Context: an optimization exercise on an open-source flow, tuned for small area. The choices shown serve that exercise and are no tape-out recipe. The RTL was checked by simulation tests, not by an equivalence proof against the original design. Not every run is shown, and edits may drop behaviour that the tests do not exercise. The clock port is modelled as an ideal driver; clocking choices that lean on that would not hold on a real chip.

### flow/design.v
module ksum(
    input  logic [11:0] a,
    input  logic [7:0] w0,
    input  logic [1:0] d0,
    input  logic [7:0] w1,
    input  logic [1:0] d1,
    input  logic [7:0] w2,
    input  logic [1:0] d2,
    input  logic [7:0] w3,
    input  logic [1:0] d3,
    input  logic [7:0] w4,
    input  logic [1:0] d4,
    input  logic [7:0] w5,
    input  logic [1:0] d5,
    input  logic [7:0] w6,
    input  logic [1:0] d6,
    input  logic [7:0] w7,
    input  logic [1:0] d7,
    input  logic [7:0] w8,
    input  logic [1:0] d8,
    output logic [13:0] s);
    wire pp1;
    assign pp1 = w1[0] & d1[0];
    wire pp2;
    assign pp2 = w1[0] & d1[1];
    wire pp3;
    assign pp3 = w1[1] & d1[0];
    wire pp4;
    assign pp4 = w1[1] & d1[1];
    wire pp5;
    assign pp5 = w1[2] & d1[0];
    wire pp6;
    assign pp6 = w1[2] & d1[1];
    wire pp7;
    assign pp7 = w1[3] & d1[0];
    wire pp8;
    assign pp8 = w1[3] & d1[1];
    wire pp9;
    assign pp9 = w1[4] & d1[0];
    wire pp10;
    assign pp10 = w1[4] & d1[1];
    wire pp11;
    assign pp11 = w1[5] & d1[0];
    wire pp12;
    assign pp12 = w1[5] & d1[1];
    wire pp13;
    assign pp13 = w1[6] & d1[0];
    wire pp14;
    assign pp14 = w1[6] & d1[1];
    wire pp15;
    assign pp15 = w1[7] & d1[0];
    wire pp16;
    assign pp16 = w1[7] & d1[1];
    wire pp17;
    assign pp17 = w2[0] & d2[0];
    wire pp18;
    assign pp18 = w2[0] & d2[1];
    wire pp19;
    assign pp19 = w2[1] & d2[0];
    wire pp20;
    assign pp20 = w2[1] & d2[1];
    wire pp21;
    assign pp21 = w2[2] & d2[0];
    wire pp22;
    assign pp22 = w2[2] & d2[1];
    wire pp23;
    assign pp23 = w2[3] & d2[0];
    wire pp24;
    assign pp24 = w2[3] & d2[1];
    wire pp25;
    assign pp25 = w2[4] & d2[0];
    wire pp26;
    assign pp26 = w2[4] & d2[1];
    wire pp27;
    assign pp27 = w2[5] & d2[0];
    wire pp28;
    assign pp28 = w2[5] & d2[1];
    wire pp29;
    assign pp29 = w2[6] & d2[0];
    wire pp30;
    assign pp30 = w2[6] & d2[1];
    wire pp31;
    assign pp31 = w2[7] & d2[0];
    wire pp32;
    assign pp32 = w2[7] & d2[1];
    wire pp33;
    assign pp33 = w4[0] & d4[0];
    wire pp34;
    assign pp34 = w4[0] & d4[1];
    wire pp35;
    assign pp35 = w4[1] & d4[0];
    wire pp36;
    assign pp36 = w4[1] & d4[1];
    wire pp37;
    assign pp37 = w4[2] & d4[0];
    wire pp38;
    assign pp38 = w4[2] & d4[1];
    wire pp39;
    assign pp39 = w4[3] & d4[0];
    wire pp40;
    assign pp40 = w4[3] & d4[1];
    wire pp41;
    assign pp41 = w4[4] & d4[0];
    wire pp42;
    assign pp42 = w4[4] & d4[1];
    wire pp43;
    assign pp43 = w4[5] & d4[0];
    wire pp44;
    assign pp44 = w4[5] & d4[1];
    wire pp45;
    assign pp45 = w4[6] & d4[0];
    wire pp46;
    assign pp46 = w4[6] & d4[1];
    wire pp47;
    assign pp47 = w4[7] & d4[0];
    wire pp48;
    assign pp48 = w4[7] & d4[1];
    wire pp49;
    assign pp49 = w5[0] & d5[0];
    wire pp50;
    assign pp50 = w5[0] & d5[1];
    wire pp51;
    assign pp51 = w5[1] & d5[0];
    wire pp52;
    assign pp52 = w5[1] & d5[1];
    wire pp53;
    assign pp53 = w5[2] & d5[0];
    wire pp54;
    assign pp54 = w5[2] & d5[1];
    wire pp55;
    assign pp55 = w5[3] & d5[0];
    wire pp56;
    assign pp56 = w5[3] & d5[1];
    wire pp57;
    assign pp57 = w5[4] & d5[0];
    wire pp58;
    assign pp58 = w5[4] & d5[1];
    wire pp59;
    assign pp59 = w5[5] & d5[0];
    wire pp60;
    assign pp60 = w5[5] & d5[1];
    wire pp61;
    assign pp61 = w5[6] & d5[0];
    wire pp62;
    assign pp62 = w5[6] & d5[1];
    wire pp63;
    assign pp63 = w5[7] & d5[0];
    wire pp64;
    assign pp64 = w5[7] & d5[1];
    wire pp65;
    assign pp65 = w7[0] & d7[0];
    wire pp66;
    assign pp66 = w7[0] & d7[1];
    wire pp67;
    assign pp67 = w7[1] & d7[0];
    wire pp68;
    assign pp68 = w7[1] & d7[1];
    wire pp69;
    assign pp69 = w7[2] & d7[0];
    wire pp70;
    assign pp70 = w7[2] & d7[1];
    wire pp71;
    assign pp71 = w7[3] & d7[0];
    wire pp72;
    assign pp72 = w7[3] & d7[1];
    wire pp73;
    assign pp73 = w7[4] & d7[0];
    wire pp74;
    assign pp74 = w7[4] & d7[1];
    wire pp75;
    assign pp75 = w7[5] & d7[0];
    wire pp76;
    assign pp76 = w7[5] & d7[1];
    wire pp77;
    assign pp77 = w7[6] & d7[0];
    wire pp78;
    assign pp78 = w7[6] & d7[1];
    wire pp79;
    assign pp79 = w7[7] & d7[0];
    wire pp80;
    assign pp80 = w7[7] & d7[1];
    wire pp81;
    assign pp81 = w8[0] & d8[0];
    wire pp82;
    assign pp82 = w8[0] & d8[1];
    wire pp83;
    assign pp83 = w8[1] & d8[0];
    wire pp84;
    assign pp84 = w8[1] & d8[1];
    wire pp85;
    assign pp85 = w8[2] & d8[0];
    wire pp86;
    assign pp86 = w8[2] & d8[1];
    wire pp87;
    assign pp87 = w8[3] & d8[0];
    wire pp88;
    assign pp88 = w8[3] & d8[1];
    wire pp89;
    assign pp89 = w8[4] & d8[0];
    wire pp90;
    assign pp90 = w8[4] & d8[1];
    wire pp91;
    assign pp91 = w8[5] & d8[0];
    wire pp92;
    assign pp92 = w8[5] & d8[1];
    wire pp93;
    assign pp93 = w8[6] & d8[0];
    wire pp94;
    assign pp94 = w8[6] & d8[1];
    wire pp95;
    assign pp95 = w8[7] & d8[0];
    wire pp96;
    assign pp96 = w8[7] & d8[1];
    wire pp97;
    assign pp97 = w0[0] & d0[0];
    wire pp98;
    assign pp98 = w0[0] & d0[1];
    wire pp99;
    assign pp99 = w0[1] & d0[0];
    wire pp100;
    assign pp100 = w0[1] & d0[1];
    wire pp101;
    assign pp101 = w0[2] & d0[0];
    wire pp102;
    assign pp102 = w0[2] & d0[1];
    wire pp103;
    assign pp103 = w0[3] & d0[0];
    wire pp104;
    assign pp104 = w0[3] & d0[1];
    wire pp105;
    assign pp105 = w0[4] & d0[0];
    wire pp106;
    assign pp106 = w0[4] & d0[1];
    wire pp107;
    assign pp107 = w0[5] & d0[0];
    wire pp108;
    assign pp108 = w0[5] & d0[1];
    wire pp109;
    assign pp109 = w0[6] & d0[0];
    wire pp110;
    assign pp110 = w0[6] & d0[1];
    wire pp111;
    assign pp111 = w0[7] & d0[0];
    wire pp112;
    assign pp112 = w0[7] & d0[1];
    wire pp113;
    assign pp113 = w3[0] & d3[0];
    wire pp114;
    assign pp114 = w3[0] & d3[1];
    wire pp115;
    assign pp115 = w3[1] & d3[0];
    wire pp116;
    assign pp116 = w3[1] & d3[1];
    wire pp117;
    assign pp117 = w3[2] & d3[0];
    wire pp118;
    assign pp118 = w3[2] & d3[1];
    wire pp119;
    assign pp119 = w3[3] & d3[0];
    wire pp120;
    assign pp120 = w3[3] & d3[1];
    wire pp121;
    assign pp121 = w3[4] & d3[0];
    wire pp122;
    assign pp122 = w3[4] & d3[1];
    wire pp123;
    assign pp123 = w3[5] & d3[0];
    wire pp124;
    assign pp124 = w3[5] & d3[1];
    wire pp125;
    assign pp125 = w3[6] & d3[0];
    wire pp126;
    assign pp126 = w3[6] & d3[1];
    wire pp127;
    assign pp127 = w3[7] & d3[0];
    wire pp128;
    assign pp128 = w3[7] & d3[1];
    wire pp129;
    assign pp129 = w6[0] & d6[0];
    wire pp130;
    assign pp130 = w6[0] & d6[1];
    wire pp131;
    assign pp131 = w6[1] & d6[0];
    wire pp132;
    assign pp132 = w6[1] & d6[1];
    wire pp133;
    assign pp133 = w6[2] & d6[0];
    wire pp134;
    assign pp134 = w6[2] & d6[1];
    wire pp135;
    assign pp135 = w6[3] & d6[0];
    wire pp136;
    assign pp136 = w6[3] & d6[1];
    wire pp137;
    assign pp137 = w6[4] & d6[0];
    wire pp138;
    assign pp138 = w6[4] & d6[1];
    wire pp139;
    assign pp139 = w6[5] & d6[0];
    wire pp140;
    assign pp140 = w6[5] & d6[1];
    wire pp141;
    assign pp141 = w6[6] & d6[0];
    wire pp142;
    assign pp142 = w6[6] & d6[1];
    wire pp143;
    assign pp143 = w6[7] & d6[0];
    wire pp144;
    assign pp144 = w6[7] & d6[1];
    wire s145;
    wire c146;
    assign s145 = a[1] ^ pp2 ^ pp3;
    assign c146 = (a[1] & pp2) | (pp3 & (a[1] ^ pp2));
    wire s147;
    wire c148;
    assign s147 = pp18 ^ pp19 ^ pp34;
    assign c148 = (pp18 & pp19) | (pp34 & (pp18 ^ pp19));
    wire s149;
    wire c150;
    assign s149 = pp35 ^ pp50 ^ pp51;
    assign c150 = (pp35 & pp50) | (pp51 & (pp35 ^ pp50));
    wire s151;
    wire c152;
    assign s151 = a[2] ^ pp4 ^ pp5;
    assign c152 = (a[2] & pp4) | (pp5 & (a[2] ^ pp4));
    wire s153;
    wire c154;
    assign s153 = pp20 ^ pp21 ^ pp36;
    assign c154 = (pp20 & pp21) | (pp36 & (pp20 ^ pp21));
    wire s155;
    wire c156;
    assign s155 = pp37 ^ pp52 ^ pp53;
    assign c156 = (pp37 & pp52) | (pp53 & (pp37 ^ pp52));
    wire s157;
    wire c158;
    assign s157 = pp68 ^ pp69 ^ pp84;
    assign c158 = (pp68 & pp69) | (pp84 & (pp68 ^ pp69));
    wire s159;
    wire c160;
    assign s159 = pp85 ^ pp100;
    assign c160 = pp85 & pp100;
    wire s161;
    wire c162;
    assign s161 = a[3] ^ pp6 ^ pp7;
    assign c162 = (a[3] & pp6) | (pp7 & (a[3] ^ pp6));
    wire s163;
    wire c164;
    assign s163 = pp22 ^ pp23 ^ pp38;
    assign c164 = (pp22 & pp23) | (pp38 & (pp22 ^ pp23));
    wire s165;
    wire c166;
    assign s165 = pp39 ^ pp54 ^ pp55;
    assign c166 = (pp39 & pp54) | (pp55 & (pp39 ^ pp54));
    wire s167;
    wire c168;
    assign s167 = pp70 ^ pp71 ^ pp86;
    assign c168 = (pp70 & pp71) | (pp86 & (pp70 ^ pp71));
    wire s169;
    wire c170;
    assign s169 = pp87 ^ pp102 ^ pp103;
    assign c170 = (pp87 & pp102) | (pp103 & (pp87 ^ pp102));
    wire s171;
    wire c172;
    assign s171 = pp118 ^ pp119;
    assign c172 = pp118 & pp119;
    wire s173;
    wire c174;
    assign s173 = a[4] ^ pp8 ^ pp9;
    assign c174 = (a[4] & pp8) | (pp9 & (a[4] ^ pp8));
    wire s175;
    wire c176;
    assign s175 = pp24 ^ pp25 ^ pp40;
    assign c176 = (pp24 & pp25) | (pp40 & (pp24 ^ pp25));
    wire s177;
    wire c178;
    assign s177 = pp41 ^ pp56 ^ pp57;
    assign c178 = (pp41 & pp56) | (pp57 & (pp41 ^ pp56));
    wire s179;
    wire c180;
    assign s179 = pp72 ^ pp73 ^ pp88;
    assign c180 = (pp72 & pp73) | (pp88 & (pp72 ^ pp73));
    wire s181;
    wire c182;
    assign s181 = pp89 ^ pp104 ^ pp105;
    assign c182 = (pp89 & pp104) | (pp105 & (pp89 ^ pp104));
    wire s183;
    wire c184;
    assign s183 = pp120 ^ pp121 ^ pp136;
    assign c184 = (pp120 & pp121) | (pp136 & (pp120 ^ pp121));
    wire s185;
    wire c186;
    assign s185 = a[5] ^ pp10 ^ pp11;
    assign c186 = (a[5] & pp10) | (pp11 & (a[5] ^ pp10));
    wire s187;
    wire c188;
    assign s187 = pp26 ^ pp27 ^ pp42;
    assign c188 = (pp26 & pp27) | (pp42 & (pp26 ^ pp27));
    wire s189;
    wire c190;
    assign s189 = pp43 ^ pp58 ^ pp59;
    assign c190 = (pp43 & pp58) | (pp59 & (pp43 ^ pp58));
    wire s191;
    wire c192;
    assign s191 = pp74 ^ pp75 ^ pp90;
    assign c192 = (pp74 & pp75) | (pp90 & (pp74 ^ pp75));
    wire s193;
    wire c194;
    assign s193 = pp91 ^ pp106 ^ pp107;
    assign c194 = (pp91 & pp106) | (pp107 & (pp91 ^ pp106));
    wire s195;
    wire c196;
    assign s195 = pp122 ^ pp123 ^ pp138;
    assign c196 = (pp122 & pp123) | (pp138 & (pp122 ^ pp123));
    wire s197;
    wire c198;
    assign s197 = a[6] ^ pp12 ^ pp13;
    assign c198 = (a[6] & pp12) | (pp13 & (a[6] ^ pp12));
    wire s199;
    wire c200;
    assign s199 = pp28 ^ pp29 ^ pp44;
    assign c200 = (pp28 & pp29) | (pp44 & (pp28 ^ pp29));
    wire s201;
    wire c202;
    assign s201 = pp45 ^ pp60 ^ pp61;
    assign c202 = (pp45 & pp60) | (pp61 & (pp45 ^ pp60));
    wire s203;
    wire c204;
    assign s203 = pp76 ^ pp77 ^ pp92;
    assign c204 = (pp76 & pp77) | (pp92 & (pp76 ^ pp77));
    wire s205;
    wire c206;
    assign s205 = pp93 ^ pp108 ^ pp109;
    assign c206 = (pp93 & pp108) | (pp109 & (pp93 ^ pp108));
    wire s207;
    wire c208;
    assign s207 = pp124 ^ pp125 ^ pp140;
    assign c208 = (pp124 & pp125) | (pp140 & (pp124 ^ pp125));
    wire s209;
    wire c210;
    assign s209 = a[7] ^ pp14 ^ pp15;
    assign c210 = (a[7] & pp14) | (pp15 & (a[7] ^ pp14));
    wire s211;
    wire c212;
    assign s211 = pp30 ^ pp31 ^ pp46;
    assign c212 = (pp30 & pp31) | (pp46 & (pp30 ^ pp31));
    wire s213;
    wire c214;
    assign s213 = pp47 ^ pp62 ^ pp63;
    assign c214 = (pp47 & pp62) | (pp63 & (pp47 ^ pp62));
    wire s215;
    wire c216;
    assign s215 = pp78 ^ pp79 ^ pp94;
    assign c216 = (pp78 & pp79) | (pp94 & (pp78 ^ pp79));
    wire s217;
    wire c218;
    assign s217 = pp95 ^ pp110 ^ pp111;
    assign c218 = (pp95 & pp110) | (pp111 & (pp95 ^ pp110));
    wire s219;
    wire c220;
    assign s219 = pp126 ^ pp127 ^ pp142;
    assign c220 = (pp126 & pp127) | (pp142 & (pp126 ^ pp127));
    wire s221;
    wire c222;
    assign s221 = a[8] ^ pp16 ^ pp32;
    assign c222 = (a[8] & pp16) | (pp32 & (a[8] ^ pp16));
    wire s223;
    wire c224;
    assign s223 = pp48 ^ pp64;
    assign c224 = pp48 & pp64;
    wire s225;
    wire c226;
    assign s225 = a[0] ^ pp1;
    assign c226 = a[0] & pp1;
    wire s227;
    wire c228;
    assign s227 = pp66 ^ pp67 ^ pp82;
    assign c228 = (pp66 & pp67) | (pp82 & (pp66 ^ pp67));
    wire s229;
    wire c230;
    assign s229 = pp83 ^ pp98 ^ pp99;
    assign c230 = (pp83 & pp98) | (pp99 & (pp83 ^ pp98));
    wire s231;
    wire c232;
    assign s231 = pp114 ^ pp115;
    assign c232 = pp114 & pp115;
    wire s233;
    wire c234;
    assign s233 = pp101 ^ pp116 ^ pp117;
    assign c234 = (pp101 & pp116) | (pp117 & (pp101 ^ pp116));
    wire s235;
    wire c236;
    assign s235 = pp132 ^ pp133 ^ s151;
    assign c236 = (pp132 & pp133) | (s151 & (pp132 ^ pp133));
    wire s237;
    wire c238;
    assign s237 = s153 ^ s155 ^ s157;
    assign c238 = (s153 & s155) | (s157 & (s153 ^ s155));
    wire s239;
    wire c240;
    assign s239 = s159 ^ c146;
    assign c240 = s159 & c146;
    wire s241;
    wire c242;
    assign s241 = pp134 ^ pp135 ^ s161;
    assign c242 = (pp134 & pp135) | (s161 & (pp134 ^ pp135));
    wire s243;
    wire c244;
    assign s243 = s163 ^ s165 ^ s167;
    assign c244 = (s163 & s165) | (s167 & (s163 ^ s165));
    wire s245;
    wire c246;
    assign s245 = s169 ^ s171 ^ c152;
    assign c246 = (s169 & s171) | (c152 & (s169 ^ s171));
    wire s247;
    wire c248;
    assign s247 = c154 ^ c156 ^ c158;
    assign c248 = (c154 & c156) | (c158 & (c154 ^ c156));
    wire s249;
    wire c250;
    assign s249 = pp137 ^ s173 ^ s175;
    assign c250 = (pp137 & s173) | (s175 & (pp137 ^ s173));
    wire s251;
    wire c252;
    assign s251 = s177 ^ s179 ^ s181;
    assign c252 = (s177 & s179) | (s181 & (s177 ^ s179));
    wire s253;
    wire c254;
    assign s253 = s183 ^ c162 ^ c164;
    assign c254 = (s183 & c162) | (c164 & (s183 ^ c162));
    wire s255;
    wire c256;
    assign s255 = c166 ^ c168 ^ c170;
    assign c256 = (c166 & c168) | (c170 & (c166 ^ c168));
    wire s257;
    wire c258;
    assign s257 = pp139 ^ s185 ^ s187;
    assign c258 = (pp139 & s185) | (s187 & (pp139 ^ s185));
    wire s259;
    wire c260;
    assign s259 = s189 ^ s191 ^ s193;
    assign c260 = (s189 & s191) | (s193 & (s189 ^ s191));
    wire s261;
    wire c262;
    assign s261 = s195 ^ c174 ^ c176;
    assign c262 = (s195 & c174) | (c176 & (s195 ^ c174));
    wire s263;
    wire c264;
    assign s263 = c178 ^ c180 ^ c182;
    assign c264 = (c178 & c180) | (c182 & (c178 ^ c180));
    wire s265;
    wire c266;
    assign s265 = pp141 ^ s197 ^ s199;
    assign c266 = (pp141 & s197) | (s199 & (pp141 ^ s197));
    wire s267;
    wire c268;
    assign s267 = s201 ^ s203 ^ s205;
    assign c268 = (s201 & s203) | (s205 & (s201 ^ s203));
    wire s269;
    wire c270;
    assign s269 = s207 ^ c186 ^ c188;
    assign c270 = (s207 & c186) | (c188 & (s207 ^ c186));
    wire s271;
    wire c272;
    assign s271 = c190 ^ c192 ^ c194;
    assign c272 = (c190 & c192) | (c194 & (c190 ^ c192));
    wire s273;
    wire c274;
    assign s273 = pp143 ^ s209 ^ s211;
    assign c274 = (pp143 & s209) | (s211 & (pp143 ^ s209));
    wire s275;
    wire c276;
    assign s275 = s213 ^ s215 ^ s217;
    assign c276 = (s213 & s215) | (s217 & (s213 ^ s215));
    wire s277;
    wire c278;
    assign s277 = s219 ^ c198 ^ c200;
    assign c278 = (s219 & c198) | (c200 & (s219 ^ c198));
    wire s279;
    wire c280;
    assign s279 = c202 ^ c204 ^ c206;
    assign c280 = (c202 & c204) | (c206 & (c202 ^ c204));
    wire s281;
    wire c282;
    assign s281 = pp80 ^ pp96 ^ pp112;
    assign c282 = (pp80 & pp96) | (pp112 & (pp80 ^ pp96));
    wire s283;
    wire c284;
    assign s283 = pp128 ^ pp144 ^ s221;
    assign c284 = (pp128 & pp144) | (s221 & (pp128 ^ pp144));
    wire s285;
    wire c286;
    assign s285 = s223 ^ c210 ^ c212;
    assign c286 = (s223 & c210) | (c212 & (s223 ^ c210));
    wire s287;
    wire c288;
    assign s287 = c214 ^ c216 ^ c218;
    assign c288 = (c214 & c216) | (c218 & (c214 ^ c216));
    wire s289;
    wire c290;
    assign s289 = pp17 ^ pp33 ^ pp49;
    assign c290 = (pp17 & pp33) | (pp49 & (pp17 ^ pp33));
    wire s291;
    wire c292;
    assign s291 = pp65 ^ pp81;
    assign c292 = pp65 & pp81;
    wire s293;
    wire c294;
    assign s293 = pp130 ^ pp131 ^ s145;
    assign c294 = (pp130 & pp131) | (s145 & (pp130 ^ pp131));
    wire s295;
    wire c296;
    assign s295 = s147 ^ s149 ^ s227;
    assign c296 = (s147 & s149) | (s227 & (s147 ^ s149));
    wire s297;
    wire c298;
    assign s297 = s229 ^ s231;
    assign c298 = s229 & s231;
    wire s299;
    wire c300;
    assign s299 = c148 ^ c150 ^ s233;
    assign c300 = (c148 & c150) | (s233 & (c148 ^ c150));
    wire s301;
    wire c302;
    assign s301 = s235 ^ s237 ^ s239;
    assign c302 = (s235 & s237) | (s239 & (s235 ^ s237));
    wire s303;
    wire c304;
    assign s303 = c228 ^ c230 ^ c232;
    assign c304 = (c228 & c230) | (c232 & (c228 ^ c230));
    wire s305;
    wire c306;
    assign s305 = c160 ^ s241 ^ s243;
    assign c306 = (c160 & s241) | (s243 & (c160 ^ s241));
    wire s307;
    wire c308;
    assign s307 = s245 ^ s247 ^ c234;
    assign c308 = (s245 & s247) | (c234 & (s245 ^ s247));
    wire s309;
    wire c310;
    assign s309 = c236 ^ c238 ^ c240;
    assign c310 = (c236 & c238) | (c240 & (c236 ^ c238));
    wire s311;
    wire c312;
    assign s311 = c172 ^ s249 ^ s251;
    assign c312 = (c172 & s249) | (s251 & (c172 ^ s249));
    wire s313;
    wire c314;
    assign s313 = s253 ^ s255 ^ c242;
    assign c314 = (s253 & s255) | (c242 & (s253 ^ s255));
    wire s315;
    wire c316;
    assign s315 = c244 ^ c246 ^ c248;
    assign c316 = (c244 & c246) | (c248 & (c244 ^ c246));
    wire s317;
    wire c318;
    assign s317 = c184 ^ s257 ^ s259;
    assign c318 = (c184 & s257) | (s259 & (c184 ^ s257));
    wire s319;
    wire c320;
    assign s319 = s261 ^ s263 ^ c250;
    assign c320 = (s261 & s263) | (c250 & (s261 ^ s263));
    wire s321;
    wire c322;
    assign s321 = c252 ^ c254 ^ c256;
    assign c322 = (c252 & c254) | (c256 & (c252 ^ c254));
    wire s323;
    wire c324;
    assign s323 = c196 ^ s265 ^ s267;
    assign c324 = (c196 & s265) | (s267 & (c196 ^ s265));
    wire s325;
    wire c326;
    assign s325 = s269 ^ s271 ^ c258;
    assign c326 = (s269 & s271) | (c258 & (s269 ^ s271));
    wire s327;
    wire c328;
    assign s327 = c260 ^ c262 ^ c264;
    assign c328 = (c260 & c262) | (c264 & (c260 ^ c262));
    wire s329;
    wire c330;
    assign s329 = c208 ^ s273 ^ s275;
    assign c330 = (c208 & s273) | (s275 & (c208 ^ s273));
    wire s331;
    wire c332;
    assign s331 = s277 ^ s279 ^ c266;
    assign c332 = (s277 & s279) | (c266 & (s277 ^ s279));
    wire s333;
    wire c334;
    assign s333 = c268 ^ c270 ^ c272;
    assign c334 = (c268 & c270) | (c272 & (c268 ^ c270));
    wire s335;
    wire c336;
    assign s335 = c220 ^ s281 ^ s283;
    assign c336 = (c220 & s281) | (s283 & (c220 ^ s281));
    wire s337;
    wire c338;
    assign s337 = s285 ^ s287 ^ c274;
    assign c338 = (s285 & s287) | (c274 & (s285 ^ s287));
    wire s339;
    wire c340;
    assign s339 = c276 ^ c278 ^ c280;
    assign c340 = (c276 & c278) | (c280 & (c276 ^ c278));
    wire s341;
    wire c342;
    assign s341 = a[9] ^ c222 ^ c224;
    assign c342 = (a[9] & c222) | (c224 & (a[9] ^ c222));
    wire s343;
    wire c344;
    assign s343 = c282 ^ c284 ^ c286;
    assign c344 = (c282 & c284) | (c286 & (c282 ^ c284));
    wire s345;
    wire c346;
    assign s345 = pp97 ^ pp113 ^ pp129;
    assign c346 = (pp97 & pp113) | (pp129 & (pp97 ^ pp113));
    wire s347;
    wire c348;
    assign s347 = c226 ^ s293 ^ s295;
    assign c348 = (c226 & s293) | (s295 & (c226 ^ s293));
    wire s349;
    wire c350;
    assign s349 = s297 ^ c290;
    assign c350 = s297 & c290;
    wire s351;
    wire c352;
    assign s351 = s299 ^ s301 ^ s303;
    assign c352 = (s299 & s301) | (s303 & (s299 ^ s301));
    wire s353;
    wire c354;
    assign s353 = c294 ^ c296 ^ c298;
    assign c354 = (c294 & c296) | (c298 & (c294 ^ c296));
    wire s355;
    wire c356;
    assign s355 = s305 ^ s307 ^ s309;
    assign c356 = (s305 & s307) | (s309 & (s305 ^ s307));
    wire s357;
    wire c358;
    assign s357 = c300 ^ c302 ^ c304;
    assign c358 = (c300 & c302) | (c304 & (c300 ^ c302));
    wire s359;
    wire c360;
    assign s359 = s311 ^ s313 ^ s315;
    assign c360 = (s311 & s313) | (s315 & (s311 ^ s313));
    wire s361;
    wire c362;
    assign s361 = c306 ^ c308 ^ c310;
    assign c362 = (c306 & c308) | (c310 & (c306 ^ c308));
    wire s363;
    wire c364;
    assign s363 = s317 ^ s319 ^ s321;
    assign c364 = (s317 & s319) | (s321 & (s317 ^ s319));
    wire s365;
    wire c366;
    assign s365 = c312 ^ c314 ^ c316;
    assign c366 = (c312 & c314) | (c316 & (c312 ^ c314));
    wire s367;
    wire c368;
    assign s367 = s323 ^ s325 ^ s327;
    assign c368 = (s323 & s325) | (s327 & (s323 ^ s325));
    wire s369;
    wire c370;
    assign s369 = c318 ^ c320 ^ c322;
    assign c370 = (c318 & c320) | (c322 & (c318 ^ c320));
    wire s371;
    wire c372;
    assign s371 = s329 ^ s331 ^ s333;
    assign c372 = (s329 & s331) | (s333 & (s329 ^ s331));
    wire s373;
    wire c374;
    assign s373 = c324 ^ c326 ^ c328;
    assign c374 = (c324 & c326) | (c328 & (c324 ^ c326));
    wire s375;
    wire c376;
    assign s375 = s335 ^ s337 ^ s339;
    assign c376 = (s335 & s337) | (s339 & (s335 ^ s337));
    wire s377;
    wire c378;
    assign s377 = c330 ^ c332 ^ c334;
    assign c378 = (c330 & c332) | (c334 & (c330 ^ c332));
    wire s379;
    wire c380;
    assign s379 = c288 ^ s341 ^ s343;
    assign c380 = (c288 & s341) | (s343 & (c288 ^ s341));
    wire s381;
    wire c382;
    assign s381 = c336 ^ c338 ^ c340;
    assign c382 = (c336 & c338) | (c340 & (c336 ^ c338));
    wire s383;
    wire c384;
    assign s383 = a[10] ^ c342;
    assign c384 = a[10] & c342;
    wire s385;
    wire c386;
    assign s385 = s225 ^ s289;
    assign c386 = s225 & s289;
    wire s387;
    wire c388;
    assign s387 = c292 ^ s347 ^ s349;
    assign c388 = (c292 & s347) | (s349 & (c292 ^ s347));
    wire s389;
    wire c390;
    assign s389 = s351 ^ s353 ^ c348;
    assign c390 = (s351 & s353) | (c348 & (s351 ^ s353));
    wire s391;
    wire c392;
    assign s391 = s355 ^ s357 ^ c352;
    assign c392 = (s355 & s357) | (c352 & (s355 ^ s357));
    wire s393;
    wire c394;
    assign s393 = s359 ^ s361 ^ c356;
    assign c394 = (s359 & s361) | (c356 & (s359 ^ s361));
    wire s395;
    wire c396;
    assign s395 = s363 ^ s365 ^ c360;
    assign c396 = (s363 & s365) | (c360 & (s363 ^ s365));
    wire s397;
    wire c398;
    assign s397 = s367 ^ s369 ^ c364;
    assign c398 = (s367 & s369) | (c364 & (s367 ^ s369));
    wire s399;
    wire c400;
    assign s399 = s371 ^ s373 ^ c368;
    assign c400 = (s371 & s373) | (c368 & (s371 ^ s373));
    wire s401;
    wire c402;
    assign s401 = s375 ^ s377 ^ c372;
    assign c402 = (s375 & s377) | (c372 & (s375 ^ s377));
    wire s403;
    wire c404;
    assign s403 = s379 ^ s381 ^ c376;
    assign c404 = (s379 & s381) | (c376 & (s379 ^ s381));
    wire s405;
    wire c406;
    assign s405 = c344 ^ s383 ^ c380;
    assign c406 = (c344 & s383) | (c380 & (c344 ^ s383));
    wire s407;
    wire c408;
    assign s407 = s291 ^ s345;
    assign c408 = s291 & s345;
    wire s409;
    wire c410;
    assign s409 = c346 ^ s387 ^ c386;
    assign c410 = (c346 & s387) | (c386 & (c346 ^ s387));
    wire s411;
    wire c412;
    assign s411 = c350 ^ s389 ^ c388;
    assign c412 = (c350 & s389) | (c388 & (c350 ^ s389));
    wire s413;
    wire c414;
    assign s413 = c354 ^ s391 ^ c390;
    assign c414 = (c354 & s391) | (c390 & (c354 ^ s391));
    wire s415;
    wire c416;
    assign s415 = c358 ^ s393 ^ c392;
    assign c416 = (c358 & s393) | (c392 & (c358 ^ s393));
    wire s417;
    wire c418;
    assign s417 = c362 ^ s395 ^ c394;
    assign c418 = (c362 & s395) | (c394 & (c362 ^ s395));
    wire s419;
    wire c420;
    assign s419 = c366 ^ s397 ^ c396;
    assign c420 = (c366 & s397) | (c396 & (c366 ^ s397));
    wire s421;
    wire c422;
    assign s421 = c370 ^ s399 ^ c398;
    assign c422 = (c370 & s399) | (c398 & (c370 ^ s399));
    wire s423;
    wire c424;
    assign s423 = c374 ^ s401 ^ c400;
    assign c424 = (c374 & s401) | (c400 & (c374 ^ s401));
    wire s425;
    wire c426;
    assign s425 = c378 ^ s403 ^ c402;
    assign c426 = (c378 & s403) | (c402 & (c378 ^ s403));
    wire s427;
    wire c428;
    assign s427 = c382 ^ s405 ^ c404;
    assign c428 = (c382 & s405) | (c404 & (c382 ^ s405));
    wire s429;
    wire c430;
    assign s429 = a[11] ^ c384 ^ c406;
    assign c430 = (a[11] & c384) | (c406 & (a[11] ^ c384));
    wire s431;
    wire c432;
    assign s431 = s385 ^ s407;
    assign c432 = s385 & s407;
    wire s433;
    wire c434;
    assign s433 = s409 ^ c408 ^ c432;
    assign c434 = (s409 & c408) | (c432 & (s409 ^ c408));
    wire s435;
    wire c436;
    assign s435 = s411 ^ c410 ^ c434;
    assign c436 = (s411 & c410) | (c434 & (s411 ^ c410));
    wire s437;
    wire c438;
    assign s437 = s413 ^ c412 ^ c436;
    assign c438 = (s413 & c412) | (c436 & (s413 ^ c412));
    wire s439;
    wire c440;
    assign s439 = s415 ^ c414 ^ c438;
    assign c440 = (s415 & c414) | (c438 & (s415 ^ c414));
    wire s441;
    wire c442;
    assign s441 = s417 ^ c416 ^ c440;
    assign c442 = (s417 & c416) | (c440 & (s417 ^ c416));
    wire s443;
    wire c444;
    assign s443 = s419 ^ c418 ^ c442;
    assign c444 = (s419 & c418) | (c442 & (s419 ^ c418));
    wire s445;
    wire c446;
    assign s445 = s421 ^ c420 ^ c444;
    assign c446 = (s421 & c420) | (c444 & (s421 ^ c420));
    wire s447;
    wire c448;
    assign s447 = s423 ^ c422 ^ c446;
    assign c448 = (s423 & c422) | (c446 & (s423 ^ c422));
    wire s449;
    wire c450;
    assign s449 = s425 ^ c424 ^ c448;
    assign c450 = (s425 & c424) | (c448 & (s425 ^ c424));
    wire s451;
    wire c452;
    assign s451 = s427 ^ c426 ^ c450;
    assign c452 = (s427 & c426) | (c450 & (s427 ^ c426));
    wire s453;
    wire c454;
    assign s453 = s429 ^ c428 ^ c452;
    assign c454 = (s429 & c428) | (c452 & (s429 ^ c428));
    wire s455;
    wire c456;
    assign s455 = c430 ^ c454;
    assign c456 = c430 & c454;
    assign s = {c456, s455, s453, s451, s449, s447, s445, s443, s441, s439, s437, s435, s433, s431};
endmodule
module apb_convolver(
    input  logic                      HCLK,
    input  logic                      HRESETn,
    input  logic               [11:0] PADDR,
    input  logic               [31:0] PWDATA,
    input  logic                      PWRITE,
    input  logic                      PSEL,
    input  logic                      PENABLE,
    output logic               [31:0] PRDATA,
    output logic                      PREADY,
    output logic                      PSLVERR,
    output logic               [3:0]  irq_o,
    output logic                      mem_wen_n,
    output logic               [10:0] mem_addr,
    output logic               [31:0] mem_wdata,
    input  logic               [31:0] mem_rdata
    );
    logic [2:0] rel_addr;
    assign rel_addr = PADDR[4:2];
    assign PREADY  = 1'b1;
    assign PSLVERR = 1'b0;
    assign irq_o   = 4'b0;
    logic wensel, shift, setup_in, display, clc, addr_increment;
    assign wensel         = PWRITE & PENABLE & PSEL;
    assign shift          = wensel & (rel_addr == 3'd3);
    assign setup_in       = PSEL & ~PENABLE & PWRITE & (rel_addr == 3'd3);
    assign display        = wensel & (rel_addr == 3'd4) &  PWDATA[0];
    assign clc            = wensel & (rel_addr == 3'd4) & ~PWDATA[0];
    assign addr_increment = ~PWRITE & PENABLE & PSEL & rel_addr[2];
    logic [31:0] qw1, qw2, qw3, q_inp, h1, h2, q_out;
    logic        q_0, q_1, q_2, q_3, q_4, pa;
    always_ff @(posedge HCLK, negedge HRESETn)
        if (~HRESETn) begin
            qw1 <= '0; qw2 <= '0; qw3 <= '0;
            q_inp <= '0; q_out <= '0;
            q_0 <= 1'b0; q_1 <= 1'b0; q_2 <= 1'b0; q_3 <= 1'b0; q_4 <= 1'b0; pa <= 1'b0;
        end else begin
            if (wensel && rel_addr == 3'd0) qw1 <= PWDATA;
            if (wensel && rel_addr == 3'd1) qw2 <= PWDATA;
            if (wensel && rel_addr == 3'd2) qw3 <= PWDATA;
            if (shift) q_inp <= PWDATA;
            if (q_4) q_out <= mem_rdata;
            q_0 <= shift;
            q_1 <= q_0;
            q_2 <= q_1 && (counter >= 5'd3) && (counter <= 5'd28);
            q_3 <= rel_addr[2];
            q_4 <= q_3;
            pa  <= setup_in;
        end
    always_comb begin
        case (rel_addr)
            3'd0: PRDATA = qw1;
            3'd1: PRDATA = qw2;
            3'd2: PRDATA = qw3;
            3'd3: PRDATA = q_inp;
            3'd5: PRDATA = q_out;
            default: PRDATA = 32'b0;
        endcase
    end
    always_ff @(posedge HCLK)
        if (shift) begin
            h1 <= q_inp;
            h2 <= h1;
        end
    localparam logic [1:0] RESET = 2'd0, CALC = 2'd1, DISPLAY = 2'd2;
    logic [1:0]  state, next_state;
    logic [10:0] address, next_address;
    logic [4:0]  counter, next_counter;
    logic        WRITEn;
    always_ff @(posedge HCLK, negedge HRESETn)
        if (~HRESETn) begin
            state   <= RESET;
            address <= '0;
            counter <= '0;
        end else begin
            state   <= next_state;
            address <= next_address;
            counter <= next_counter;
        end
    always_comb begin
        WRITEn       = 1'b1;
        next_address = address;
        next_counter = counter;
        next_state   = state;
        case (state)
            RESET: begin
                WRITEn = 1'b0;
                next_address = address + 1'b1;
                if (address == 11'd338) begin
                    next_state   = CALC;
                    next_address = '0;
                end
            end
            CALC: begin
                WRITEn = ~q_2;
                if (q_2)
                    next_address = address + 1'b1;
                else if (shift)
                    next_counter = (counter == 5'd28) ? 5'd1 : counter + 1'b1;
                else if (display) begin
                    next_address = '0;
                    next_state   = DISPLAY;
                    next_counter = '0;
                end
            end
            DISPLAY: begin
                if (addr_increment)
                    next_address = address + 1'b1;
                else if (clc) begin
                    next_address = '0;
                    next_state   = CALC;
                end
            end
            default: ;
        endcase
    end
    assign mem_wen_n = WRITEn;
    assign mem_addr  = address;
    logic [1:0] sel;
    assign sel = {q_0 | q_1, pa | q_1};
    logic [1:0] dC [4], dB [4], dA [4];    
    always_comb
        for (int k = 0; k < 4; k++) begin
            case (sel)
                2'd0: begin dC[k] = PWDATA[8*k+0 +: 2]; dB[k] = q_inp[8*k+0 +: 2]; dA[k] = h1[8*k+0 +: 2]; end
                2'd1: begin dC[k] = PWDATA[8*k+2 +: 2]; dB[k] = q_inp[8*k+2 +: 2]; dA[k] = h1[8*k+2 +: 2]; end
                2'd2: begin dC[k] = q_inp[8*k+4 +: 2];  dB[k] = h1[8*k+4 +: 2];    dA[k] = h2[8*k+4 +: 2]; end
                default: begin dC[k] = q_inp[8*k+6 +: 2]; dB[k] = h1[8*k+6 +: 2];  dA[k] = h2[8*k+6 +: 2]; end
            endcase
        end
    logic [13:0] acc_up, acc_lo, nx_up, nx_lo;
    logic [1:0]  sv_up, sv_lo;
    logic [11:0] fb_up, fb_lo;
    assign fb_up = (sel == 2'd0) ? 12'd0 : acc_up[13:2];
    assign fb_lo = (sel == 2'd0) ? 12'd0 : acc_lo[13:2];
    ksum k_up (.a(fb_up), .s(nx_up),
        .w0(qw1[7:0]), .d0(dC[3]), .w1(qw1[15:8]), .d1(dB[3]), .w2(qw1[23:16]), .d2(dA[3]),
        .w3(qw2[7:0]), .d3(dC[2]), .w4(qw2[15:8]), .d4(dB[2]), .w5(qw2[23:16]), .d5(dA[2]),
        .w6(qw3[7:0]), .d6(dC[1]), .w7(qw3[15:8]), .d7(dB[1]), .w8(qw3[23:16]), .d8(dA[1]));
    ksum k_lo (.a(fb_lo), .s(nx_lo),
        .w0(qw1[7:0]), .d0(dC[2]), .w1(qw1[15:8]), .d1(dB[2]), .w2(qw1[23:16]), .d2(dA[2]),
        .w3(qw2[7:0]), .d3(dC[1]), .w4(qw2[15:8]), .d4(dB[1]), .w5(qw2[23:16]), .d5(dA[1]),
        .w6(qw3[7:0]), .d6(dC[0]), .w7(qw3[15:8]), .d7(dB[0]), .w8(qw3[23:16]), .d8(dA[0]));
    always_ff @(posedge HCLK, negedge HRESETn)
        if (~HRESETn) begin
            acc_up <= '0; acc_lo <= '0; sv_up <= '0; sv_lo <= '0;
        end else begin
            acc_up <= nx_up;
            acc_lo <= nx_lo;
            sv_up  <= acc_up[1:0];
            sv_lo  <= acc_lo[1:0];
        end
    assign mem_wdata = {acc_up, sv_up, acc_lo, sv_lo};
endmodule
### flow/flow/run.sh
#!/bin/bash
# Own layout flow, built on the standard ORFS flow (standard.sh):
#  1. the standard synthesis, unchanged (standard.sh synth);
#  2. flow/polarity.py rewrites the synthesised netlist's inverters: full adders are
#     self-dual and many gates have a complementary cell, so it picks their polarities to
#     need fewer inverters (registers and the logic function are unchanged);
#  3. the standard floorplan and placement, with port buffers of sky130_fd_sc_hd__buf_1
#     (instead of clkdlybuf4s50_1);
#  5. the rest of the standard flow.
# Each tool's full output goes to a log file of its own in the work folder (flow_*.log);
# ORFS's per-step logs are under orfs/logs/.
set -euo pipefail
RES=orfs/results/${FLOW_PLATFORM}/apb_convolver/base
LIB=${FLOW_HOME}/platforms/${FLOW_PLATFORM}/lib/sky130_fd_sc_hd__tt_025C_1v80.lib
BP="BUFFER_PORTS_ARGS=-buffer_cell sky130_fd_sc_hd__buf_1"

bash standard.sh synth > flow_synth.log 2>&1
cp ${RES}/1_2_yosys.v ${RES}/1_2_yosys.standard.v
python3 flow/polarity.py ${RES}/1_2_yosys.standard.v ${RES}/1_2_yosys.pol.v ${LIB} > flow_polarity.log 2>&1
cp ${RES}/1_2_yosys.pol.v ${RES}/1_2_yosys.v
rm -f ${RES}/1_synth.odb ${RES}/1_synth.sdc

bash standard.sh "$BP" place > flow_place.log 2>&1

BASE="-sink_clustering_enable -repair_clock_nets -dont_use_dummy_load"
TRIALS=(
  "-buf_list sky130_fd_sc_hd__clkbuf_4 -sink_clustering_size 8 -sink_clustering_max_diameter 80"
  "-buf_list sky130_fd_sc_hd__clkbuf_4 -sink_clustering_size 10 -sink_clustering_max_diameter 60"
  "-buf_list sky130_fd_sc_hd__clkbuf_4 -sink_clustering_size 8 -sink_clustering_max_diameter 60"
  "-buf_list sky130_fd_sc_hd__clkbuf_8 -sink_clustering_size 14 -sink_clustering_max_diameter 60"
  "-buf_list sky130_fd_sc_hd__clkbuf_4 -sink_clustering_size 10 -sink_clustering_max_diameter 35"
  "-buf_list sky130_fd_sc_hd__clkbuf_8 -sink_clustering_size 10 -sink_clustering_max_diameter 60"
)
best_args="$BASE -buf_list sky130_fd_sc_hd__clkbuf_4"
best_area=1e9
: > flow_cts_trials.log
for i in "${!TRIALS[@]}"; do
  args="$BASE ${TRIALS[$i]}"
  line=$(CTS_TRY_ARGS="$args" CTS_TRY_ODB=${RES}/3_place.odb CTS_TRY_SDC=${RES}/3_place.sdc \
         openroad -no_init -exit flow/cts_trial.tcl 2>&1 | tee -a flow_cts_trials.log | grep CTS_TRIAL || true)
  echo "trial $i: $args -> $line" >> flow_cts_trials.log
  area=$(echo "$line" | awk '{print $3}'); slew=$(echo "$line" | awk '{print $5}')
  if [[ -n "$area" && -n "$slew" ]] && awk -v s="$slew" -v a="$area" -v b="$best_area" 'BEGIN{exit !(s < 0.112 && a < b)}'; then
    best_area=$area; best_args="$args"
  fi
done
echo "chosen: $best_args (clock cells $best_area um2)" >> flow_cts_trials.log

bash standard.sh "$BP" "CTS_ARGS=$best_args" finish > flow_layout.log 2>&1
### flow/flow/cts_trial.tcl
# Trial clock tree on the placed design: prints the clock cells' area and the largest
# slew at a register clock pin. Reads CTS_TRY_ARGS, CTS_TRY_ODB, CTS_TRY_SDC from the environment.
set P $::env(FLOW_HOME)/platforms/$::env(FLOW_PLATFORM)
read_lef $P/lef/sky130_fd_sc_hd.tlef
read_lef $P/lef/sky130_fd_sc_hd_merged.lef
read_liberty $P/lib/sky130_fd_sc_hd__tt_025C_1v80.lib
read_db $::env(CTS_TRY_ODB)
read_sdc $::env(CTS_TRY_SDC)
source $P/setRC.tcl
clock_tree_synthesis {*}$::env(CTS_TRY_ARGS)
set_propagated_clock [all_clocks]
estimate_parasitics -placement
set a 0
foreach inst [get_cells *] {
  set m [get_property $inst ref_name]
  if {[string match "*clkbuf*" $m] || [string match "*clkinv*" $m]} {
    set a [expr {$a + [get_property [get_lib_cells */$m] area]}]
  }
}
set mx 0
foreach pin [get_pins -hierarchical */CLK] {
  set s [get_property $pin slew_max]
  if {$s > $mx} { set mx $s }
}
puts "CTS_TRIAL area $a slew $mx"
### flow/flow/polarity.py
#!/usr/bin/env python3
"""Inverter-polarity optimisation of a flat sky130hd gate netlist written by Yosys.

Two kinds of cell may change the polarity of what they drive:
  - a full adder (fa) is self-dual, FA(~a,~b,~c) = (~sum, ~cout), so it may be
    "flipped": fed the complements of its inputs it drives the complements of
    its outputs;
  - a simple gate may be swapped for its complementary cell (nand2 <-> and2,
    xnor2 <-> xor2, a21oi <-> a21o, mux2i <-> mux2, ...), which has the same
    inputs and drives the complement of the output.
All of the netlist's inverters (except any that drive an output port) are
removed, a polarity is chosen for every such cell by simulated annealing to
minimise (inverter area + swapped-cell area change), and one inverter is put
back for every signal whose complement is still needed. The function of every
output and register input is unchanged; registers are untouched.

usage: polarity2.py IN.v OUT.v [LIBERTY]
"""
import re, sys, random, math
from collections import defaultdict

P = "sky130_fd_sc_hd__"
INV = P + "inv_1"
LIB = sys.argv[3] if len(sys.argv) > 3 else \
    "/OpenROAD-flow-scripts/flow/platforms/sky130hd/lib/sky130_fd_sc_hd__tt_025C_1v80.lib"
PAIRS = [("nand2_1", "Y", "and2_1", "X"), ("nand2_1", "Y", "and2_0", "X"),
         ("nor2_1", "Y", "or2_1", "X"), ("nor2_1", "Y", "or2_0", "X"),
         ("nand3_1", "Y", "and3_1", "X"), ("nor3_1", "Y", "or3_1", "X"),
         ("nand4_1", "Y", "and4_1", "X"), ("nor4_1", "Y", "or4_1", "X"),
         ("xnor2_1", "Y", "xor2_1", "X"),
         ("a21oi_1", "Y", "a21o_1", "X"), ("o21ai_0", "Y", "o21a_1", "X"),
         ("o21ai_1", "Y", "o21a_1", "X"),
         ("a22oi_1", "Y", "a22o_1", "X"), ("o22ai_1", "Y", "o22a_1", "X"),
         ("a211oi_1", "Y", "a211o_1", "X"), ("o211ai_1", "Y", "o211a_1", "X"),
         ("a31oi_1", "Y", "a31o_1", "X"), ("o31ai_1", "Y", "o31a_1", "X"),
         ("a2bb2oi_1", "Y", "a2bb2o_1", "X"), ("o2bb2ai_1", "Y", "o2bb2a_1", "X"),
         ("a21boi_0", "Y", "a21bo_1", "X"), ("o21bai_1", "Y", "o21ba_1", "X"),
         ("mux2i_1", "Y", "mux2_1", "X")]
SWAP = {}
for a, pa, b, pb in PAIRS:
    SWAP.setdefault(P + a, (P + b, pa, pb))
    SWAP.setdefault(P + b, (P + a, pb, pa))
AREA = {}
_n = None
for l in open(LIB):
    mm = re.match(r'\s*cell\s*\(\s*"?(\w+)"?\s*\)', l)
    if mm:
        _n = mm.group(1)
    mm = re.match(r'\s*area\s*:\s*([\d.]+)', l)
    if mm and _n:
        AREA[_n] = float(mm.group(1)); _n = None
INV_AREA = AREA[INV]

src = open(sys.argv[1]).read()
m = re.search(r"^module\s+(\w+)\s*\((.*?)\);", src, re.S | re.M)
head_end = m.end()
endm = src.rindex("endmodule")
body = src[head_end:endm]
inst_re = re.compile(r"^\s*(sky130_fd_sc_hd__\w+)\s+(\S+)\s*\((.*?)\);\s*$", re.S | re.M)
pin_re = re.compile(r"\.(\w+)\(\s*(.*?)\s*\)\s*(?:,|$)", re.S)
cells = []
for im in inst_re.finditer(body):
    cells.append([im.group(1), im.group(2), [(p, n.strip()) for p, n in pin_re.findall(im.group(3))]])
first_inst = inst_re.search(body).start()
decls = body[:first_inst]
assert inst_re.sub("", body[first_inst:]).strip() == ""
port_dir = {}
for d, rng, names in re.findall(r"^\s*(input|output|inout)\s+(\[[^\]]*\])?\s*([^;]+);", decls, re.M):
    for n in names.split(","):
        port_dir[n.strip()] = d
def port_kind(net):
    return port_dir.get(net.split("[")[0].strip())

OUTPINS = {"X", "Y", "Q", "Q_N", "SUM", "COUT", "HI", "LO", "GCLK"}
def is_const(n):
    return n == "" or n.startswith("1'b") or n.startswith("'")

inv_of = {}
n_inv = 0
for c in cells:
    if c[0].startswith(P + "inv_"):
        n_inv += 1
        pins = dict(c[2])
        if port_kind(pins["Y"]) != "output":
            inv_of[pins["Y"]] = pins["A"]
def root(net):
    par = 0
    while net in inv_of:
        net = inv_of[net]; par ^= 1
    return net, par
def removed(c):
    return c[0].startswith(P + "inv_") and dict(c[2])["Y"] in inv_of

# nodes: fa cells (flip inputs and outputs) and swappable gates (flip output)
is_fa = {}
node_out = {}      # cell idx -> list of output nets
drv_node = {}      # net -> cell idx whose polarity sets it
swap_gain = {}     # cell idx -> area change when flipped
for i, c in enumerate(cells):
    typ = c[0]
    if typ.startswith(P + "fa_"):
        outs = [n for p, n in c[2] if p in ("SUM", "COUT")]
        if any(port_kind(n) == "output" for n in outs):
            continue
        is_fa[i] = True
        node_out[i] = outs
        swap_gain[i] = 0.0
    elif typ in SWAP:
        outs = [n for p, n in c[2] if p in OUTPINS]
        if len(outs) != 1 or port_kind(outs[0]) == "output":
            continue
        is_fa[i] = False
        node_out[i] = outs
        swap_gain[i] = AREA[SWAP[typ][0]] - AREA[typ]
    else:
        continue
    for n in node_out[i]:
        drv_node[n] = i
nodes = list(node_out)

uses = defaultdict(list)    # root -> [(cell idx, parity)]
in_roots = defaultdict(set)
for i, c in enumerate(cells):
    if removed(c):
        continue
    for p, n in c[2]:
        if p in OUTPINS or is_const(n):
            continue
        r, par = root(n)
        uses[r].append((i, par))
        if is_fa.get(i):
            in_roots[i].add(r)
flip = defaultdict(int)
def need(r):
    ph = flip[drv_node[r]] if r in drv_node else 0
    for i, par in uses[r]:
        if par ^ (flip[i] if is_fa.get(i) else 0) ^ ph:
            return 1
    return 0
touch = {i: set(node_out[i]) | in_roots[i] for i in nodes}
def local(i):
    return sum(need(r) for r in touch[i]) * INV_AREA + (swap_gain[i] if flip[i] else 0.0)
cost = sum(need(r) for r in uses) * INV_AREA
start = cost
random.seed(1)
best = cost; best_flip = dict(flip)
T = 2.0
steps = 200 * len(nodes)
for s in range(steps):
    T = 2.0 * (1 - s / steps) + 0.01
    i = random.choice(nodes)
    c0 = local(i)
    flip[i] ^= 1
    d = local(i) - c0
    if d <= 0 or random.random() < math.exp(-d / T):
        cost += d
        if cost < best - 1e-9:
            best = cost; best_flip = dict(flip)
    else:
        flip[i] ^= 1
flip = defaultdict(int, best_flip)
improved = True
while improved:
    improved = False
    for i in nodes:
        c0 = local(i); flip[i] ^= 1
        if local(i) < c0 - 1e-9:
            improved = True
        else:
            flip[i] ^= 1
ninv = sum(need(r) for r in uses)
dswap = sum(swap_gain[i] for i in nodes if flip[i])
sys.stderr.write(f"polarity: {n_inv} inverters in, {ninv} out; {sum(1 for i in nodes if flip[i] and is_fa[i])} fa flipped, "
                 f"{sum(1 for i in nodes if flip[i] and not is_fa[i])} gates swapped (area {dswap:+.1f}); "
                 f"net area change {(ninv - n_inv) * INV_AREA + dswap:+.1f} um2\n")

newdecl, inv_net = [], {}
def comp_net(r):
    if r not in inv_net:
        nn = f"_pol{len(inv_net) + 1}_"
        inv_net[r] = nn
        newdecl.append(f"  wire {nn};\n")
    return inv_net[r]
out_cells = []
for i, c in enumerate(cells):
    if removed(c):
        continue
    typ, name, pl = c
    if flip[i] and not is_fa.get(i, True):
        newtyp, oldpin, newpin = SWAP[typ]
        typ = newtyp
        pl = [(newpin if p == oldpin else p, n) for p, n in pl]
    npl = []
    for p, n in pl:
        if p in OUTPINS or is_const(n):
            npl.append((p, n)); continue
        r, par = root(n)
        ph = flip[drv_node[r]] if r in drv_node else 0
        q = par ^ (flip[i] if is_fa.get(i) else 0) ^ ph
        npl.append((p, comp_net(r) if q else r))
    out_cells.append((typ, name, npl))
for k, (r, nn) in enumerate(inv_net.items()):
    ph = flip[drv_node[r]] if r in drv_node else 0
    out_cells.append((INV, f"_polinv{k + 1}_", [("A", r), ("Y", nn)]))
def esc(n):
    return n + " " if n.startswith("\\") else n
def fmt(c):
    typ, name, pl = c
    return f"  {typ} {esc(name)} (\n" + ",\n".join(f"    .{p}({esc(n)})" for p, n in pl) + "\n  );\n"
open(sys.argv[2], "w").write(src[:head_end] + decls + "".join(newdecl) + "".join(fmt(c) for c in out_cells) + src[endm:])
### flow/standard.sh
#!/bin/bash
# synth_recipe.tcl (not shown) runs the flow's synth.tcl, then flattens the netlist and writes it again
# the make line also repeats each setting of config.mk as NAME=value (left out here)
make -C /OpenROAD-flow-scripts/flow DESIGN_CONFIG=/design/flow/config.mk WORK_HOME=/design/flow/orfs CLKGATE_MAP_FILE= SYNTH_SCRIPT=/design/flow/synth_recipe.tcl "${@:-finish}"
### flow/config.mk
export PLATFORM = sky130hd
export DESIGN_NAME = apb_convolver
export DESIGN_NICKNAME = apb_convolver
export VERILOG_FILES = /design/flow/design.v
export SDC_FILE = /design/flow/constraint.sdc
export NUM_CORES = 4
export LEC_CHECK = 0
export ABC_AREA = 1
export CAP_MARGIN = 20
export CORE_MARGIN = 2
export CORE_UTILIZATION = 40
export SLEW_MARGIN = 20
### flow/constraint.sdc
create_clock -name core_clock -period 10.0 [get_ports {HCLK}]
set_input_delay 2.0000 -clock core_clock [delete_from_list [all_inputs] [get_ports {HCLK}]]
set_output_delay 2.0000 -clock core_clock [all_outputs]
set_load 0.01 [all_outputs]
==> run_1/final_congestion.png <==
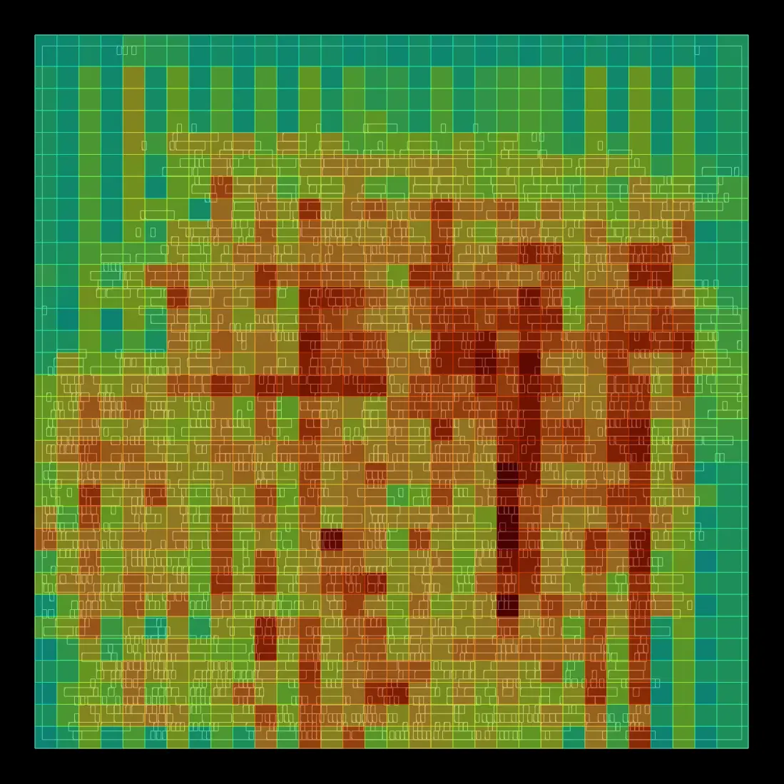
Final Util: 44.4%
busiest grt layer: met2

==> run_1/clock_map.png <==
Scale bar: 50 um.
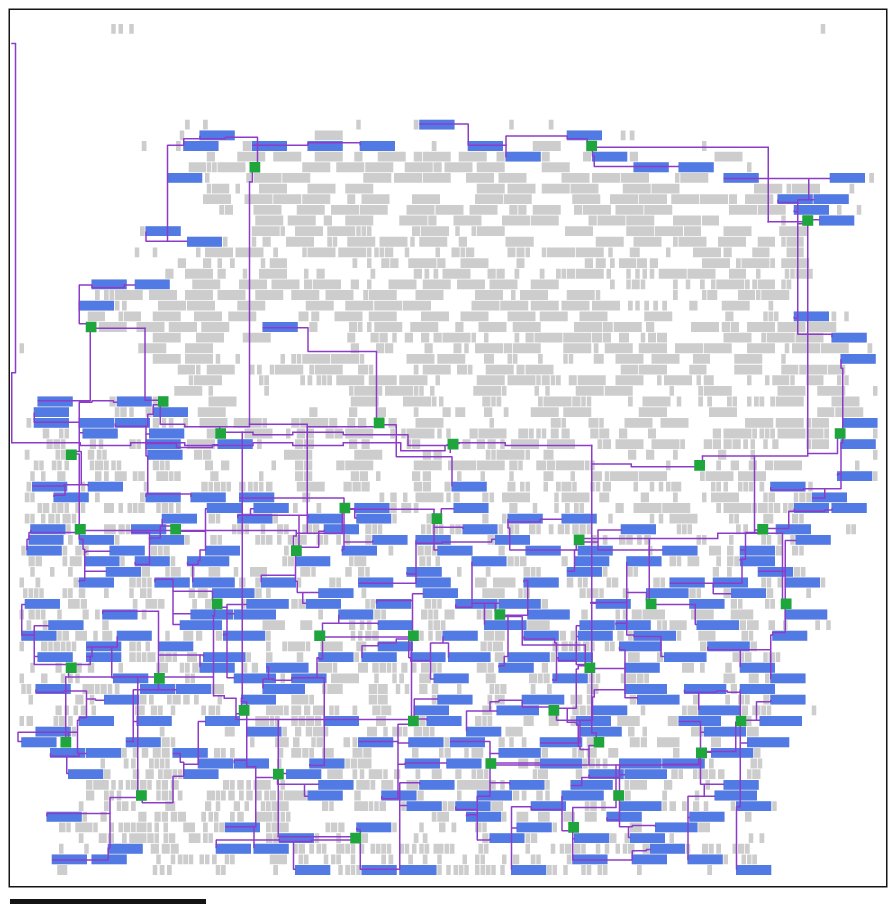
Key: flip-flops = blue [count 264]; cells driving clock nets = green [count 40]; clock wires = purple [length 4100 um]
There are 41 routed clock nets.

==> run_1/registers.png <==
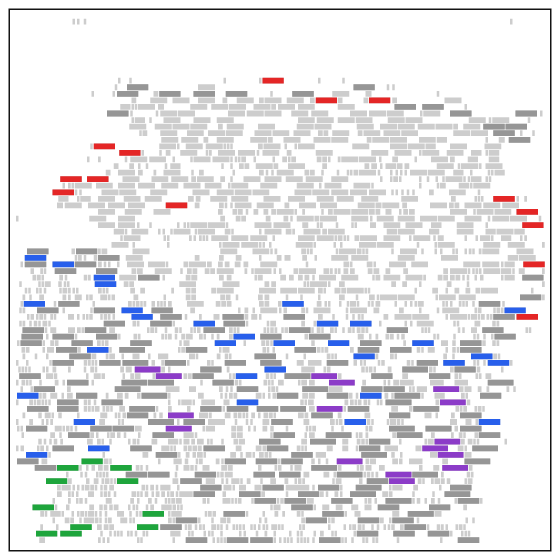
Key: `acc_up` = red [placed flops 14]; `qw3` = blue [placed flops 32]; `h2` = purple [placed flops 16]; `address` = green [placed flops 11, where lower left]

==> flow_summary.ini, run 1 <==
[drt]
drc_errors = 0
detail-route-antenna-nets = 0
wl_met3_um = 2990
routed_wirelength_um = 58900
routed_via_density = 5.27
drtIter0Drc = 1134
drt-pass1-iter-count = 5

[logic_synthesis]
netlist_area_um2 = 19300
syn_area_per_cell_um2 = 10.1
ys_warn_count = 7

[cells_and_area]
seq_share_pct = 32.3
clockNetworkAreaShare_pct = 1.42
fillers = 4623
multi_input_area_um2 = 11300
drive_above_1_share_pct = 6.87
seqCellArea_um2 = 6850

[die]
core_area_um2 = 47700
start_util_pct = 40.5
num_rows = 80

[worst_setup_path]
cp_max_fo = 9
critical_path_arrival_ns = 10.35
path_buf_inv = 5
cp_slowest_cell = fa_1
r2r_slack_ns = 0.29
reg2regPathDepth = 27
critPathLaunchType = flip-flop
cp-startpoint = q_1

[global_route]
grt_pass1_wl_um = 92000
grt_use_met3_pct = 3.23
grt_pass1_vias = 15200
use_met1_pct = 32.4
antenna_found_initial = 4

[sta]
max_freq_ghz = 0.103
tightest_slew_ns = 1.03
hold_viol = 0
finalSetupViolations = 0
rsz0062_at_grt = no
relSlewSlack_pct = 31.2
min_period_ns = 9.71
drv_slew = 0
fin_skew_ns = 0.0998

[status]
status = timing/DRC/antenna clean

[place]
io_buffer_count = 147
place_hpwl_um = 46600

[hold_path]
holdPathStages = 0
hp-class = reg -> reg
hold_start = q_3

[clock_network]
cts_hold_buf = 0
clock_latency_ns = 0.78
run 1: flip-flops by register name (all words and copies together), names as in the netlist, 5 cells and up:
signal   cells
acc_up      14
q_out       32
h1          32
qw2         32
q_inp       32
acc_lo      14
address     11
qw3         32
qw1         32
counter      5
h2          16
run 1: worst max path at each step:
stage | endpoint | depth (start not counted)
3_5_place_dp | acc_up[12] | 22
6_report | acc_up[12] | 27
3_3_place_gp | acc_up[12] | 22
5_1_grt | acc_up[12] | 25
2_1_floorplan | acc_lo[12] | 21
4_1_cts | acc_up[12] | 23
run 1: metrics by stage:
| step | setup TNS [ns] | hold WS (ns) | instance area [um^2] | cells |
|---|---|---|---|---|
| final | 0 | 0.358 | 21200 | 2714 |
| after global routing | 0 | 0.362 | 21200 | 2714 |
| after CTS | 0 | 0.361 | 21100 | 2711 |
| after detailed placement | -0.357 | 0.335 | 20800 | 2671 |
| after global placement | -0.139 | 0.332 | 20800 | 2671 |
| after floorplan | 0 | 0.331 | 19300 | 1915 |
run 1: what timing repair did:
item	4_1_cts	5_1_grt
resized for setup	0	1
hold endpoints to repair	0	0
endpoints found under the setup margin	0	1
setup buffers	0	0
==> run 2: changes to the inputs <==
--- a/flow/config.mk
+++ b/flow/config.mk
@@ -6,5 +6,4 @@
 export NUM_CORES = 4
 export LEC_CHECK = 0
-export ABC_AREA = 1
 export CAP_MARGIN = 20
 export CORE_MARGIN = 2
==> run_2/registers.png <==
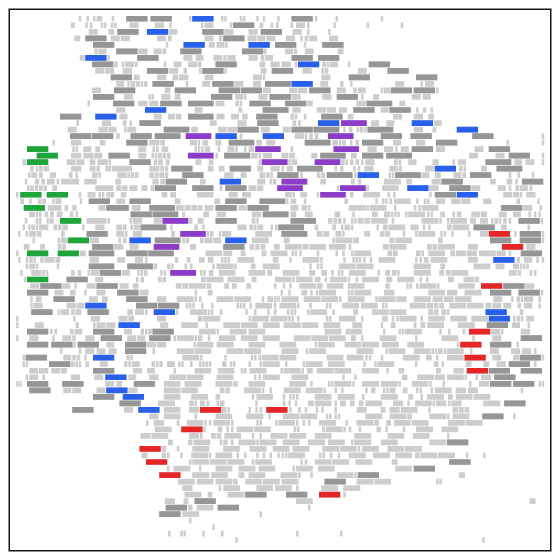
Key: `h2` = purple [placed flops 16]; `acc_up` = red [placed flops 14]; `address` = green [placed flops 11]; `qw3` = blue [placed flops 32, where all over the die]
Another 191 sequential cells are not coloured.

==> run_2/metal_stack.png <==
Two of the layers only.
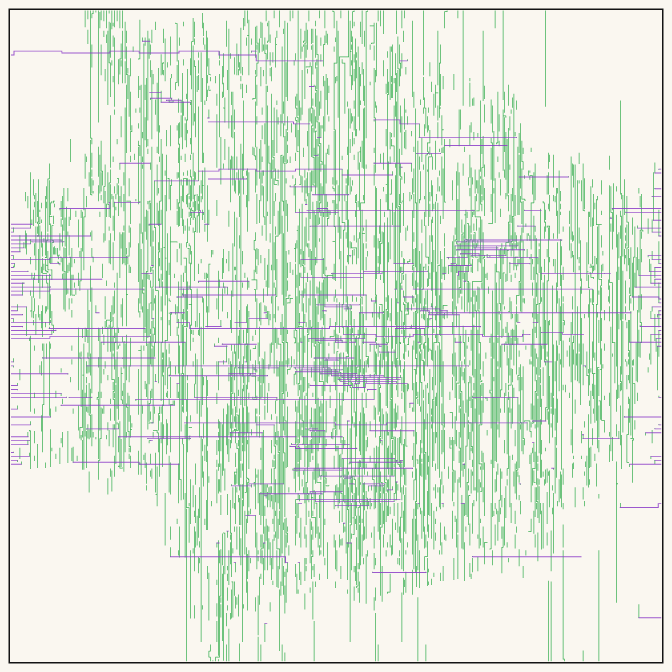
Key: met3 = purple [wire length 3550 um]; met2 = green [wire length 27.9 mm]

==> run 2 against run 1 <==
  * Sequential share of layout area is 0.55 points lower
  * Still clean
  * Cell area is 1.7% higher
  * Clock skew is 0.014 ns lower
  * Die area is 1.4% higher
==> flow_summary.ini, run 2 <==
[global_route]
grt_use_met3_pct = 4.62
grt_pass1_wl_um = 88100
antenna_found_initial = 4
grt_pass1_vias = 14600

[die]
ios = 163
num_rows = 81
fp.dieH_um = 225
start_util_pct = 40.3

[sta]
max_freq_ghz = 0.104
setup-tns-final_ns = 0
hold_viol = 0
finalSetupViolations = 0
hold_slack_ns = 0.356
relSlewSlack_pct = 41.8
rsz0062_at_grt = no
min_period_ns = 9.65
drv_slew = 0
tightest_slew_ns = 0.873

[logic_synthesis]
syn_area_per_cell_um2 = 11.8
netlist_area_um2 = 19600
ys_warn_count = 7

[clock_network]
cts_hold_buf = 0
cts_setup_buffers = 0
post_cts_resized = 0
clock_latency_ns = 0.75
cts.sink_count = 264

[worst_setup_path]
cp_max_fo = 22
critical_path_arrival_ns = 10.30

[status]
status = timing/DRC/antenna clean

[run]
cap_violations = 0

[cells_and_area]
multi_input_area_um2 = 12000
drive_above_1_share_pct = 16.1
finish.utilization_pct = 44.3
seqCellArea_um2 = 6850
seq_share_pct = 31.8
fillers = 4628
finalNonFillerCells = 2480
clockNetworkAreaShare_pct = 1.36
fin_area_um2 = 21600

[drt]
highest_layer = met5
drtIter0Drc = 944
routed_wirelength_um = 57700
detail-route-antenna-nets = 0
routed_via_density = 5.42
drt-pass1-iter-count = 6

[place]
place_inst = 2438
io_buffer_count = 147
postPlaceCellArea_um2 = 21200

[hold_path]
hp-class = reg -> reg
==> run_2/clock_map.png <==
Scale bar: 50 um.
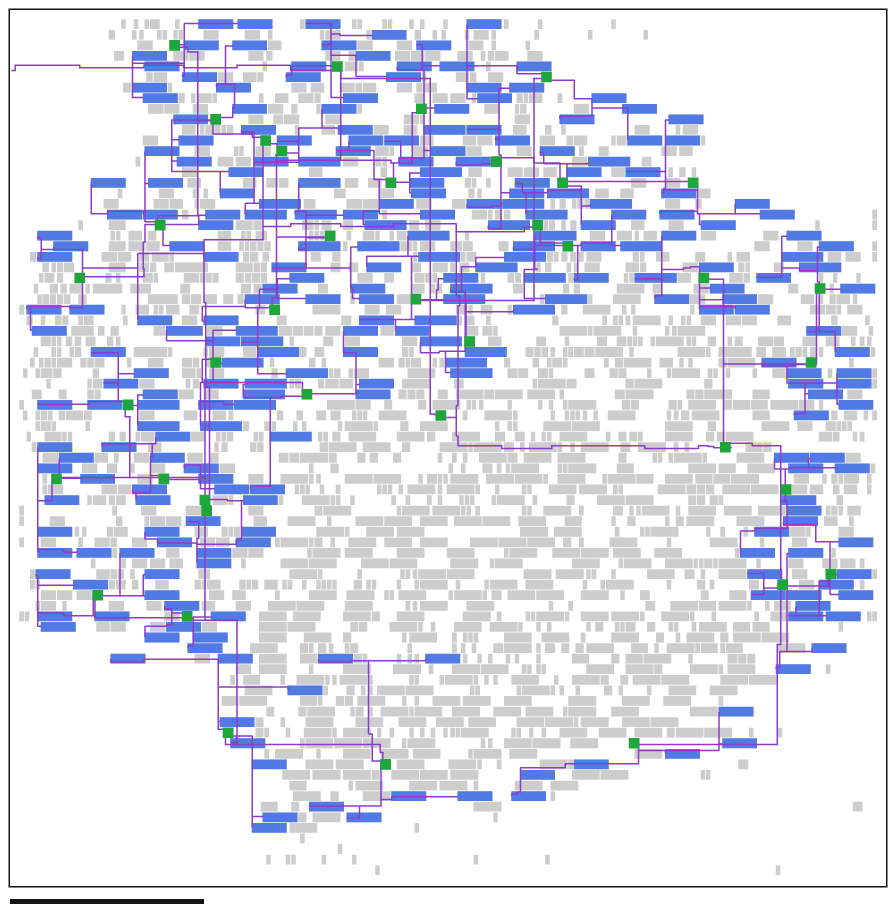
Key: flip-flops = blue [count 264]; cells driving clock nets = green [count 39]; clock wires = purple [length 3900 um]
There are 40 routed clock nets.

==> run_2/density.png <==
Scale bar: 50 um. 23 x 23 tiles, from white (low) to dark blue (high), 0 to 100% covered.
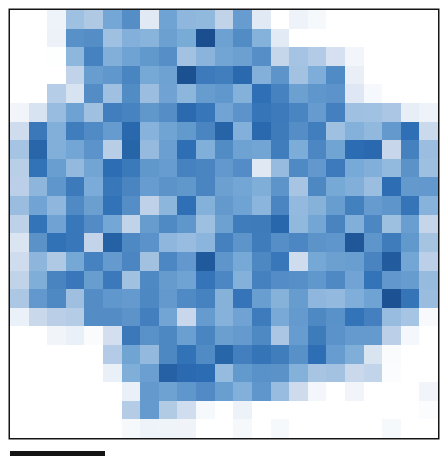
19% of the tiles are nearly empty. The fullest tile reaches 88%. The emptiest ninth of the die: lower left. The mean over all tiles is 41%. 4.5% of the tiles are over 75% full.

-- run 2: worst paths after layout --
path,from,to,slack [ns],cells after the start
worst max-delay path,pa,acc_lo[12],0.35,23
worst min-delay path,q_3,q_4,0.36,0
min in group asynchronous,HRESETn,acc_lo[0],1.30,1
max in group asynchronous,HRESETn,qw2[18],6.88,3
worst max register to register,pa,acc_lo[12],0.35,23
worst min register to register,q_3,q_4,0.36,0
-- run 2: worst max-delay path, cell delays in order, from the launching register on --
cell and delay, ns:
dfrtp_2 0.67, buf_12 0.26, mux2i_1 0.18, nor2_1 0.12, a21oi_1 0.05, o21ai_0 0.63, and2_1 0.26, fa_1 0.45
fa_1 0.63, fa_1 0.47, fa_1 0.50, fa_1 0.57, fa_1 0.44, fa_1 0.46, fa_1 0.39, fa_1 0.39
fa_1 0.40, fa_1 0.40, fa_1 0.40, fa_1 0.39, fa_1 0.42, fa_1 0.39, fa_1 0.38, ha_1 0.28
==> run 3: changes to the inputs <==
--- a/flow/config.mk
+++ b/flow/config.mk
@@ -6,6 +6,7 @@
 export NUM_CORES = 4
 export LEC_CHECK = 0
+export ABC_AREA = 1
 export CAP_MARGIN = 20
 export CORE_MARGIN = 2
-export CORE_UTILIZATION = 40
+export CORE_UTILIZATION = 65
 export SLEW_MARGIN = 20
==> run_3/clock_map.png <==
Scale bar: 50 um.
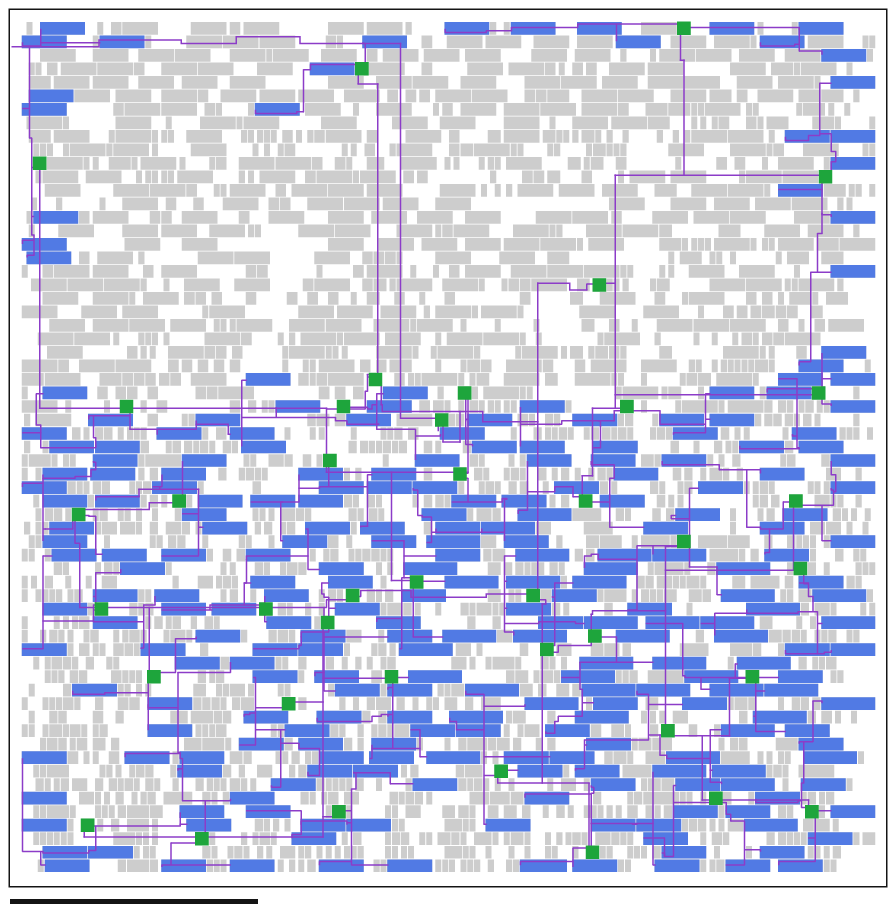
Key: clock wires = purple [length 3590 um]; cells driving clock nets = green [count 40]; flip-flops = blue [count 264]
There are 41 routed clock nets.

==> run_3/density.png <==
Scale bar: 50 um. 18 x 18 tiles, from white (low) to dark blue (high), 0 to 100% covered.
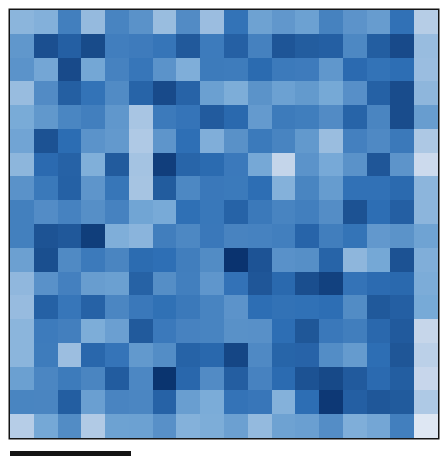
The mean over all tiles is 65%. The fullest tile reaches 99%. 28% of the tiles are over 75% full.

==> run 3 against run 2 <==
  * Synthesized cell count up 15%
  * Die area down 39%
  * First-iteration DRC count up 45%
  * Cell count shrank 0.24%
  * Highest routed layer unchanged
==> flow_summary.ini, run 3 <==
[cells_and_area]
drive_above_1_share_pct = 6.29
fin_area_um2 = 20800
finish.utilization_pct = 70.6

[logic_synthesis]
ys_warn_count = 7
netlist_area_um2 = 19300
syn_area_per_cell_um2 = 10.1

[place]
place_inst = 2432
gp_congestion = 0.941
io_buffer_count = 147

[worst_setup_path]
timing.rr.start = pa
cp-startpoint = pa
path_cells = inv_1 > o21ai_4 > inv_1 > buf_12 > o21ai_4 > inv_1 > and2_1 > fa_1 > fa_1 > fa_1 > fa_1 > fa_1 > fa_1 > fa_1 > fa_1 > fa_1 > fa_1 > fa_1 > fa_1 > fa_1 > fa_1 > fa_1 > fa_1 > ha_1
critical_path_arrival_ns = 10.33
critPathKind = reg -> reg
required_ns = 10.57
cp_max_fo = 10
r2r_slack_ns = 0.24
critical_path.max_stage_delay_ns = 0.60
path_buf_inv = 4

[die]
start_util_pct = 65.5
fp.dieH_um = 176
ios = 163
num_rows = 63

[clock_network]
cts_setup_buffers = 0
cts.sink_count = 264
clock_latency_ns = 0.70
clk_pin_slew_worst_paths_ns = 0.10

[sta]
drv_slew = 0
setup-tns-final_ns = 0
tightest_slew_ns = 1.10
hold_viol = 0
finalSetupViolations = 0
max_freq_ghz = 0.102
hold_slack_ns = 0.360
min_period_ns = 9.76
rsz0062_at_grt = no

[global_route]
grt_pass1_wl_um = 86300
grt_remaining_overflow = 0
grt_use_met3_pct = 7.69
antenna_found_initial = 2

[run]
cap_violations = 0

[drt]
routed_via_density = 5.87
detail-route-antenna-nets = 0
drtIter0Drc = 1369
routed_wirelength_um = 55200
highest_layer = met5
drt-pass1-iter-count = 6

[hold_path]
hp-class = reg -> reg

[status]
status = timing/DRC/antenna clean
==> run_3/registers.png <==
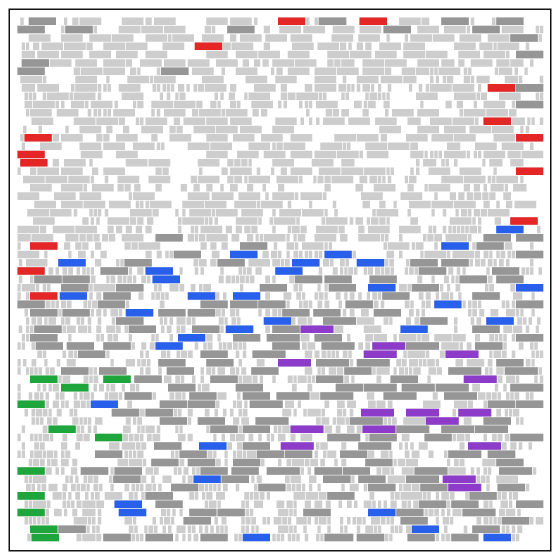
Key: `qw3` = blue [placed flops 32]; `acc_up` = red [placed flops 14]; `h2` = purple [placed flops 16]; `address` = green [placed flops 11, where lower left]

==> run_3/metal_stack.png <==
Two of the layers only.
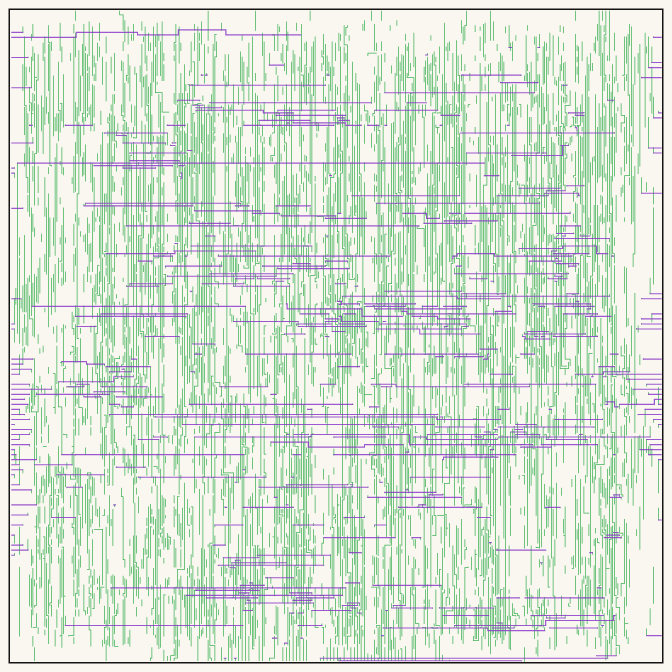
Key: met2 = green [wire length 26.0 mm]; met3 = purple [wire length 4720 um]

-- run 3: worst paths after layout --
| kind | depth (start not counted) | endpoint |
|---|---|---|
| setup / recovery | 24 | acc_lo[12] |
| hold / removal | 0 | q_4 |
| setup reg to reg | 24 | acc_lo[12] |
| hold reg to reg | 0 | q_4 |
| max in group asynchronous | 2 | q_out[23] |
| min in group asynchronous | 1 | q_out[17] |
-- run 3: layout make-up --
type | instances | area [um^2]
multi-input combinational | 1351 | 11300
fill | 2297 | 8680
sequential | 264 | 6850
timing repair buffer | 196 | 948
inverter | 231 | 871
tap | 390 | 488
clock buffer | 40 | 300
antenna | 2 | 5.00
-- run 3: what timing repair did --
action / in CTS / in global routing
endpoints found under the setup margin: 0 / 2
hold buffers: 0 / 0
gates resized for setup: 0 / 3
==> run 4: changes to the inputs <==
--- a/flow/flow/run.sh
+++ b/flow/flow/run.sh
@@ -14,4 +14,5 @@
 LIB=${FLOW_HOME}/platforms/${FLOW_PLATFORM}/lib/sky130_fd_sc_hd__tt_025C_1v80.lib
 BP="BUFFER_PORTS_ARGS=-buffer_cell sky130_fd_sc_hd__buf_1"
+RB="REMOVE_ABC_BUFFERS=1"
 
 bash standard.sh synth > flow_synth.log 2>&1
@@ -21,5 +22,5 @@
 rm -f ${RES}/1_synth.odb ${RES}/1_synth.sdc
 
-bash standard.sh "$BP" place > flow_place.log 2>&1
+bash standard.sh "$BP" "$RB" place > flow_place.log 2>&1
 
 BASE="-sink_clustering_enable -repair_clock_nets -dont_use_dummy_load"
@@ -47,3 +48,3 @@
 echo "chosen: $best_args (clock cells $best_area um2)" >> flow_cts_trials.log
 
-bash standard.sh "$BP" "CTS_ARGS=$best_args" finish > flow_layout.log 2>&1
+bash standard.sh "$BP" "$RB" "CTS_ARGS=$best_args" finish > flow_layout.log 2>&1
--- a/flow/config.mk
+++ b/flow/config.mk
@@ -6,7 +6,6 @@
 export NUM_CORES = 4
 export LEC_CHECK = 0
-export ABC_AREA = 1
-export CAP_MARGIN = 20
+export CAP_MARGIN = 5
 export CORE_MARGIN = 2
-export CORE_UTILIZATION = 65
-export SLEW_MARGIN = 20
+export CORE_UTILIZATION = 40
+export SLEW_MARGIN = 5
==> run_4/metal_stack.png <==
Two of the layers only.
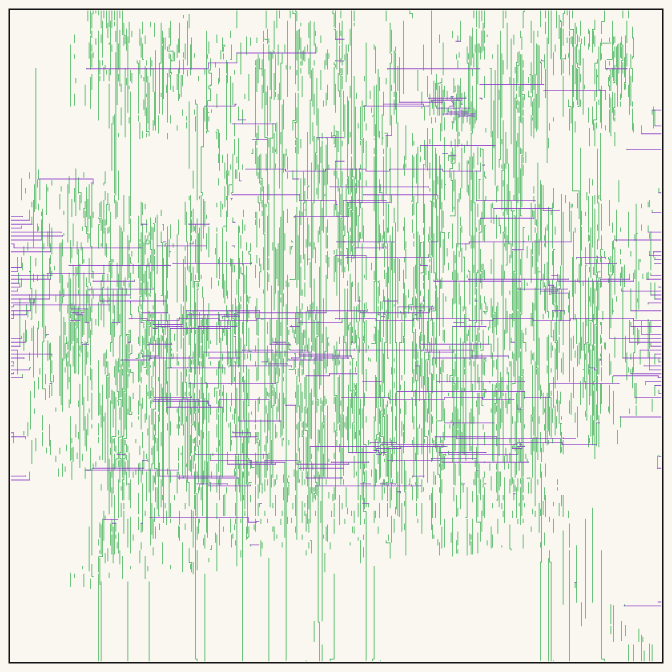
Key: met3 = purple [wire length 3560 um]; met2 = green [wire length 26.6 mm]

==> run_4/density.png <==
Scale bar: 50 um. 23 x 23 tiles, from white (low) to dark blue (high), 0 to 100% covered.
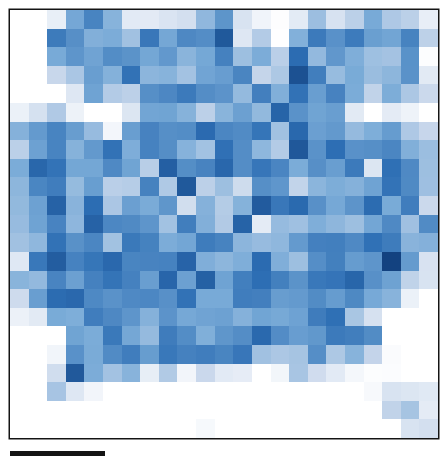
6.0% of the tiles are over 75% full. The fullest tile reaches 93%. The emptiest ninth of the die: lower right. The mean over all tiles is 41%. 18% of the tiles are nearly empty.

==> run 4 against run 3 <==
  * Utilization shrank 26 points
  * Synthesized area is 1.4% higher
  * Cell count increased by 0.32%
  * Sequential share of layout area down 1.2 points
  * Count of clock-buffer cells in the layout is 2 higher
  * Flip-flop and latch count did not move
  * Critical endpoint is now acc_up[12]
==> flow_summary.ini, run 4 <==
[worst_setup_path]
cp-endpoint = acc_up[12]
timing.rr.start = pa
critical_path.max_stage_delay_ns = 0.59
critical_path_arrival_ns = 10.28
reg2reg_to = acc_up[12]
cp-startpoint = pa
cp_num_cells = 23
critPathKind = reg -> reg
path_cells = nor2b_1 > buf_4 > a21oi_1 > o21ai_1 > nand2_1 > fa_1 > fa_1 > inv_1 > fa_1 > fa_1 > fa_1 > fa_1 > fa_1 > fa_1 > fa_1 > fa_1 > fa_1 > fa_1 > fa_1 > fa_1 > fa_1 > fa_1 > ha_1
r2r_slack_ns = 0.39
path_buf_inv = 2

[drt]
drt-pass1-iter-count = 8
routed_via_density = 5.41
drtIter0Drc = 941
routed_wirelength_um = 56300

[clock_network]
post_cts_resized = 0
cts_setup_buffers = 0
clk_pin_slew_worst_paths_ns = 0.09
clock_latency_ns = 0.80
cts_hold_buf = 0

[cells_and_area]
antenna_cells = 5
fin_area_um2 = 21600
seqCellArea_um2 = 6850
multi_input_cells = 1223
nNonClkBuffers = 225
n_all_inverters = 101
multi_input_area_share_pct = 55.8
drive_above_1_share_pct = 16.0
fillers = 4663
layout.nonclk_buf_share_pct = 5.50
clock_buffers = 42
dominant-cell-class = multi-input combinational cells
multi_input_area_um2 = 12000

[logic_synthesis]
ys_warn_count = 7

[hold_path]
hp-class = reg -> reg

[sta]
hold_viol = 0
min_period_ns = 9.61
hold_slack_ns = 0.361
drv_slew = 0
max_freq_ghz = 0.104
finalSetupViolations = 0
tightest_slew_ns = 1.09
rsz0062_at_grt = no

[global_route]
antenna_found_initial = 6
grt_pass1_wl_um = 87000

[die]
num_tap_cells = 622
num_rows = 81

[place]
gp_congestion = 0.878
place_inst = 2435
io_buffer_count = 147

[status]
status = timing/DRC/antenna clean

[run]
cap_violations = 0
==> run_4/clock_map.png <==
Scale bar: 50 um.
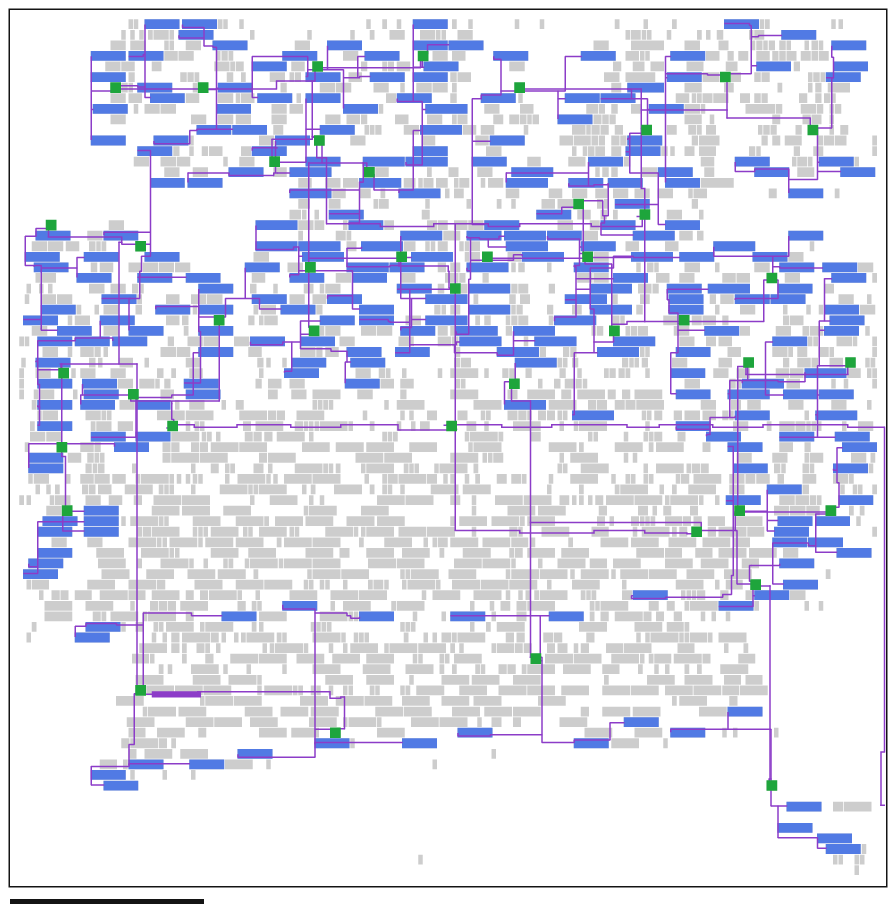
Key: flip-flops = blue [count 264]; clock wires = purple [length 4320 um]; cells driving clock nets = green [count 42]
There are 43 routed clock nets.

==> run_4/final_congestion.png <==
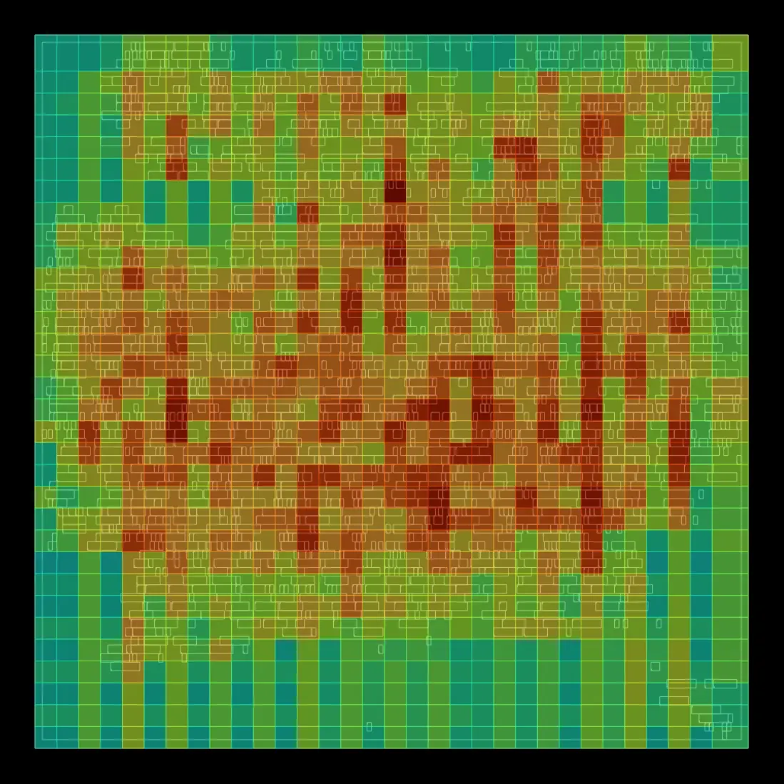
Final Util: 44.3%
WL per Instance: 22.7 um
gr usage total: 23.1%

[run 4: changes by cell type in the layout (fill, tap and decap cells not counted), sizes merged, moves of 18 or more]
cell,delta
a21oi,-28
and2,-61
buf,+26
inv,-129
mux2,+162
mux2i,+89
nand3,-18
nor2,-146
o21ai,-110
[run 4: worst min path at each step]
stage,end,slack (ns),from,cells after the start
2_1_floorplan,q_4,0.33,q_3,0
3_3_place_gp,q_4,0.33,q_3,0
3_5_place_dp,q_4,0.35,q_3,0
4_1_cts,q_4,0.37,q_3,0
5_1_grt,q_4,0.37,q_3,0
6_report,q_4,0.36,q_3,0
[run 4: per-layer routing]
| metal | share of wire [%] | wire [um] | GRT usage (%) |
|---|---|---|---|
| met5 | 0.067 | 38 | 0 |
| met4 | 3.4 | 1930 | 8.18 |
| met3 | 6.3 | 3560 | 4.32 |
| met2 | 47 | 26600 | 37.1 |
| met1 | 43 | 24200 | 31.3 |
==> run 5: changes to the inputs <==
--- a/flow/design.v
+++ b/flow/design.v
@@ -967,12 +967,7 @@
     always_ff @(posedge HCLK, negedge HRESETn)
         if (~HRESETn) begin
-            qw1 <= '0; qw2 <= '0; qw3 <= '0;
-            q_inp <= '0; q_out <= '0;
+            q_out <= '0;
             q_0 <= 1'b0; q_1 <= 1'b0; q_2 <= 1'b0; q_3 <= 1'b0; q_4 <= 1'b0; pa <= 1'b0;
         end else begin
-            if (wensel && rel_addr == 3'd0) qw1 <= PWDATA;
-            if (wensel && rel_addr == 3'd1) qw2 <= PWDATA;
-            if (wensel && rel_addr == 3'd2) qw3 <= PWDATA;
-            if (shift) q_inp <= PWDATA;
             if (q_4) q_out <= mem_rdata;
             q_0 <= shift;
@@ -993,4 +988,12 @@
         endcase
     end
+    logic [31:0] wdata;
+    assign wdata = PWDATA & {32{HRESETn}};
+    always_ff @(posedge HCLK) begin
+        if (~HRESETn || (wensel && rel_addr == 3'd0)) qw1 <= wdata;
+        if (~HRESETn || (wensel && rel_addr == 3'd1)) qw2 <= wdata;
+        if (~HRESETn || (wensel && rel_addr == 3'd2)) qw3 <= wdata;
+        if (~HRESETn || shift)                        q_inp <= wdata;
+    end
     always_ff @(posedge HCLK)
         if (shift) begin
--- a/flow/flow/run.sh
+++ b/flow/flow/run.sh
@@ -14,5 +14,4 @@
 LIB=${FLOW_HOME}/platforms/${FLOW_PLATFORM}/lib/sky130_fd_sc_hd__tt_025C_1v80.lib
 BP="BUFFER_PORTS_ARGS=-buffer_cell sky130_fd_sc_hd__buf_1"
-RB="REMOVE_ABC_BUFFERS=1"
 
 bash standard.sh synth > flow_synth.log 2>&1
@@ -22,5 +21,5 @@
 rm -f ${RES}/1_synth.odb ${RES}/1_synth.sdc
 
-bash standard.sh "$BP" "$RB" place > flow_place.log 2>&1
+bash standard.sh "$BP" place > flow_place.log 2>&1
 
 BASE="-sink_clustering_enable -repair_clock_nets -dont_use_dummy_load"
@@ -48,3 +47,3 @@
 echo "chosen: $best_args (clock cells $best_area um2)" >> flow_cts_trials.log
 
-bash standard.sh "$BP" "$RB" "CTS_ARGS=$best_args" finish > flow_layout.log 2>&1
+bash standard.sh "$BP" "CTS_ARGS=$best_args" finish > flow_layout.log 2>&1
--- a/flow/config.mk
+++ b/flow/config.mk
@@ -6,6 +6,7 @@
 export NUM_CORES = 4
 export LEC_CHECK = 0
-export CAP_MARGIN = 5
+export ABC_AREA = 1
+export CAP_MARGIN = 20
 export CORE_MARGIN = 2
 export CORE_UTILIZATION = 40
-export SLEW_MARGIN = 5
+export SLEW_MARGIN = 20
==> run_5/final_congestion.png <==
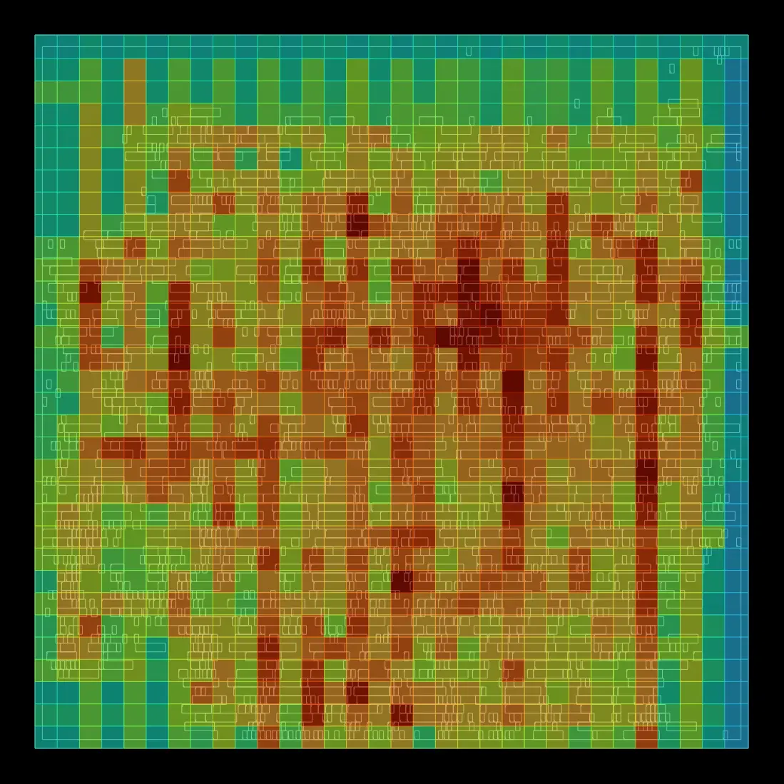
global routing usage on met1: 34.0%
met2 Usage GRT: 41.1%
global-route track usage on met3: 4.90%
gr usage total: 25.5%

==> run_5/clock_map.png <==
Scale bar: 50 um.
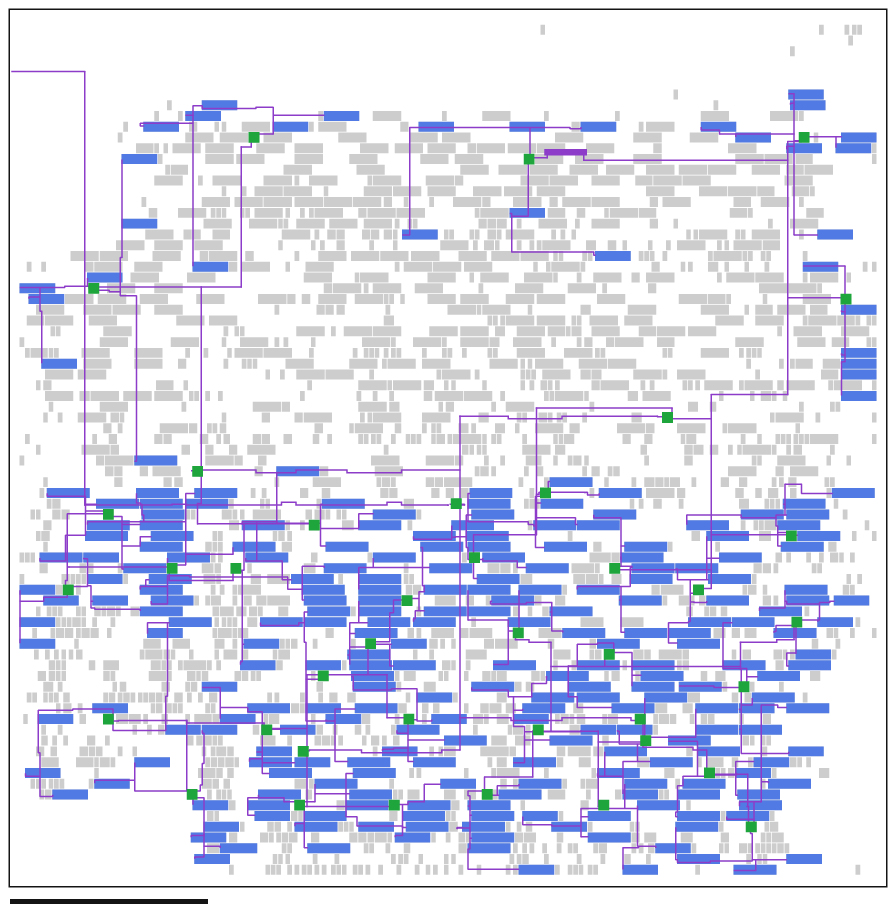
Key: clock wires = purple [length 4080 um]; flip-flops = blue [count 264]; cells driving clock nets = green [count 39]
There are 40 routed clock nets.

==> run 5 against run 4 <==
  * Still clean
  * Setup slack worse by 0.025 ns
  * Cell count decreased by 0.85%
  * Clock skew grew 0.032 ns
  * Synthesized cell count hardly changed
  * First-iteration DRC count is 17% higher
  * Register-to-register slack lost 0.02 ns
  * Maximum frequency is 0.26% lower
==> flow_summary.ini, run 5 <==
[worst_setup_path]
critical_path.max_stage_delay_ns = 0.59
r2r_slack_ns = 0.36
critPathKind = reg -> reg
path_cells = inv_1 > o21ai_4 > inv_2 > buf_4 > nor2_1 > a31oi_2 > and2_1 > fa_1 > fa_1 > fa_1 > fa_1 > fa_1 > fa_1 > fa_1 > fa_1 > fa_1 > fa_1 > fa_1 > fa_1 > fa_1 > fa_1 > fa_1 > fa_1 > ha_1
cp-startpoint = q_0
path_buf_inv = 3
cp-endpoint = acc_up[12]
critical_path_arrival_ns = 10.27

[sta]
min_period_ns = 9.64
finalSetupViolations = 0
hold_slack_ns = 0.358
hold_viol = 0
drv_slew = 0
max_freq_ghz = 0.104

[cells_and_area]
fillers = 4436
finish.utilization_pct = 44.4
seqCellArea_um2 = 7490
drive_above_1_share_pct = 7.29
multi_input_area_um2 = 10300
fin_area_um2 = 20700

[clock_network]
clock_latency_ns = 0.81
clk_pin_slew_worst_paths_ns = 0.10
post_cts_resized = 0
cts_hold_buf = 0
cts_setup_buffers = 0

[run]
cap_violations = 0

[die]
die_w_um = 221
num_rows = 79

[drt]
wl_met1_um = 24500
wl_met3_um = 4330
routed_via_density = 5.27
highest_layer = met5
wl_per_cell_um = 24.3
wl_met2_um = 28400

[hold_path]
hold_start = q_3
worstHoldEndpoint = q_4
holdPathStages = 0
hp-class = reg -> reg

[logic_synthesis]
ys_warn_count = 7

[status]
status = timing/DRC/antenna clean

[place]
place_inst = 2419
io_buffer_count = 147
==> run_5/registers.png <==
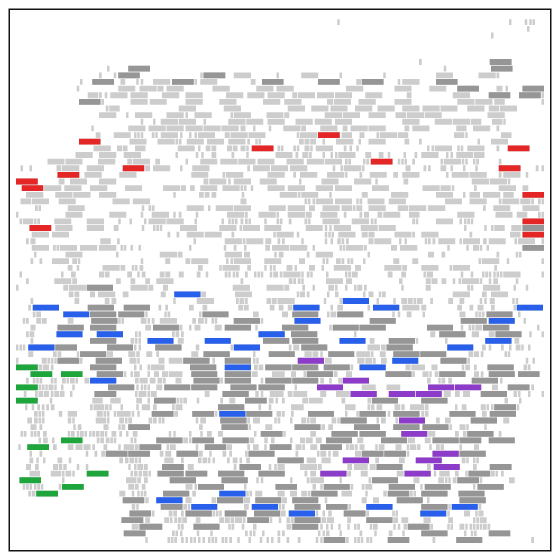
Key: `acc_up` = red [placed flops 14]; `address` = green [placed flops 11, where lower left]; `qw3` = blue [placed flops 32]; `h2` = purple [placed flops 16, where lower right]
Another 191 sequential cells are not coloured.

==> run_5/density.png <==
Scale bar: 50 um. 22 x 22 tiles, from white (low) to dark blue (high), 0 to 100% covered.
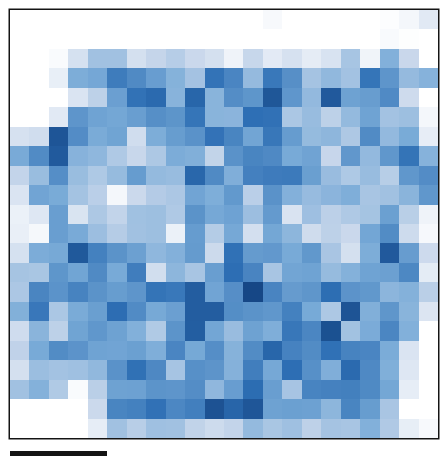
5.0% of the tiles are over 75% full. 13% of the tiles are nearly empty. The fullest tile reaches 91%. The densest ninth of the die: bottom centre.

[run 5: final cells by class]
| cell class | count | share of cell area (%) |
|---|---|---|
| multi-input combinational | 1125 | 50.0 |
| sequential | 264 | 36.2 |
| timing repair buffer | 198 | 4.54 |
| inverter | 225 | 4.09 |
| tap | 607 | 3.67 |
| clock buffer | 39 | 1.42 |
| antenna | 3 | 0.0363 |
[run 5: worst register-to-register path, stage by stage (launching register included)]
cell and delay (ns):
dfrtp_1 0.39, inv_1 0.28, o21ai_4 0.11, inv_2 0.39
buf_4 0.27, nor2_1 0.07, a31oi_2 0.35, and2_1 0.23
fa_1 0.43, fa_1 0.59, fa_1 0.45, fa_1 0.51
fa_1 0.57, fa_1 0.45, fa_1 0.44, fa_1 0.40
fa_1 0.43, fa_1 0.43, fa_1 0.41, fa_1 0.47
fa_1 0.44, fa_1 0.39, fa_1 0.40, fa_1 0.37
ha_1 0.27
[run 5: metal layers]
layer  up-vias  track usage (%)
li1       5675                -
met1      6653             34.0
met2       515             41.1
met3       133             4.90
met4         2             10.1
met5         -                0
==> run 6: changes to the inputs <==
--- a/flow/flow/run.sh
+++ b/flow/flow/run.sh
@@ -15,5 +15,11 @@
 BP="BUFFER_PORTS_ARGS=-buffer_cell sky130_fd_sc_hd__buf_1"
 
-bash standard.sh synth > flow_synth.log 2>&1
+# synthesis: the standard synthesis script, with only its ABC mapping script replaced
+# by flow/abc.script (area-oriented mapping); registers are mapped before ABC runs, so they
+# are the standard synthesis's registers.
+sed "s#log_cmd abc {\*}\$abc_args#lset abc_args [expr {[lsearch \$abc_args -script] + 1}] $PWD/flow/abc.script\n  log_cmd abc {*}\$abc_args#" \
+  ${FLOW_HOME}/scripts/synth.tcl > synth_own.tcl
+sed "s#source \$::env(SCRIPTS_DIR)/synth.tcl#source $PWD/synth_own.tcl#" synth_recipe.tcl > synth_recipe_own.tcl
+bash standard.sh "SYNTH_SCRIPT=$PWD/synth_recipe_own.tcl" synth > flow_synth.log 2>&1
 cp ${RES}/1_2_yosys.v ${RES}/1_2_yosys.standard.v
 python3 flow/polarity.py ${RES}/1_2_yosys.standard.v ${RES}/1_2_yosys.pol.v ${LIB} > flow_polarity.log 2>&1
==> flow/flow/abc.script (new file) <==
strash
&get -n
&dch -f
&nf -R 1000
&put
topo
--- a/flow/flow/polarity.py
+++ b/flow/flow/polarity.py
@@ -79,5 +79,5 @@
 n_inv = 0
 for c in cells:
-    if c[0].startswith(P + "inv_"):
+    if c[0].startswith(P + "inv_") or c[0].startswith(P + "clkinv_"):
         n_inv += 1
         pins = dict(c[2])
@@ -90,5 +90,5 @@
     return net, par
 def removed(c):
-    return c[0].startswith(P + "inv_") and dict(c[2])["Y"] in inv_of
+    return (c[0].startswith(P + "inv_") or c[0].startswith(P + "clkinv_")) and dict(c[2])["Y"] in inv_of
 
 # nodes: fa cells (flip inputs and outputs) and swappable gates (flip output)
==> run_6/registers.png <==
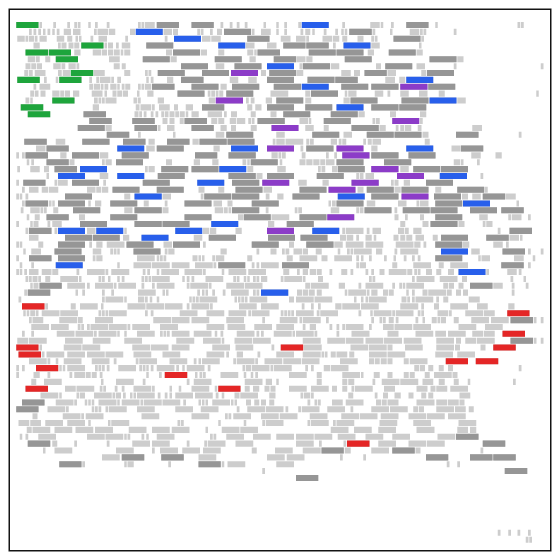
Key: `acc_up` = red [placed flops 14]; `address` = green [placed flops 11, where upper left]; `qw3` = blue [placed flops 32]; `h2` = purple [placed flops 16]

==> run_6/density.png <==
Scale bar: 50 um. 21 x 21 tiles, from white (low) to dark blue (high), 0 to 100% covered.
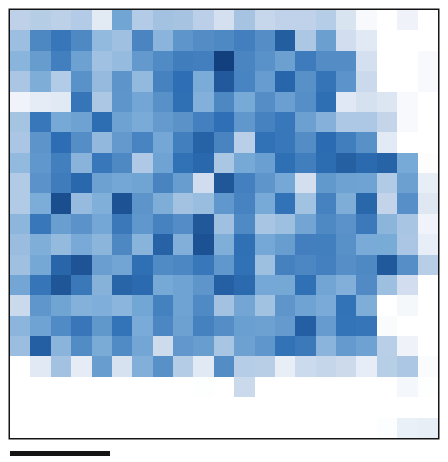
7.0% of the tiles are over 75% full. 18% of the tiles are nearly empty. The emptiest ninth of the die: lower right. The mean over all tiles is 42%.

==> run 6 against run 5 <==
  * Die area shrank 6.4%
  * Clock skew decreased by 0.028 ns
  * Still clean
  * Sequential share of layout area is 1.6 points higher
  * Routed wire length is 13% lower
  * Synthesized area shrank 6.5%
  * Via count down 7.7%
==> flow_summary.ini, run 6 <==
[sta]
finalSetupViolations = 0
max_freq_ghz = 0.105
hold_viol = 0
hold_slack_ns = 0.354
min_period_ns = 9.56

[cells_and_area]
fin_area_um2 = 19800
clockNetworkAreaShare_pct = 1.52
fillers = 3997
n_all_inverters = 79
clock_buffers = 40
seq_share_pct = 37.9
antenna_cells = 1
layout.nonclk_buf_share_pct = 5.53
multi_input_area_share_pct = 49.9
multi_input_cells = 974
seq_cell_count = 264
dominant-cell-class = multi-input combinational cells

[hold_path]
hold_start = q_3
holdPathStages = 0
worstHoldEndpoint = q_4

[worst_setup_path]
path_buf_inv = 4
critical_path_arrival_ns = 10.18
r2r_slack_ns = 0.44
critical_path.max_stage_delay_ns = 0.60
critPathKind = reg -> reg

[drt]
highest_layer = met5
wl_per_cell_um = 24.2
routed_via_density = 5.56

[place]
io_buffer_count = 147

[global_route]
grt_use_met3_pct = 4.99
gr-usage-met2_pct = 36.4
grtUsageTotal_pct = 23.2

[run]
cap_violations = 0

[clock_network]
cts_hold_buf = 0
post_cts_resized = 0

[status]
status = timing/DRC/antenna clean
==> run_6/clock_map.png <==
Scale bar: 50 um.
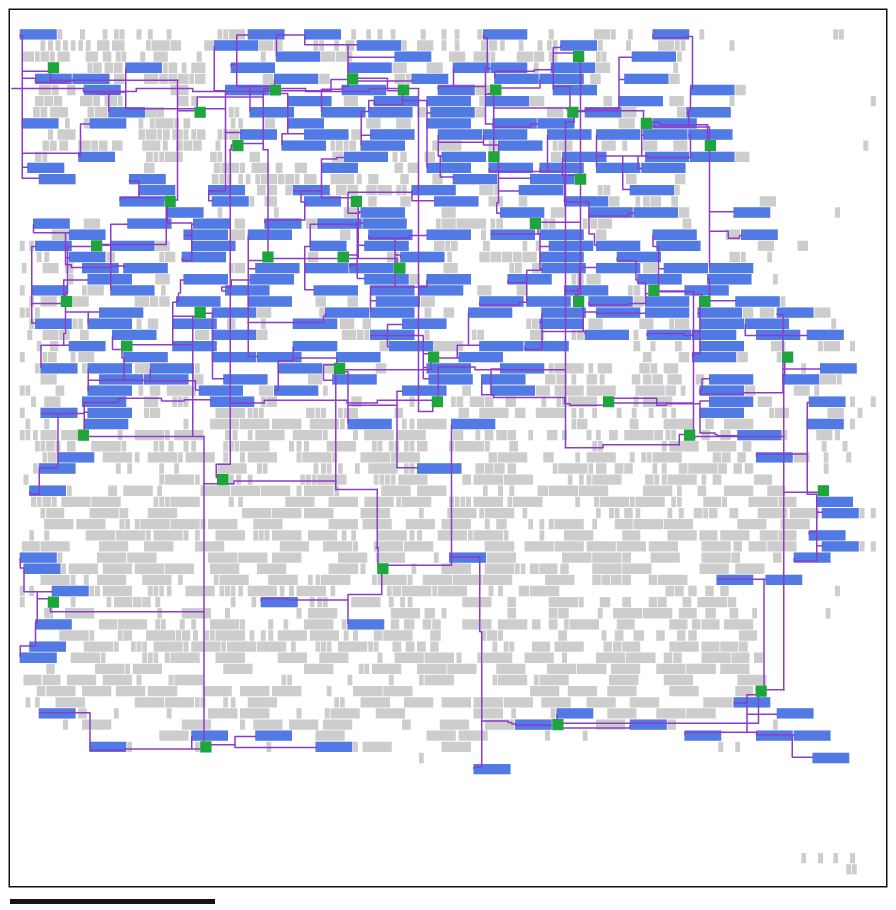
Key: cells driving clock nets = green [count 40]; flip-flops = blue [count 264]; clock wires = purple [length 3930 um]
There are 41 routed clock nets.

==> run_6/metal_stack.png <==
Two of the layers only.
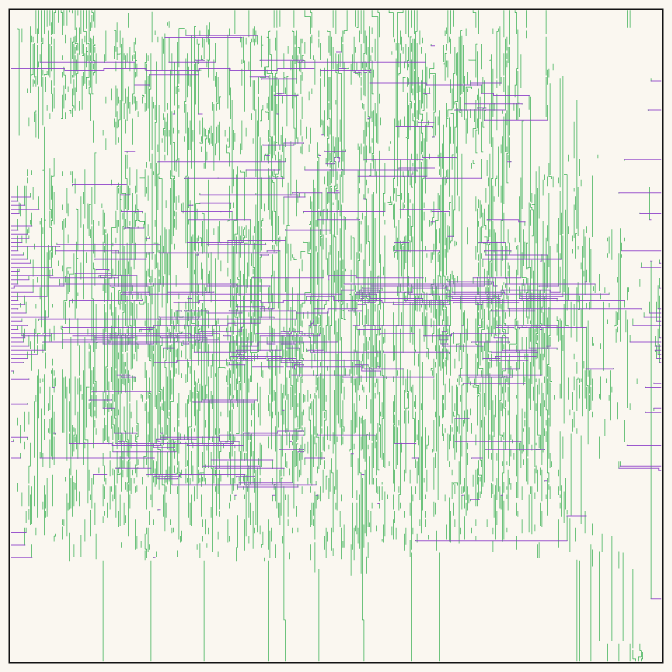
Key: met3 = purple [wire length 4570 um]; met2 = green [wire length 24.4 mm]

## run 6: changes by cell type in the layout (fill, tap and decap cells not counted), moves of 27 or more
| cell | previous run | this run |
|---|---|---|
| a222oi_1 | 0 | 56 |
| a22oi_1 | 0 | 33 |
| and2_0 | 0 | 92 |
| and2_1 | 142 | 26 |
| inv_1 | 224 | 78 |
| mux2_1 | 0 | 32 |
| nand2_1 | 225 | 294 |
| nor2_1 | 180 | 15 |
| o21ai_0 | 63 | 26 |
| o22ai_1 | 27 | 0 |
## run 6: worst max-delay path by stage
| stage | start | slack (ns) | end |
|---|---|---|---|
| detailed placement | PWDATA[17] | -0.16 | acc_lo[12] |
| finish | q_0 | 0.44 | acc_lo[12] |
| CTS | q_0 | 0.39 | acc_lo[12] |
| global route | q_0 | 0.03 | acc_lo[12] |
| global placement | PWDATA[17] | -0.10 | acc_lo[12] |
| floorplan | PWDATA[16] | 0.03 | acc_lo[12] |
==> run 7: changes to the inputs <==
==> flow/flow/abc.script (replaced) <==
strash
dch -f
amap
topo
==> run_7/density.png <==
Scale bar: 50 um. 21 x 21 tiles, from white (low) to dark blue (high), 0 to 100% covered.
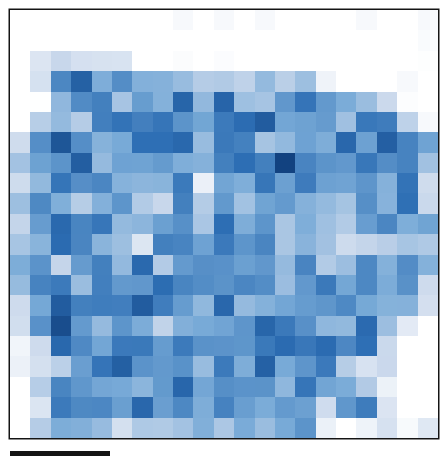
6.8% of the tiles are over 75% full. 17% of the tiles are nearly empty. The mean over all tiles is 42%.

==> run_7/final_congestion.png <==
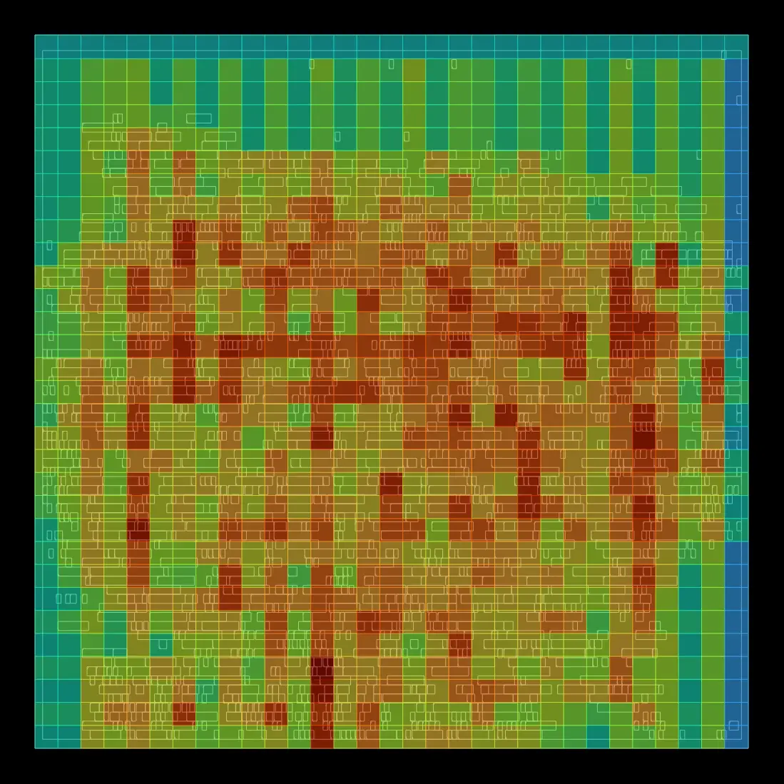
global routing usage on met1: 32.9%
global-route track usage on met3: 4.94%
WL per Instance: 23.4 um
met2 Usage GRT: 39.5%
Final Util: 45.7%

==> run 7 against run 6 <==
  * Still clean
  * Cell count up 6.1%
  * Sequential share of layout area is 0.10 points lower
  * Clock skew down 0.0038 ns
  * Worst hold slack improved by 0.0032 ns
  * Cell area grew 0.27%
  * Flip-flop and latch count did not move
  * Routed wire length is 2.7% higher
  * Synthesized cell count up 9.7%
  * Global-route usage is 0.93 points higher
  * Non-clock buffer count fell by 1
  * Critical endpoint is now acc_up[12]
==> flow_summary.ini, run 7 <==
[sta]
hold_viol = 0
max_freq_ghz = 0.104
min_period_ns = 9.65
hold_slack_ns = 0.358

[worst_setup_path]
critPathKind = reg -> reg
critPathCaptureType = flip-flop
critical_path_arrival_ns = 10.30
r2r_slack_ns = 0.35
cp-startpoint = q_1
cp-endpoint = acc_up[12]

[cells_and_area]
fin_area_um2 = 19800

[global_route]
grtUsageTotal_pct = 24.2
grt_remaining_overflow = 0

[clock_network]
post_cts_resized = 0
cts_hold_buf = 0

[status]
status = timing/DRC/antenna clean

[place]
place_inst = 2241
io_buffer_count = 147

[run]
cap_violations = 0

[hold_path]
holdPathStages = 0
worstHoldEndpoint = sv_up[0]
hold_start = acc_up[0]

[drt]
drtIter0Drc = 1068
routed_via_density = 5.38

[die]
die_w_um = 214
==> run_7/metal_stack.png <==
Two of the layers only.
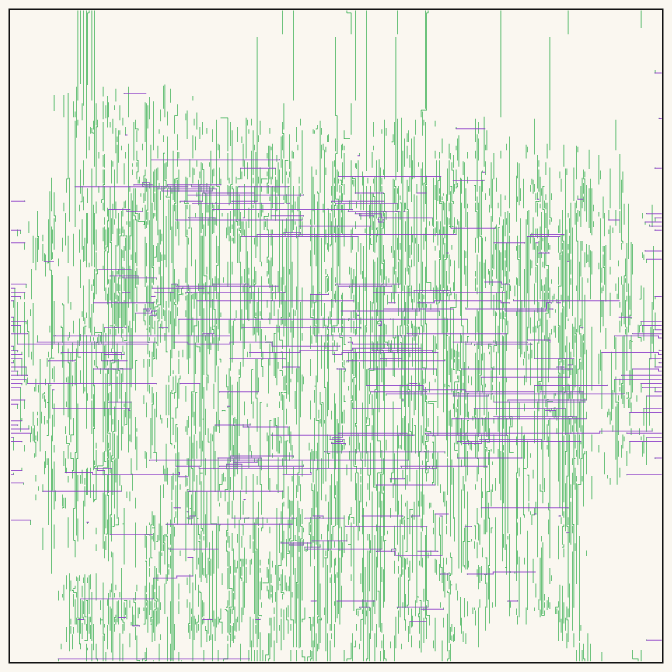
Key: met3 = purple [wire length 4110 um]; met2 = green [wire length 25.7 mm]

==> run_7/registers.png <==
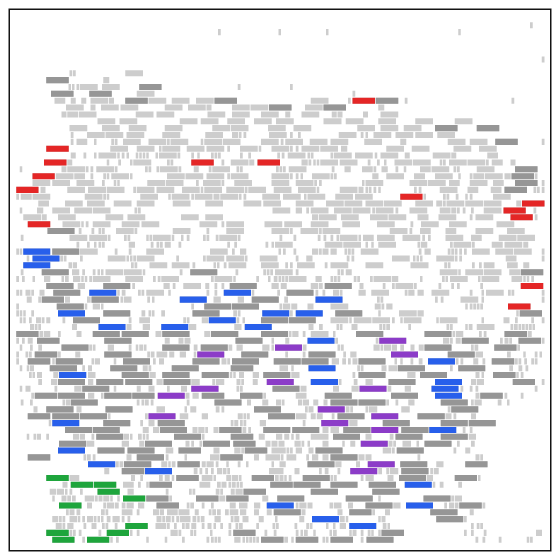
Key: `acc_up` = red [placed flops 14]; `address` = green [placed flops 11, where lower left]; `qw3` = blue [placed flops 32]; `h2` = purple [placed flops 16]

-- run 7: critical path, stage by stage (launching register included) --
cell and delay, ns:
dfrtp_1 0.39, or2_0 0.37, nor2_4 0.14, buf_4 0.20, a222oi_1 0.36, nand2_1 0.09, o21ai_1 0.33, nor2_1 0.13
fa_1 0.57, fa_1 0.47, fa_1 0.52, fa_1 0.51, fa_1 0.58, fa_1 0.45, fa_1 0.44, fa_1 0.40
fa_1 0.43, fa_1 0.42, fa_1 0.43, fa_1 0.42, fa_1 0.45, fa_1 0.40, fa_1 0.38, fa_1 0.37
ha_1 0.28
-- run 7: cell type report --
class                      count  area (um^2)
fill                        4100        23500
multi-input combinational   1006         9570
sequential                   264         7490
timing repair buffer         211         1060
tap                          585          732
inverter                     175          658
clock buffer                  42          315
antenna                        3         7.51
-- run 7: routing by layer --
layer	vias up	part of all wire, %
li1	5329	-
met1	6379	41
met2	510	48
met3	77	7.7
met4	0	2.9
met5	-	0
==> run 8: changes to the inputs <==
==> flow/flow/abc.script (replaced) <==
strash
ifraig
dch -f
amap -m
topo
--- a/flow/config.mk
+++ b/flow/config.mk
@@ -9,4 +9,4 @@
 export CAP_MARGIN = 20
 export CORE_MARGIN = 2
-export CORE_UTILIZATION = 40
+export CORE_UTILIZATION = 60
 export SLEW_MARGIN = 20
==> run_8/clock_map.png <==
Scale bar: 50 um.
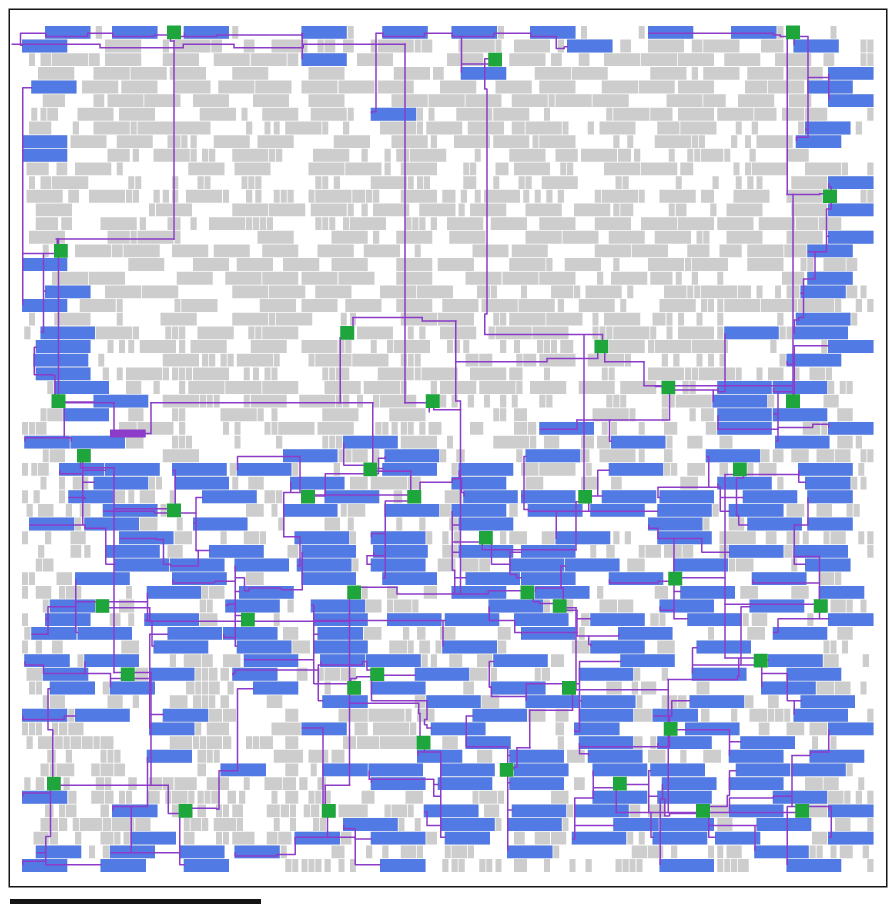
Key: flip-flops = blue [count 264]; clock wires = purple [length 3400 um]; cells driving clock nets = green [count 40]
Position of the flops: all over the die. There are 41 routed clock nets.

==> run_8/metal_stack.png <==
Two of the layers only.
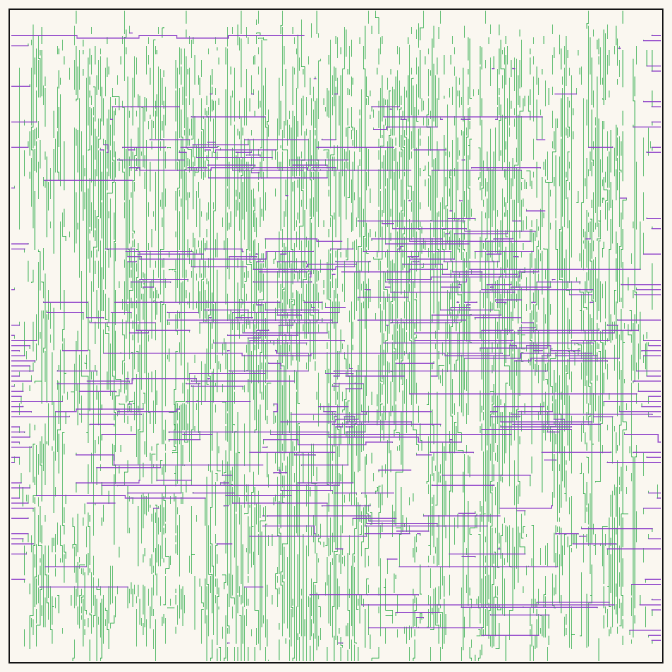
Key: met2 = green [wire length 23.0 mm]; met3 = purple [wire length 4840 um]

==> run 8 against run 7 <==
  * Clock skew is 0.017 ns higher
  * First-iteration DRC count is 27% higher
  * Synthesized cell count down 8.7%
  * Cell count decreased by 15%
  * Worst hold slack better by 0.0070 ns
  * Critical path depth down 1
  * Largest cell class unchanged
  * Setup slack better by 0.060 ns
  * Still clean on timing, DRC and antenna
  * Global-route usage rose by 9.7 points
  * Critical path type unchanged
  * Highest routed layer is now met5
==> flow_summary.ini, run 8 <==
[status]
status = timing/DRC/antenna clean

[worst_setup_path]
path_cells = nor3b_2 > buf_12 > a222oi_1 > nor2_1 > a21oi_1 > nor2_1 > fa_1 > fa_1 > fa_1 > fa_1 > fa_1 > fa_1 > fa_1 > fa_1 > fa_1 > fa_1 > fa_1 > fa_1 > fa_1 > fa_1 > fa_1 > fa_1 > ha_1
cp-startpoint = pa
cp_num_cells = 23
critical_path_arrival_ns = 10.11
path_buf_inv = 1
cp-endpoint = acc_up[12]
critPathCaptureType = flip-flop
critical_path.max_stage_delay_ns = 0.62
r2r_slack_ns = 0.41
critical-path-top-delay-family = adder cells
cp_slowest_cell = a21oi_1
critPathKind = reg -> reg
worst_path_most_repeated_cell = fa_1

[drt]
highest_layer = met5
drtIter0Drc = 1355
wl_met3_um = 4840
wl_met1_um = 18100
wl_met2_um = 23000
routed_via_density = 6.20
wl_per_cell_um = 24.9

[clock_network]
cts_hold_buf = 0
tritoncts = done
post_cts_resized = 0

[logic_synthesis]
synth_cells = 1321
ys_warn_count = 7

[cells_and_area]
fin_area_um2 = 19300
finish.utilization_pct = 67.4
fillers = 2220

[run]
cap_violations = 0

[sta]
max_freq_ghz = 0.104
hold_viol = 0
min_period_ns = 9.59
finalSetupViolations = 0

[hold_path]
hold_start = q_3
worstHoldEndpoint = q_4
holdPathStages = 0

[place]
place_ws_ns = -0.122
io_buffer_count = 147

[die]
die_w_um = 174

[global_route]
grt_remaining_overflow = 0
grtUsageTotal_pct = 33.8
==> run_8/density.png <==
Scale bar: 50 um. 17 x 17 tiles, from white (low) to dark blue (high), 0 to 100% covered.
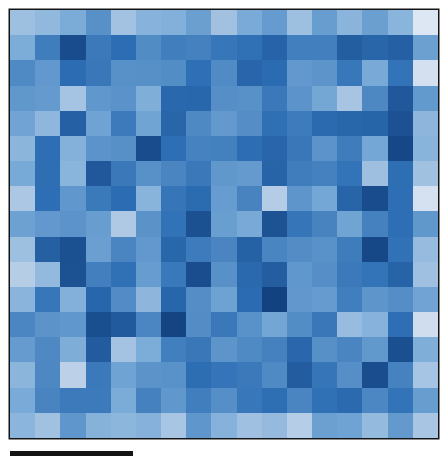
The mean over all tiles is 62%. The fullest tile reaches 93%. 19% of the tiles are over 75% full.

==> run_8/registers.png <==
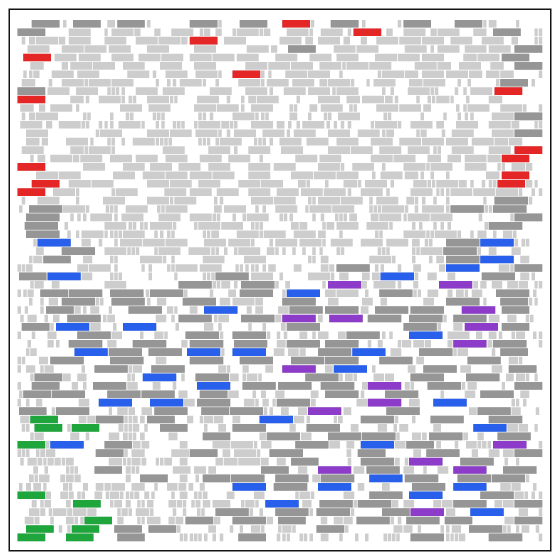
Key: `acc_up` = red [placed flops 14]; `qw3` = blue [placed flops 32]; `h2` = purple [placed flops 16]; `address` = green [placed flops 11, where lower left]
Another 191 sequential cells are not coloured.

run 8: cell type report:
cell class / count / area (um^2) / share of cell area [%]
Multi-Input combinational cell: 935 / 9530 / 49.4
Sequential cell: 264 / 7490 / 38.8
Timing Repair Buffer: 203 / 1040 / 5.38
Tap cell: 384 / 480 / 2.49
Inverter: 120 / 450 / 2.33
Clock buffer: 40 / 300 / 1.56
Antenna cell: 1 / 2.50 / 0.0130
run 8: routing by layer:
layer / up-vias / global-route usage [%]
met5: - / 0
met4: 2 / 15.8
met3: 130 / 6.21
met2: 723 / 54.1
met1: 6143 / 45.6
li1: 5068 / -
run 8: metrics by stage:
step	instances	hold slack (ns)
floorplan	1325	0.331
global placement	1906	0.333
detailed placement	1906	0.343
CTS	1946	0.363
global route	1947	0.384
finish	1947	0.364
==> run 9: changes to the inputs <==
--- a/flow/design.v
+++ b/flow/design.v
@@ -967,7 +967,12 @@
     always_ff @(posedge HCLK, negedge HRESETn)
         if (~HRESETn) begin
-            q_out <= '0;
+            qw1 <= '0; qw2 <= '0; qw3 <= '0;
+            q_inp <= '0; q_out <= '0;
             q_0 <= 1'b0; q_1 <= 1'b0; q_2 <= 1'b0; q_3 <= 1'b0; q_4 <= 1'b0; pa <= 1'b0;
         end else begin
+            if (wensel && rel_addr == 3'd0) qw1 <= PWDATA;
+            if (wensel && rel_addr == 3'd1) qw2 <= PWDATA;
+            if (wensel && rel_addr == 3'd2) qw3 <= PWDATA;
+            if (shift) q_inp <= PWDATA;
             if (q_4) q_out <= mem_rdata;
             q_0 <= shift;
@@ -988,12 +993,4 @@
         endcase
     end
-    logic [31:0] wdata;
-    assign wdata = PWDATA & {32{HRESETn}};
-    always_ff @(posedge HCLK) begin
-        if (~HRESETn || (wensel && rel_addr == 3'd0)) qw1 <= wdata;
-        if (~HRESETn || (wensel && rel_addr == 3'd1)) qw2 <= wdata;
-        if (~HRESETn || (wensel && rel_addr == 3'd2)) qw3 <= wdata;
-        if (~HRESETn || shift)                        q_inp <= wdata;
-    end
     always_ff @(posedge HCLK)
         if (shift) begin
==> flow/flow/abc.script (replaced) <==
strash
dch -f
amap
topo
--- a/flow/config.mk
+++ b/flow/config.mk
@@ -9,4 +9,4 @@
 export CAP_MARGIN = 20
 export CORE_MARGIN = 2
-export CORE_UTILIZATION = 60
+export CORE_UTILIZATION = 40
 export SLEW_MARGIN = 20
==> run_9/metal_stack.png <==
Two of the layers only.
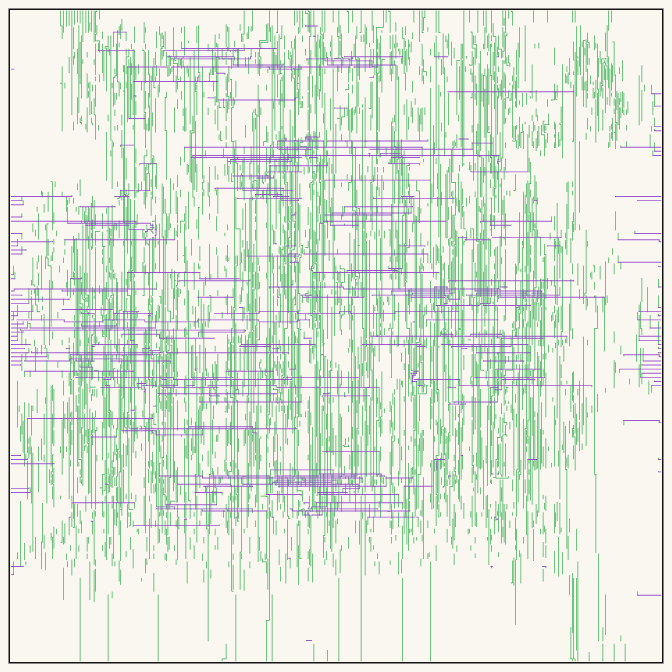
Key: met2 = green [wire length 26.0 mm]; met3 = purple [wire length 4620 um]

==> run_9/final_congestion.png <==
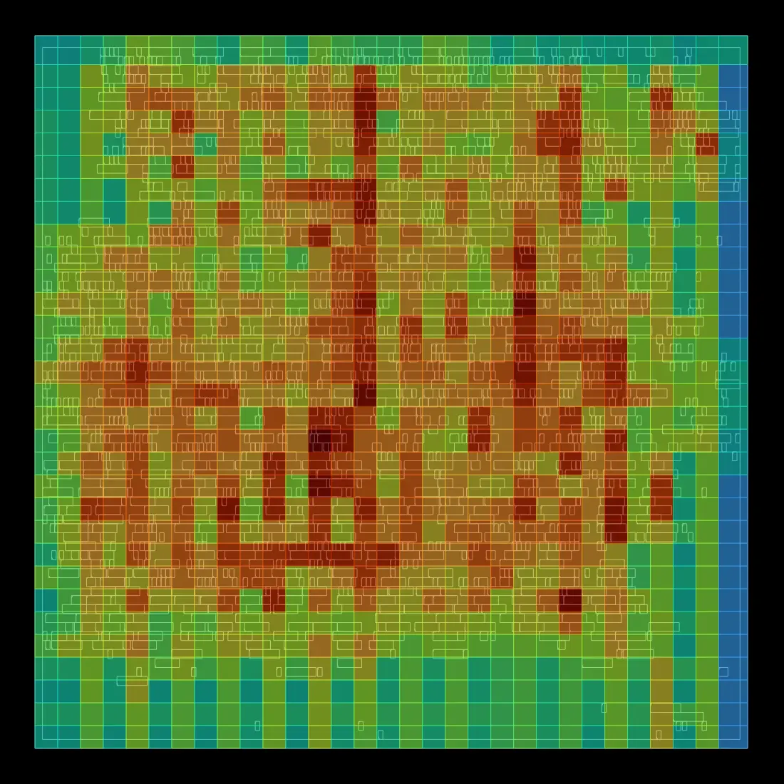
gr usage total: 24.5%
global-route track usage on met3: 4.43%
Final Util: 45.6%
met2 Usage GRT: 38.6%
WL per Instance: 22.3 um

==> run 9 against run 8 <==
  * Routed wire length grew 15%
  * Worst hold slack lost 0.0047 ns
  * Cell area grew 4.4%
  * Clock skew shrank 0.012 ns
  * Via count grew 13%
  * Flip-flop and latch count is the same
  * Synthesized cell count grew 25%
  * Setup slack gained 0.051 ns
  * Synthesized area grew 2.9%
==> flow_summary.ini, run 9 <==
[cells_and_area]
nNonClkBuffers = 222
multi_input_cells = 1208
finalNonFillerCells = 2502
areaGrowthSynthToFinish_pct = 12.3
dominant-cell-class = multi-input combinational cells
antenna_cells = 2
n_all_inverters = 174
multi_input_area_um2 = 10400
seq_share_pct = 34.0
clockNetworkAreaShare_pct = 1.49
seq_cell_count = 264
fin_area_um2 = 20100
clock_buffers = 40
seqCellArea_um2 = 6850
multi_input_area_share_pct = 51.8
layout.nonclk_buf_share_pct = 5.74
fillers = 4243

[place]
place_inst = 2460
place_ws_ns = 0.000471
io_buffer_count = 147

[sta]
finalSetupViolations = 0
min_period_ns = 9.54
hold_slack_ns = 0.360
max_freq_ghz = 0.105
hold_viol = 0
period_share_pct = 95.4

[worst_setup_path]
r2r_slack_ns = 0.46
critical_path_arrival_ns = 10.15
cp-startpoint = q_1
critPathCaptureType = flip-flop
timing.rr.start = q_1
cp_max_fo = 26
critPathKind = reg -> reg

[clock_network]
cts_hold_buf = 0
tritoncts = done

[logic_synthesis]
synth_cells = 1648
ys_warn_count = 7

[die]
num_tap_cells = 592
die_w_um = 216

[status]
status = timing/DRC/antenna clean

[drt]
via_count = 13700
routed_via_density = 5.47
drtIter0Drc = 1107

[global_route]
grt_remaining_overflow = 0
grt_pass1_vias = 14100

[run]
cap_violations = 0

[hold_path]
holdPathStages = 0
==> run_9/registers.png <==
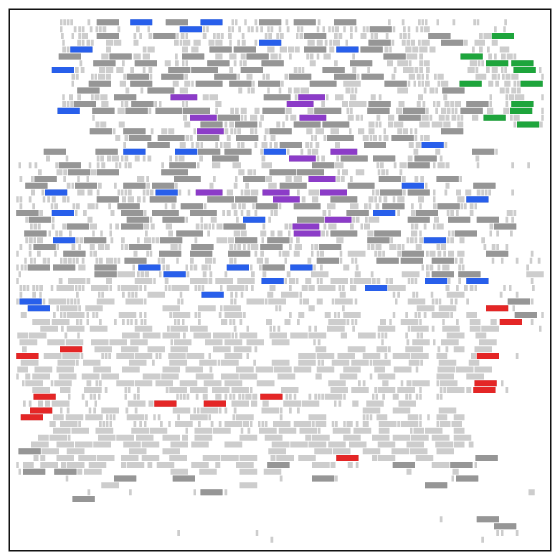
Key: `qw3` = blue [placed flops 32]; `h2` = purple [placed flops 16]; `acc_up` = red [placed flops 14]; `address` = green [placed flops 11, where upper right]
Another 191 sequential cells are not coloured.

==> run_9/density.png <==
Scale bar: 50 um. 22 x 22 tiles, from white (low) to dark blue (high), 0 to 100% covered.
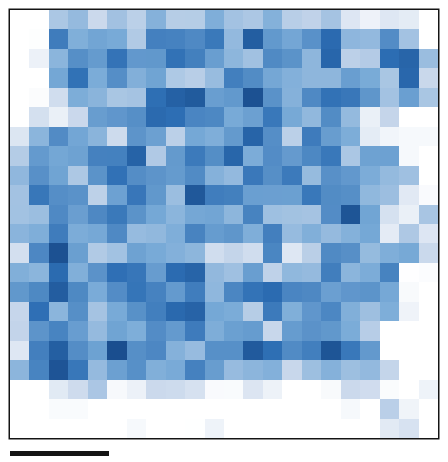
The fullest tile reaches 88%. 14% of the tiles are nearly empty. The emptiest ninth of the die: lower right. 6.0% of the tiles are over 75% full. The mean over all tiles is 42%.

==> run 9: per-layer routing <==
| metal | part of all wire, % | vias to the layer above | track usage (%) |
|---|---|---|---|
| li1 | - | 5983 | - |
| met1 | 41 | 6978 | 34.2 |
| met2 | 47 | 615 | 38.6 |
| met3 | 8.3 | 103 | 4.43 |
| met4 | 3.7 | 2 | 9.08 |
| met5 | 0.023 | - | 0 |
==> run 9: worst max-delay path, stage by stage (launching register included) <==
cell,delay [ns]
dfrtp_1,0.39
or2_0,0.28
nor2_2,0.11
buf_12,0.19
a222oi_1,0.35
nand2_1,0.08
o21ai_1,0.17
buf_4,0.34
nor2_1,0.09
fa_1,0.47
fa_1,0.55
fa_1,0.45
fa_1,0.52
fa_1,0.58
fa_1,0.45
fa_1,0.44
fa_1,0.38
fa_1,0.44
fa_1,0.43
fa_1,0.41
fa_1,0.40
fa_1,0.43
fa_1,0.40
fa_1,0.39
fa_1,0.37
ha_1,0.28
==> run 9: how the worst min path moves through the flow <==
stage	start	to	slack [ns]
after global routing	q_3	q_4	0.36
after CTS	q_3	q_4	0.36
after detailed placement	q_3	q_4	0.34
after global placement	q_3	q_4	0.33
final	q_3	q_4	0.36
after floorplan	q_3	q_4	0.33
==> run 10: changes to the inputs <==
--- a/flow/design.v
+++ b/flow/design.v
@@ -1052,21 +1052,21 @@
     assign mem_wen_n = WRITEn;
     assign mem_addr  = address;
-    logic [1:0] sel;
-    assign sel = {q_0 | q_1, pa | q_1};
+    logic ph0;
+    assign ph0 = ~(pa | q_0 | q_1);
     logic [1:0] dC [4], dB [4], dA [4];    
     always_comb
         for (int k = 0; k < 4; k++) begin
-            case (sel)
-                2'd0: begin dC[k] = PWDATA[8*k+0 +: 2]; dB[k] = q_inp[8*k+0 +: 2]; dA[k] = h1[8*k+0 +: 2]; end
-                2'd1: begin dC[k] = PWDATA[8*k+2 +: 2]; dB[k] = q_inp[8*k+2 +: 2]; dA[k] = h1[8*k+2 +: 2]; end
-                2'd2: begin dC[k] = q_inp[8*k+4 +: 2];  dB[k] = h1[8*k+4 +: 2];    dA[k] = h2[8*k+4 +: 2]; end
-                default: begin dC[k] = q_inp[8*k+6 +: 2]; dB[k] = h1[8*k+6 +: 2];  dA[k] = h2[8*k+6 +: 2]; end
-            endcase
+            dC[k] = ({2{ph0}} & PWDATA[8*k+0 +: 2]) | ({2{pa}} & PWDATA[8*k+2 +: 2])
+                  | ({2{q_0}} & q_inp[8*k+4 +: 2])  | ({2{q_1}} & q_inp[8*k+6 +: 2]);
+            dB[k] = ({2{ph0}} & q_inp[8*k+0 +: 2])  | ({2{pa}} & q_inp[8*k+2 +: 2])
+                  | ({2{q_0}} & h1[8*k+4 +: 2])     | ({2{q_1}} & h1[8*k+6 +: 2]);
+            dA[k] = ({2{ph0}} & h1[8*k+0 +: 2])     | ({2{pa}} & h1[8*k+2 +: 2])
+                  | ({2{q_0}} & h2[8*k+4 +: 2])     | ({2{q_1}} & h2[8*k+6 +: 2]);
         end
     logic [13:0] acc_up, acc_lo, nx_up, nx_lo;
     logic [1:0]  sv_up, sv_lo;
     logic [11:0] fb_up, fb_lo;
-    assign fb_up = (sel == 2'd0) ? 12'd0 : acc_up[13:2];
-    assign fb_lo = (sel == 2'd0) ? 12'd0 : acc_lo[13:2];
+    assign fb_up = ph0 ? 12'd0 : acc_up[13:2];
+    assign fb_lo = ph0 ? 12'd0 : acc_lo[13:2];
     ksum k_up (.a(fb_up), .s(nx_up),
         .w0(qw1[7:0]), .d0(dC[3]), .w1(qw1[15:8]), .d1(dB[3]), .w2(qw1[23:16]), .d2(dA[3]),
==> flow/flow/abc.script (replaced) <==
strash
ifraig
dch -f
amap -m
topo
--- a/flow/config.mk
+++ b/flow/config.mk
@@ -9,4 +9,4 @@
 export CAP_MARGIN = 20
 export CORE_MARGIN = 2
-export CORE_UTILIZATION = 40
+export CORE_UTILIZATION = 60
 export SLEW_MARGIN = 20
==> run_10/metal_stack.png <==
Two of the layers only.
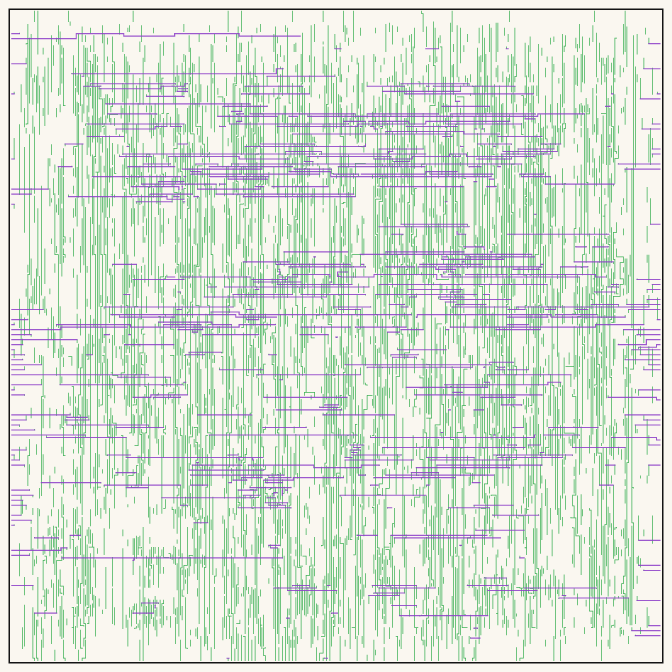
Key: met2 = green [wire length 24.2 mm]; met3 = purple [wire length 5500 um]

==> run_10/registers.png <==
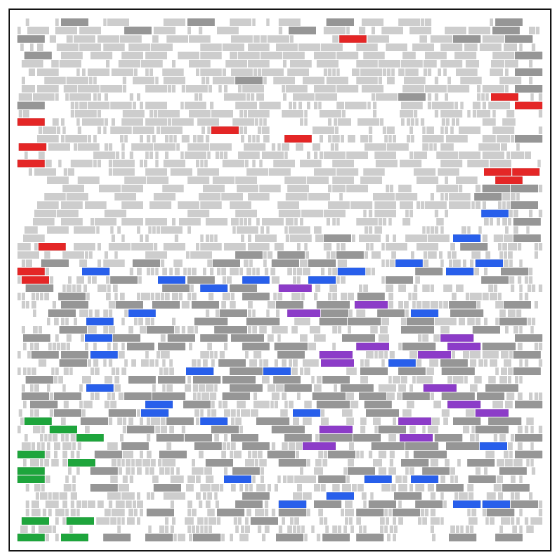
Key: `acc_up` = red [placed flops 14]; `qw3` = blue [placed flops 32]; `h2` = purple [placed flops 16]; `address` = green [placed flops 11, where lower left]
Another 191 sequential cells are not coloured.

==> run 10 against run 9 <==
  * First-iteration DRC count rose by 10%
  * Setup slack better by 0.023 ns
  * Clock skew is 0.018 ns higher
  * Non-clock buffer count shrank 1
  * Global-route usage is 11 points higher
  * Sequential share of layout area is 0.44 points higher
  * Critical endpoint unchanged
  * Critical path type unchanged
  * Cell count shrank 8.4%
==> flow_summary.ini, run 10 <==
[cells_and_area]
fin_area_um2 = 19900
areaGrowthSynthToFinish_pct = 11.1
finalNonFillerCells = 2293

[run]
cap_violations = 0

[place]
postPlaceCellArea_um2 = 19600
place_ws_ns = -0.0564
io_buffer_count = 147
place_hpwl_um = 38800
place_inst = 2250

[status]
status = timing/DRC/antenna clean

[drt]
via_count = 13800
detail-route-antenna-nets = 0
drtIter0Drc = 1220
routed_via_density = 6.03

[global_route]
grt_remaining_overflow = 0
grt_pass1_vias = 14400
busiest_layer = met2
use_met1_pct = 49.2

[sta]
max_freq_ghz = 0.105
hold_slack_ns = 0.371
finalSetupViolations = 0
hold_viol = 0
fin_ws_ns = 0.482
fin_skew_ns = 0.0968
period_share_pct = 95.2
min_period_ns = 9.52

[clock_network]
cts_hold_buf = 0
post_cts_resized = 0
tritoncts = done

[worst_setup_path]
critPathKind = reg -> reg
critical_path_arrival_ns = 10.08
cp_slowest_cell = fa_1
worst_path_most_repeated_cell = fa_1
cp_max_fo = 16
path_buf_inv = 3
path_cells = buf_4 > inv_1 > o22ai_1 > a221oi_2 > buf_4 > nor2_1 > fa_1 > fa_1 > fa_1 > fa_1 > fa_1 > fa_1 > fa_1 > fa_1 > fa_1 > fa_1 > fa_1 > fa_1 > fa_1 > fa_1 > fa_1 > fa_1 > ha_1
critical_path.max_stage_delay_ns = 0.58
critPathCaptureType = flip-flop
critical-path-top-delay-family = adder cells
critPathLaunchType = flip-flop

[logic_synthesis]
ys_warn_count = 7
syn_area_per_cell_um2 = 10.9
synth_cells = 1642

[die]
fp.dieH_um = 177
die_w_um = 177
num_rows = 63
==> run_10/final_congestion.png <==
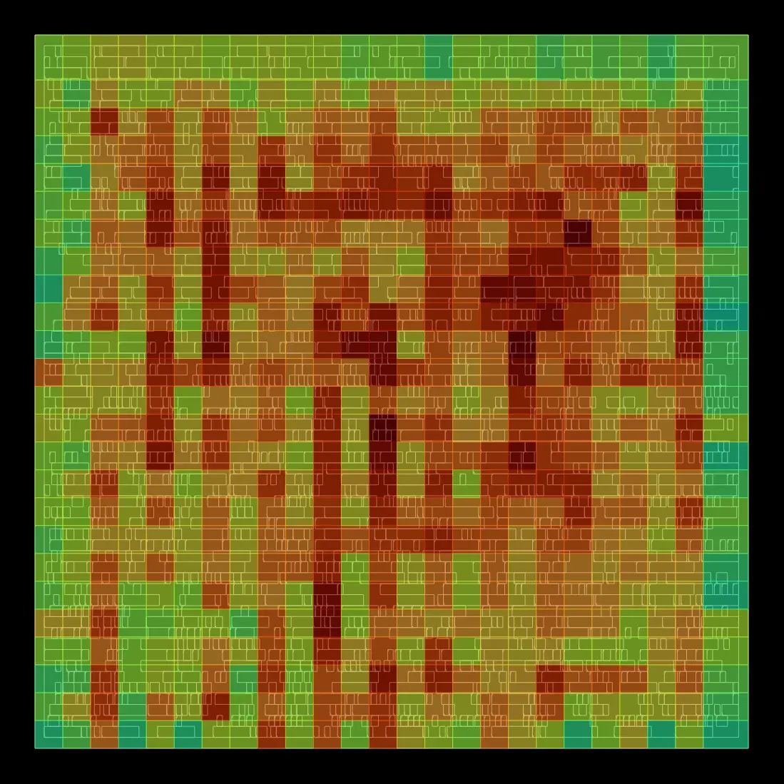
WL per Instance: 23.0 um
gr usage total: 35.7%
Final Util: 67.5%
met2 Usage GRT: 55.4%
global-route track usage on met3: 7.88%

==> run_10/density.png <==
Scale bar: 50 um. 18 x 18 tiles, from white (low) to dark blue (high), 0 to 100% covered.
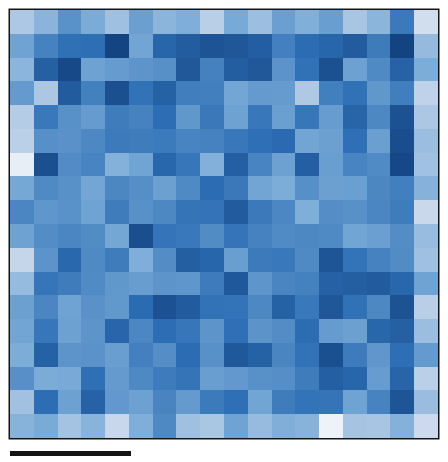
The fullest tile reaches 92%. 20% of the tiles are over 75% full. The mean over all tiles is 62%.

-- run 10: path summary, 6_finish.rpt --
check / from / end / slack [ns] / cells past startpoint
worst max-delay path: pa / acc_up[12] / 0.48 / 23
worst min-delay path: q_3 / q_4 / 0.37 / 0
worst max register to register: pa / acc_up[12] / 0.48 / 23
worst min register to register: q_3 / q_4 / 0.37 / 0
max in group asynchronous: HRESETn / acc_lo[8] / 7.08 / 3
min in group asynchronous: HRESETn / qw1[0] / 1.44 / 2
-- run 10: per-layer routing --
| layer | up-vias | routed length, um |
|---|---|---|
| li1 | 5956 | - |
| met1 | 6890 | 20400 |
| met2 | 828 | 24200 |
| met3 | 153 | 5500 |
| met4 | 2 | 2670 |
| met5 | - | 13 |
-- run 10: area by class of cell --
class	count	area, um^2
diodes	2	5.00
clock buffers	40	300
fillers	2374	9590
inverters	189	713
multi-input cells	1187	10400
flip-flops and latches	264	6850
well taps	390	488
repair buffers	221	1150
==> run 11: changes to the inputs <==
==> flow/flow/abc.script (replaced) <==
strash
ifraig
dch -f
amap -m -F 4 -A 8
topo
--- a/flow/config.mk
+++ b/flow/config.mk
@@ -10,3 +10,4 @@
 export CORE_MARGIN = 2
 export CORE_UTILIZATION = 60
+export GPL_TIMING_DRIVEN = 0
 export SLEW_MARGIN = 20
==> run_11/registers.png <==
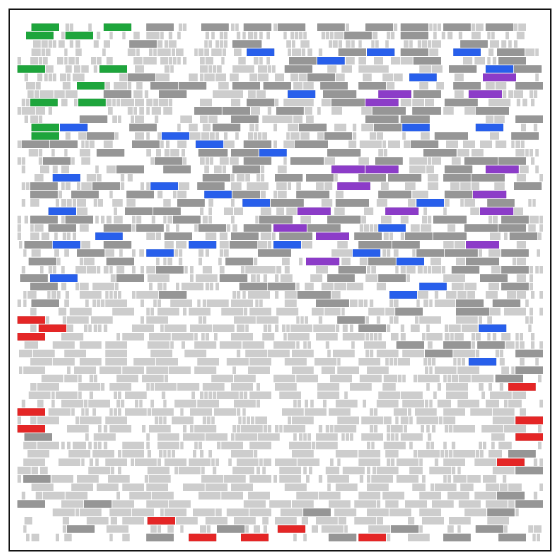
Key: `acc_up` = red [placed flops 14]; `address` = green [placed flops 11, where upper left]; `h2` = purple [placed flops 16]; `qw3` = blue [placed flops 32]
Another 191 sequential cells are not coloured.

==> run_11/clock_map.png <==
Scale bar: 50 um.
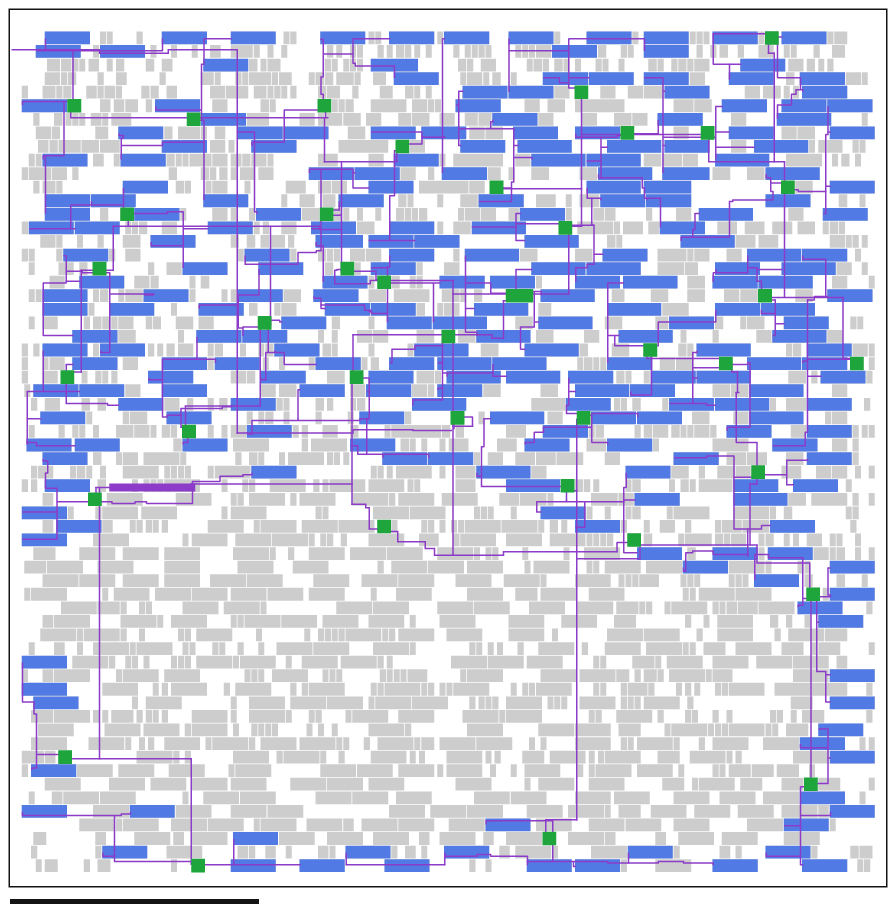
Key: flip-flops = blue [count 264]; cells driving clock nets = green [count 39]; clock wires = purple [length 3510 um]
Position of the flops: all over the die. There are 40 routed clock nets.

==> run 11 against run 10 <==
  * Still clean on timing, DRC and antenna
  * Critical path depth fell by 3
  * Register-to-register slack worse by 0.11 ns
  * Count of clock-buffer cells in the layout decreased by 1
  * Worst hold slack got worse by 0.00096 ns
  * Synthesized area fell by 1.3%
  * Setup slack worse by 0.27 ns
  * Critical path type is now in -> reg
  * Highest routed layer unchanged
==> flow_summary.ini, run 11 <==
[status]
status = timing/DRC/antenna clean

[drt]
routed_via_density = 6.35
wl_per_cell_um = 24.4
via_count = 13300

[logic_synthesis]
synth_cells = 1474
ys_warn_count = 7
syn_area_per_cell_um2 = 12.0

[die]
num_rows = 62

[sta]
fin_skew_ns = 0.0759
fin_ws_ns = 0.208
finalSetupViolations = 0
max_freq_ghz = 0.102

[clock_network]
cts_hold_buf = 0

[run]
cap_violations = 0

[worst_setup_path]
critPathKind = in -> reg
cp_slowest_cell = a21boi_2
critical_path_arrival_ns = 10.34
cp-startpoint = PWDATA[27]
critPathCaptureType = flip-flop
cp-endpoint = acc_up[12]
worst_path_most_repeated_cell = fa_1
timing.rr.start = q_1
reg2reg_to = acc_lo[12]
path_buf_inv = 1

[place]
place_ws_ns = -0.575
place_hpwl_um = 38900
io_buffer_count = 147

[hold_path]
hold_start = q_3

[global_route]
grt_remaining_overflow = 0

[cells_and_area]
finish.utilization_pct = 68.6
==> run_11/metal_stack.png <==
Two of the layers only.
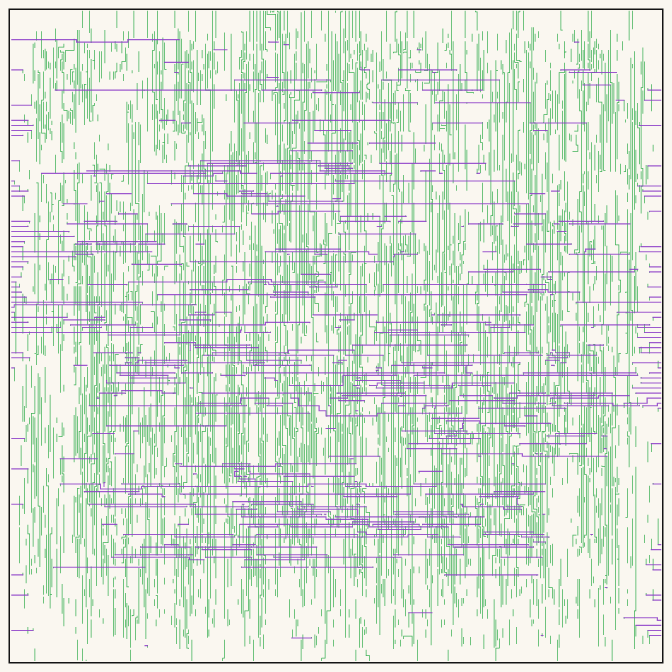
Key: met3 = purple [wire length 5740 um]; met2 = green [wire length 23.7 mm]

==> run_11/density.png <==
Scale bar: 50 um. 18 x 18 tiles, from white (low) to dark blue (high), 0 to 100% covered.
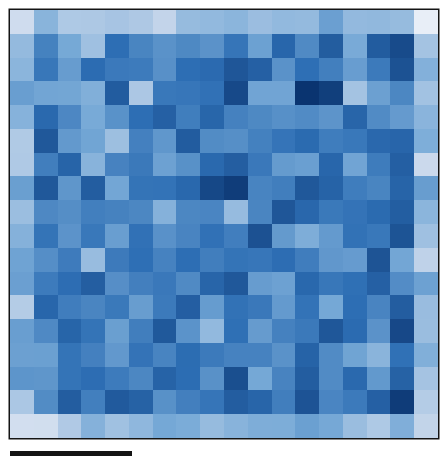
24% of the tiles are over 75% full. The mean over all tiles is 63%. The fullest tile reaches 98%.

## run 11: timing repair
action,in CTS,in global routing
gates resized for setup,3,4
pin swaps,0,2
buffers inserted,0,1
cloned,0,0
endpoints found under the setup margin,2,3
## run 11: layout make-up
cell class / count / area, um^2
tap: 384 / 480
multi-input combinational: 1085 / 10500
clock buffer: 39 / 293
buffer: 6 / 45.0
timing repair buffer: 192 / 1190
inverter: 123 / 464
sequential: 264 / 6850
antenna: 1 / 2.50
fill: 2257 / 9070
## run 11: through the flow
step           area [um^2]  hold slack (ns)
4_1_cts              19800            0.368
6_report             19800            0.370
3_5_place_dp         19500            0.345
3_3_place_gp         18700            0.333
2_1_floorplan        17700            0.331
5_1_grt              19800            0.374
## run 11: routing by layer
layer	GRT usage [%]	part of all wire [%]	routed length, um	up-vias
met5	0	0.076	39	-
met4	14.6	4.7	2420	6
met3	7.81	11	5740	159
met2	54.1	46	23700	775
met1	48.9	37	19100	6769
li1	-	-	-	5586
==> run 12: changes to the inputs <==
==> flow/flow/abc.script (replaced) <==
strash
dch -f
amap
topo
--- a/flow/config.mk
+++ b/flow/config.mk
@@ -9,5 +9,5 @@
 export CAP_MARGIN = 20
 export CORE_MARGIN = 2
-export CORE_UTILIZATION = 60
+export CORE_UTILIZATION = 40
 export GPL_TIMING_DRIVEN = 0
 export SLEW_MARGIN = 20
==> run_12/metal_stack.png <==
Two of the layers only.
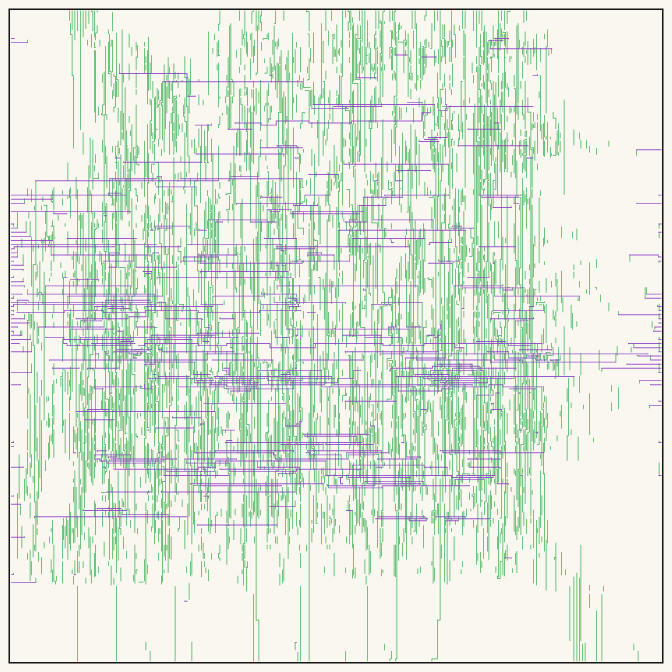
Key: met3 = purple [wire length 5450 um]; met2 = green [wire length 25.1 mm]

==> run_12/clock_map.png <==
Scale bar: 50 um.
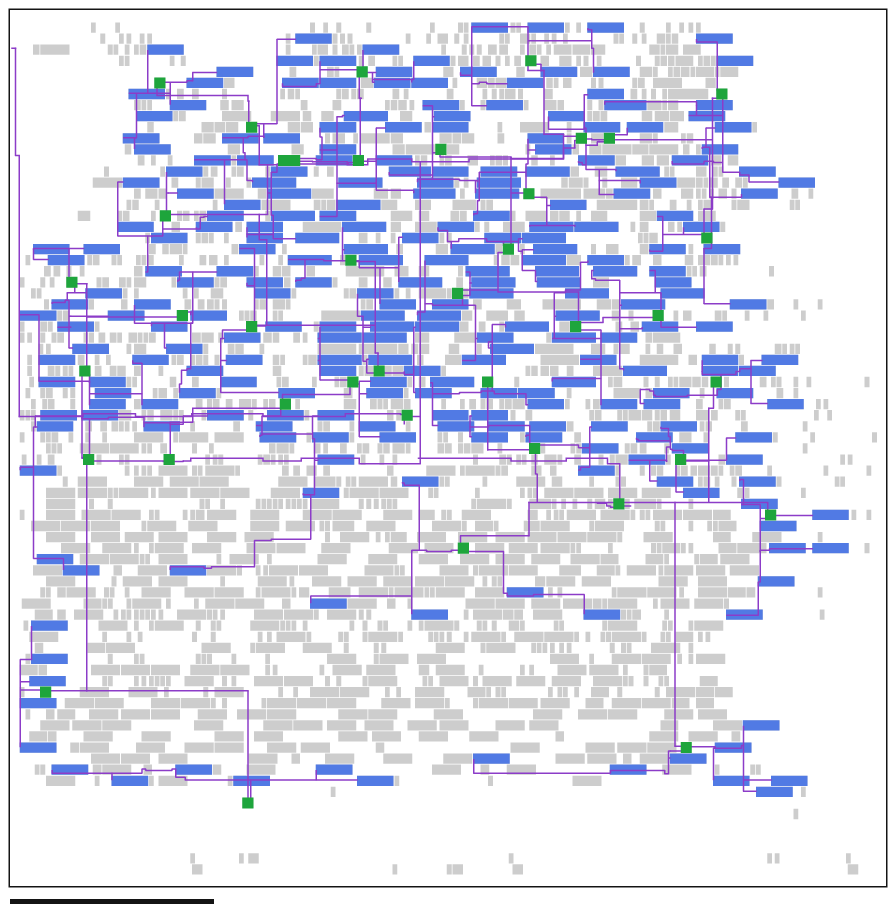
Key: clock wires = purple [length 3950 um]; cells driving clock nets = green [count 39]; flip-flops = blue [count 264]
There are 40 routed clock nets.

==> run 12 against run 11 <==
  * Routed wire length increased by 9.6%
  * Global-route usage fell by 10 points
  * Critical path depth grew 4
  * Worst hold slack got worse by 0.0053 ns
  * Critical path type is now reg -> reg
  * Largest cell class unchanged
==> flow_summary.ini, run 12 <==
[worst_setup_path]
worst_path_most_repeated_cell = fa_1
timing.rr.start = q_0
cp_slowest_cell = dfrtp_4
critPathKind = reg -> reg
critPathCaptureType = flip-flop
path_buf_inv = 3

[global_route]
grt_use_met3_pct = 5.96
gr-usage-met2_pct = 37.5
use_met1_pct = 34.8
busiest_layer = met2

[die]
num_rows = 77

[run]
cap_violations = 0

[cells_and_area]
finish.utilization_pct = 46.5

[drt]
wl_met3_um = 5450
routed_via_density = 5.60
via_count = 13800
wl_per_cell_um = 22.8
wl_met2_um = 25100
wl_met1_um = 23300

[status]
status = timing/DRC/antenna clean

[logic_synthesis]
ys_warn_count = 7
synth_cells = 1613
syn_area_per_cell_um2 = 11.1

[place]
io_buffer_count = 147
place_ws_ns = -0.814

[sta]
fin_skew_ns = 0.0529

[clock_network]
cts_hold_buf = 0
==> run_12/density.png <==
Scale bar: 50 um. 22 x 22 tiles, from white (low) to dark blue (high), 0 to 100% covered.
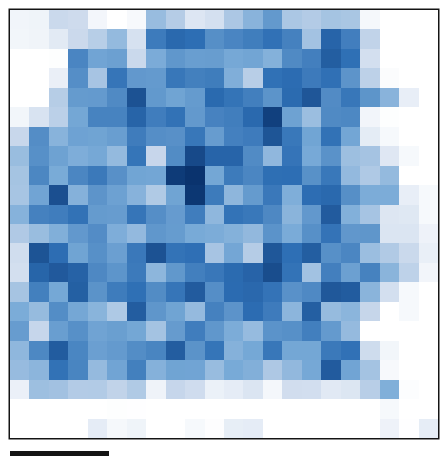
The emptiest ninth of the die: lower right. The fullest tile reaches 99%. 16% of the tiles are nearly empty.

==> run_12/registers.png <==
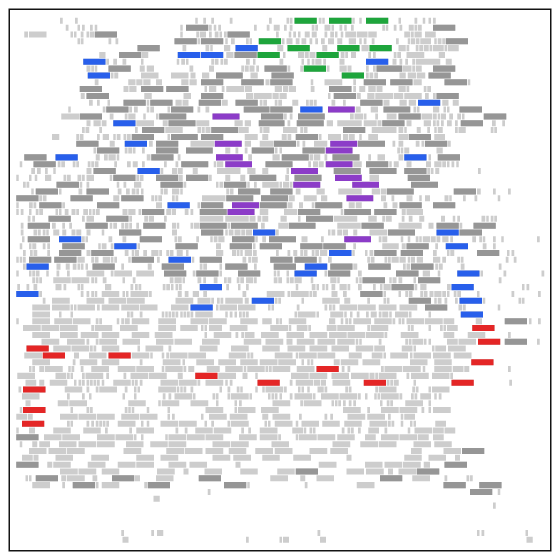
Key: `address` = green [placed flops 11, where top centre]; `acc_up` = red [placed flops 14]; `qw3` = blue [placed flops 32]; `h2` = purple [placed flops 16]

==> run 12: cell types whose count changed in the layout (fill, tap and decap cells not counted), moves of 45 or more <==
cell      previous run  this run
a21oi_1             88       144
inv_1              117       165
o22a_1              72        16
a222oi_1            56         8
o22ai_1              6        51
nor2_1             387       455
==> run 12: timing repair <==
| item | in CTS | in global routing |
|---|---|---|
| setup buffers | 3 | 13 |
| gates resized for setup | 8 | 1 |
| pin swaps | 1 | 0 |
| setup endpoints to repair | 8 | 4 |
==> run 12: through the flow <==
step                      hold WS, ns  area, um^2  TNS (ns)
after floorplan                 0.331       17900         0
after global placement          0.332       19200  -1011.81
after detailed placement        0.337       20000     -4.60
after CTS                       0.368       20400         0
after global routing            0.379       20500         0
final                           0.365       20500         0
==> run 12: area by class of cell <==
cell class | count | area [um^2] | area share, %
plain buffers | 6 | 45.0 | 0.220
flip-flops and latches | 264 | 6860 | 33.5
clock buffers | 39 | 293 | 1.43
inverters | 171 | 649 | 3.17
repair buffers | 206 | 1320 | 6.43
multi-input cells | 1176 | 10600 | 51.7
well taps | 592 | 741 | 3.61
diodes | 3 | 7.51 | 0.0366
==> run 13: changes to the inputs <==
--- a/flow/config.mk
+++ b/flow/config.mk
@@ -10,4 +10,3 @@
 export CORE_MARGIN = 2
 export CORE_UTILIZATION = 40
-export GPL_TIMING_DRIVEN = 0
 export SLEW_MARGIN = 20
==> run_13/registers.png <==
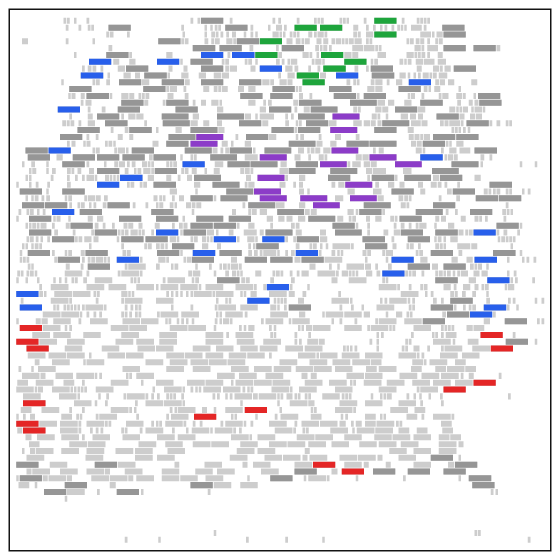
Key: `h2` = purple [placed flops 16]; `acc_up` = red [placed flops 14]; `address` = green [placed flops 11, where top centre]; `qw3` = blue [placed flops 32]
Another 191 sequential cells are not coloured.

==> run_13/density.png <==
Scale bar: 50 um. 22 x 22 tiles, from white (low) to dark blue (high), 0 to 100% covered.
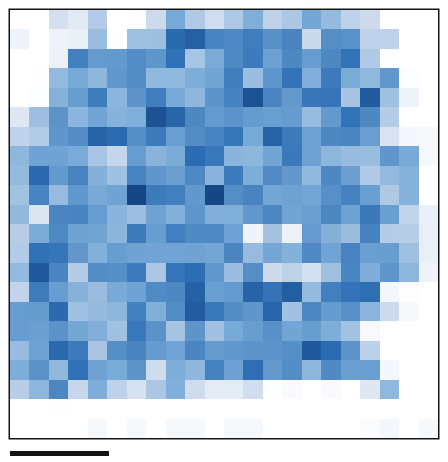
The emptiest ninth of the die: lower right. 5.2% of the tiles are over 75% full. The mean over all tiles is 42%. 16% of the tiles are nearly empty.

==> run 13 against run 12 <==
  * Worst hold slack got worse by 0.0041 ns
  * Setup slack improved by 0.19 ns
  * Sequential share of layout area rose by 0.76 points
  * Non-clock buffer count rose by 9
  * Cell count rose by 0.37%
  * First-iteration DRC count rose by 1.4%
  * Utilization fell by 1.1 points
  * Critical endpoint is now acc_lo[12]
  * Largest cell class unchanged
  * Routed wire length barely moved
==> flow_summary.ini, run 13 <==
[worst_setup_path]
critPathCaptureType = flip-flop
timing.rr.start = pa
critPathKind = reg -> reg
reg2regPathDepth = 23
path_buf_inv = 2
worst_path_most_repeated_cell = fa_1

[logic_synthesis]
syn_area_per_cell_um2 = 11.1
synth_cells = 1613

[hold_path]
hp-class = reg -> reg
holdPathStages = 0

[global_route]
gr-usage-met2_pct = 38.3
busiest_layer = met2

[cells_and_area]
finalNonFillerCells = 2466

[drt]
wl_met2_um = 25700
wl_met3_um = 4590
via_count = 13500
routed_via_density = 5.46
drtIter0Drc = 1290

[sta]
fin_skew_ns = 0.0612

[clock_network]
cts_hold_buf = 0
cts_setup_buffers = 0

[place]
io_buffer_count = 147

[die]
num_rows = 77

[run]
cap_violations = 0

[status]
status = timing/DRC/antenna clean
==> run_13/final_congestion.png <==
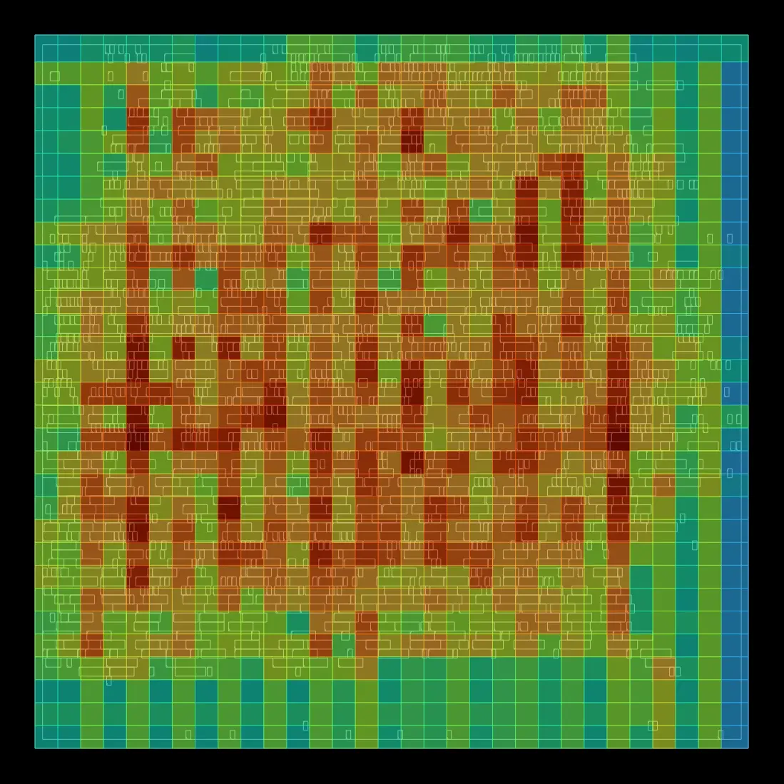
WL per Instance: 22.7 um
global-route track usage on met3: 4.66%
gr usage total: 24.9%

==> run_13/metal_stack.png <==
Two of the layers only.
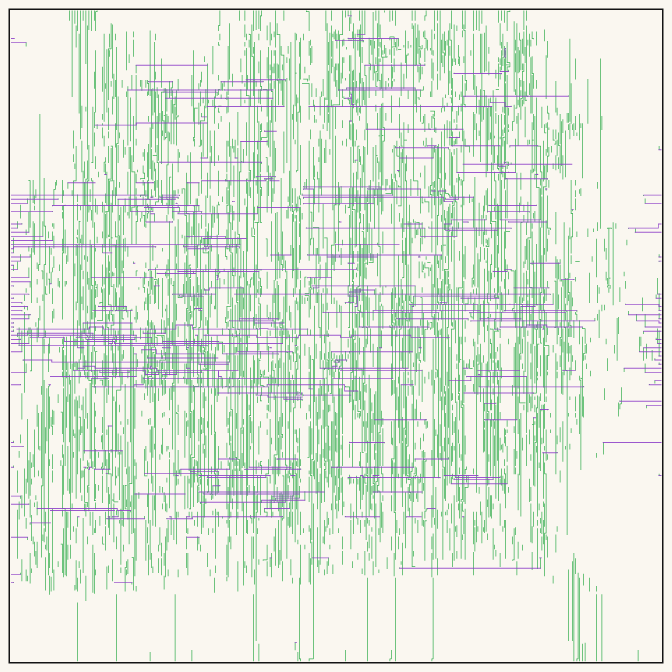
Key: met3 = purple [wire length 4590 um]; met2 = green [wire length 25.7 mm]

-- run 13: stage by stage --
step | hold WS, ns | TNS, ns | setup WS (ns) | utilization, % | area [um^2]
finish | 0.361 | 0 | 0.396 | 45.4 | 20000
global route | 0.355 | 0 | 0.0431 | 45.4 | 20000
global placement | 0.332 | 0 | 0.0193 | 44.7 | 19700
CTS | 0.359 | 0 | 0.293 | 45.3 | 20000
floorplan | 0.331 | 0 | 0.0331 | - | 17900
detailed placement | 0.339 | -0.0548 | -0.0278 | 44.7 | 19700
-- run 13: cell type report --
class,instances,area (um^2)
Timing Repair Buffer,221,1110
Antenna cell,2,5.00
Multi-Input combinational cell,1176,10400
Sequential cell,264,6850
Tap cell,592,741
Clock buffer,40,300
Fill cell,4348,24100
Inverter,171,643
-- run 13: worst max path at each step --
| stage | start | end | slack, ns | cells past startpoint |
|---|---|---|---|---|
| floorplan | PWDATA[10] | acc_up[12] | 0.03 | 18 |
| CTS | pa | acc_lo[12] | 0.29 | 23 |
| detailed placement | PWDATA[17] | acc_up[12] | -0.03 | 20 |
| global route | pa | acc_lo[12] | 0.04 | 23 |
| global placement | PWDATA[17] | acc_up[12] | 0.02 | 20 |
| finish | pa | acc_lo[12] | 0.40 | 23 |
==> run 14: changes to the inputs <==
--- a/flow/flow/run.sh
+++ b/flow/flow/run.sh
@@ -47,5 +47,5 @@
   echo "trial $i: $args -> $line" >> flow_cts_trials.log
   area=$(echo "$line" | awk '{print $3}'); slew=$(echo "$line" | awk '{print $5}')
-  if [[ -n "$area" && -n "$slew" ]] && awk -v s="$slew" -v a="$area" -v b="$best_area" 'BEGIN{exit !(s < 0.112 && a < b)}'; then
+  if [[ -n "$area" && -n "$slew" ]] && awk -v s="$slew" -v a="$area" -v b="$best_area" 'BEGIN{exit !(s < 0.108 && a < b)}'; then
     best_area=$area; best_args="$args"
   fi
==> flow/flow/abc.script (replaced) <==
strash
ifraig
dch -f
amap -m -F 4 -A 8
topo
--- a/flow/config.mk
+++ b/flow/config.mk
@@ -9,4 +9,4 @@
 export CAP_MARGIN = 20
 export CORE_MARGIN = 2
-export CORE_UTILIZATION = 40
+export CORE_UTILIZATION = 60
 export SLEW_MARGIN = 20
==> run_14/clock_map.png <==
Scale bar: 50 um.
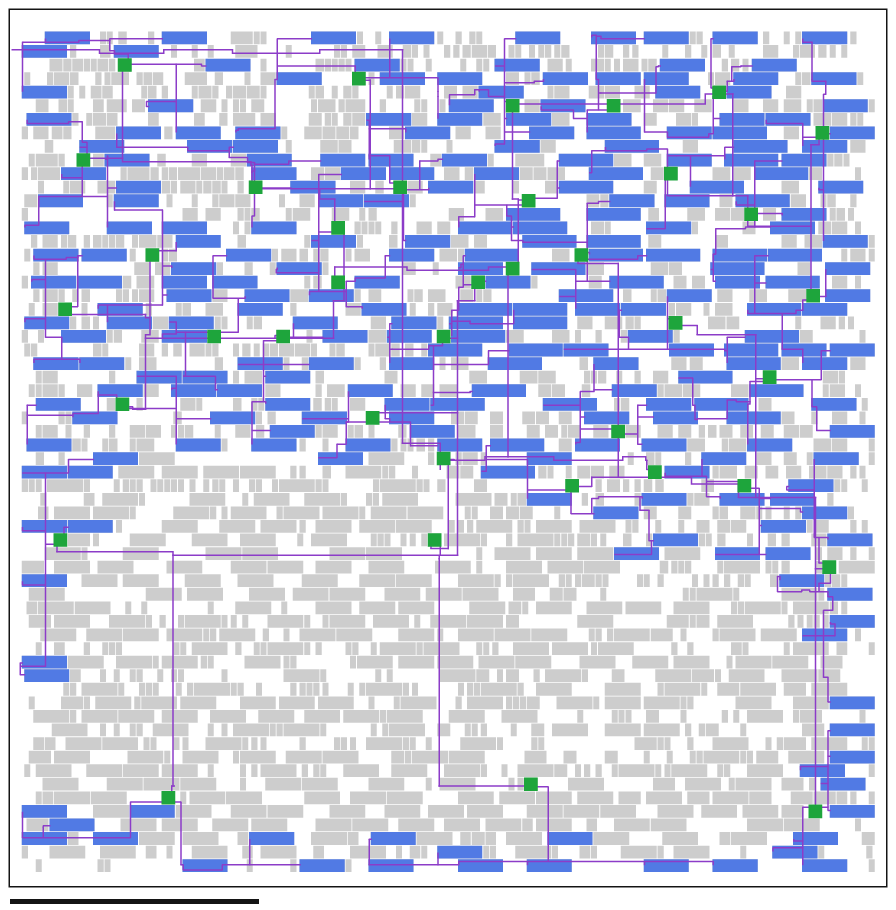
Key: clock wires = purple [length 3450 um]; cells driving clock nets = green [count 38]; flip-flops = blue [count 264]
Position of the flops: all over the die.

==> run_14/registers.png <==
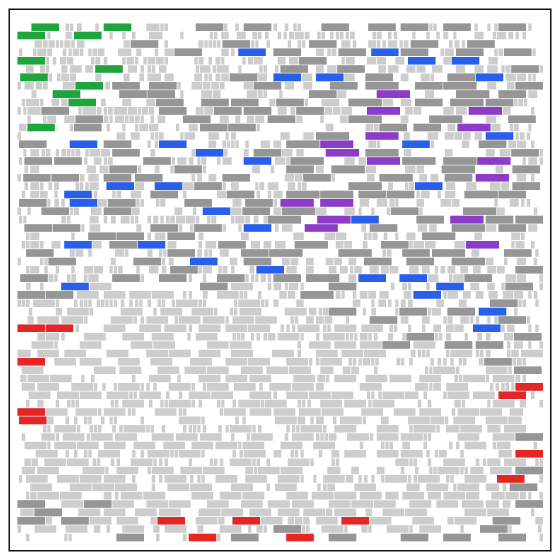
Key: `h2` = purple [placed flops 16]; `qw3` = blue [placed flops 32]; `address` = green [placed flops 11, where upper left]; `acc_up` = red [placed flops 14]
Another 191 sequential cells are not coloured.

==> run 14 against run 13 <==
  * Worst hold slack worse by 0.00053 ns
  * Clock skew is 0.014 ns higher
  * Critical path depth fell by 1
  * Cell area decreased by 2.1%
  * Still clean
  * Synthesized area decreased by 0.90%
  * Utilization is 23 points higher
  * Non-clock buffer count rose by 3
  * Critical path type unchanged
  * Sequential share of layout area grew 0.72 points
  * Maximum frequency up 0.52%
==> flow_summary.ini, run 14 <==
[drt]
routed_via_density = 6.30
via_count = 13300
wl_met3_um = 5220
drtIter0Drc = 1549

[global_route]
busiest_layer = met2
grt_use_met3_pct = 6.19

[logic_synthesis]
syn_area_per_cell_um2 = 12.0
synth_cells = 1474

[run]
cap_violations = 0

[cells_and_area]
fillers = 2300
antenna_cells = 2
layout.nonclk_buf_share_pct = 5.91
dominant-cell-class = multi-input combinational cells
multi_input_area_share_pct = 52.9
seqCellArea_um2 = 6850
nNonClkBuffers = 224
seq_cell_count = 264
clockNetworkAreaShare_pct = 1.46
clock_buffers = 38
seq_share_pct = 34.9

[worst_setup_path]
critPathKind = reg -> reg
timing.rr.start = q_1
reg2regPathDepth = 22
critPathCaptureType = flip-flop

[clock_network]
cts_setup_buffers = 0
cts_hold_buf = 0

[sta]
hold_slack_ns = 0.360

[die]
num_tap_cells = 384
num_rows = 62

[hold_path]
hp-class = reg -> reg

[status]
status = timing/DRC/antenna clean
==> run_14/metal_stack.png <==
Two of the layers only.
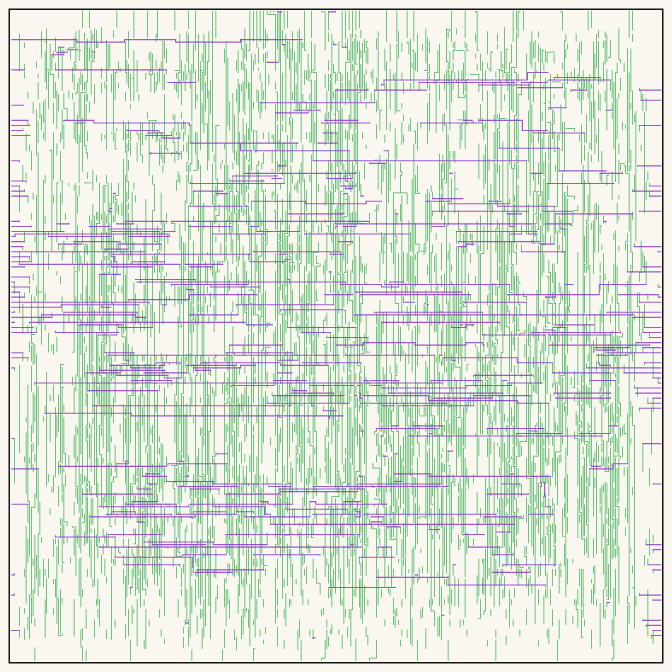
Key: met3 = purple [wire length 5220 um]; met2 = green [wire length 23.7 mm]

==> run_14/final_congestion.png <==
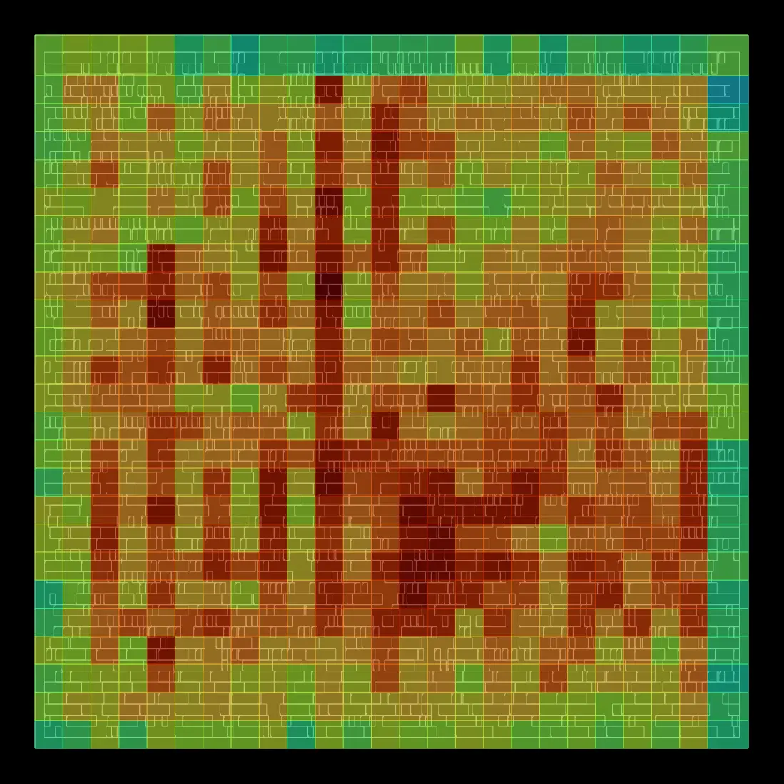
WL per Instance: 24.1 um
met2 Usage GRT: 54.0%
gr usage total: 35.0%
Final Util: 67.9%

==> run 14: critical path, stage by stage (launching register included) <==
cell and delay [ns]:
dfrtp_1 0.56, buf_4 0.30, a222oi_1 0.46, a21boi_1 0.38
buf_12 0.23, nor2_1 0.07, fa_1 0.47, fa_1 0.59
fa_1 0.46, fa_1 0.52, fa_1 0.59, fa_1 0.45
fa_1 0.46, fa_1 0.44, fa_1 0.43, fa_1 0.39
fa_1 0.41, fa_1 0.41, fa_1 0.40, fa_1 0.42
fa_1 0.39, fa_1 0.37, ha_1 0.27
==> run 14: metrics by stage <==
stage	area (um^2)	setup TNS, ns	worst slack [ns]	cells
3_3_place_gp	19300	-0.0739	-0.0433	2080
5_1_grt	19600	0	0.214	2120
3_5_place_dp	19300	-0.330	-0.157	2080
4_1_cts	19600	0	0.474	2118
6_report	19600	0	0.446	2120
2_1_floorplan	17700	0	0.0762	1478
==> run 14: worst max-delay path by stage <==
stage	from	to
final	q_1	acc_up[12]
after global routing	q_1	acc_lo[12]
after CTS	q_1	acc_up[12]
after detailed placement	PWDATA[19]	acc_up[12]
after global placement	PWDATA[19]	acc_up[12]
after floorplan	PWDATA[19]	acc_lo[12]
==> run 15: changes to the inputs <==
--- a/flow/flow/run.sh
+++ b/flow/flow/run.sh
@@ -1,5 +1,7 @@
 #!/bin/bash
 # Own layout flow, built on the standard ORFS flow (standard.sh):
-#  1. the standard synthesis, unchanged (standard.sh synth);
+#  1. the standard synthesis (standard.sh synth, synth_recipe.tcl), with only the ABC
+#     mapping script replaced by flow/abc.script (area-oriented mapping); the registers are
+#     mapped before ABC runs, so they are the standard synthesis's registers;
 #  2. flow/polarity.py rewrites the synthesised netlist's inverters: full adders are
 #     self-dual and many gates have a complementary cell, so it picks their polarities to
==> run_15/density.png <==
Scale bar: 50 um. 18 x 18 tiles, from white (low) to dark blue (high), 0 to 100% covered.
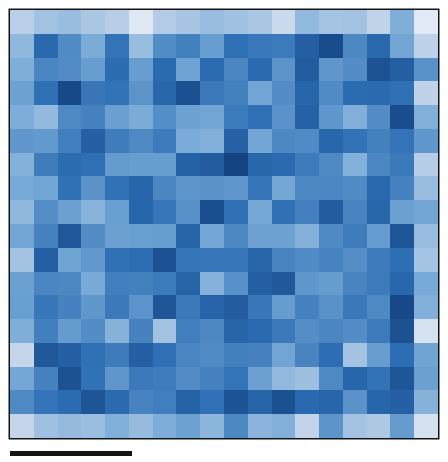
22% of the tiles are over 75% full. The mean over all tiles is 62%. The fullest tile reaches 92%.

==> run 15 against run 14 <==
  * Critical path depth stayed put
  * Setup slack stayed put
  * Flip-flop and latch count stayed put
  * First-iteration DRC count did not move
==> flow_summary.ini, run 15 <==
[status]
status = timing/DRC/antenna clean

[worst_setup_path]
critPathKind = reg -> reg
critical-path-top-delay-family = adder cells
critical_path.max_stage_delay_ns = 0.59
r2r_slack_ns = 0.45
reg2regPathDepth = 22
timing.rr.start = q_1
cp_slowest_cell = fa_1
critPathCaptureType = flip-flop
path_buf_inv = 2
path_cells = buf_4 > a222oi_1 > a21boi_1 > buf_12 > nor2_1 > fa_1 > fa_1 > fa_1 > fa_1 > fa_1 > fa_1 > fa_1 > fa_1 > fa_1 > fa_1 > fa_1 > fa_1 > fa_1 > fa_1 > fa_1 > fa_1 > ha_1
cp-startpoint = q_1

[global_route]
grtUsageTotal_pct = 35.0

[place]
place_inst = 2080
place_ws_ns = -0.157
postPlaceCellArea_um2 = 19300

[clock_network]
cts_setup_buffers = 0
cts_hold_buf = 0

[sta]
relSlewSlack_pct = 24.2
setup-tns-final_ns = 0
hold_slack_ns = 0.360
tightest_slew_ns = 1.14
fin_ws_ns = 0.446

[drt]
via_count = 13300
wl_per_cell_um = 24.1
routed_via_density = 6.30
drtIter0Drc = 1549
wl_met1_um = 19700
wl_met3_um = 5220

[cells_and_area]
finalNonFillerCells = 2120
finish.utilization_pct = 67.9
fin_area_um2 = 19600

[logic_synthesis]
syn_area_per_cell_um2 = 12.0
synth_cells = 1474
-- run 15: how the worst max path moves through the flow --
| stage | cells past startpoint | endpoint |
|---|---|---|
| after floorplan | 19 | acc_lo[12] |
| after global placement | 23 | acc_up[12] |
| after detailed placement | 23 | acc_up[12] |
| after CTS | 21 | acc_up[12] |
| after global routing | 21 | acc_lo[12] |
| final | 22 | acc_up[12] |
-- run 15: cell type report --
type	instances	area [um^2]	area share, %
Tap cell	384	480	2.45
Multi-Input combinational cell	1085	10400	52.9
Clock buffer	38	285	1.46
Timing Repair Buffer	224	1160	5.91
Sequential cell	264	6850	34.9
Antenna cell	2	5.00	0.0255
Inverter	123	464	2.37
-- run 15: layer usage --
layer	global-route usage, %	vias up
met5	0	-
met4	14.5	4
met3	6.19	130
met2	54.0	790
met1	50.0	6795
li1	-	5628
==> run 16: changes to the inputs <==
--- a/flow/design.v
+++ b/flow/design.v
@@ -967,12 +967,7 @@
     always_ff @(posedge HCLK, negedge HRESETn)
         if (~HRESETn) begin
-            qw1 <= '0; qw2 <= '0; qw3 <= '0;
-            q_inp <= '0; q_out <= '0;
+            q_out <= '0;
             q_0 <= 1'b0; q_1 <= 1'b0; q_2 <= 1'b0; q_3 <= 1'b0; q_4 <= 1'b0; pa <= 1'b0;
         end else begin
-            if (wensel && rel_addr == 3'd0) qw1 <= PWDATA;
-            if (wensel && rel_addr == 3'd1) qw2 <= PWDATA;
-            if (wensel && rel_addr == 3'd2) qw3 <= PWDATA;
-            if (shift) q_inp <= PWDATA;
             if (q_4) q_out <= mem_rdata;
             q_0 <= shift;
@@ -993,4 +988,12 @@
         endcase
     end
+    logic [31:0] wdata;
+    assign wdata = PWDATA & {32{HRESETn}};
+    always_ff @(posedge HCLK) begin
+        if (~HRESETn || (wensel && rel_addr == 3'd0)) qw1 <= wdata;
+        if (~HRESETn || (wensel && rel_addr == 3'd1)) qw2 <= wdata;
+        if (~HRESETn || (wensel && rel_addr == 3'd2)) qw3 <= wdata;
+        if (~HRESETn || shift)                        q_inp <= wdata;
+    end
     always_ff @(posedge HCLK)
         if (shift) begin
==> flow/flow/abc.script (replaced) <==
strash
ifraig
dch -f
amap -m
topo
==> run_16/density.png <==
Scale bar: 50 um. 17 x 17 tiles, from white (low) to dark blue (high), 0 to 100% covered.
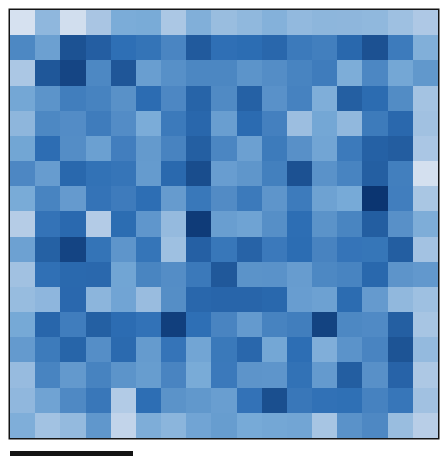
The mean over all tiles is 62%. The fullest tile reaches 98%. 22% of the tiles are over 75% full.

==> run_16/registers.png <==
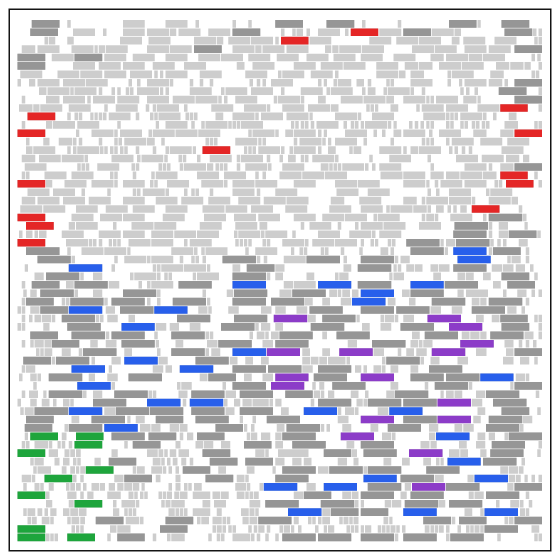
Key: `h2` = purple [placed flops 16]; `address` = green [placed flops 11, where lower left]; `qw3` = blue [placed flops 32]; `acc_up` = red [placed flops 14]
Another 191 sequential cells are not coloured.

==> run 16 against run 15 <==
  * Via count fell by 9.7%
  * Register-to-register slack improved by 0.12 ns
  * Utilization fell by 0.50 points
  * Critical path type unchanged
  * Routed wire length fell by 4.6%
  * Count of clock-buffer cells in the layout rose by 1
  * Setup slack improved by 0.12 ns
==> flow_summary.ini, run 16 <==
[status]
status = timing/DRC/antenna clean

[drt]
wl_per_cell_um = 24.9
via_count = 12000
drtIter0Drc = 1311
drt-pass1-iter-count = 6
drc_errors = 0

[clock_network]
tritoncts = done
cts_hold_buf = 0
cts_setup_buffers = 0

[cells_and_area]
areaGrowthSynthToFinish_pct = 10.7
finalNonFillerCells = 1958
seqCellArea_um2 = 7490
multi_input_area_um2 = 9490
final_common_cell = nor2_1

[worst_setup_path]
path_cells = buf_4 > a222oi_1 > a21boi_2 > nor2_1 > fa_1 > fa_1 > fa_1 > fa_1 > fa_1 > fa_1 > fa_1 > fa_1 > fa_1 > fa_1 > fa_1 > fa_1 > fa_1 > fa_1 > fa_1 > fa_1 > ha_1
critical_path.max_stage_delay_ns = 0.70
path_buf_inv = 1
cp_slowest_cell = a21boi_2
critPathCaptureType = flip-flop
critical_path_arrival_ns = 9.97
critPathKind = reg -> reg
critical-path-top-delay-family = adder cells

[place]
place_hpwl_um = 36400
gp_congestion = 0.929
place_inst = 1916
place_ws_ns = -0.136

[sta]
tightest_slew_ns = 0.904
setup-tns-final_ns = 0
relSlewSlack_pct = 39.7
fin_ws_ns = 0.568

[hold_path]
hp-class = reg -> reg

[logic_synthesis]
synth_cells = 1327
syn_area_per_cell_um2 = 13.1
==> run_16/final_congestion.png <==
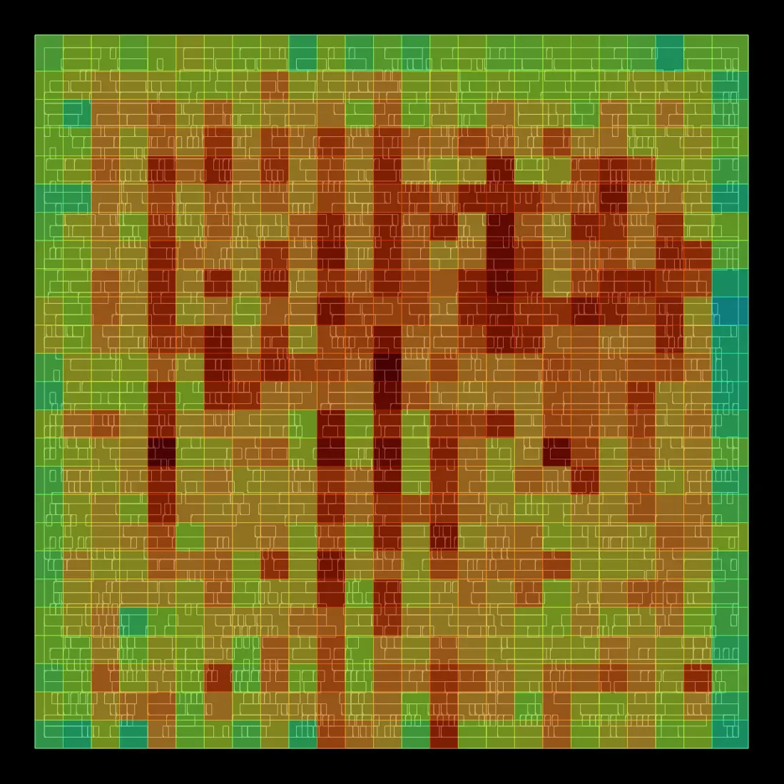
gr usage total: 34.3%
Final Util: 67.4%
met2 Usage GRT: 54.9%

==> run_16/metal_stack.png <==
Two of the layers only.
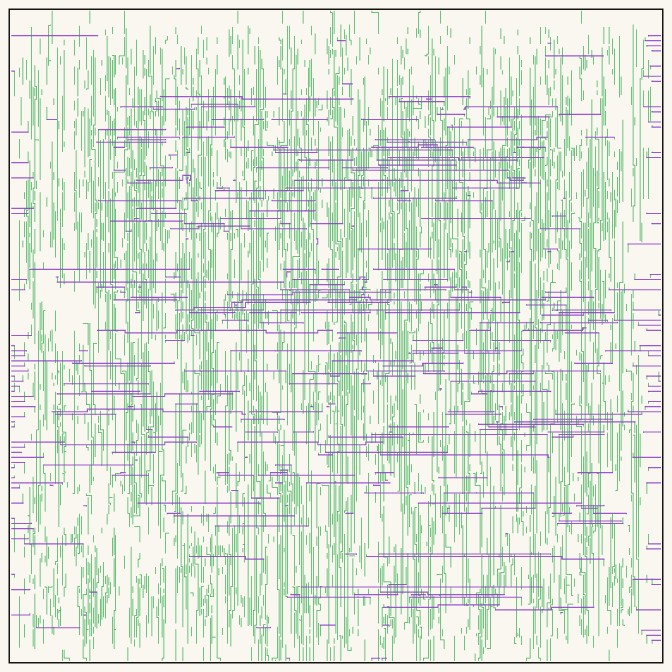
Key: met3 = purple [wire length 4440 um]; met2 = green [wire length 23.1 mm]

## run 16: layout make-up
type / instances / share of cell area (%)
tap: 384 / 2.49
timing repair buffer: 208 / 5.42
inverter: 134 / 2.61
clock buffer: 39 / 1.52
antenna: 2 / 0.0259
multi-input combinational: 927 / 49.2
sequential: 264 / 38.8
## run 16: worst paths after layout
path,from,to,slack [ns],cells after the start
max reg2reg,q_1,acc_up[12],0.57,21
min reg2reg,acc_lo[0],sv_lo[0],0.37,0
min,acc_lo[0],sv_lo[0],0.37,0
min in group asynchronous,HRESETn,q_out[31],1.42,1
max,q_1,acc_up[12],0.57,21
max in group asynchronous,HRESETn,q_out[23],7.40,2
## run 16: metal layers
| layer | GRT usage [%] | share of wire, % | vias to the layer above |
|---|---|---|---|
| met5 | 0 | 0 | - |
| met4 | 14.3 | 4.7 | 0 |
| met3 | 6.19 | 9.1 | 138 |
| met2 | 54.9 | 47 | 638 |
| met1 | 47.1 | 39 | 6203 |
| li1 | - | - | 5067 |
## run 16: per-stage QoR
stage | cell area (um^2) | hold WS (ns)
after floorplan | 17500 | 0.331
after global placement | 19000 | 0.340
after detailed placement | 19000 | 0.348
after CTS | 19300 | 0.374
after global routing | 19300 | 0.392
final | 19300 | 0.372
==> run 17: changes to the inputs <==
--- a/flow/flow/run.sh
+++ b/flow/flow/run.sh
@@ -1,7 +1,5 @@
 #!/bin/bash
 # Own layout flow, built on the standard ORFS flow (standard.sh):
-#  1. the standard synthesis (standard.sh synth, synth_recipe.tcl), with only the ABC
-#     mapping script replaced by flow/abc.script (area-oriented mapping); the registers are
-#     mapped before ABC runs, so they are the standard synthesis's registers;
+#  1. the standard synthesis, unchanged (standard.sh synth);
 #  2. flow/polarity.py rewrites the synthesised netlist's inverters: full adders are
 #     self-dual and many gates have a complementary cell, so it picks their polarities to
==> run_17/clock_map.png <==
Scale bar: 50 um.
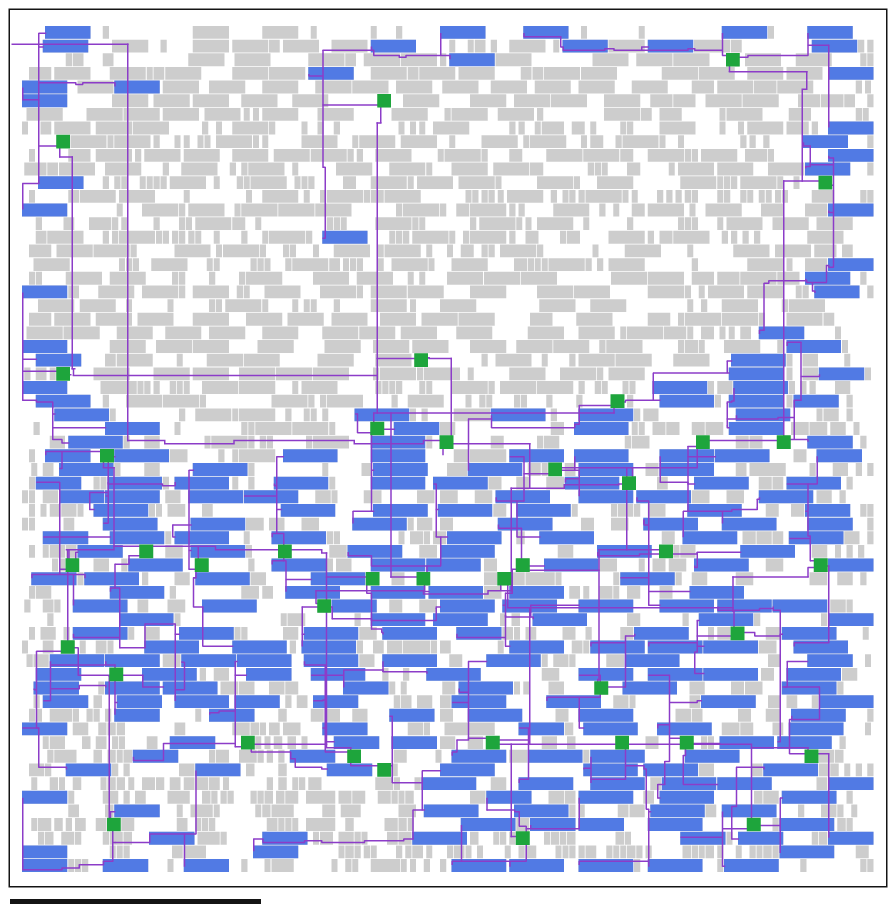
Key: cells driving clock nets = green [count 39]; flip-flops = blue [count 264]; clock wires = purple [length 3380 um]
There are 40 routed clock nets.

==> run 17 against run 16 <==
  * Worst hold slack stayed put
  * Cell count stayed put
  * Register-to-register slack hardly changed
  * Routed wire length stayed put
  * Utilization stayed put
  * Global-route usage stayed put
  * Via count stayed put
  * Count of clock-buffer cells in the layout stayed put
  * First-iteration DRC count stayed put
==> flow_summary.ini, run 17 <==
[status]
status = timing/DRC/antenna clean

[place]
place_ws_ns = -0.136
place_hpwl_um = 36400
gp_congestion = 0.929

[drt]
drtIter0Drc = 1311
via_count = 12000
drc_errors = 0
wl_met3_um = 4440
wl_met1_um = 18900
wl_per_cell_um = 24.9
highest_layer = met4

[worst_setup_path]
cp-endpoint = acc_up[12]
cp_num_cells = 21
path_cells = buf_4 > a222oi_1 > a21boi_2 > nor2_1 > fa_1 > fa_1 > fa_1 > fa_1 > fa_1 > fa_1 > fa_1 > fa_1 > fa_1 > fa_1 > fa_1 > fa_1 > fa_1 > fa_1 > fa_1 > fa_1 > ha_1
critPathCaptureType = flip-flop
reg2reg_to = acc_up[12]
reg2regPathDepth = 21
critPathKind = reg -> reg
timing.rr.start = q_1
cp_slowest_cell = a21boi_2
path_buf_inv = 1
critical-path-top-delay-family = adder cells

[cells_and_area]
nNonClkBuffers = 208
finish.utilization_pct = 67.4
final_common_cell = nor2_1
seqCellArea_um2 = 7490
multi_input_cells = 927
seq_cell_count = 264
clock_buffers = 39
dominant-cell-class = multi-input combinational cells
n_all_inverters = 134
clockNetworkAreaShare_pct = 1.52
layout.nonclk_buf_share_pct = 5.42
multi_input_area_um2 = 9490

[logic_synthesis]
synth_cells = 1327
syn_area_per_cell_um2 = 13.1

[hold_path]
worstHoldEndpoint = sv_lo[0]
hold_start = acc_lo[0]

[global_route]
gr-usage-met2_pct = 54.9

[sta]
relSlewSlack_pct = 39.7
setup-tns-final_ns = 0

[clock_network]
cts_setup_buffers = 0

[die]
num_tap_cells = 384
[run 17: cell counts in the layout (fill, tap and decap cells not counted)]
Identical to the previous run, type by type.
[run 17: worst register-to-register path: cells and delay by family (launching register included)]
kind,cells,cell delay [ns]
flip-flops,1,0.56
AND/OR/NAND/NOR,1,0.15
buffers and inverters,1,0.27
AO/OA/AOI/OAI,2,0.93
adder cells (fa/ha/maj),17,7.40
[run 17: per-stage QoR]
| step | hold WS, ns | area, um^2 | instances |
|---|---|---|---|
| final | 0.372 | 19300 | 1958 |
| after global routing | 0.392 | 19300 | 1957 |
| after CTS | 0.374 | 19300 | 1955 |
| after detailed placement | 0.348 | 19000 | 1916 |
| after global placement | 0.340 | 19000 | 1916 |
| after floorplan | 0.331 | 17500 | 1331 |
==> run 18: changes to the inputs <==
--- a/flow/design.v
+++ b/flow/design.v
@@ -990,8 +990,12 @@
     logic [31:0] wdata;
     assign wdata = PWDATA & {32{HRESETn}};
+    logic [31:0] qw1n, qw2n, qw3n;
+    assign qw1 = ~qw1n;
+    assign qw2 = ~qw2n;
+    assign qw3 = ~qw3n;
     always_ff @(posedge HCLK) begin
-        if (~HRESETn || (wensel && rel_addr == 3'd0)) qw1 <= wdata;
-        if (~HRESETn || (wensel && rel_addr == 3'd1)) qw2 <= wdata;
-        if (~HRESETn || (wensel && rel_addr == 3'd2)) qw3 <= wdata;
+        if (~HRESETn || (wensel && rel_addr == 3'd0)) qw1n <= ~wdata;
+        if (~HRESETn || (wensel && rel_addr == 3'd1)) qw2n <= ~wdata;
+        if (~HRESETn || (wensel && rel_addr == 3'd2)) qw3n <= ~wdata;
         if (~HRESETn || shift)                        q_inp <= wdata;
     end
--- a/flow/flow/run.sh
+++ b/flow/flow/run.sh
@@ -1,5 +1,7 @@
 #!/bin/bash
 # Own layout flow, built on the standard ORFS flow (standard.sh):
-#  1. the standard synthesis, unchanged (standard.sh synth);
+#  1. the standard synthesis (standard.sh synth, synth_recipe.tcl), with only the ABC
+#     mapping script replaced by flow/abc.script (area-oriented mapping); the registers are
+#     mapped before ABC runs, so they are the standard synthesis's registers;
 #  2. flow/polarity.py rewrites the synthesised netlist's inverters: full adders are
 #     self-dual and many gates have a complementary cell, so it picks their polarities to
==> flow/flow/abc.script (replaced) <==
strash
ifraig
dch -f
amap -m -F 4 -A 8
topo
==> run_18/density.png <==
Scale bar: 50 um. 17 x 17 tiles, from white (low) to dark blue (high), 0 to 100% covered.
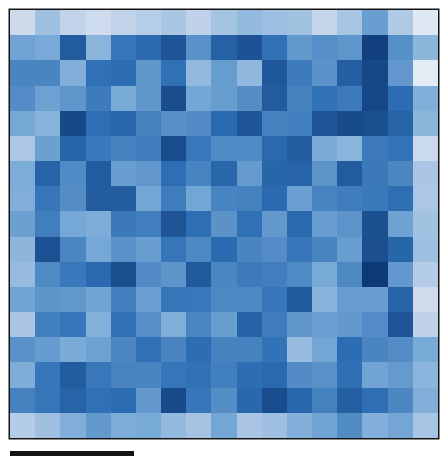
The mean over all tiles is 62%. 23% of the tiles are over 75% full. The fullest tile reaches 96%.

==> run_18/final_congestion.png <==
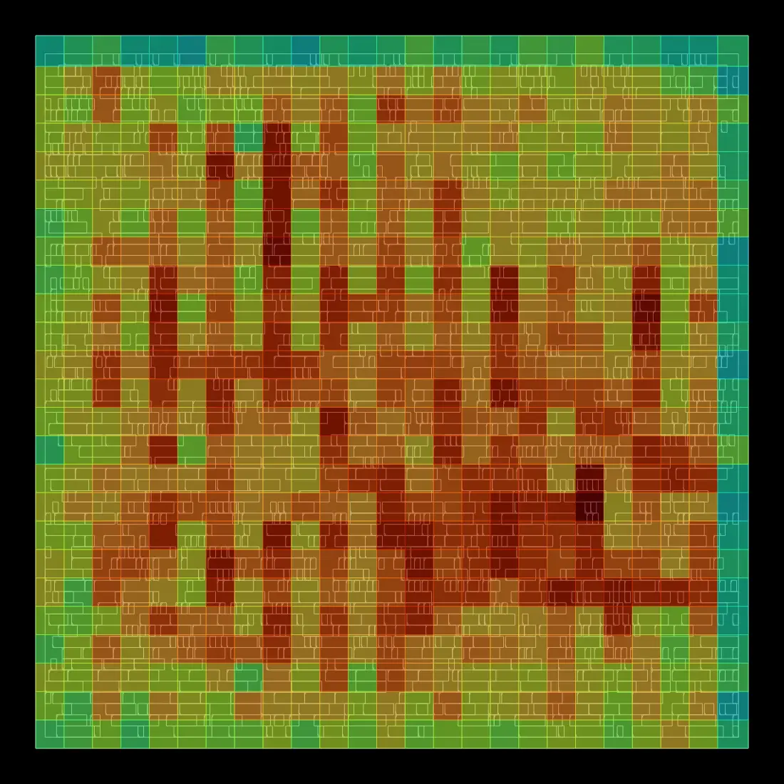
global routing usage on met1: 46.7%
WL per Instance: 25.5 um

==> run 18 against run 17 <==
  * Still clean
  * Die area decreased by 1.6%
  * Setup slack got worse by 0.24 ns
  * Count of clock-buffer cells in the layout unchanged
  * Maximum frequency decreased by 2.5%
  * Flip-flop and latch count unchanged
  * Synthesized cell count decreased by 4.1%
  * First-iteration DRC count increased by 16%
  * Critical path type unchanged
==> flow_summary.ini, run 18 <==
[status]
status = timing/DRC/antenna clean

[drt]
drtIter0Drc = 1522
drc_errors = 0
wl_met3_um = 4700
highest_layer = met4
via_count = 12000
routed_wirelength_um = 48400
wl_met1_um = 18500

[worst_setup_path]
critPathCaptureType = flip-flop
path_buf_inv = 1
critPathKind = reg -> reg

[cells_and_area]
final_common_cell = nor2_1
layout.nonclk_buf_share_pct = 5.54
nNonClkBuffers = 210
clockNetworkAreaShare_pct = 1.54
clock_buffers = 39
seq_cell_count = 264
seqCellArea_um2 = 7490
multi_input_cells = 936
n_all_inverters = 70
dominant-cell-class = multi-input combinational cells
finish.utilization_pct = 68.0
multi_input_area_um2 = 9430
finalNonFillerCells = 1898

[logic_synthesis]
syn_area_per_cell_um2 = 13.5
synth_cells = 1272

[place]
gp_congestion = 0.940
place_hpwl_um = 35900
place_inst = 1858

[die]
core_area_um2 = 27900
num_tap_cells = 378
fp.dieH_um = 173
num_rows = 61

[clock_network]
cts_setup_buffers = 0

[sta]
relSlewSlack_pct = 40.9
==> run_18/clock_map.png <==
Scale bar: 50 um.
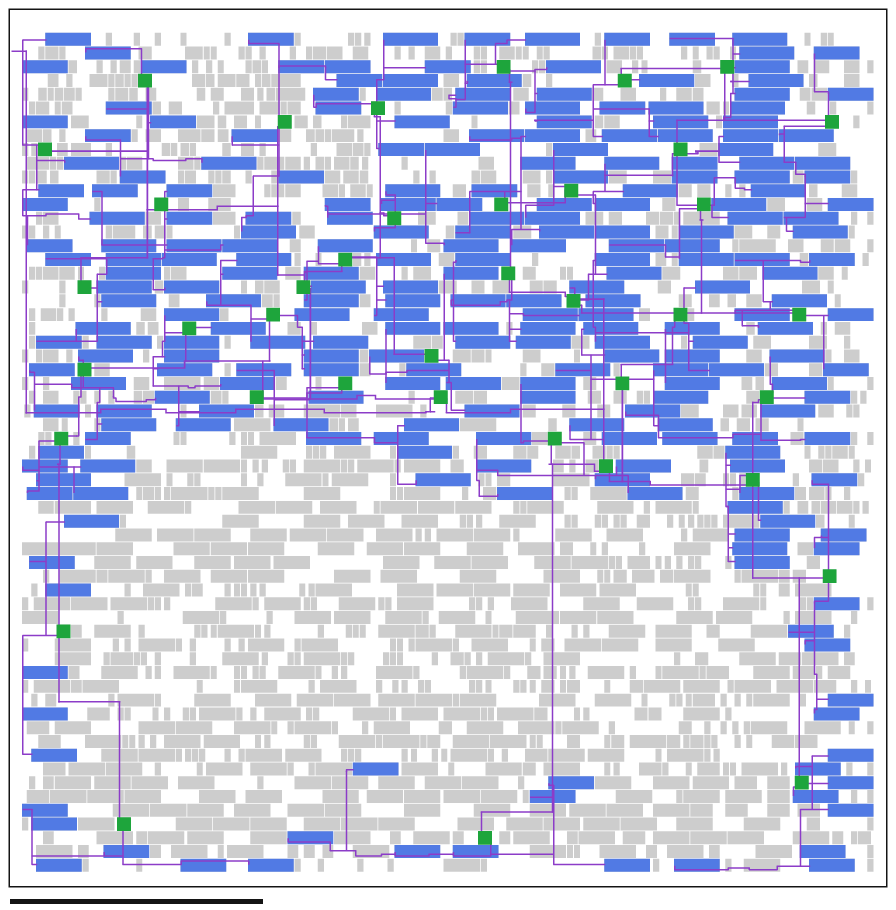
Key: flip-flops = blue [count 264]; clock wires = purple [length 3310 um]; cells driving clock nets = green [count 39]
Position of the flops: all over the die.

==> run_18/metal_stack.png <==
Two of the layers only.
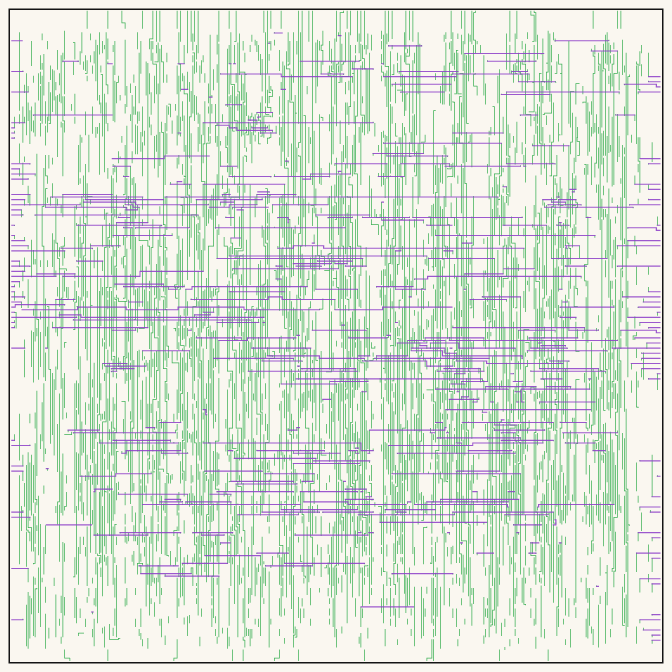
Key: met3 = purple [wire length 4700 um]; met2 = green [wire length 22.9 mm]

-- run 18: path summary, 6_finish.rpt --
check | startpoint | end | cells after the start
max | q_1 | acc_up[12] | 21
min | q_3 | q_4 | 0
max reg2reg | q_1 | acc_up[12] | 21
min reg2reg | q_3 | q_4 | 0
max in group asynchronous | HRESETn | pa | 2
min in group asynchronous | HRESETn | sv_lo[1] | 1
-- run 18: metrics by stage --
step | TNS [ns] | instance area (um^2) | setup slack [ns] | hold slack [ns]
after detailed placement | -0.485 | 18700 | -0.228 | 0.342
after CTS | 0 | 19000 | 0.375 | 0.364
after global placement | -0.151 | 18700 | -0.0983 | 0.332
final | 0 | 19000 | 0.330 | 0.363
after global routing | 0 | 19000 | 0.173 | 0.388
after floorplan | 0 | 17200 | 0.0189 | 0.331
-- run 18: per-layer routing --
metal | GRT usage (%) | vias to the layer above
li1 | - | 4970
met1 | 46.7 | 6090
met2 | 53.4 | 753
met3 | 6.38 | 142
met4 | 13.9 | 0
met5 | 0 | -
==> run 19: changes to the inputs <==
--- a/flow/design.v
+++ b/flow/design.v
@@ -964,10 +964,19 @@
     assign addr_increment = ~PWRITE & PENABLE & PSEL & rel_addr[2];
     logic [31:0] qw1, qw2, qw3, q_inp, h1, h2, q_out;
+    logic [31:0] qw1n, qw2n, qw3n;
+    assign qw1 = ~qw1n;
+    assign qw2 = ~qw2n;
+    assign qw3 = ~qw3n;
     logic        q_0, q_1, q_2, q_3, q_4, pa;
     always_ff @(posedge HCLK, negedge HRESETn)
         if (~HRESETn) begin
-            q_out <= '0;
+            qw1n <= '1; qw2n <= '1; qw3n <= '1;
+            q_inp <= '0; q_out <= '0;
             q_0 <= 1'b0; q_1 <= 1'b0; q_2 <= 1'b0; q_3 <= 1'b0; q_4 <= 1'b0; pa <= 1'b0;
         end else begin
+            if (wensel && rel_addr == 3'd0) qw1n <= ~PWDATA;
+            if (wensel && rel_addr == 3'd1) qw2n <= ~PWDATA;
+            if (wensel && rel_addr == 3'd2) qw3n <= ~PWDATA;
+            if (shift) q_inp <= PWDATA;
             if (q_4) q_out <= mem_rdata;
             q_0 <= shift;
@@ -988,16 +997,4 @@
         endcase
     end
-    logic [31:0] wdata;
-    assign wdata = PWDATA & {32{HRESETn}};
-    logic [31:0] qw1n, qw2n, qw3n;
-    assign qw1 = ~qw1n;
-    assign qw2 = ~qw2n;
-    assign qw3 = ~qw3n;
-    always_ff @(posedge HCLK) begin
-        if (~HRESETn || (wensel && rel_addr == 3'd0)) qw1n <= ~wdata;
-        if (~HRESETn || (wensel && rel_addr == 3'd1)) qw2n <= ~wdata;
-        if (~HRESETn || (wensel && rel_addr == 3'd2)) qw3n <= ~wdata;
-        if (~HRESETn || shift)                        q_inp <= wdata;
-    end
     always_ff @(posedge HCLK)
         if (shift) begin
--- a/flow/config.mk
+++ b/flow/config.mk
@@ -9,4 +9,4 @@
 export CAP_MARGIN = 20
 export CORE_MARGIN = 2
-export CORE_UTILIZATION = 60
+export CORE_UTILIZATION = 40
 export SLEW_MARGIN = 20
==> run_19/density.png <==
Scale bar: 50 um. 21 x 21 tiles, from white (low) to dark blue (high), 0 to 100% covered.
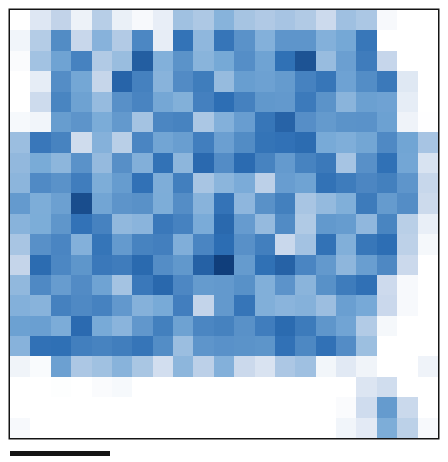
4.3% of the tiles are over 75% full. The mean over all tiles is 42%. The fullest tile reaches 94%. The emptiest ninth of the die: lower right. 16% of the tiles are nearly empty.

==> run_19/metal_stack.png <==
Two of the layers only.
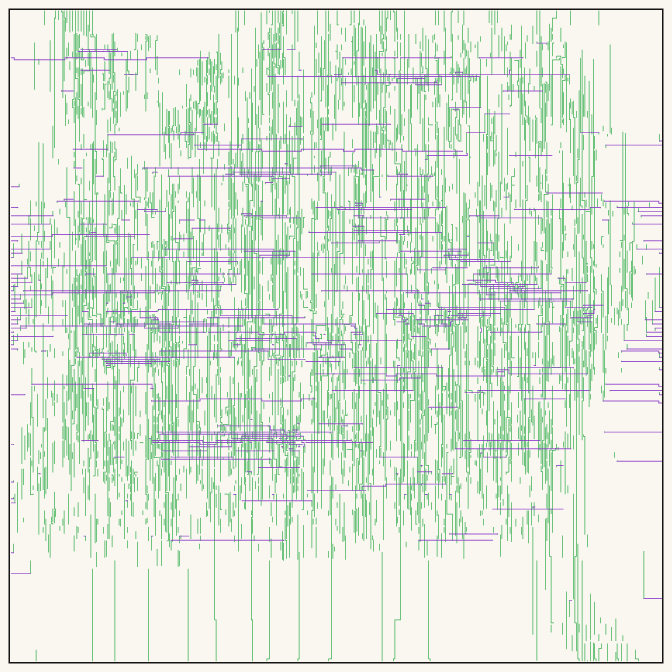
Key: met2 = green [wire length 25.9 mm]; met3 = purple [wire length 4480 um]

==> run 19 against run 18 <==
  * Highest routed layer is now met5
  * Largest cell class unchanged
  * Utilization fell by 22 points
  * Setup slack improved by 0.17 ns
  * Clock skew down 0.030 ns
  * Routed wire length increased by 12%
  * Flip-flop and latch count unchanged
  * First-iteration DRC count shrank 15%
==> flow_summary.ini, run 19 <==
[sta]
hold_viol = 0
relSlewSlack_pct = 37.8
hold_slack_ns = 0.356
rsz0062_at_grt = no

[global_route]
gr-usage-met2_pct = 39.5
busiest_layer = met2
grt_pass1_vias = 13700
grt_use_met3_pct = 5.28
use_met1_pct = 33.6

[worst_setup_path]
cp_slowest_cell = fa_1
critPathCaptureType = flip-flop
critPathKind = reg -> reg
path_buf_inv = 1

[cells_and_area]
final_common_cell = nor2_1
fin_area_um2 = 19700

[die]
num_rows = 76
fp.dieH_um = 213
ios = 163

[clock_network]
clock_latency_ns = 0.78
cts_setup_buffers = 0

[drt]
drc_errors = 0
wl_per_cell_um = 23.6
via_count = 13100
wl_met1_um = 21700
highest_layer = met5
routed_wirelength_um = 54200
drtIter0Drc = 1301
wl_met3_um = 4480

[place]
place_hpwl_um = 40600

[status]
status = timing/DRC/antenna clean

[logic_synthesis]
syn_area_per_cell_um2 = 12.2
synth_cells = 1438
==> run_19/clock_map.png <==
Scale bar: 50 um.
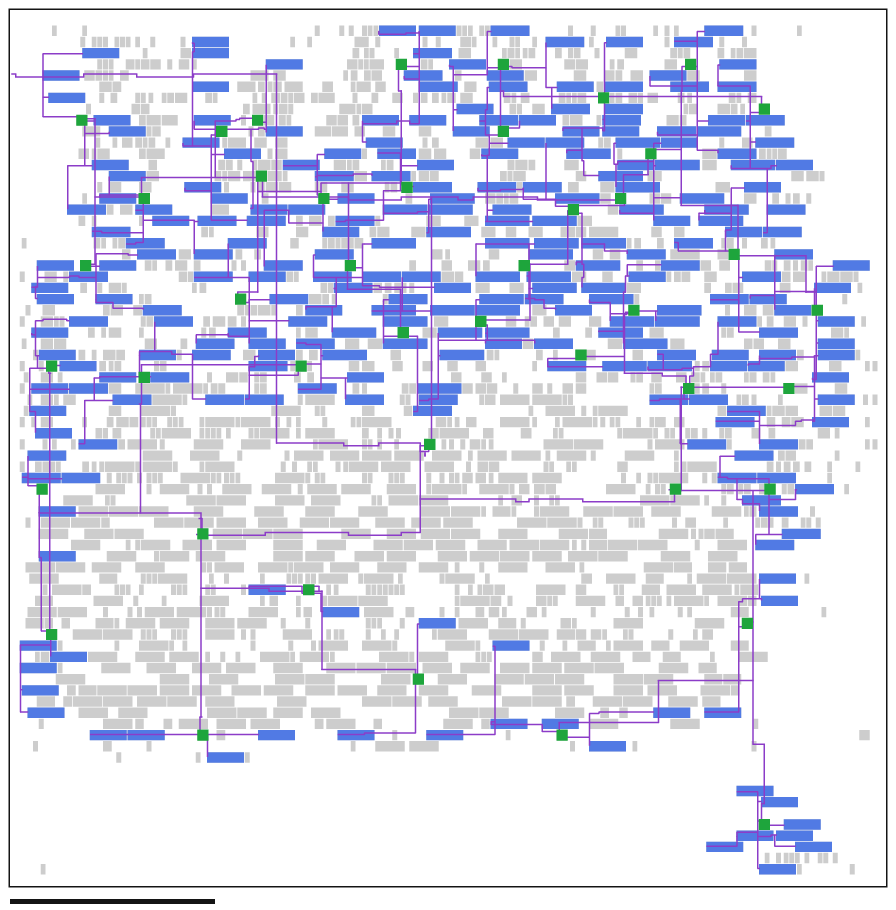
Key: clock wires = purple [length 3980 um]; flip-flops = blue [count 264]; cells driving clock nets = green [count 43]
There are 44 routed clock nets.

==> run_19/registers.png <==
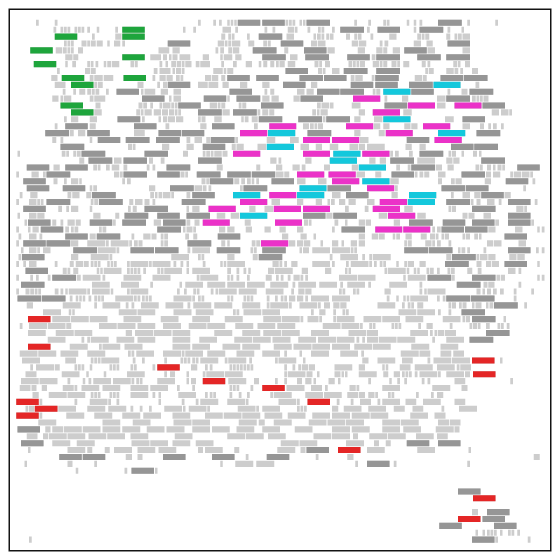
Key: `acc_up` = red [placed flops 14]; `h2` = cyan [placed flops 16]; `h1` = magenta [placed flops 32]; `address` = green [placed flops 11, where upper left]

==> run 19: worst paths after layout <==
path	startpoint	end	cells past startpoint
setup / recovery	q_0	acc_lo[12]	21
hold / removal	q_3	q_4	0
setup reg to reg	q_0	acc_lo[12]	21
hold reg to reg	q_3	q_4	0
max in group asynchronous	HRESETn	state[1]	2
min in group asynchronous	HRESETn	q_out[18]	1
==> run 19: through the flow <==
step | util, % | setup WS (ns) | TNS, ns | std cells
2_1_floorplan | - | 0.0192 | 0 | 1442
3_3_place_gp | 45.0 | -0.0503 | -0.0801 | 2245
3_5_place_dp | 45.0 | -0.133 | -0.242 | 2245
4_1_cts | 45.7 | 0.466 | 0 | 2288
5_1_grt | 45.7 | 0.211 | 0 | 2291
6_report | 45.7 | 0.496 | 0 | 2291
==> run 19: area by class of cell <==
| cell class | instances | area (um^2) |
|---|---|---|
| Sequential cell | 264 | 6970 |
| Tap cell | 585 | 732 |
| Multi-Input combinational cell | 1136 | 10400 |
| Timing Repair Buffer | 224 | 1160 |
| Fill cell | 4073 | 23400 |
| Antenna cell | 3 | 7.51 |
| Inverter | 36 | 135 |
| Clock buffer | 43 | 323 |
==> run 20: changes to the inputs <==
--- a/flow/config.mk
+++ b/flow/config.mk
@@ -9,4 +9,4 @@
 export CAP_MARGIN = 20
 export CORE_MARGIN = 2
-export CORE_UTILIZATION = 40
+export CORE_UTILIZATION = 60
 export SLEW_MARGIN = 20
==> run_20/density.png <==
Scale bar: 50 um. 17 x 17 tiles, from white (low) to dark blue (high), 0 to 100% covered.
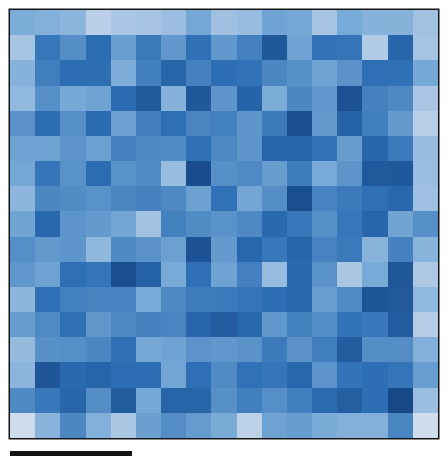
The fullest tile reaches 90%. 20% of the tiles are over 75% full. The mean over all tiles is 62%.

==> run_20/metal_stack.png <==
Two of the layers only.
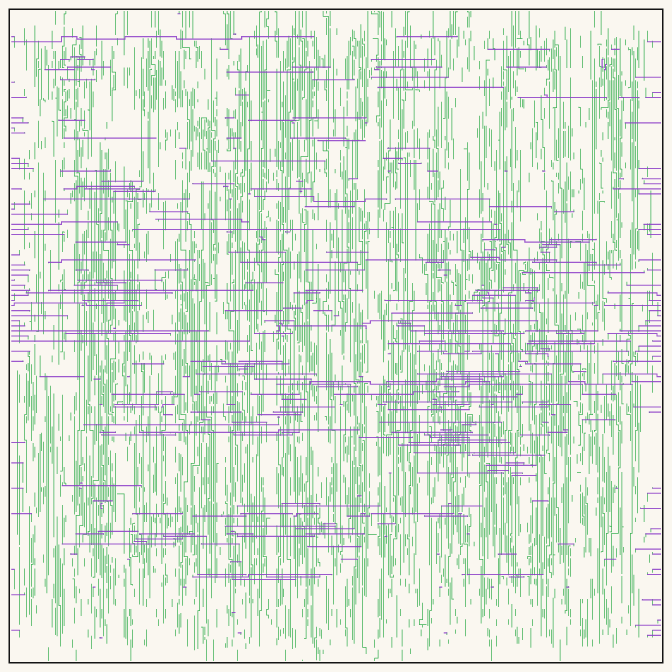
Key: met3 = purple [wire length 4230 um]; met2 = green [wire length 23.3 mm]

==> run 20 against run 19 <==
  * Routed wire length shrank 8.1%
  * Critical path depth shrank 1
  * First-iteration DRC count is 2.2% higher
  * Maximum frequency fell by 1.0%
  * Utilization rose by 22 points
  * Synthesized cell count is the same
  * Cell count down 9.0%
  * Global-route usage grew 9.2 points
  * Register-to-register slack worse by 0.096 ns
  * Synthesized area unchanged
  * Highest routed layer is now met4
==> flow_summary.ini, run 20 <==
[status]
status = timing/DRC/antenna clean

[global_route]
use_met1_pct = 48.9
grt_max_degree = 91
busiest_layer = met2
grt_remaining_overflow = 0
grt_pass1_vias = 13300

[clock_network]
cts_setup_buffers = 0
post_cts_resized = 0

[cells_and_area]
fin_area_um2 = 19400
fillers = 2282
finish.utilization_pct = 67.8
final_common_cell = nor2_1

[worst_setup_path]
path_buf_inv = 0
critical-path-top-delay-family = adder cells
critical_path_arrival_ns = 10.14
cp_slowest_cell = dfrtp_1
reg2regPathDepth = 20
cp_num_cells = 20
critPathKind = reg -> reg
critPathCaptureType = flip-flop

[sta]
rsz0062_at_grt = no
setup-tns-final_ns = 0
hold_viol = 0
max_freq_ghz = 0.104
relSlewSlack_pct = 25.9
fin_ws_ns = 0.400

[logic_synthesis]
syn_area_per_cell_um2 = 12.2
synth_cells = 1438

[place]
postPlaceCellArea_um2 = 19100
place_ws_ns = -0.124
place_hpwl_um = 36800

[drt]
drtIter0Drc = 1329
wl_met1_um = 19800
drc_errors = 0
wl_met3_um = 4230
routed_via_density = 6.24
via_count = 13000
highest_layer = met4

[hold_path]
holdPathStages = 0

[die]
ios = 163
fp.dieH_um = 175
num_rows = 62
==> run_20/final_congestion.png <==
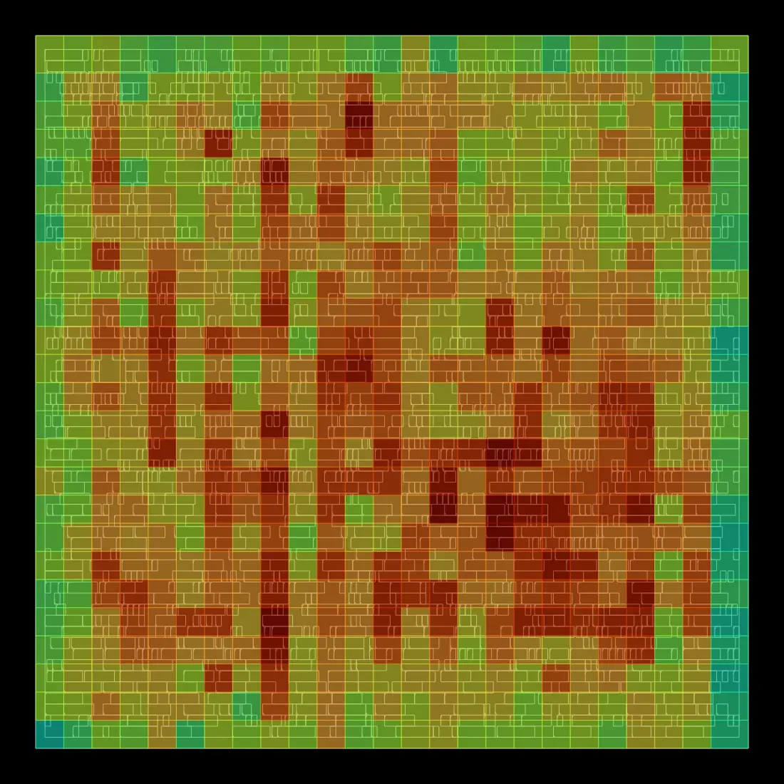
global-route track usage on met3: 5.09%
gr usage total: 34.0%
WL per Instance: 23.9 um
met2 Usage GRT: 52.4%

==> run_20/registers.png <==
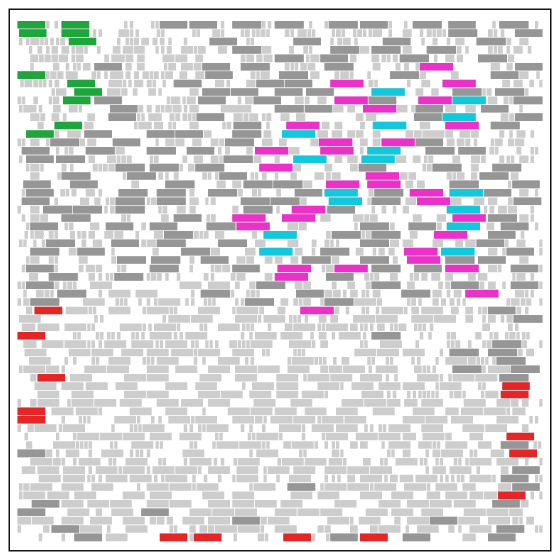
Key: `address` = green [placed flops 11, where upper left]; `h1` = magenta [placed flops 32]; `acc_up` = red [placed flops 14]; `h2` = cyan [placed flops 16]

## run 20: cell count changes in the layout (fill, tap and decap cells not counted), sizes merged
cell | previous run | this run
buf | 223 | 220
clkbuf | 44 | 41
diode | 3 | 4
## run 20: final timing paths
kind | from | to | slack [ns]
setup / recovery | pa | acc_up[12] | 0.40
hold / removal | q_3 | q_4 | 0.36
setup reg to reg | pa | acc_up[12] | 0.40
hold reg to reg | q_3 | q_4 | 0.36
max in group asynchronous | HRESETn | q_out[11] | 6.74
min in group asynchronous | HRESETn | acc_lo[9] | 1.26
## run 20: final cells by class
cell class | instances | area, um^2 | area share, %
Clock buffer | 40 | 300 | 1.54
Multi-Input combinational cell | 1136 | 10400 | 53.5
Inverter | 36 | 135 | 0.695
Timing Repair Buffer | 221 | 1140 | 5.88
Antenna cell | 4 | 10.0 | 0.0515
Sequential cell | 264 | 6970 | 35.8
Tap cell | 384 | 480 | 2.47
## run 20: through the flow
stage	cells	hold WS [ns]
global route	2082	0.363
floorplan	1442	0.331
detailed placement	2041	0.336
global placement	2040	0.332
finish	2085	0.357
CTS	2081	0.358
==> run 21: changes to the inputs <==
--- a/flow/design.v
+++ b/flow/design.v
@@ -963,20 +963,16 @@
     assign clc            = wensel & (rel_addr == 3'd4) & ~PWDATA[0];
     assign addr_increment = ~PWRITE & PENABLE & PSEL & rel_addr[2];
+    localparam logic [1:0] RESET = 2'd0, CALC = 2'd1, DISPLAY = 2'd2;
+    logic [1:0]  state, next_state;
+    logic [10:0] address, next_address;
+    logic [4:0]  counter, next_counter;
+    logic        WRITEn;
     logic [31:0] qw1, qw2, qw3, q_inp, h1, h2, q_out;
-    logic [31:0] qw1n, qw2n, qw3n;
-    assign qw1 = ~qw1n;
-    assign qw2 = ~qw2n;
-    assign qw3 = ~qw3n;
     logic        q_0, q_1, q_2, q_3, q_4, pa;
     always_ff @(posedge HCLK, negedge HRESETn)
         if (~HRESETn) begin
-            qw1n <= '1; qw2n <= '1; qw3n <= '1;
-            q_inp <= '0; q_out <= '0;
+            q_out <= '0;
             q_0 <= 1'b0; q_1 <= 1'b0; q_2 <= 1'b0; q_3 <= 1'b0; q_4 <= 1'b0; pa <= 1'b0;
         end else begin
-            if (wensel && rel_addr == 3'd0) qw1n <= ~PWDATA;
-            if (wensel && rel_addr == 3'd1) qw2n <= ~PWDATA;
-            if (wensel && rel_addr == 3'd2) qw3n <= ~PWDATA;
-            if (shift) q_inp <= PWDATA;
             if (q_4) q_out <= mem_rdata;
             q_0 <= shift;
@@ -997,4 +993,20 @@
         endcase
     end
+    logic stale;
+    always_ff @(posedge HCLK, negedge HRESETn)
+        if (~HRESETn) stale <= 1'b1;
+        else          stale <= 1'b0;
+    logic [31:0] wdata;
+    assign wdata = PWDATA & {32{~stale}};
+    logic [31:0] qw1n, qw2n, qw3n;
+    assign qw1 = ~qw1n;
+    assign qw2 = ~qw2n;
+    assign qw3 = ~qw3n;
+    always_ff @(posedge HCLK) begin
+        if (stale || (wensel && rel_addr == 3'd0)) qw1n <= ~wdata;
+        if (stale || (wensel && rel_addr == 3'd1)) qw2n <= ~wdata;
+        if (stale || (wensel && rel_addr == 3'd2)) qw3n <= ~wdata;
+        if (stale || shift)                        q_inp <= wdata;
+    end
     always_ff @(posedge HCLK)
         if (shift) begin
@@ -1002,9 +1014,4 @@
             h2 <= h1;
         end
-    localparam logic [1:0] RESET = 2'd0, CALC = 2'd1, DISPLAY = 2'd2;
-    logic [1:0]  state, next_state;
-    logic [10:0] address, next_address;
-    logic [4:0]  counter, next_counter;
-    logic        WRITEn;
     always_ff @(posedge HCLK, negedge HRESETn)
         if (~HRESETn) begin
@@ -1057,5 +1064,5 @@
     assign mem_addr  = address;
     logic ph0;
-    assign ph0 = ~(pa | q_0 | q_1);
+    assign ph0 = ~(pa | q_0 | q_1 | stale);
     logic [1:0] dC [4], dB [4], dA [4];    
     always_comb
==> flow/flow/abc.script (replaced) <==
strash
&get -n
&dch -f
&nf -R 1000
&put
topo
==> run_21/registers.png <==
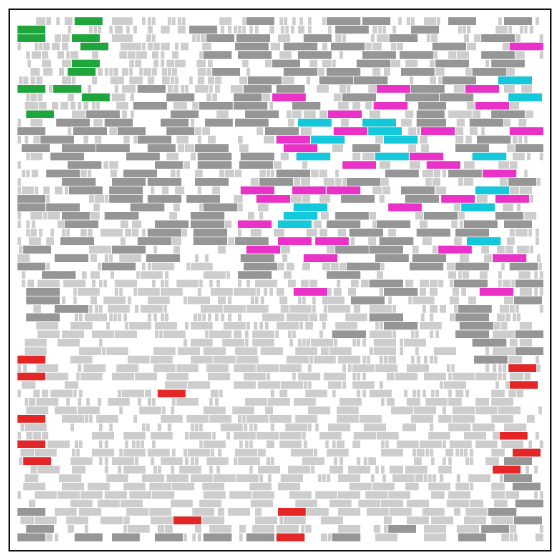
Key: `address` = green [placed flops 11, where upper left]; `acc_up` = red [placed flops 14]; `h2` = cyan [placed flops 16]; `h1` = magenta [placed flops 32]
Another 192 sequential cells are not coloured.

==> run_21/density.png <==
Scale bar: 50 um. 17 x 17 tiles, from white (low) to dark blue (high), 0 to 100% covered.
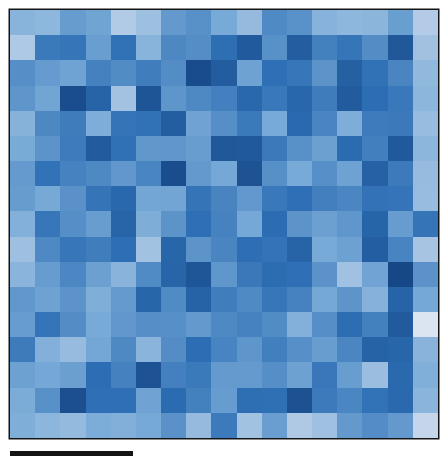
The fullest tile reaches 90%. The mean over all tiles is 62%. 17% of the tiles are over 75% full.

==> run 21 against run 20 <==
  * Clock skew grew 0.0098 ns
  * Register-to-register slack gained 0.07 ns
  * Synthesized area shrank 1.4%
  * Global-route usage shrank 1.0 points
  * Count of clock-buffer cells in the layout is the same
  * First-iteration DRC count is the same
  * Via count shrank 11%
  * Routed wire length shrank 4.6%
  * Cell area shrank 1.6%
  * Flip-flop and latch count grew 1
==> flow_summary.ini, run 21 <==
[status]
status = timing/DRC/antenna clean

[drt]
routed_via_density = 6.18
drc_errors = 0
drtIter0Drc = 1329
wl_met1_um = 18100

[cells_and_area]
layout.nonclk_buf_share_pct = 5.51
finish.utilization_pct = 67.0
nNonClkBuffers = 210
seq_cell_count = 265
seqCellArea_um2 = 7510
dominant-cell-class = multi-input combinational cells
fillers = 2244
clockNetworkAreaShare_pct = 1.57
final_common_cell = nor2_1
multi_input_area_um2 = 9630
finalNonFillerCells = 1884

[worst_setup_path]
critical-path-top-delay-family = adder cells
critical_path_arrival_ns = 10.09
critPathCaptureType = flip-flop
cp_slowest_cell = dfrtp_1
critPathKind = reg -> reg

[sta]
fin_ws_ns = 0.470
rsz0062_at_grt = no
relSlewSlack_pct = 27.7
setup-tns-final_ns = 0

[die]
num_rows = 62
num_tap_cells = 384

[global_route]
grt_pass1_vias = 12300

[clock_network]
cts_setup_buffers = 0

[place]
place_hpwl_um = 35500
place_inst = 1841
place_ws_ns = -0.228
==> run_21/clock_map.png <==
Scale bar: 50 um.
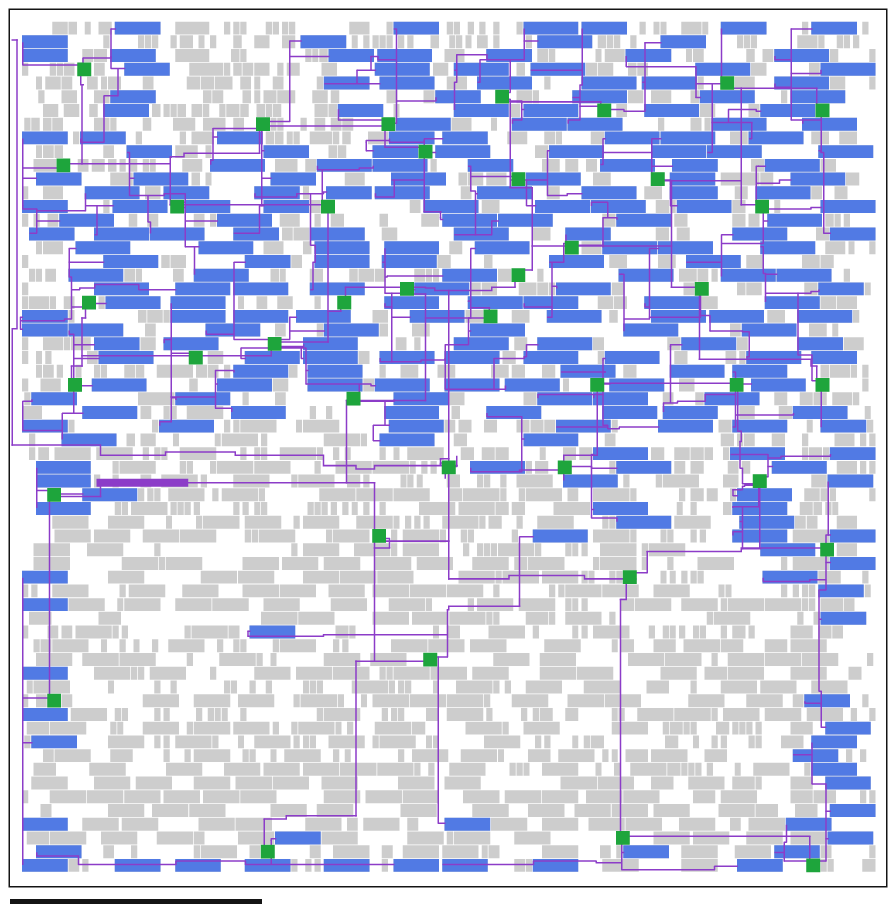
Key: flip-flops = blue [count 265]; cells driving clock nets = green [count 40]; clock wires = purple [length 3510 um]
Position of the flops: all over the die. There are 41 routed clock nets.

==> run_21/final_congestion.png <==
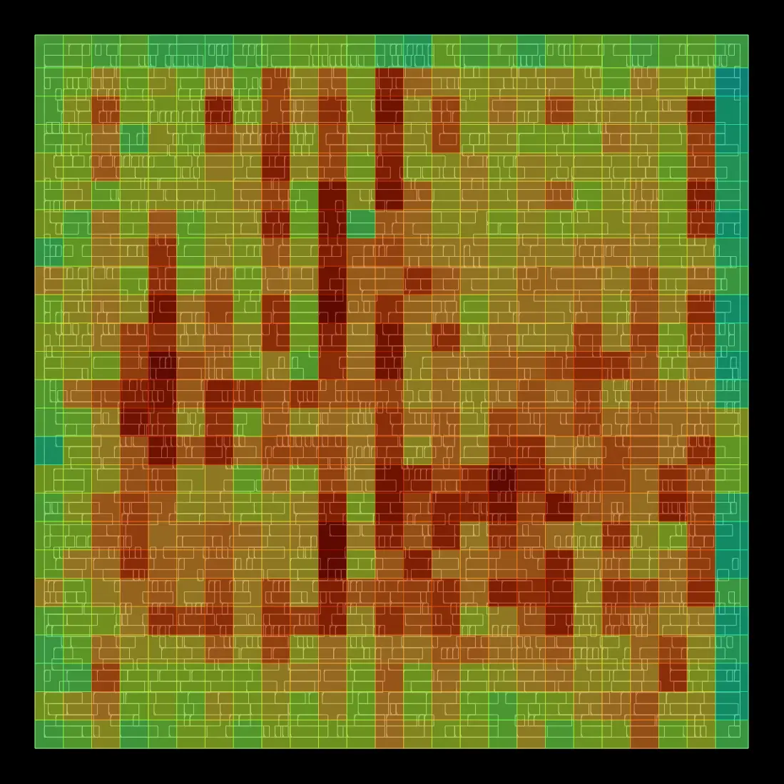
global routing usage on met1: 45.1%
met2 Usage GRT: 54.2%
global-route track usage on met3: 4.54%
gr usage total: 33.0%
WL per Instance: 25.2 um

run 21: through the flow:
step	cell area, um^2	hold WS, ns
4_1_cts	19100	0.380
3_5_place_dp	18800	0.349
5_1_grt	19100	0.387
2_1_floorplan	17300	0.331
3_3_place_gp	18800	0.336
6_report	19100	0.378
run 21: final timing paths:
| kind | from | endpoint | slack [ns] | depth (start not counted) |
|---|---|---|---|---|
| min in group asynchronous | HRESETn | acc_up[5] | 1.34 | 1 |
| max reg2reg | pa | acc_up[12] | 0.47 | 22 |
| min reg2reg | acc_up[0] | sv_up[0] | 0.38 | 0 |
| min | acc_up[0] | sv_up[0] | 0.38 | 0 |
| max in group asynchronous | HRESETn | state[0] | 7.52 | 2 |
| max | pa | acc_up[12] | 0.47 | 22 |
run 21: metal layers:
metal	GRT usage [%]	vias to the layer above
met4	14.1	2
met5	0	-
li1	-	4890
met2	54.2	621
met1	45.1	6003
met3	4.54	133
==> run 22: changes to the inputs <==
==> flow/flow/abc.script (replaced) <==
strash
ifraig
dch -f
amap -m -F 4 -A 8
topo
--- a/flow/config.mk
+++ b/flow/config.mk
@@ -9,4 +9,4 @@
 export CAP_MARGIN = 20
 export CORE_MARGIN = 2
-export CORE_UTILIZATION = 60
+export CORE_UTILIZATION = 75
 export SLEW_MARGIN = 20
==> run_22/registers.png <==
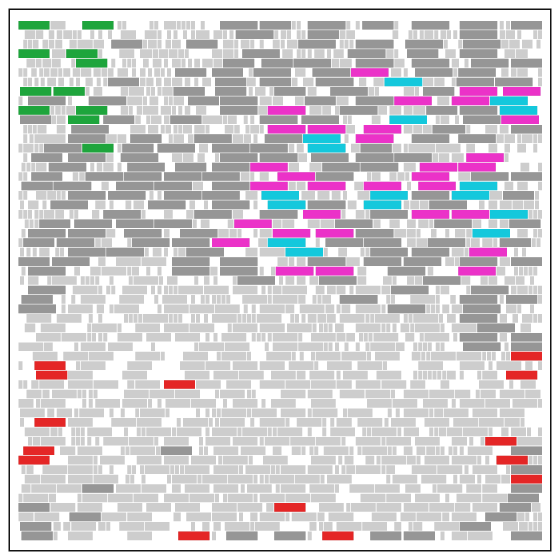
Key: `address` = green [placed flops 11, where upper left]; `h2` = cyan [placed flops 16]; `h1` = magenta [placed flops 32]; `acc_up` = red [placed flops 14]
Another 192 sequential cells are not coloured.

==> run_22/final_congestion.png <==
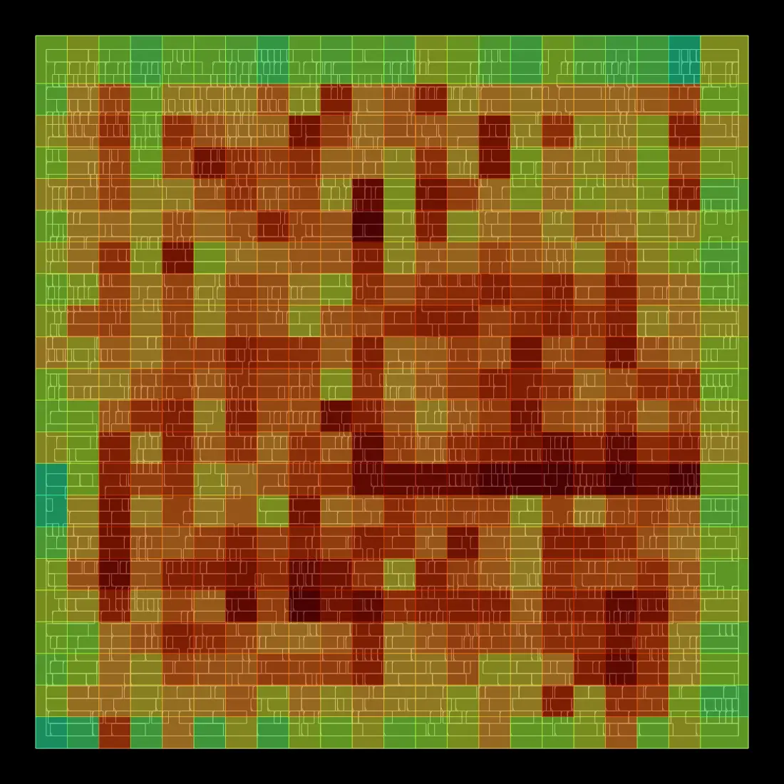
global routing usage on met1: 54.9%
Final Util: 84.0%
met2 Usage GRT: 64.9%
WL per Instance: 26.4 um
gr usage total: 41.7%

==> run 22 against run 21 <==
  * Utilization grew 17 points
  * Via count grew 7.4%
  * Die area is 20% lower
  * Non-clock buffer count is 3 higher
  * Maximum frequency is 2.0% lower
  * Cell count down 3.8%
  * Sequential share of layout area increased by 0.34 points
  * First-iteration DRC count up 12%
  * Critical path type is now in -> reg
  * Critical endpoint is now acc_lo[12]
==> flow_summary.ini, run 22 <==
[status]
status = timing/DRC/antenna clean

[cells_and_area]
fillers = 1229
final_common_cell = nor2_1
fin_area_um2 = 19000
finalNonFillerCells = 1812

[place]
place_inst = 1770
postPlaceCellArea_um2 = 18600
place_hpwl_um = 35600

[worst_setup_path]
reg2reg_to = acc_lo[12]
cp-startpoint = PWDATA[11]
critical_path_arrival_ns = 10.22
reg2regPathDepth = 21
critPathCaptureType = flip-flop
cp_num_cells = 21
critical-path-top-delay-family = adder cells
cp_slowest_cell = fa_1
critPathKind = in -> reg
timing.rr.start = q_0
r2r_slack_ns = 0.33
cp-endpoint = acc_lo[12]

[drt]
drc_errors = 0
drtIter0Drc = 1491
routed_via_density = 6.91

[global_route]
grt_use_met3_pct = 9.11
busiest_layer = met2
grt_pass1_vias = 13300

[die]
num_rows = 55

[sta]
rsz0062_at_grt = no
relSlewSlack_pct = 41.9
finalSetupViolations = 0
setup-tns-final_ns = 0
fin_ws_ns = 0.272

[run]
cap_violations = 0

[clock_network]
cts_setup_buffers = 0
==> run_22/clock_map.png <==
Scale bar: 50 um.
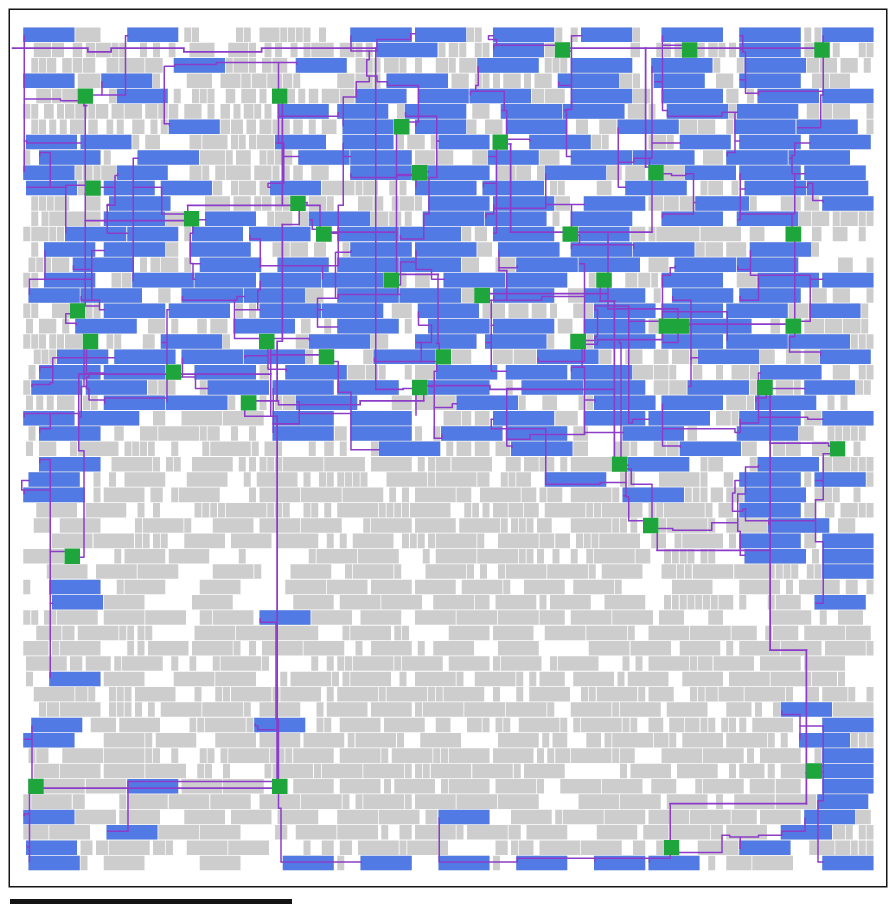
Key: cells driving clock nets = green [count 39]; clock wires = purple [length 3050 um]; flip-flops = blue [count 265]
Position of the flops: all over the die.

==> run_22/density.png <==
Scale bar: 50 um. 16 x 16 tiles, from white (low) to dark blue (high), 0 to 100% covered.
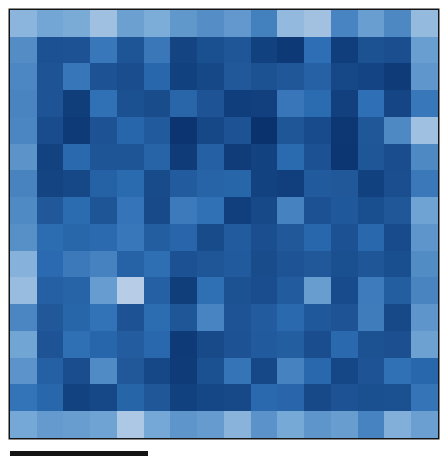
The fullest tile reaches 99%. The mean over all tiles is 77%. 66% of the tiles are over 75% full.

run 22: cell type report:
cell class | instances | area (um^2) | area share, %
inverter | 70 | 263 | 1.39
sequential | 265 | 7510 | 39.6
multi-input combinational | 938 | 9440 | 49.8
antenna | 2 | 5.00 | 0.0264
timing repair buffer | 213 | 1090 | 5.77
tap | 285 | 357 | 1.88
clock buffer | 39 | 293 | 1.54
run 22: layer usage:
| metal | wire length (um) | vias to the layer above |
|---|---|---|
| met5 | 0 | - |
| met4 | 3420 | 0 |
| li1 | - | 4969 |
| met1 | 15500 | 6179 |
| met3 | 6200 | 241 |
| met2 | 22700 | 1127 |
run 22: how the worst min path moves through the flow:
stage               start   to  slack (ns)  cells after the start
global placement      q_3  q_4        0.33                      0
floorplan             q_3  q_4        0.33                      0
global route          q_3  q_4        0.38                      0
CTS                   q_3  q_4        0.37                      0
detailed placement    q_3  q_4        0.35                      0
finish                q_3  q_4        0.36                      0
run 22: through the flow:
step / hold WS, ns / utilization, %
after global routing: 0.379 / 84.0
after floorplan: 0.331 / -
after CTS: 0.366 / 83.9
final: 0.365 / 84.0
after detailed placement: 0.345 / 82.6
after global placement: 0.333 / 82.6

==> notes/layouts.md <==
Pictures saved along the way, in no particular order.

Congestion heat map.
panel A
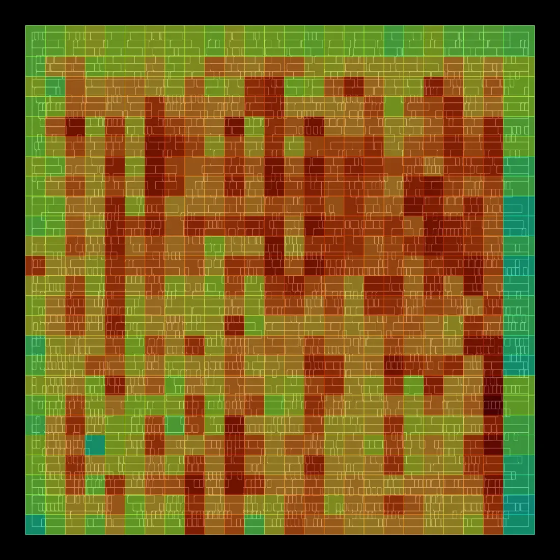
panel B
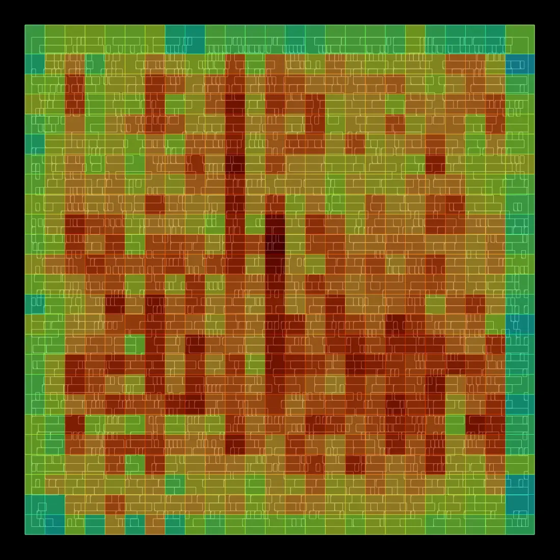
panel C
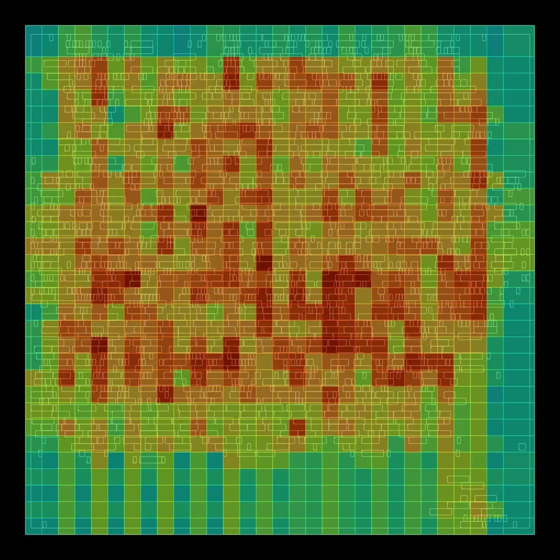
panel D
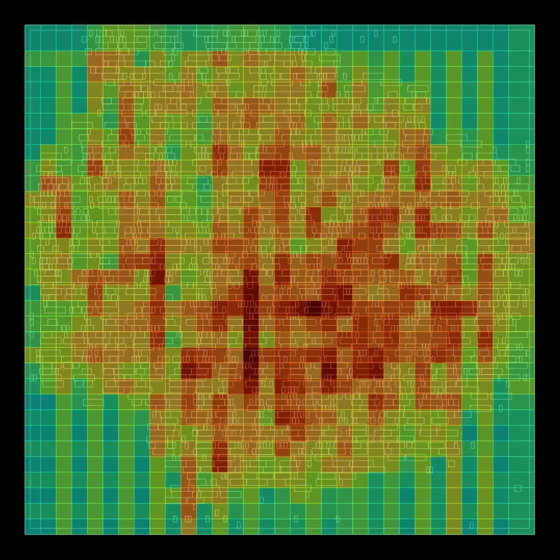
panel E
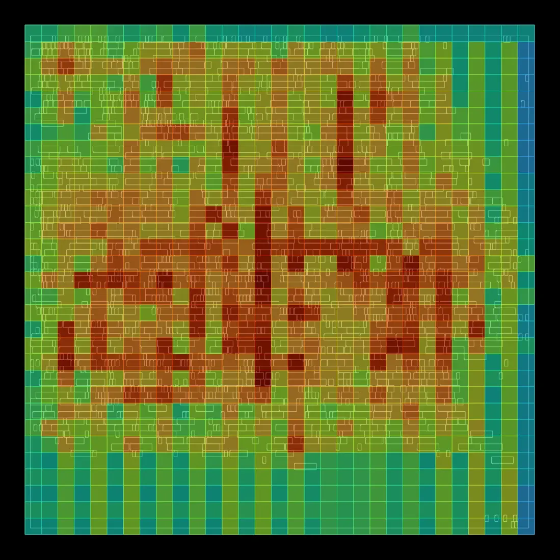
run 2: panel D
run 19: panel C
run 6: panel E
run 3: panel A
run 11: panel B


==> gallery <==
Signal wires by layer.
Two of the layers only.
picture 1
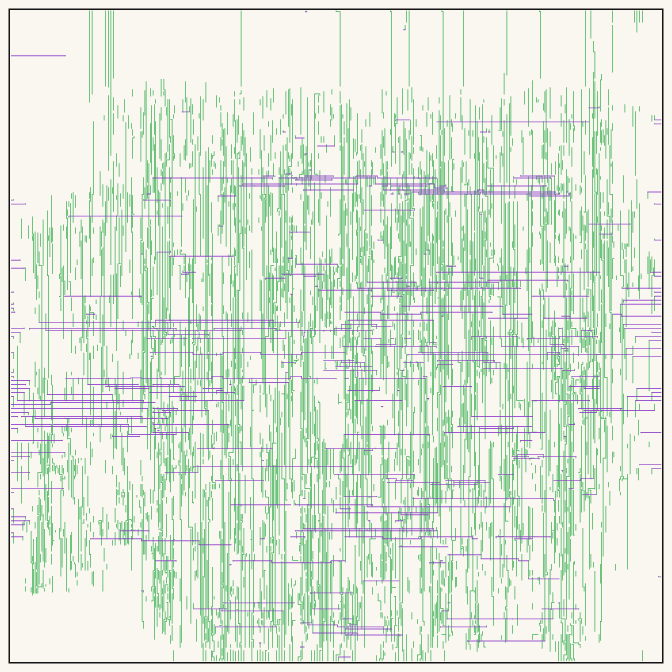
picture 2
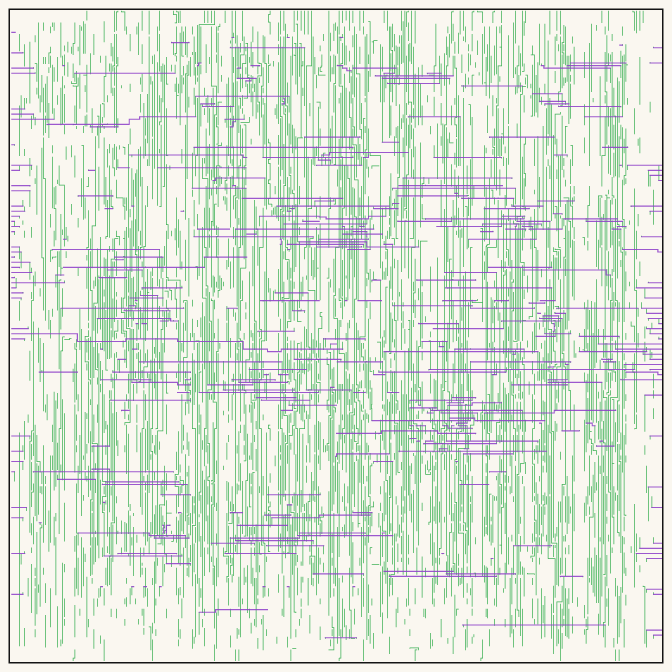
picture 3
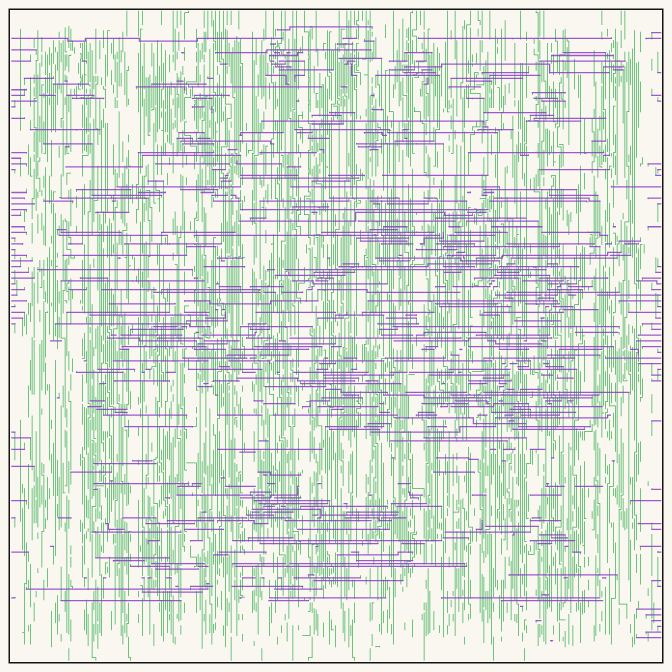
picture 4
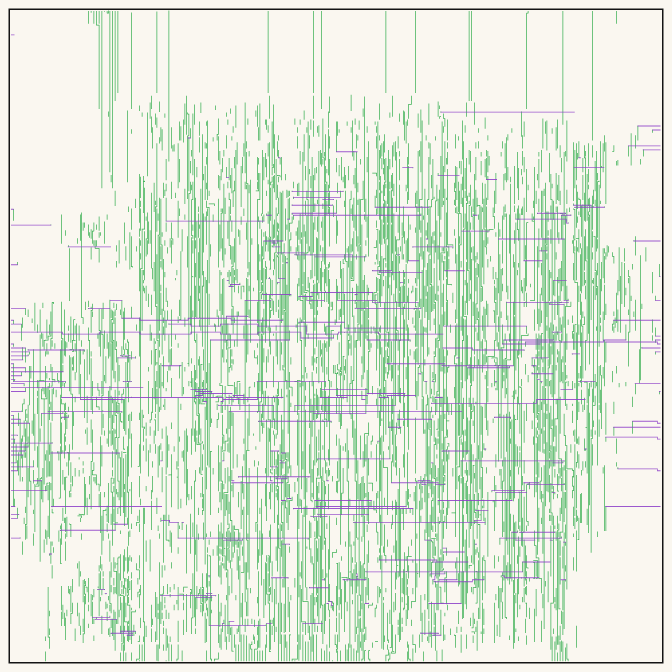
For run 22, see picture 3.
For run 5, see picture 1.
For run 21, see picture 2.
For run 1, see picture 4.

==> what the ideal ports hide <==
The flow's constraints put no driver on any port. The routed layouts listed below were extracted and timed again, unchanged, in two steps.
Step 1 assumes that a clkbuf_16 drives the clock port and a buf_2 every other input.
Step 2 adds t to the input delays and takes it off the output delays; t is the mean of the earliest and latest rising clock arrival at the registers after step 1. Input paths then give back, and output paths get back, about the clock's delay inside the block.
Slacks: ideal / step 1 / step 2; pairs: ideal / step 1.
| run | t (ns) | setup slack, ns | worst data-port slew with drivers (ns) |
|---|---|---|---|
| run 1 | 0.781 | 0.288 / 0.288 / -0.122 | 0.07 |
| run 2 | 0.764 | 0.346 / 0.346 / -0.043 | 0.08 |
| run 3 | 0.710 | 0.242 / 0.242 / -0.116 | 0.09 |
| run 4 | 0.816 | 0.389 / 0.389 / -0.205 | 0.10 |
| run 5 | 0.809 | 0.364 / 0.364 / -0.013 | 0.08 |
| run 6 | 0.774 | 0.437 / 0.437 / -0.065 | 0.10 |
| run 7 | 0.783 | 0.347 / 0.347 / 0.007 | 0.06 |
| run 8 | 0.684 | 0.407 / 0.407 / -0.084 | 0.07 |
| run 9 | 0.781 | 0.459 / 0.459 / 0.019 | 0.09 |
| run 10 | 0.736 | 0.482 / 0.482 / -0.001 | 0.08 |
| run 11 | 0.716 | 0.208 / 0.236 / -0.480 | 0.08 |
| run 12 | 0.784 | 0.204 / 0.204 / -0.421 | 0.10 |
| run 13 | 0.787 | 0.396 / 0.396 / -0.005 | 0.12 |
| run 14 | 0.695 | 0.446 / 0.446 / -0.145 | 0.08 |
| run 15 | 0.695 | 0.446 / 0.446 / -0.145 | 0.08 |
| run 16 | 0.701 | 0.568 / 0.568 / -0.058 | 0.07 |
| run 17 | 0.701 | 0.568 / 0.568 / -0.058 | 0.07 |
| run 18 | 0.677 | 0.330 / 0.330 / -0.262 | 0.07 |
| run 19 | 0.793 | 0.496 / 0.496 / -0.101 | 0.08 |
| run 20 | 0.702 | 0.400 / 0.400 / -0.137 | 0.08 |
| run 21 | 0.707 | 0.470 / 0.470 / -0.184 | 0.07 |
| run 22 | 0.672 | 0.272 / 0.277 / -0.396 | 0.07 |
Met with ideal ports but missed after step 2: setup timing in 20 of these runs. The setup slack of run 11, which loses most, moves by +0.028 ns with the drivers and by -0.688 ns with both steps.
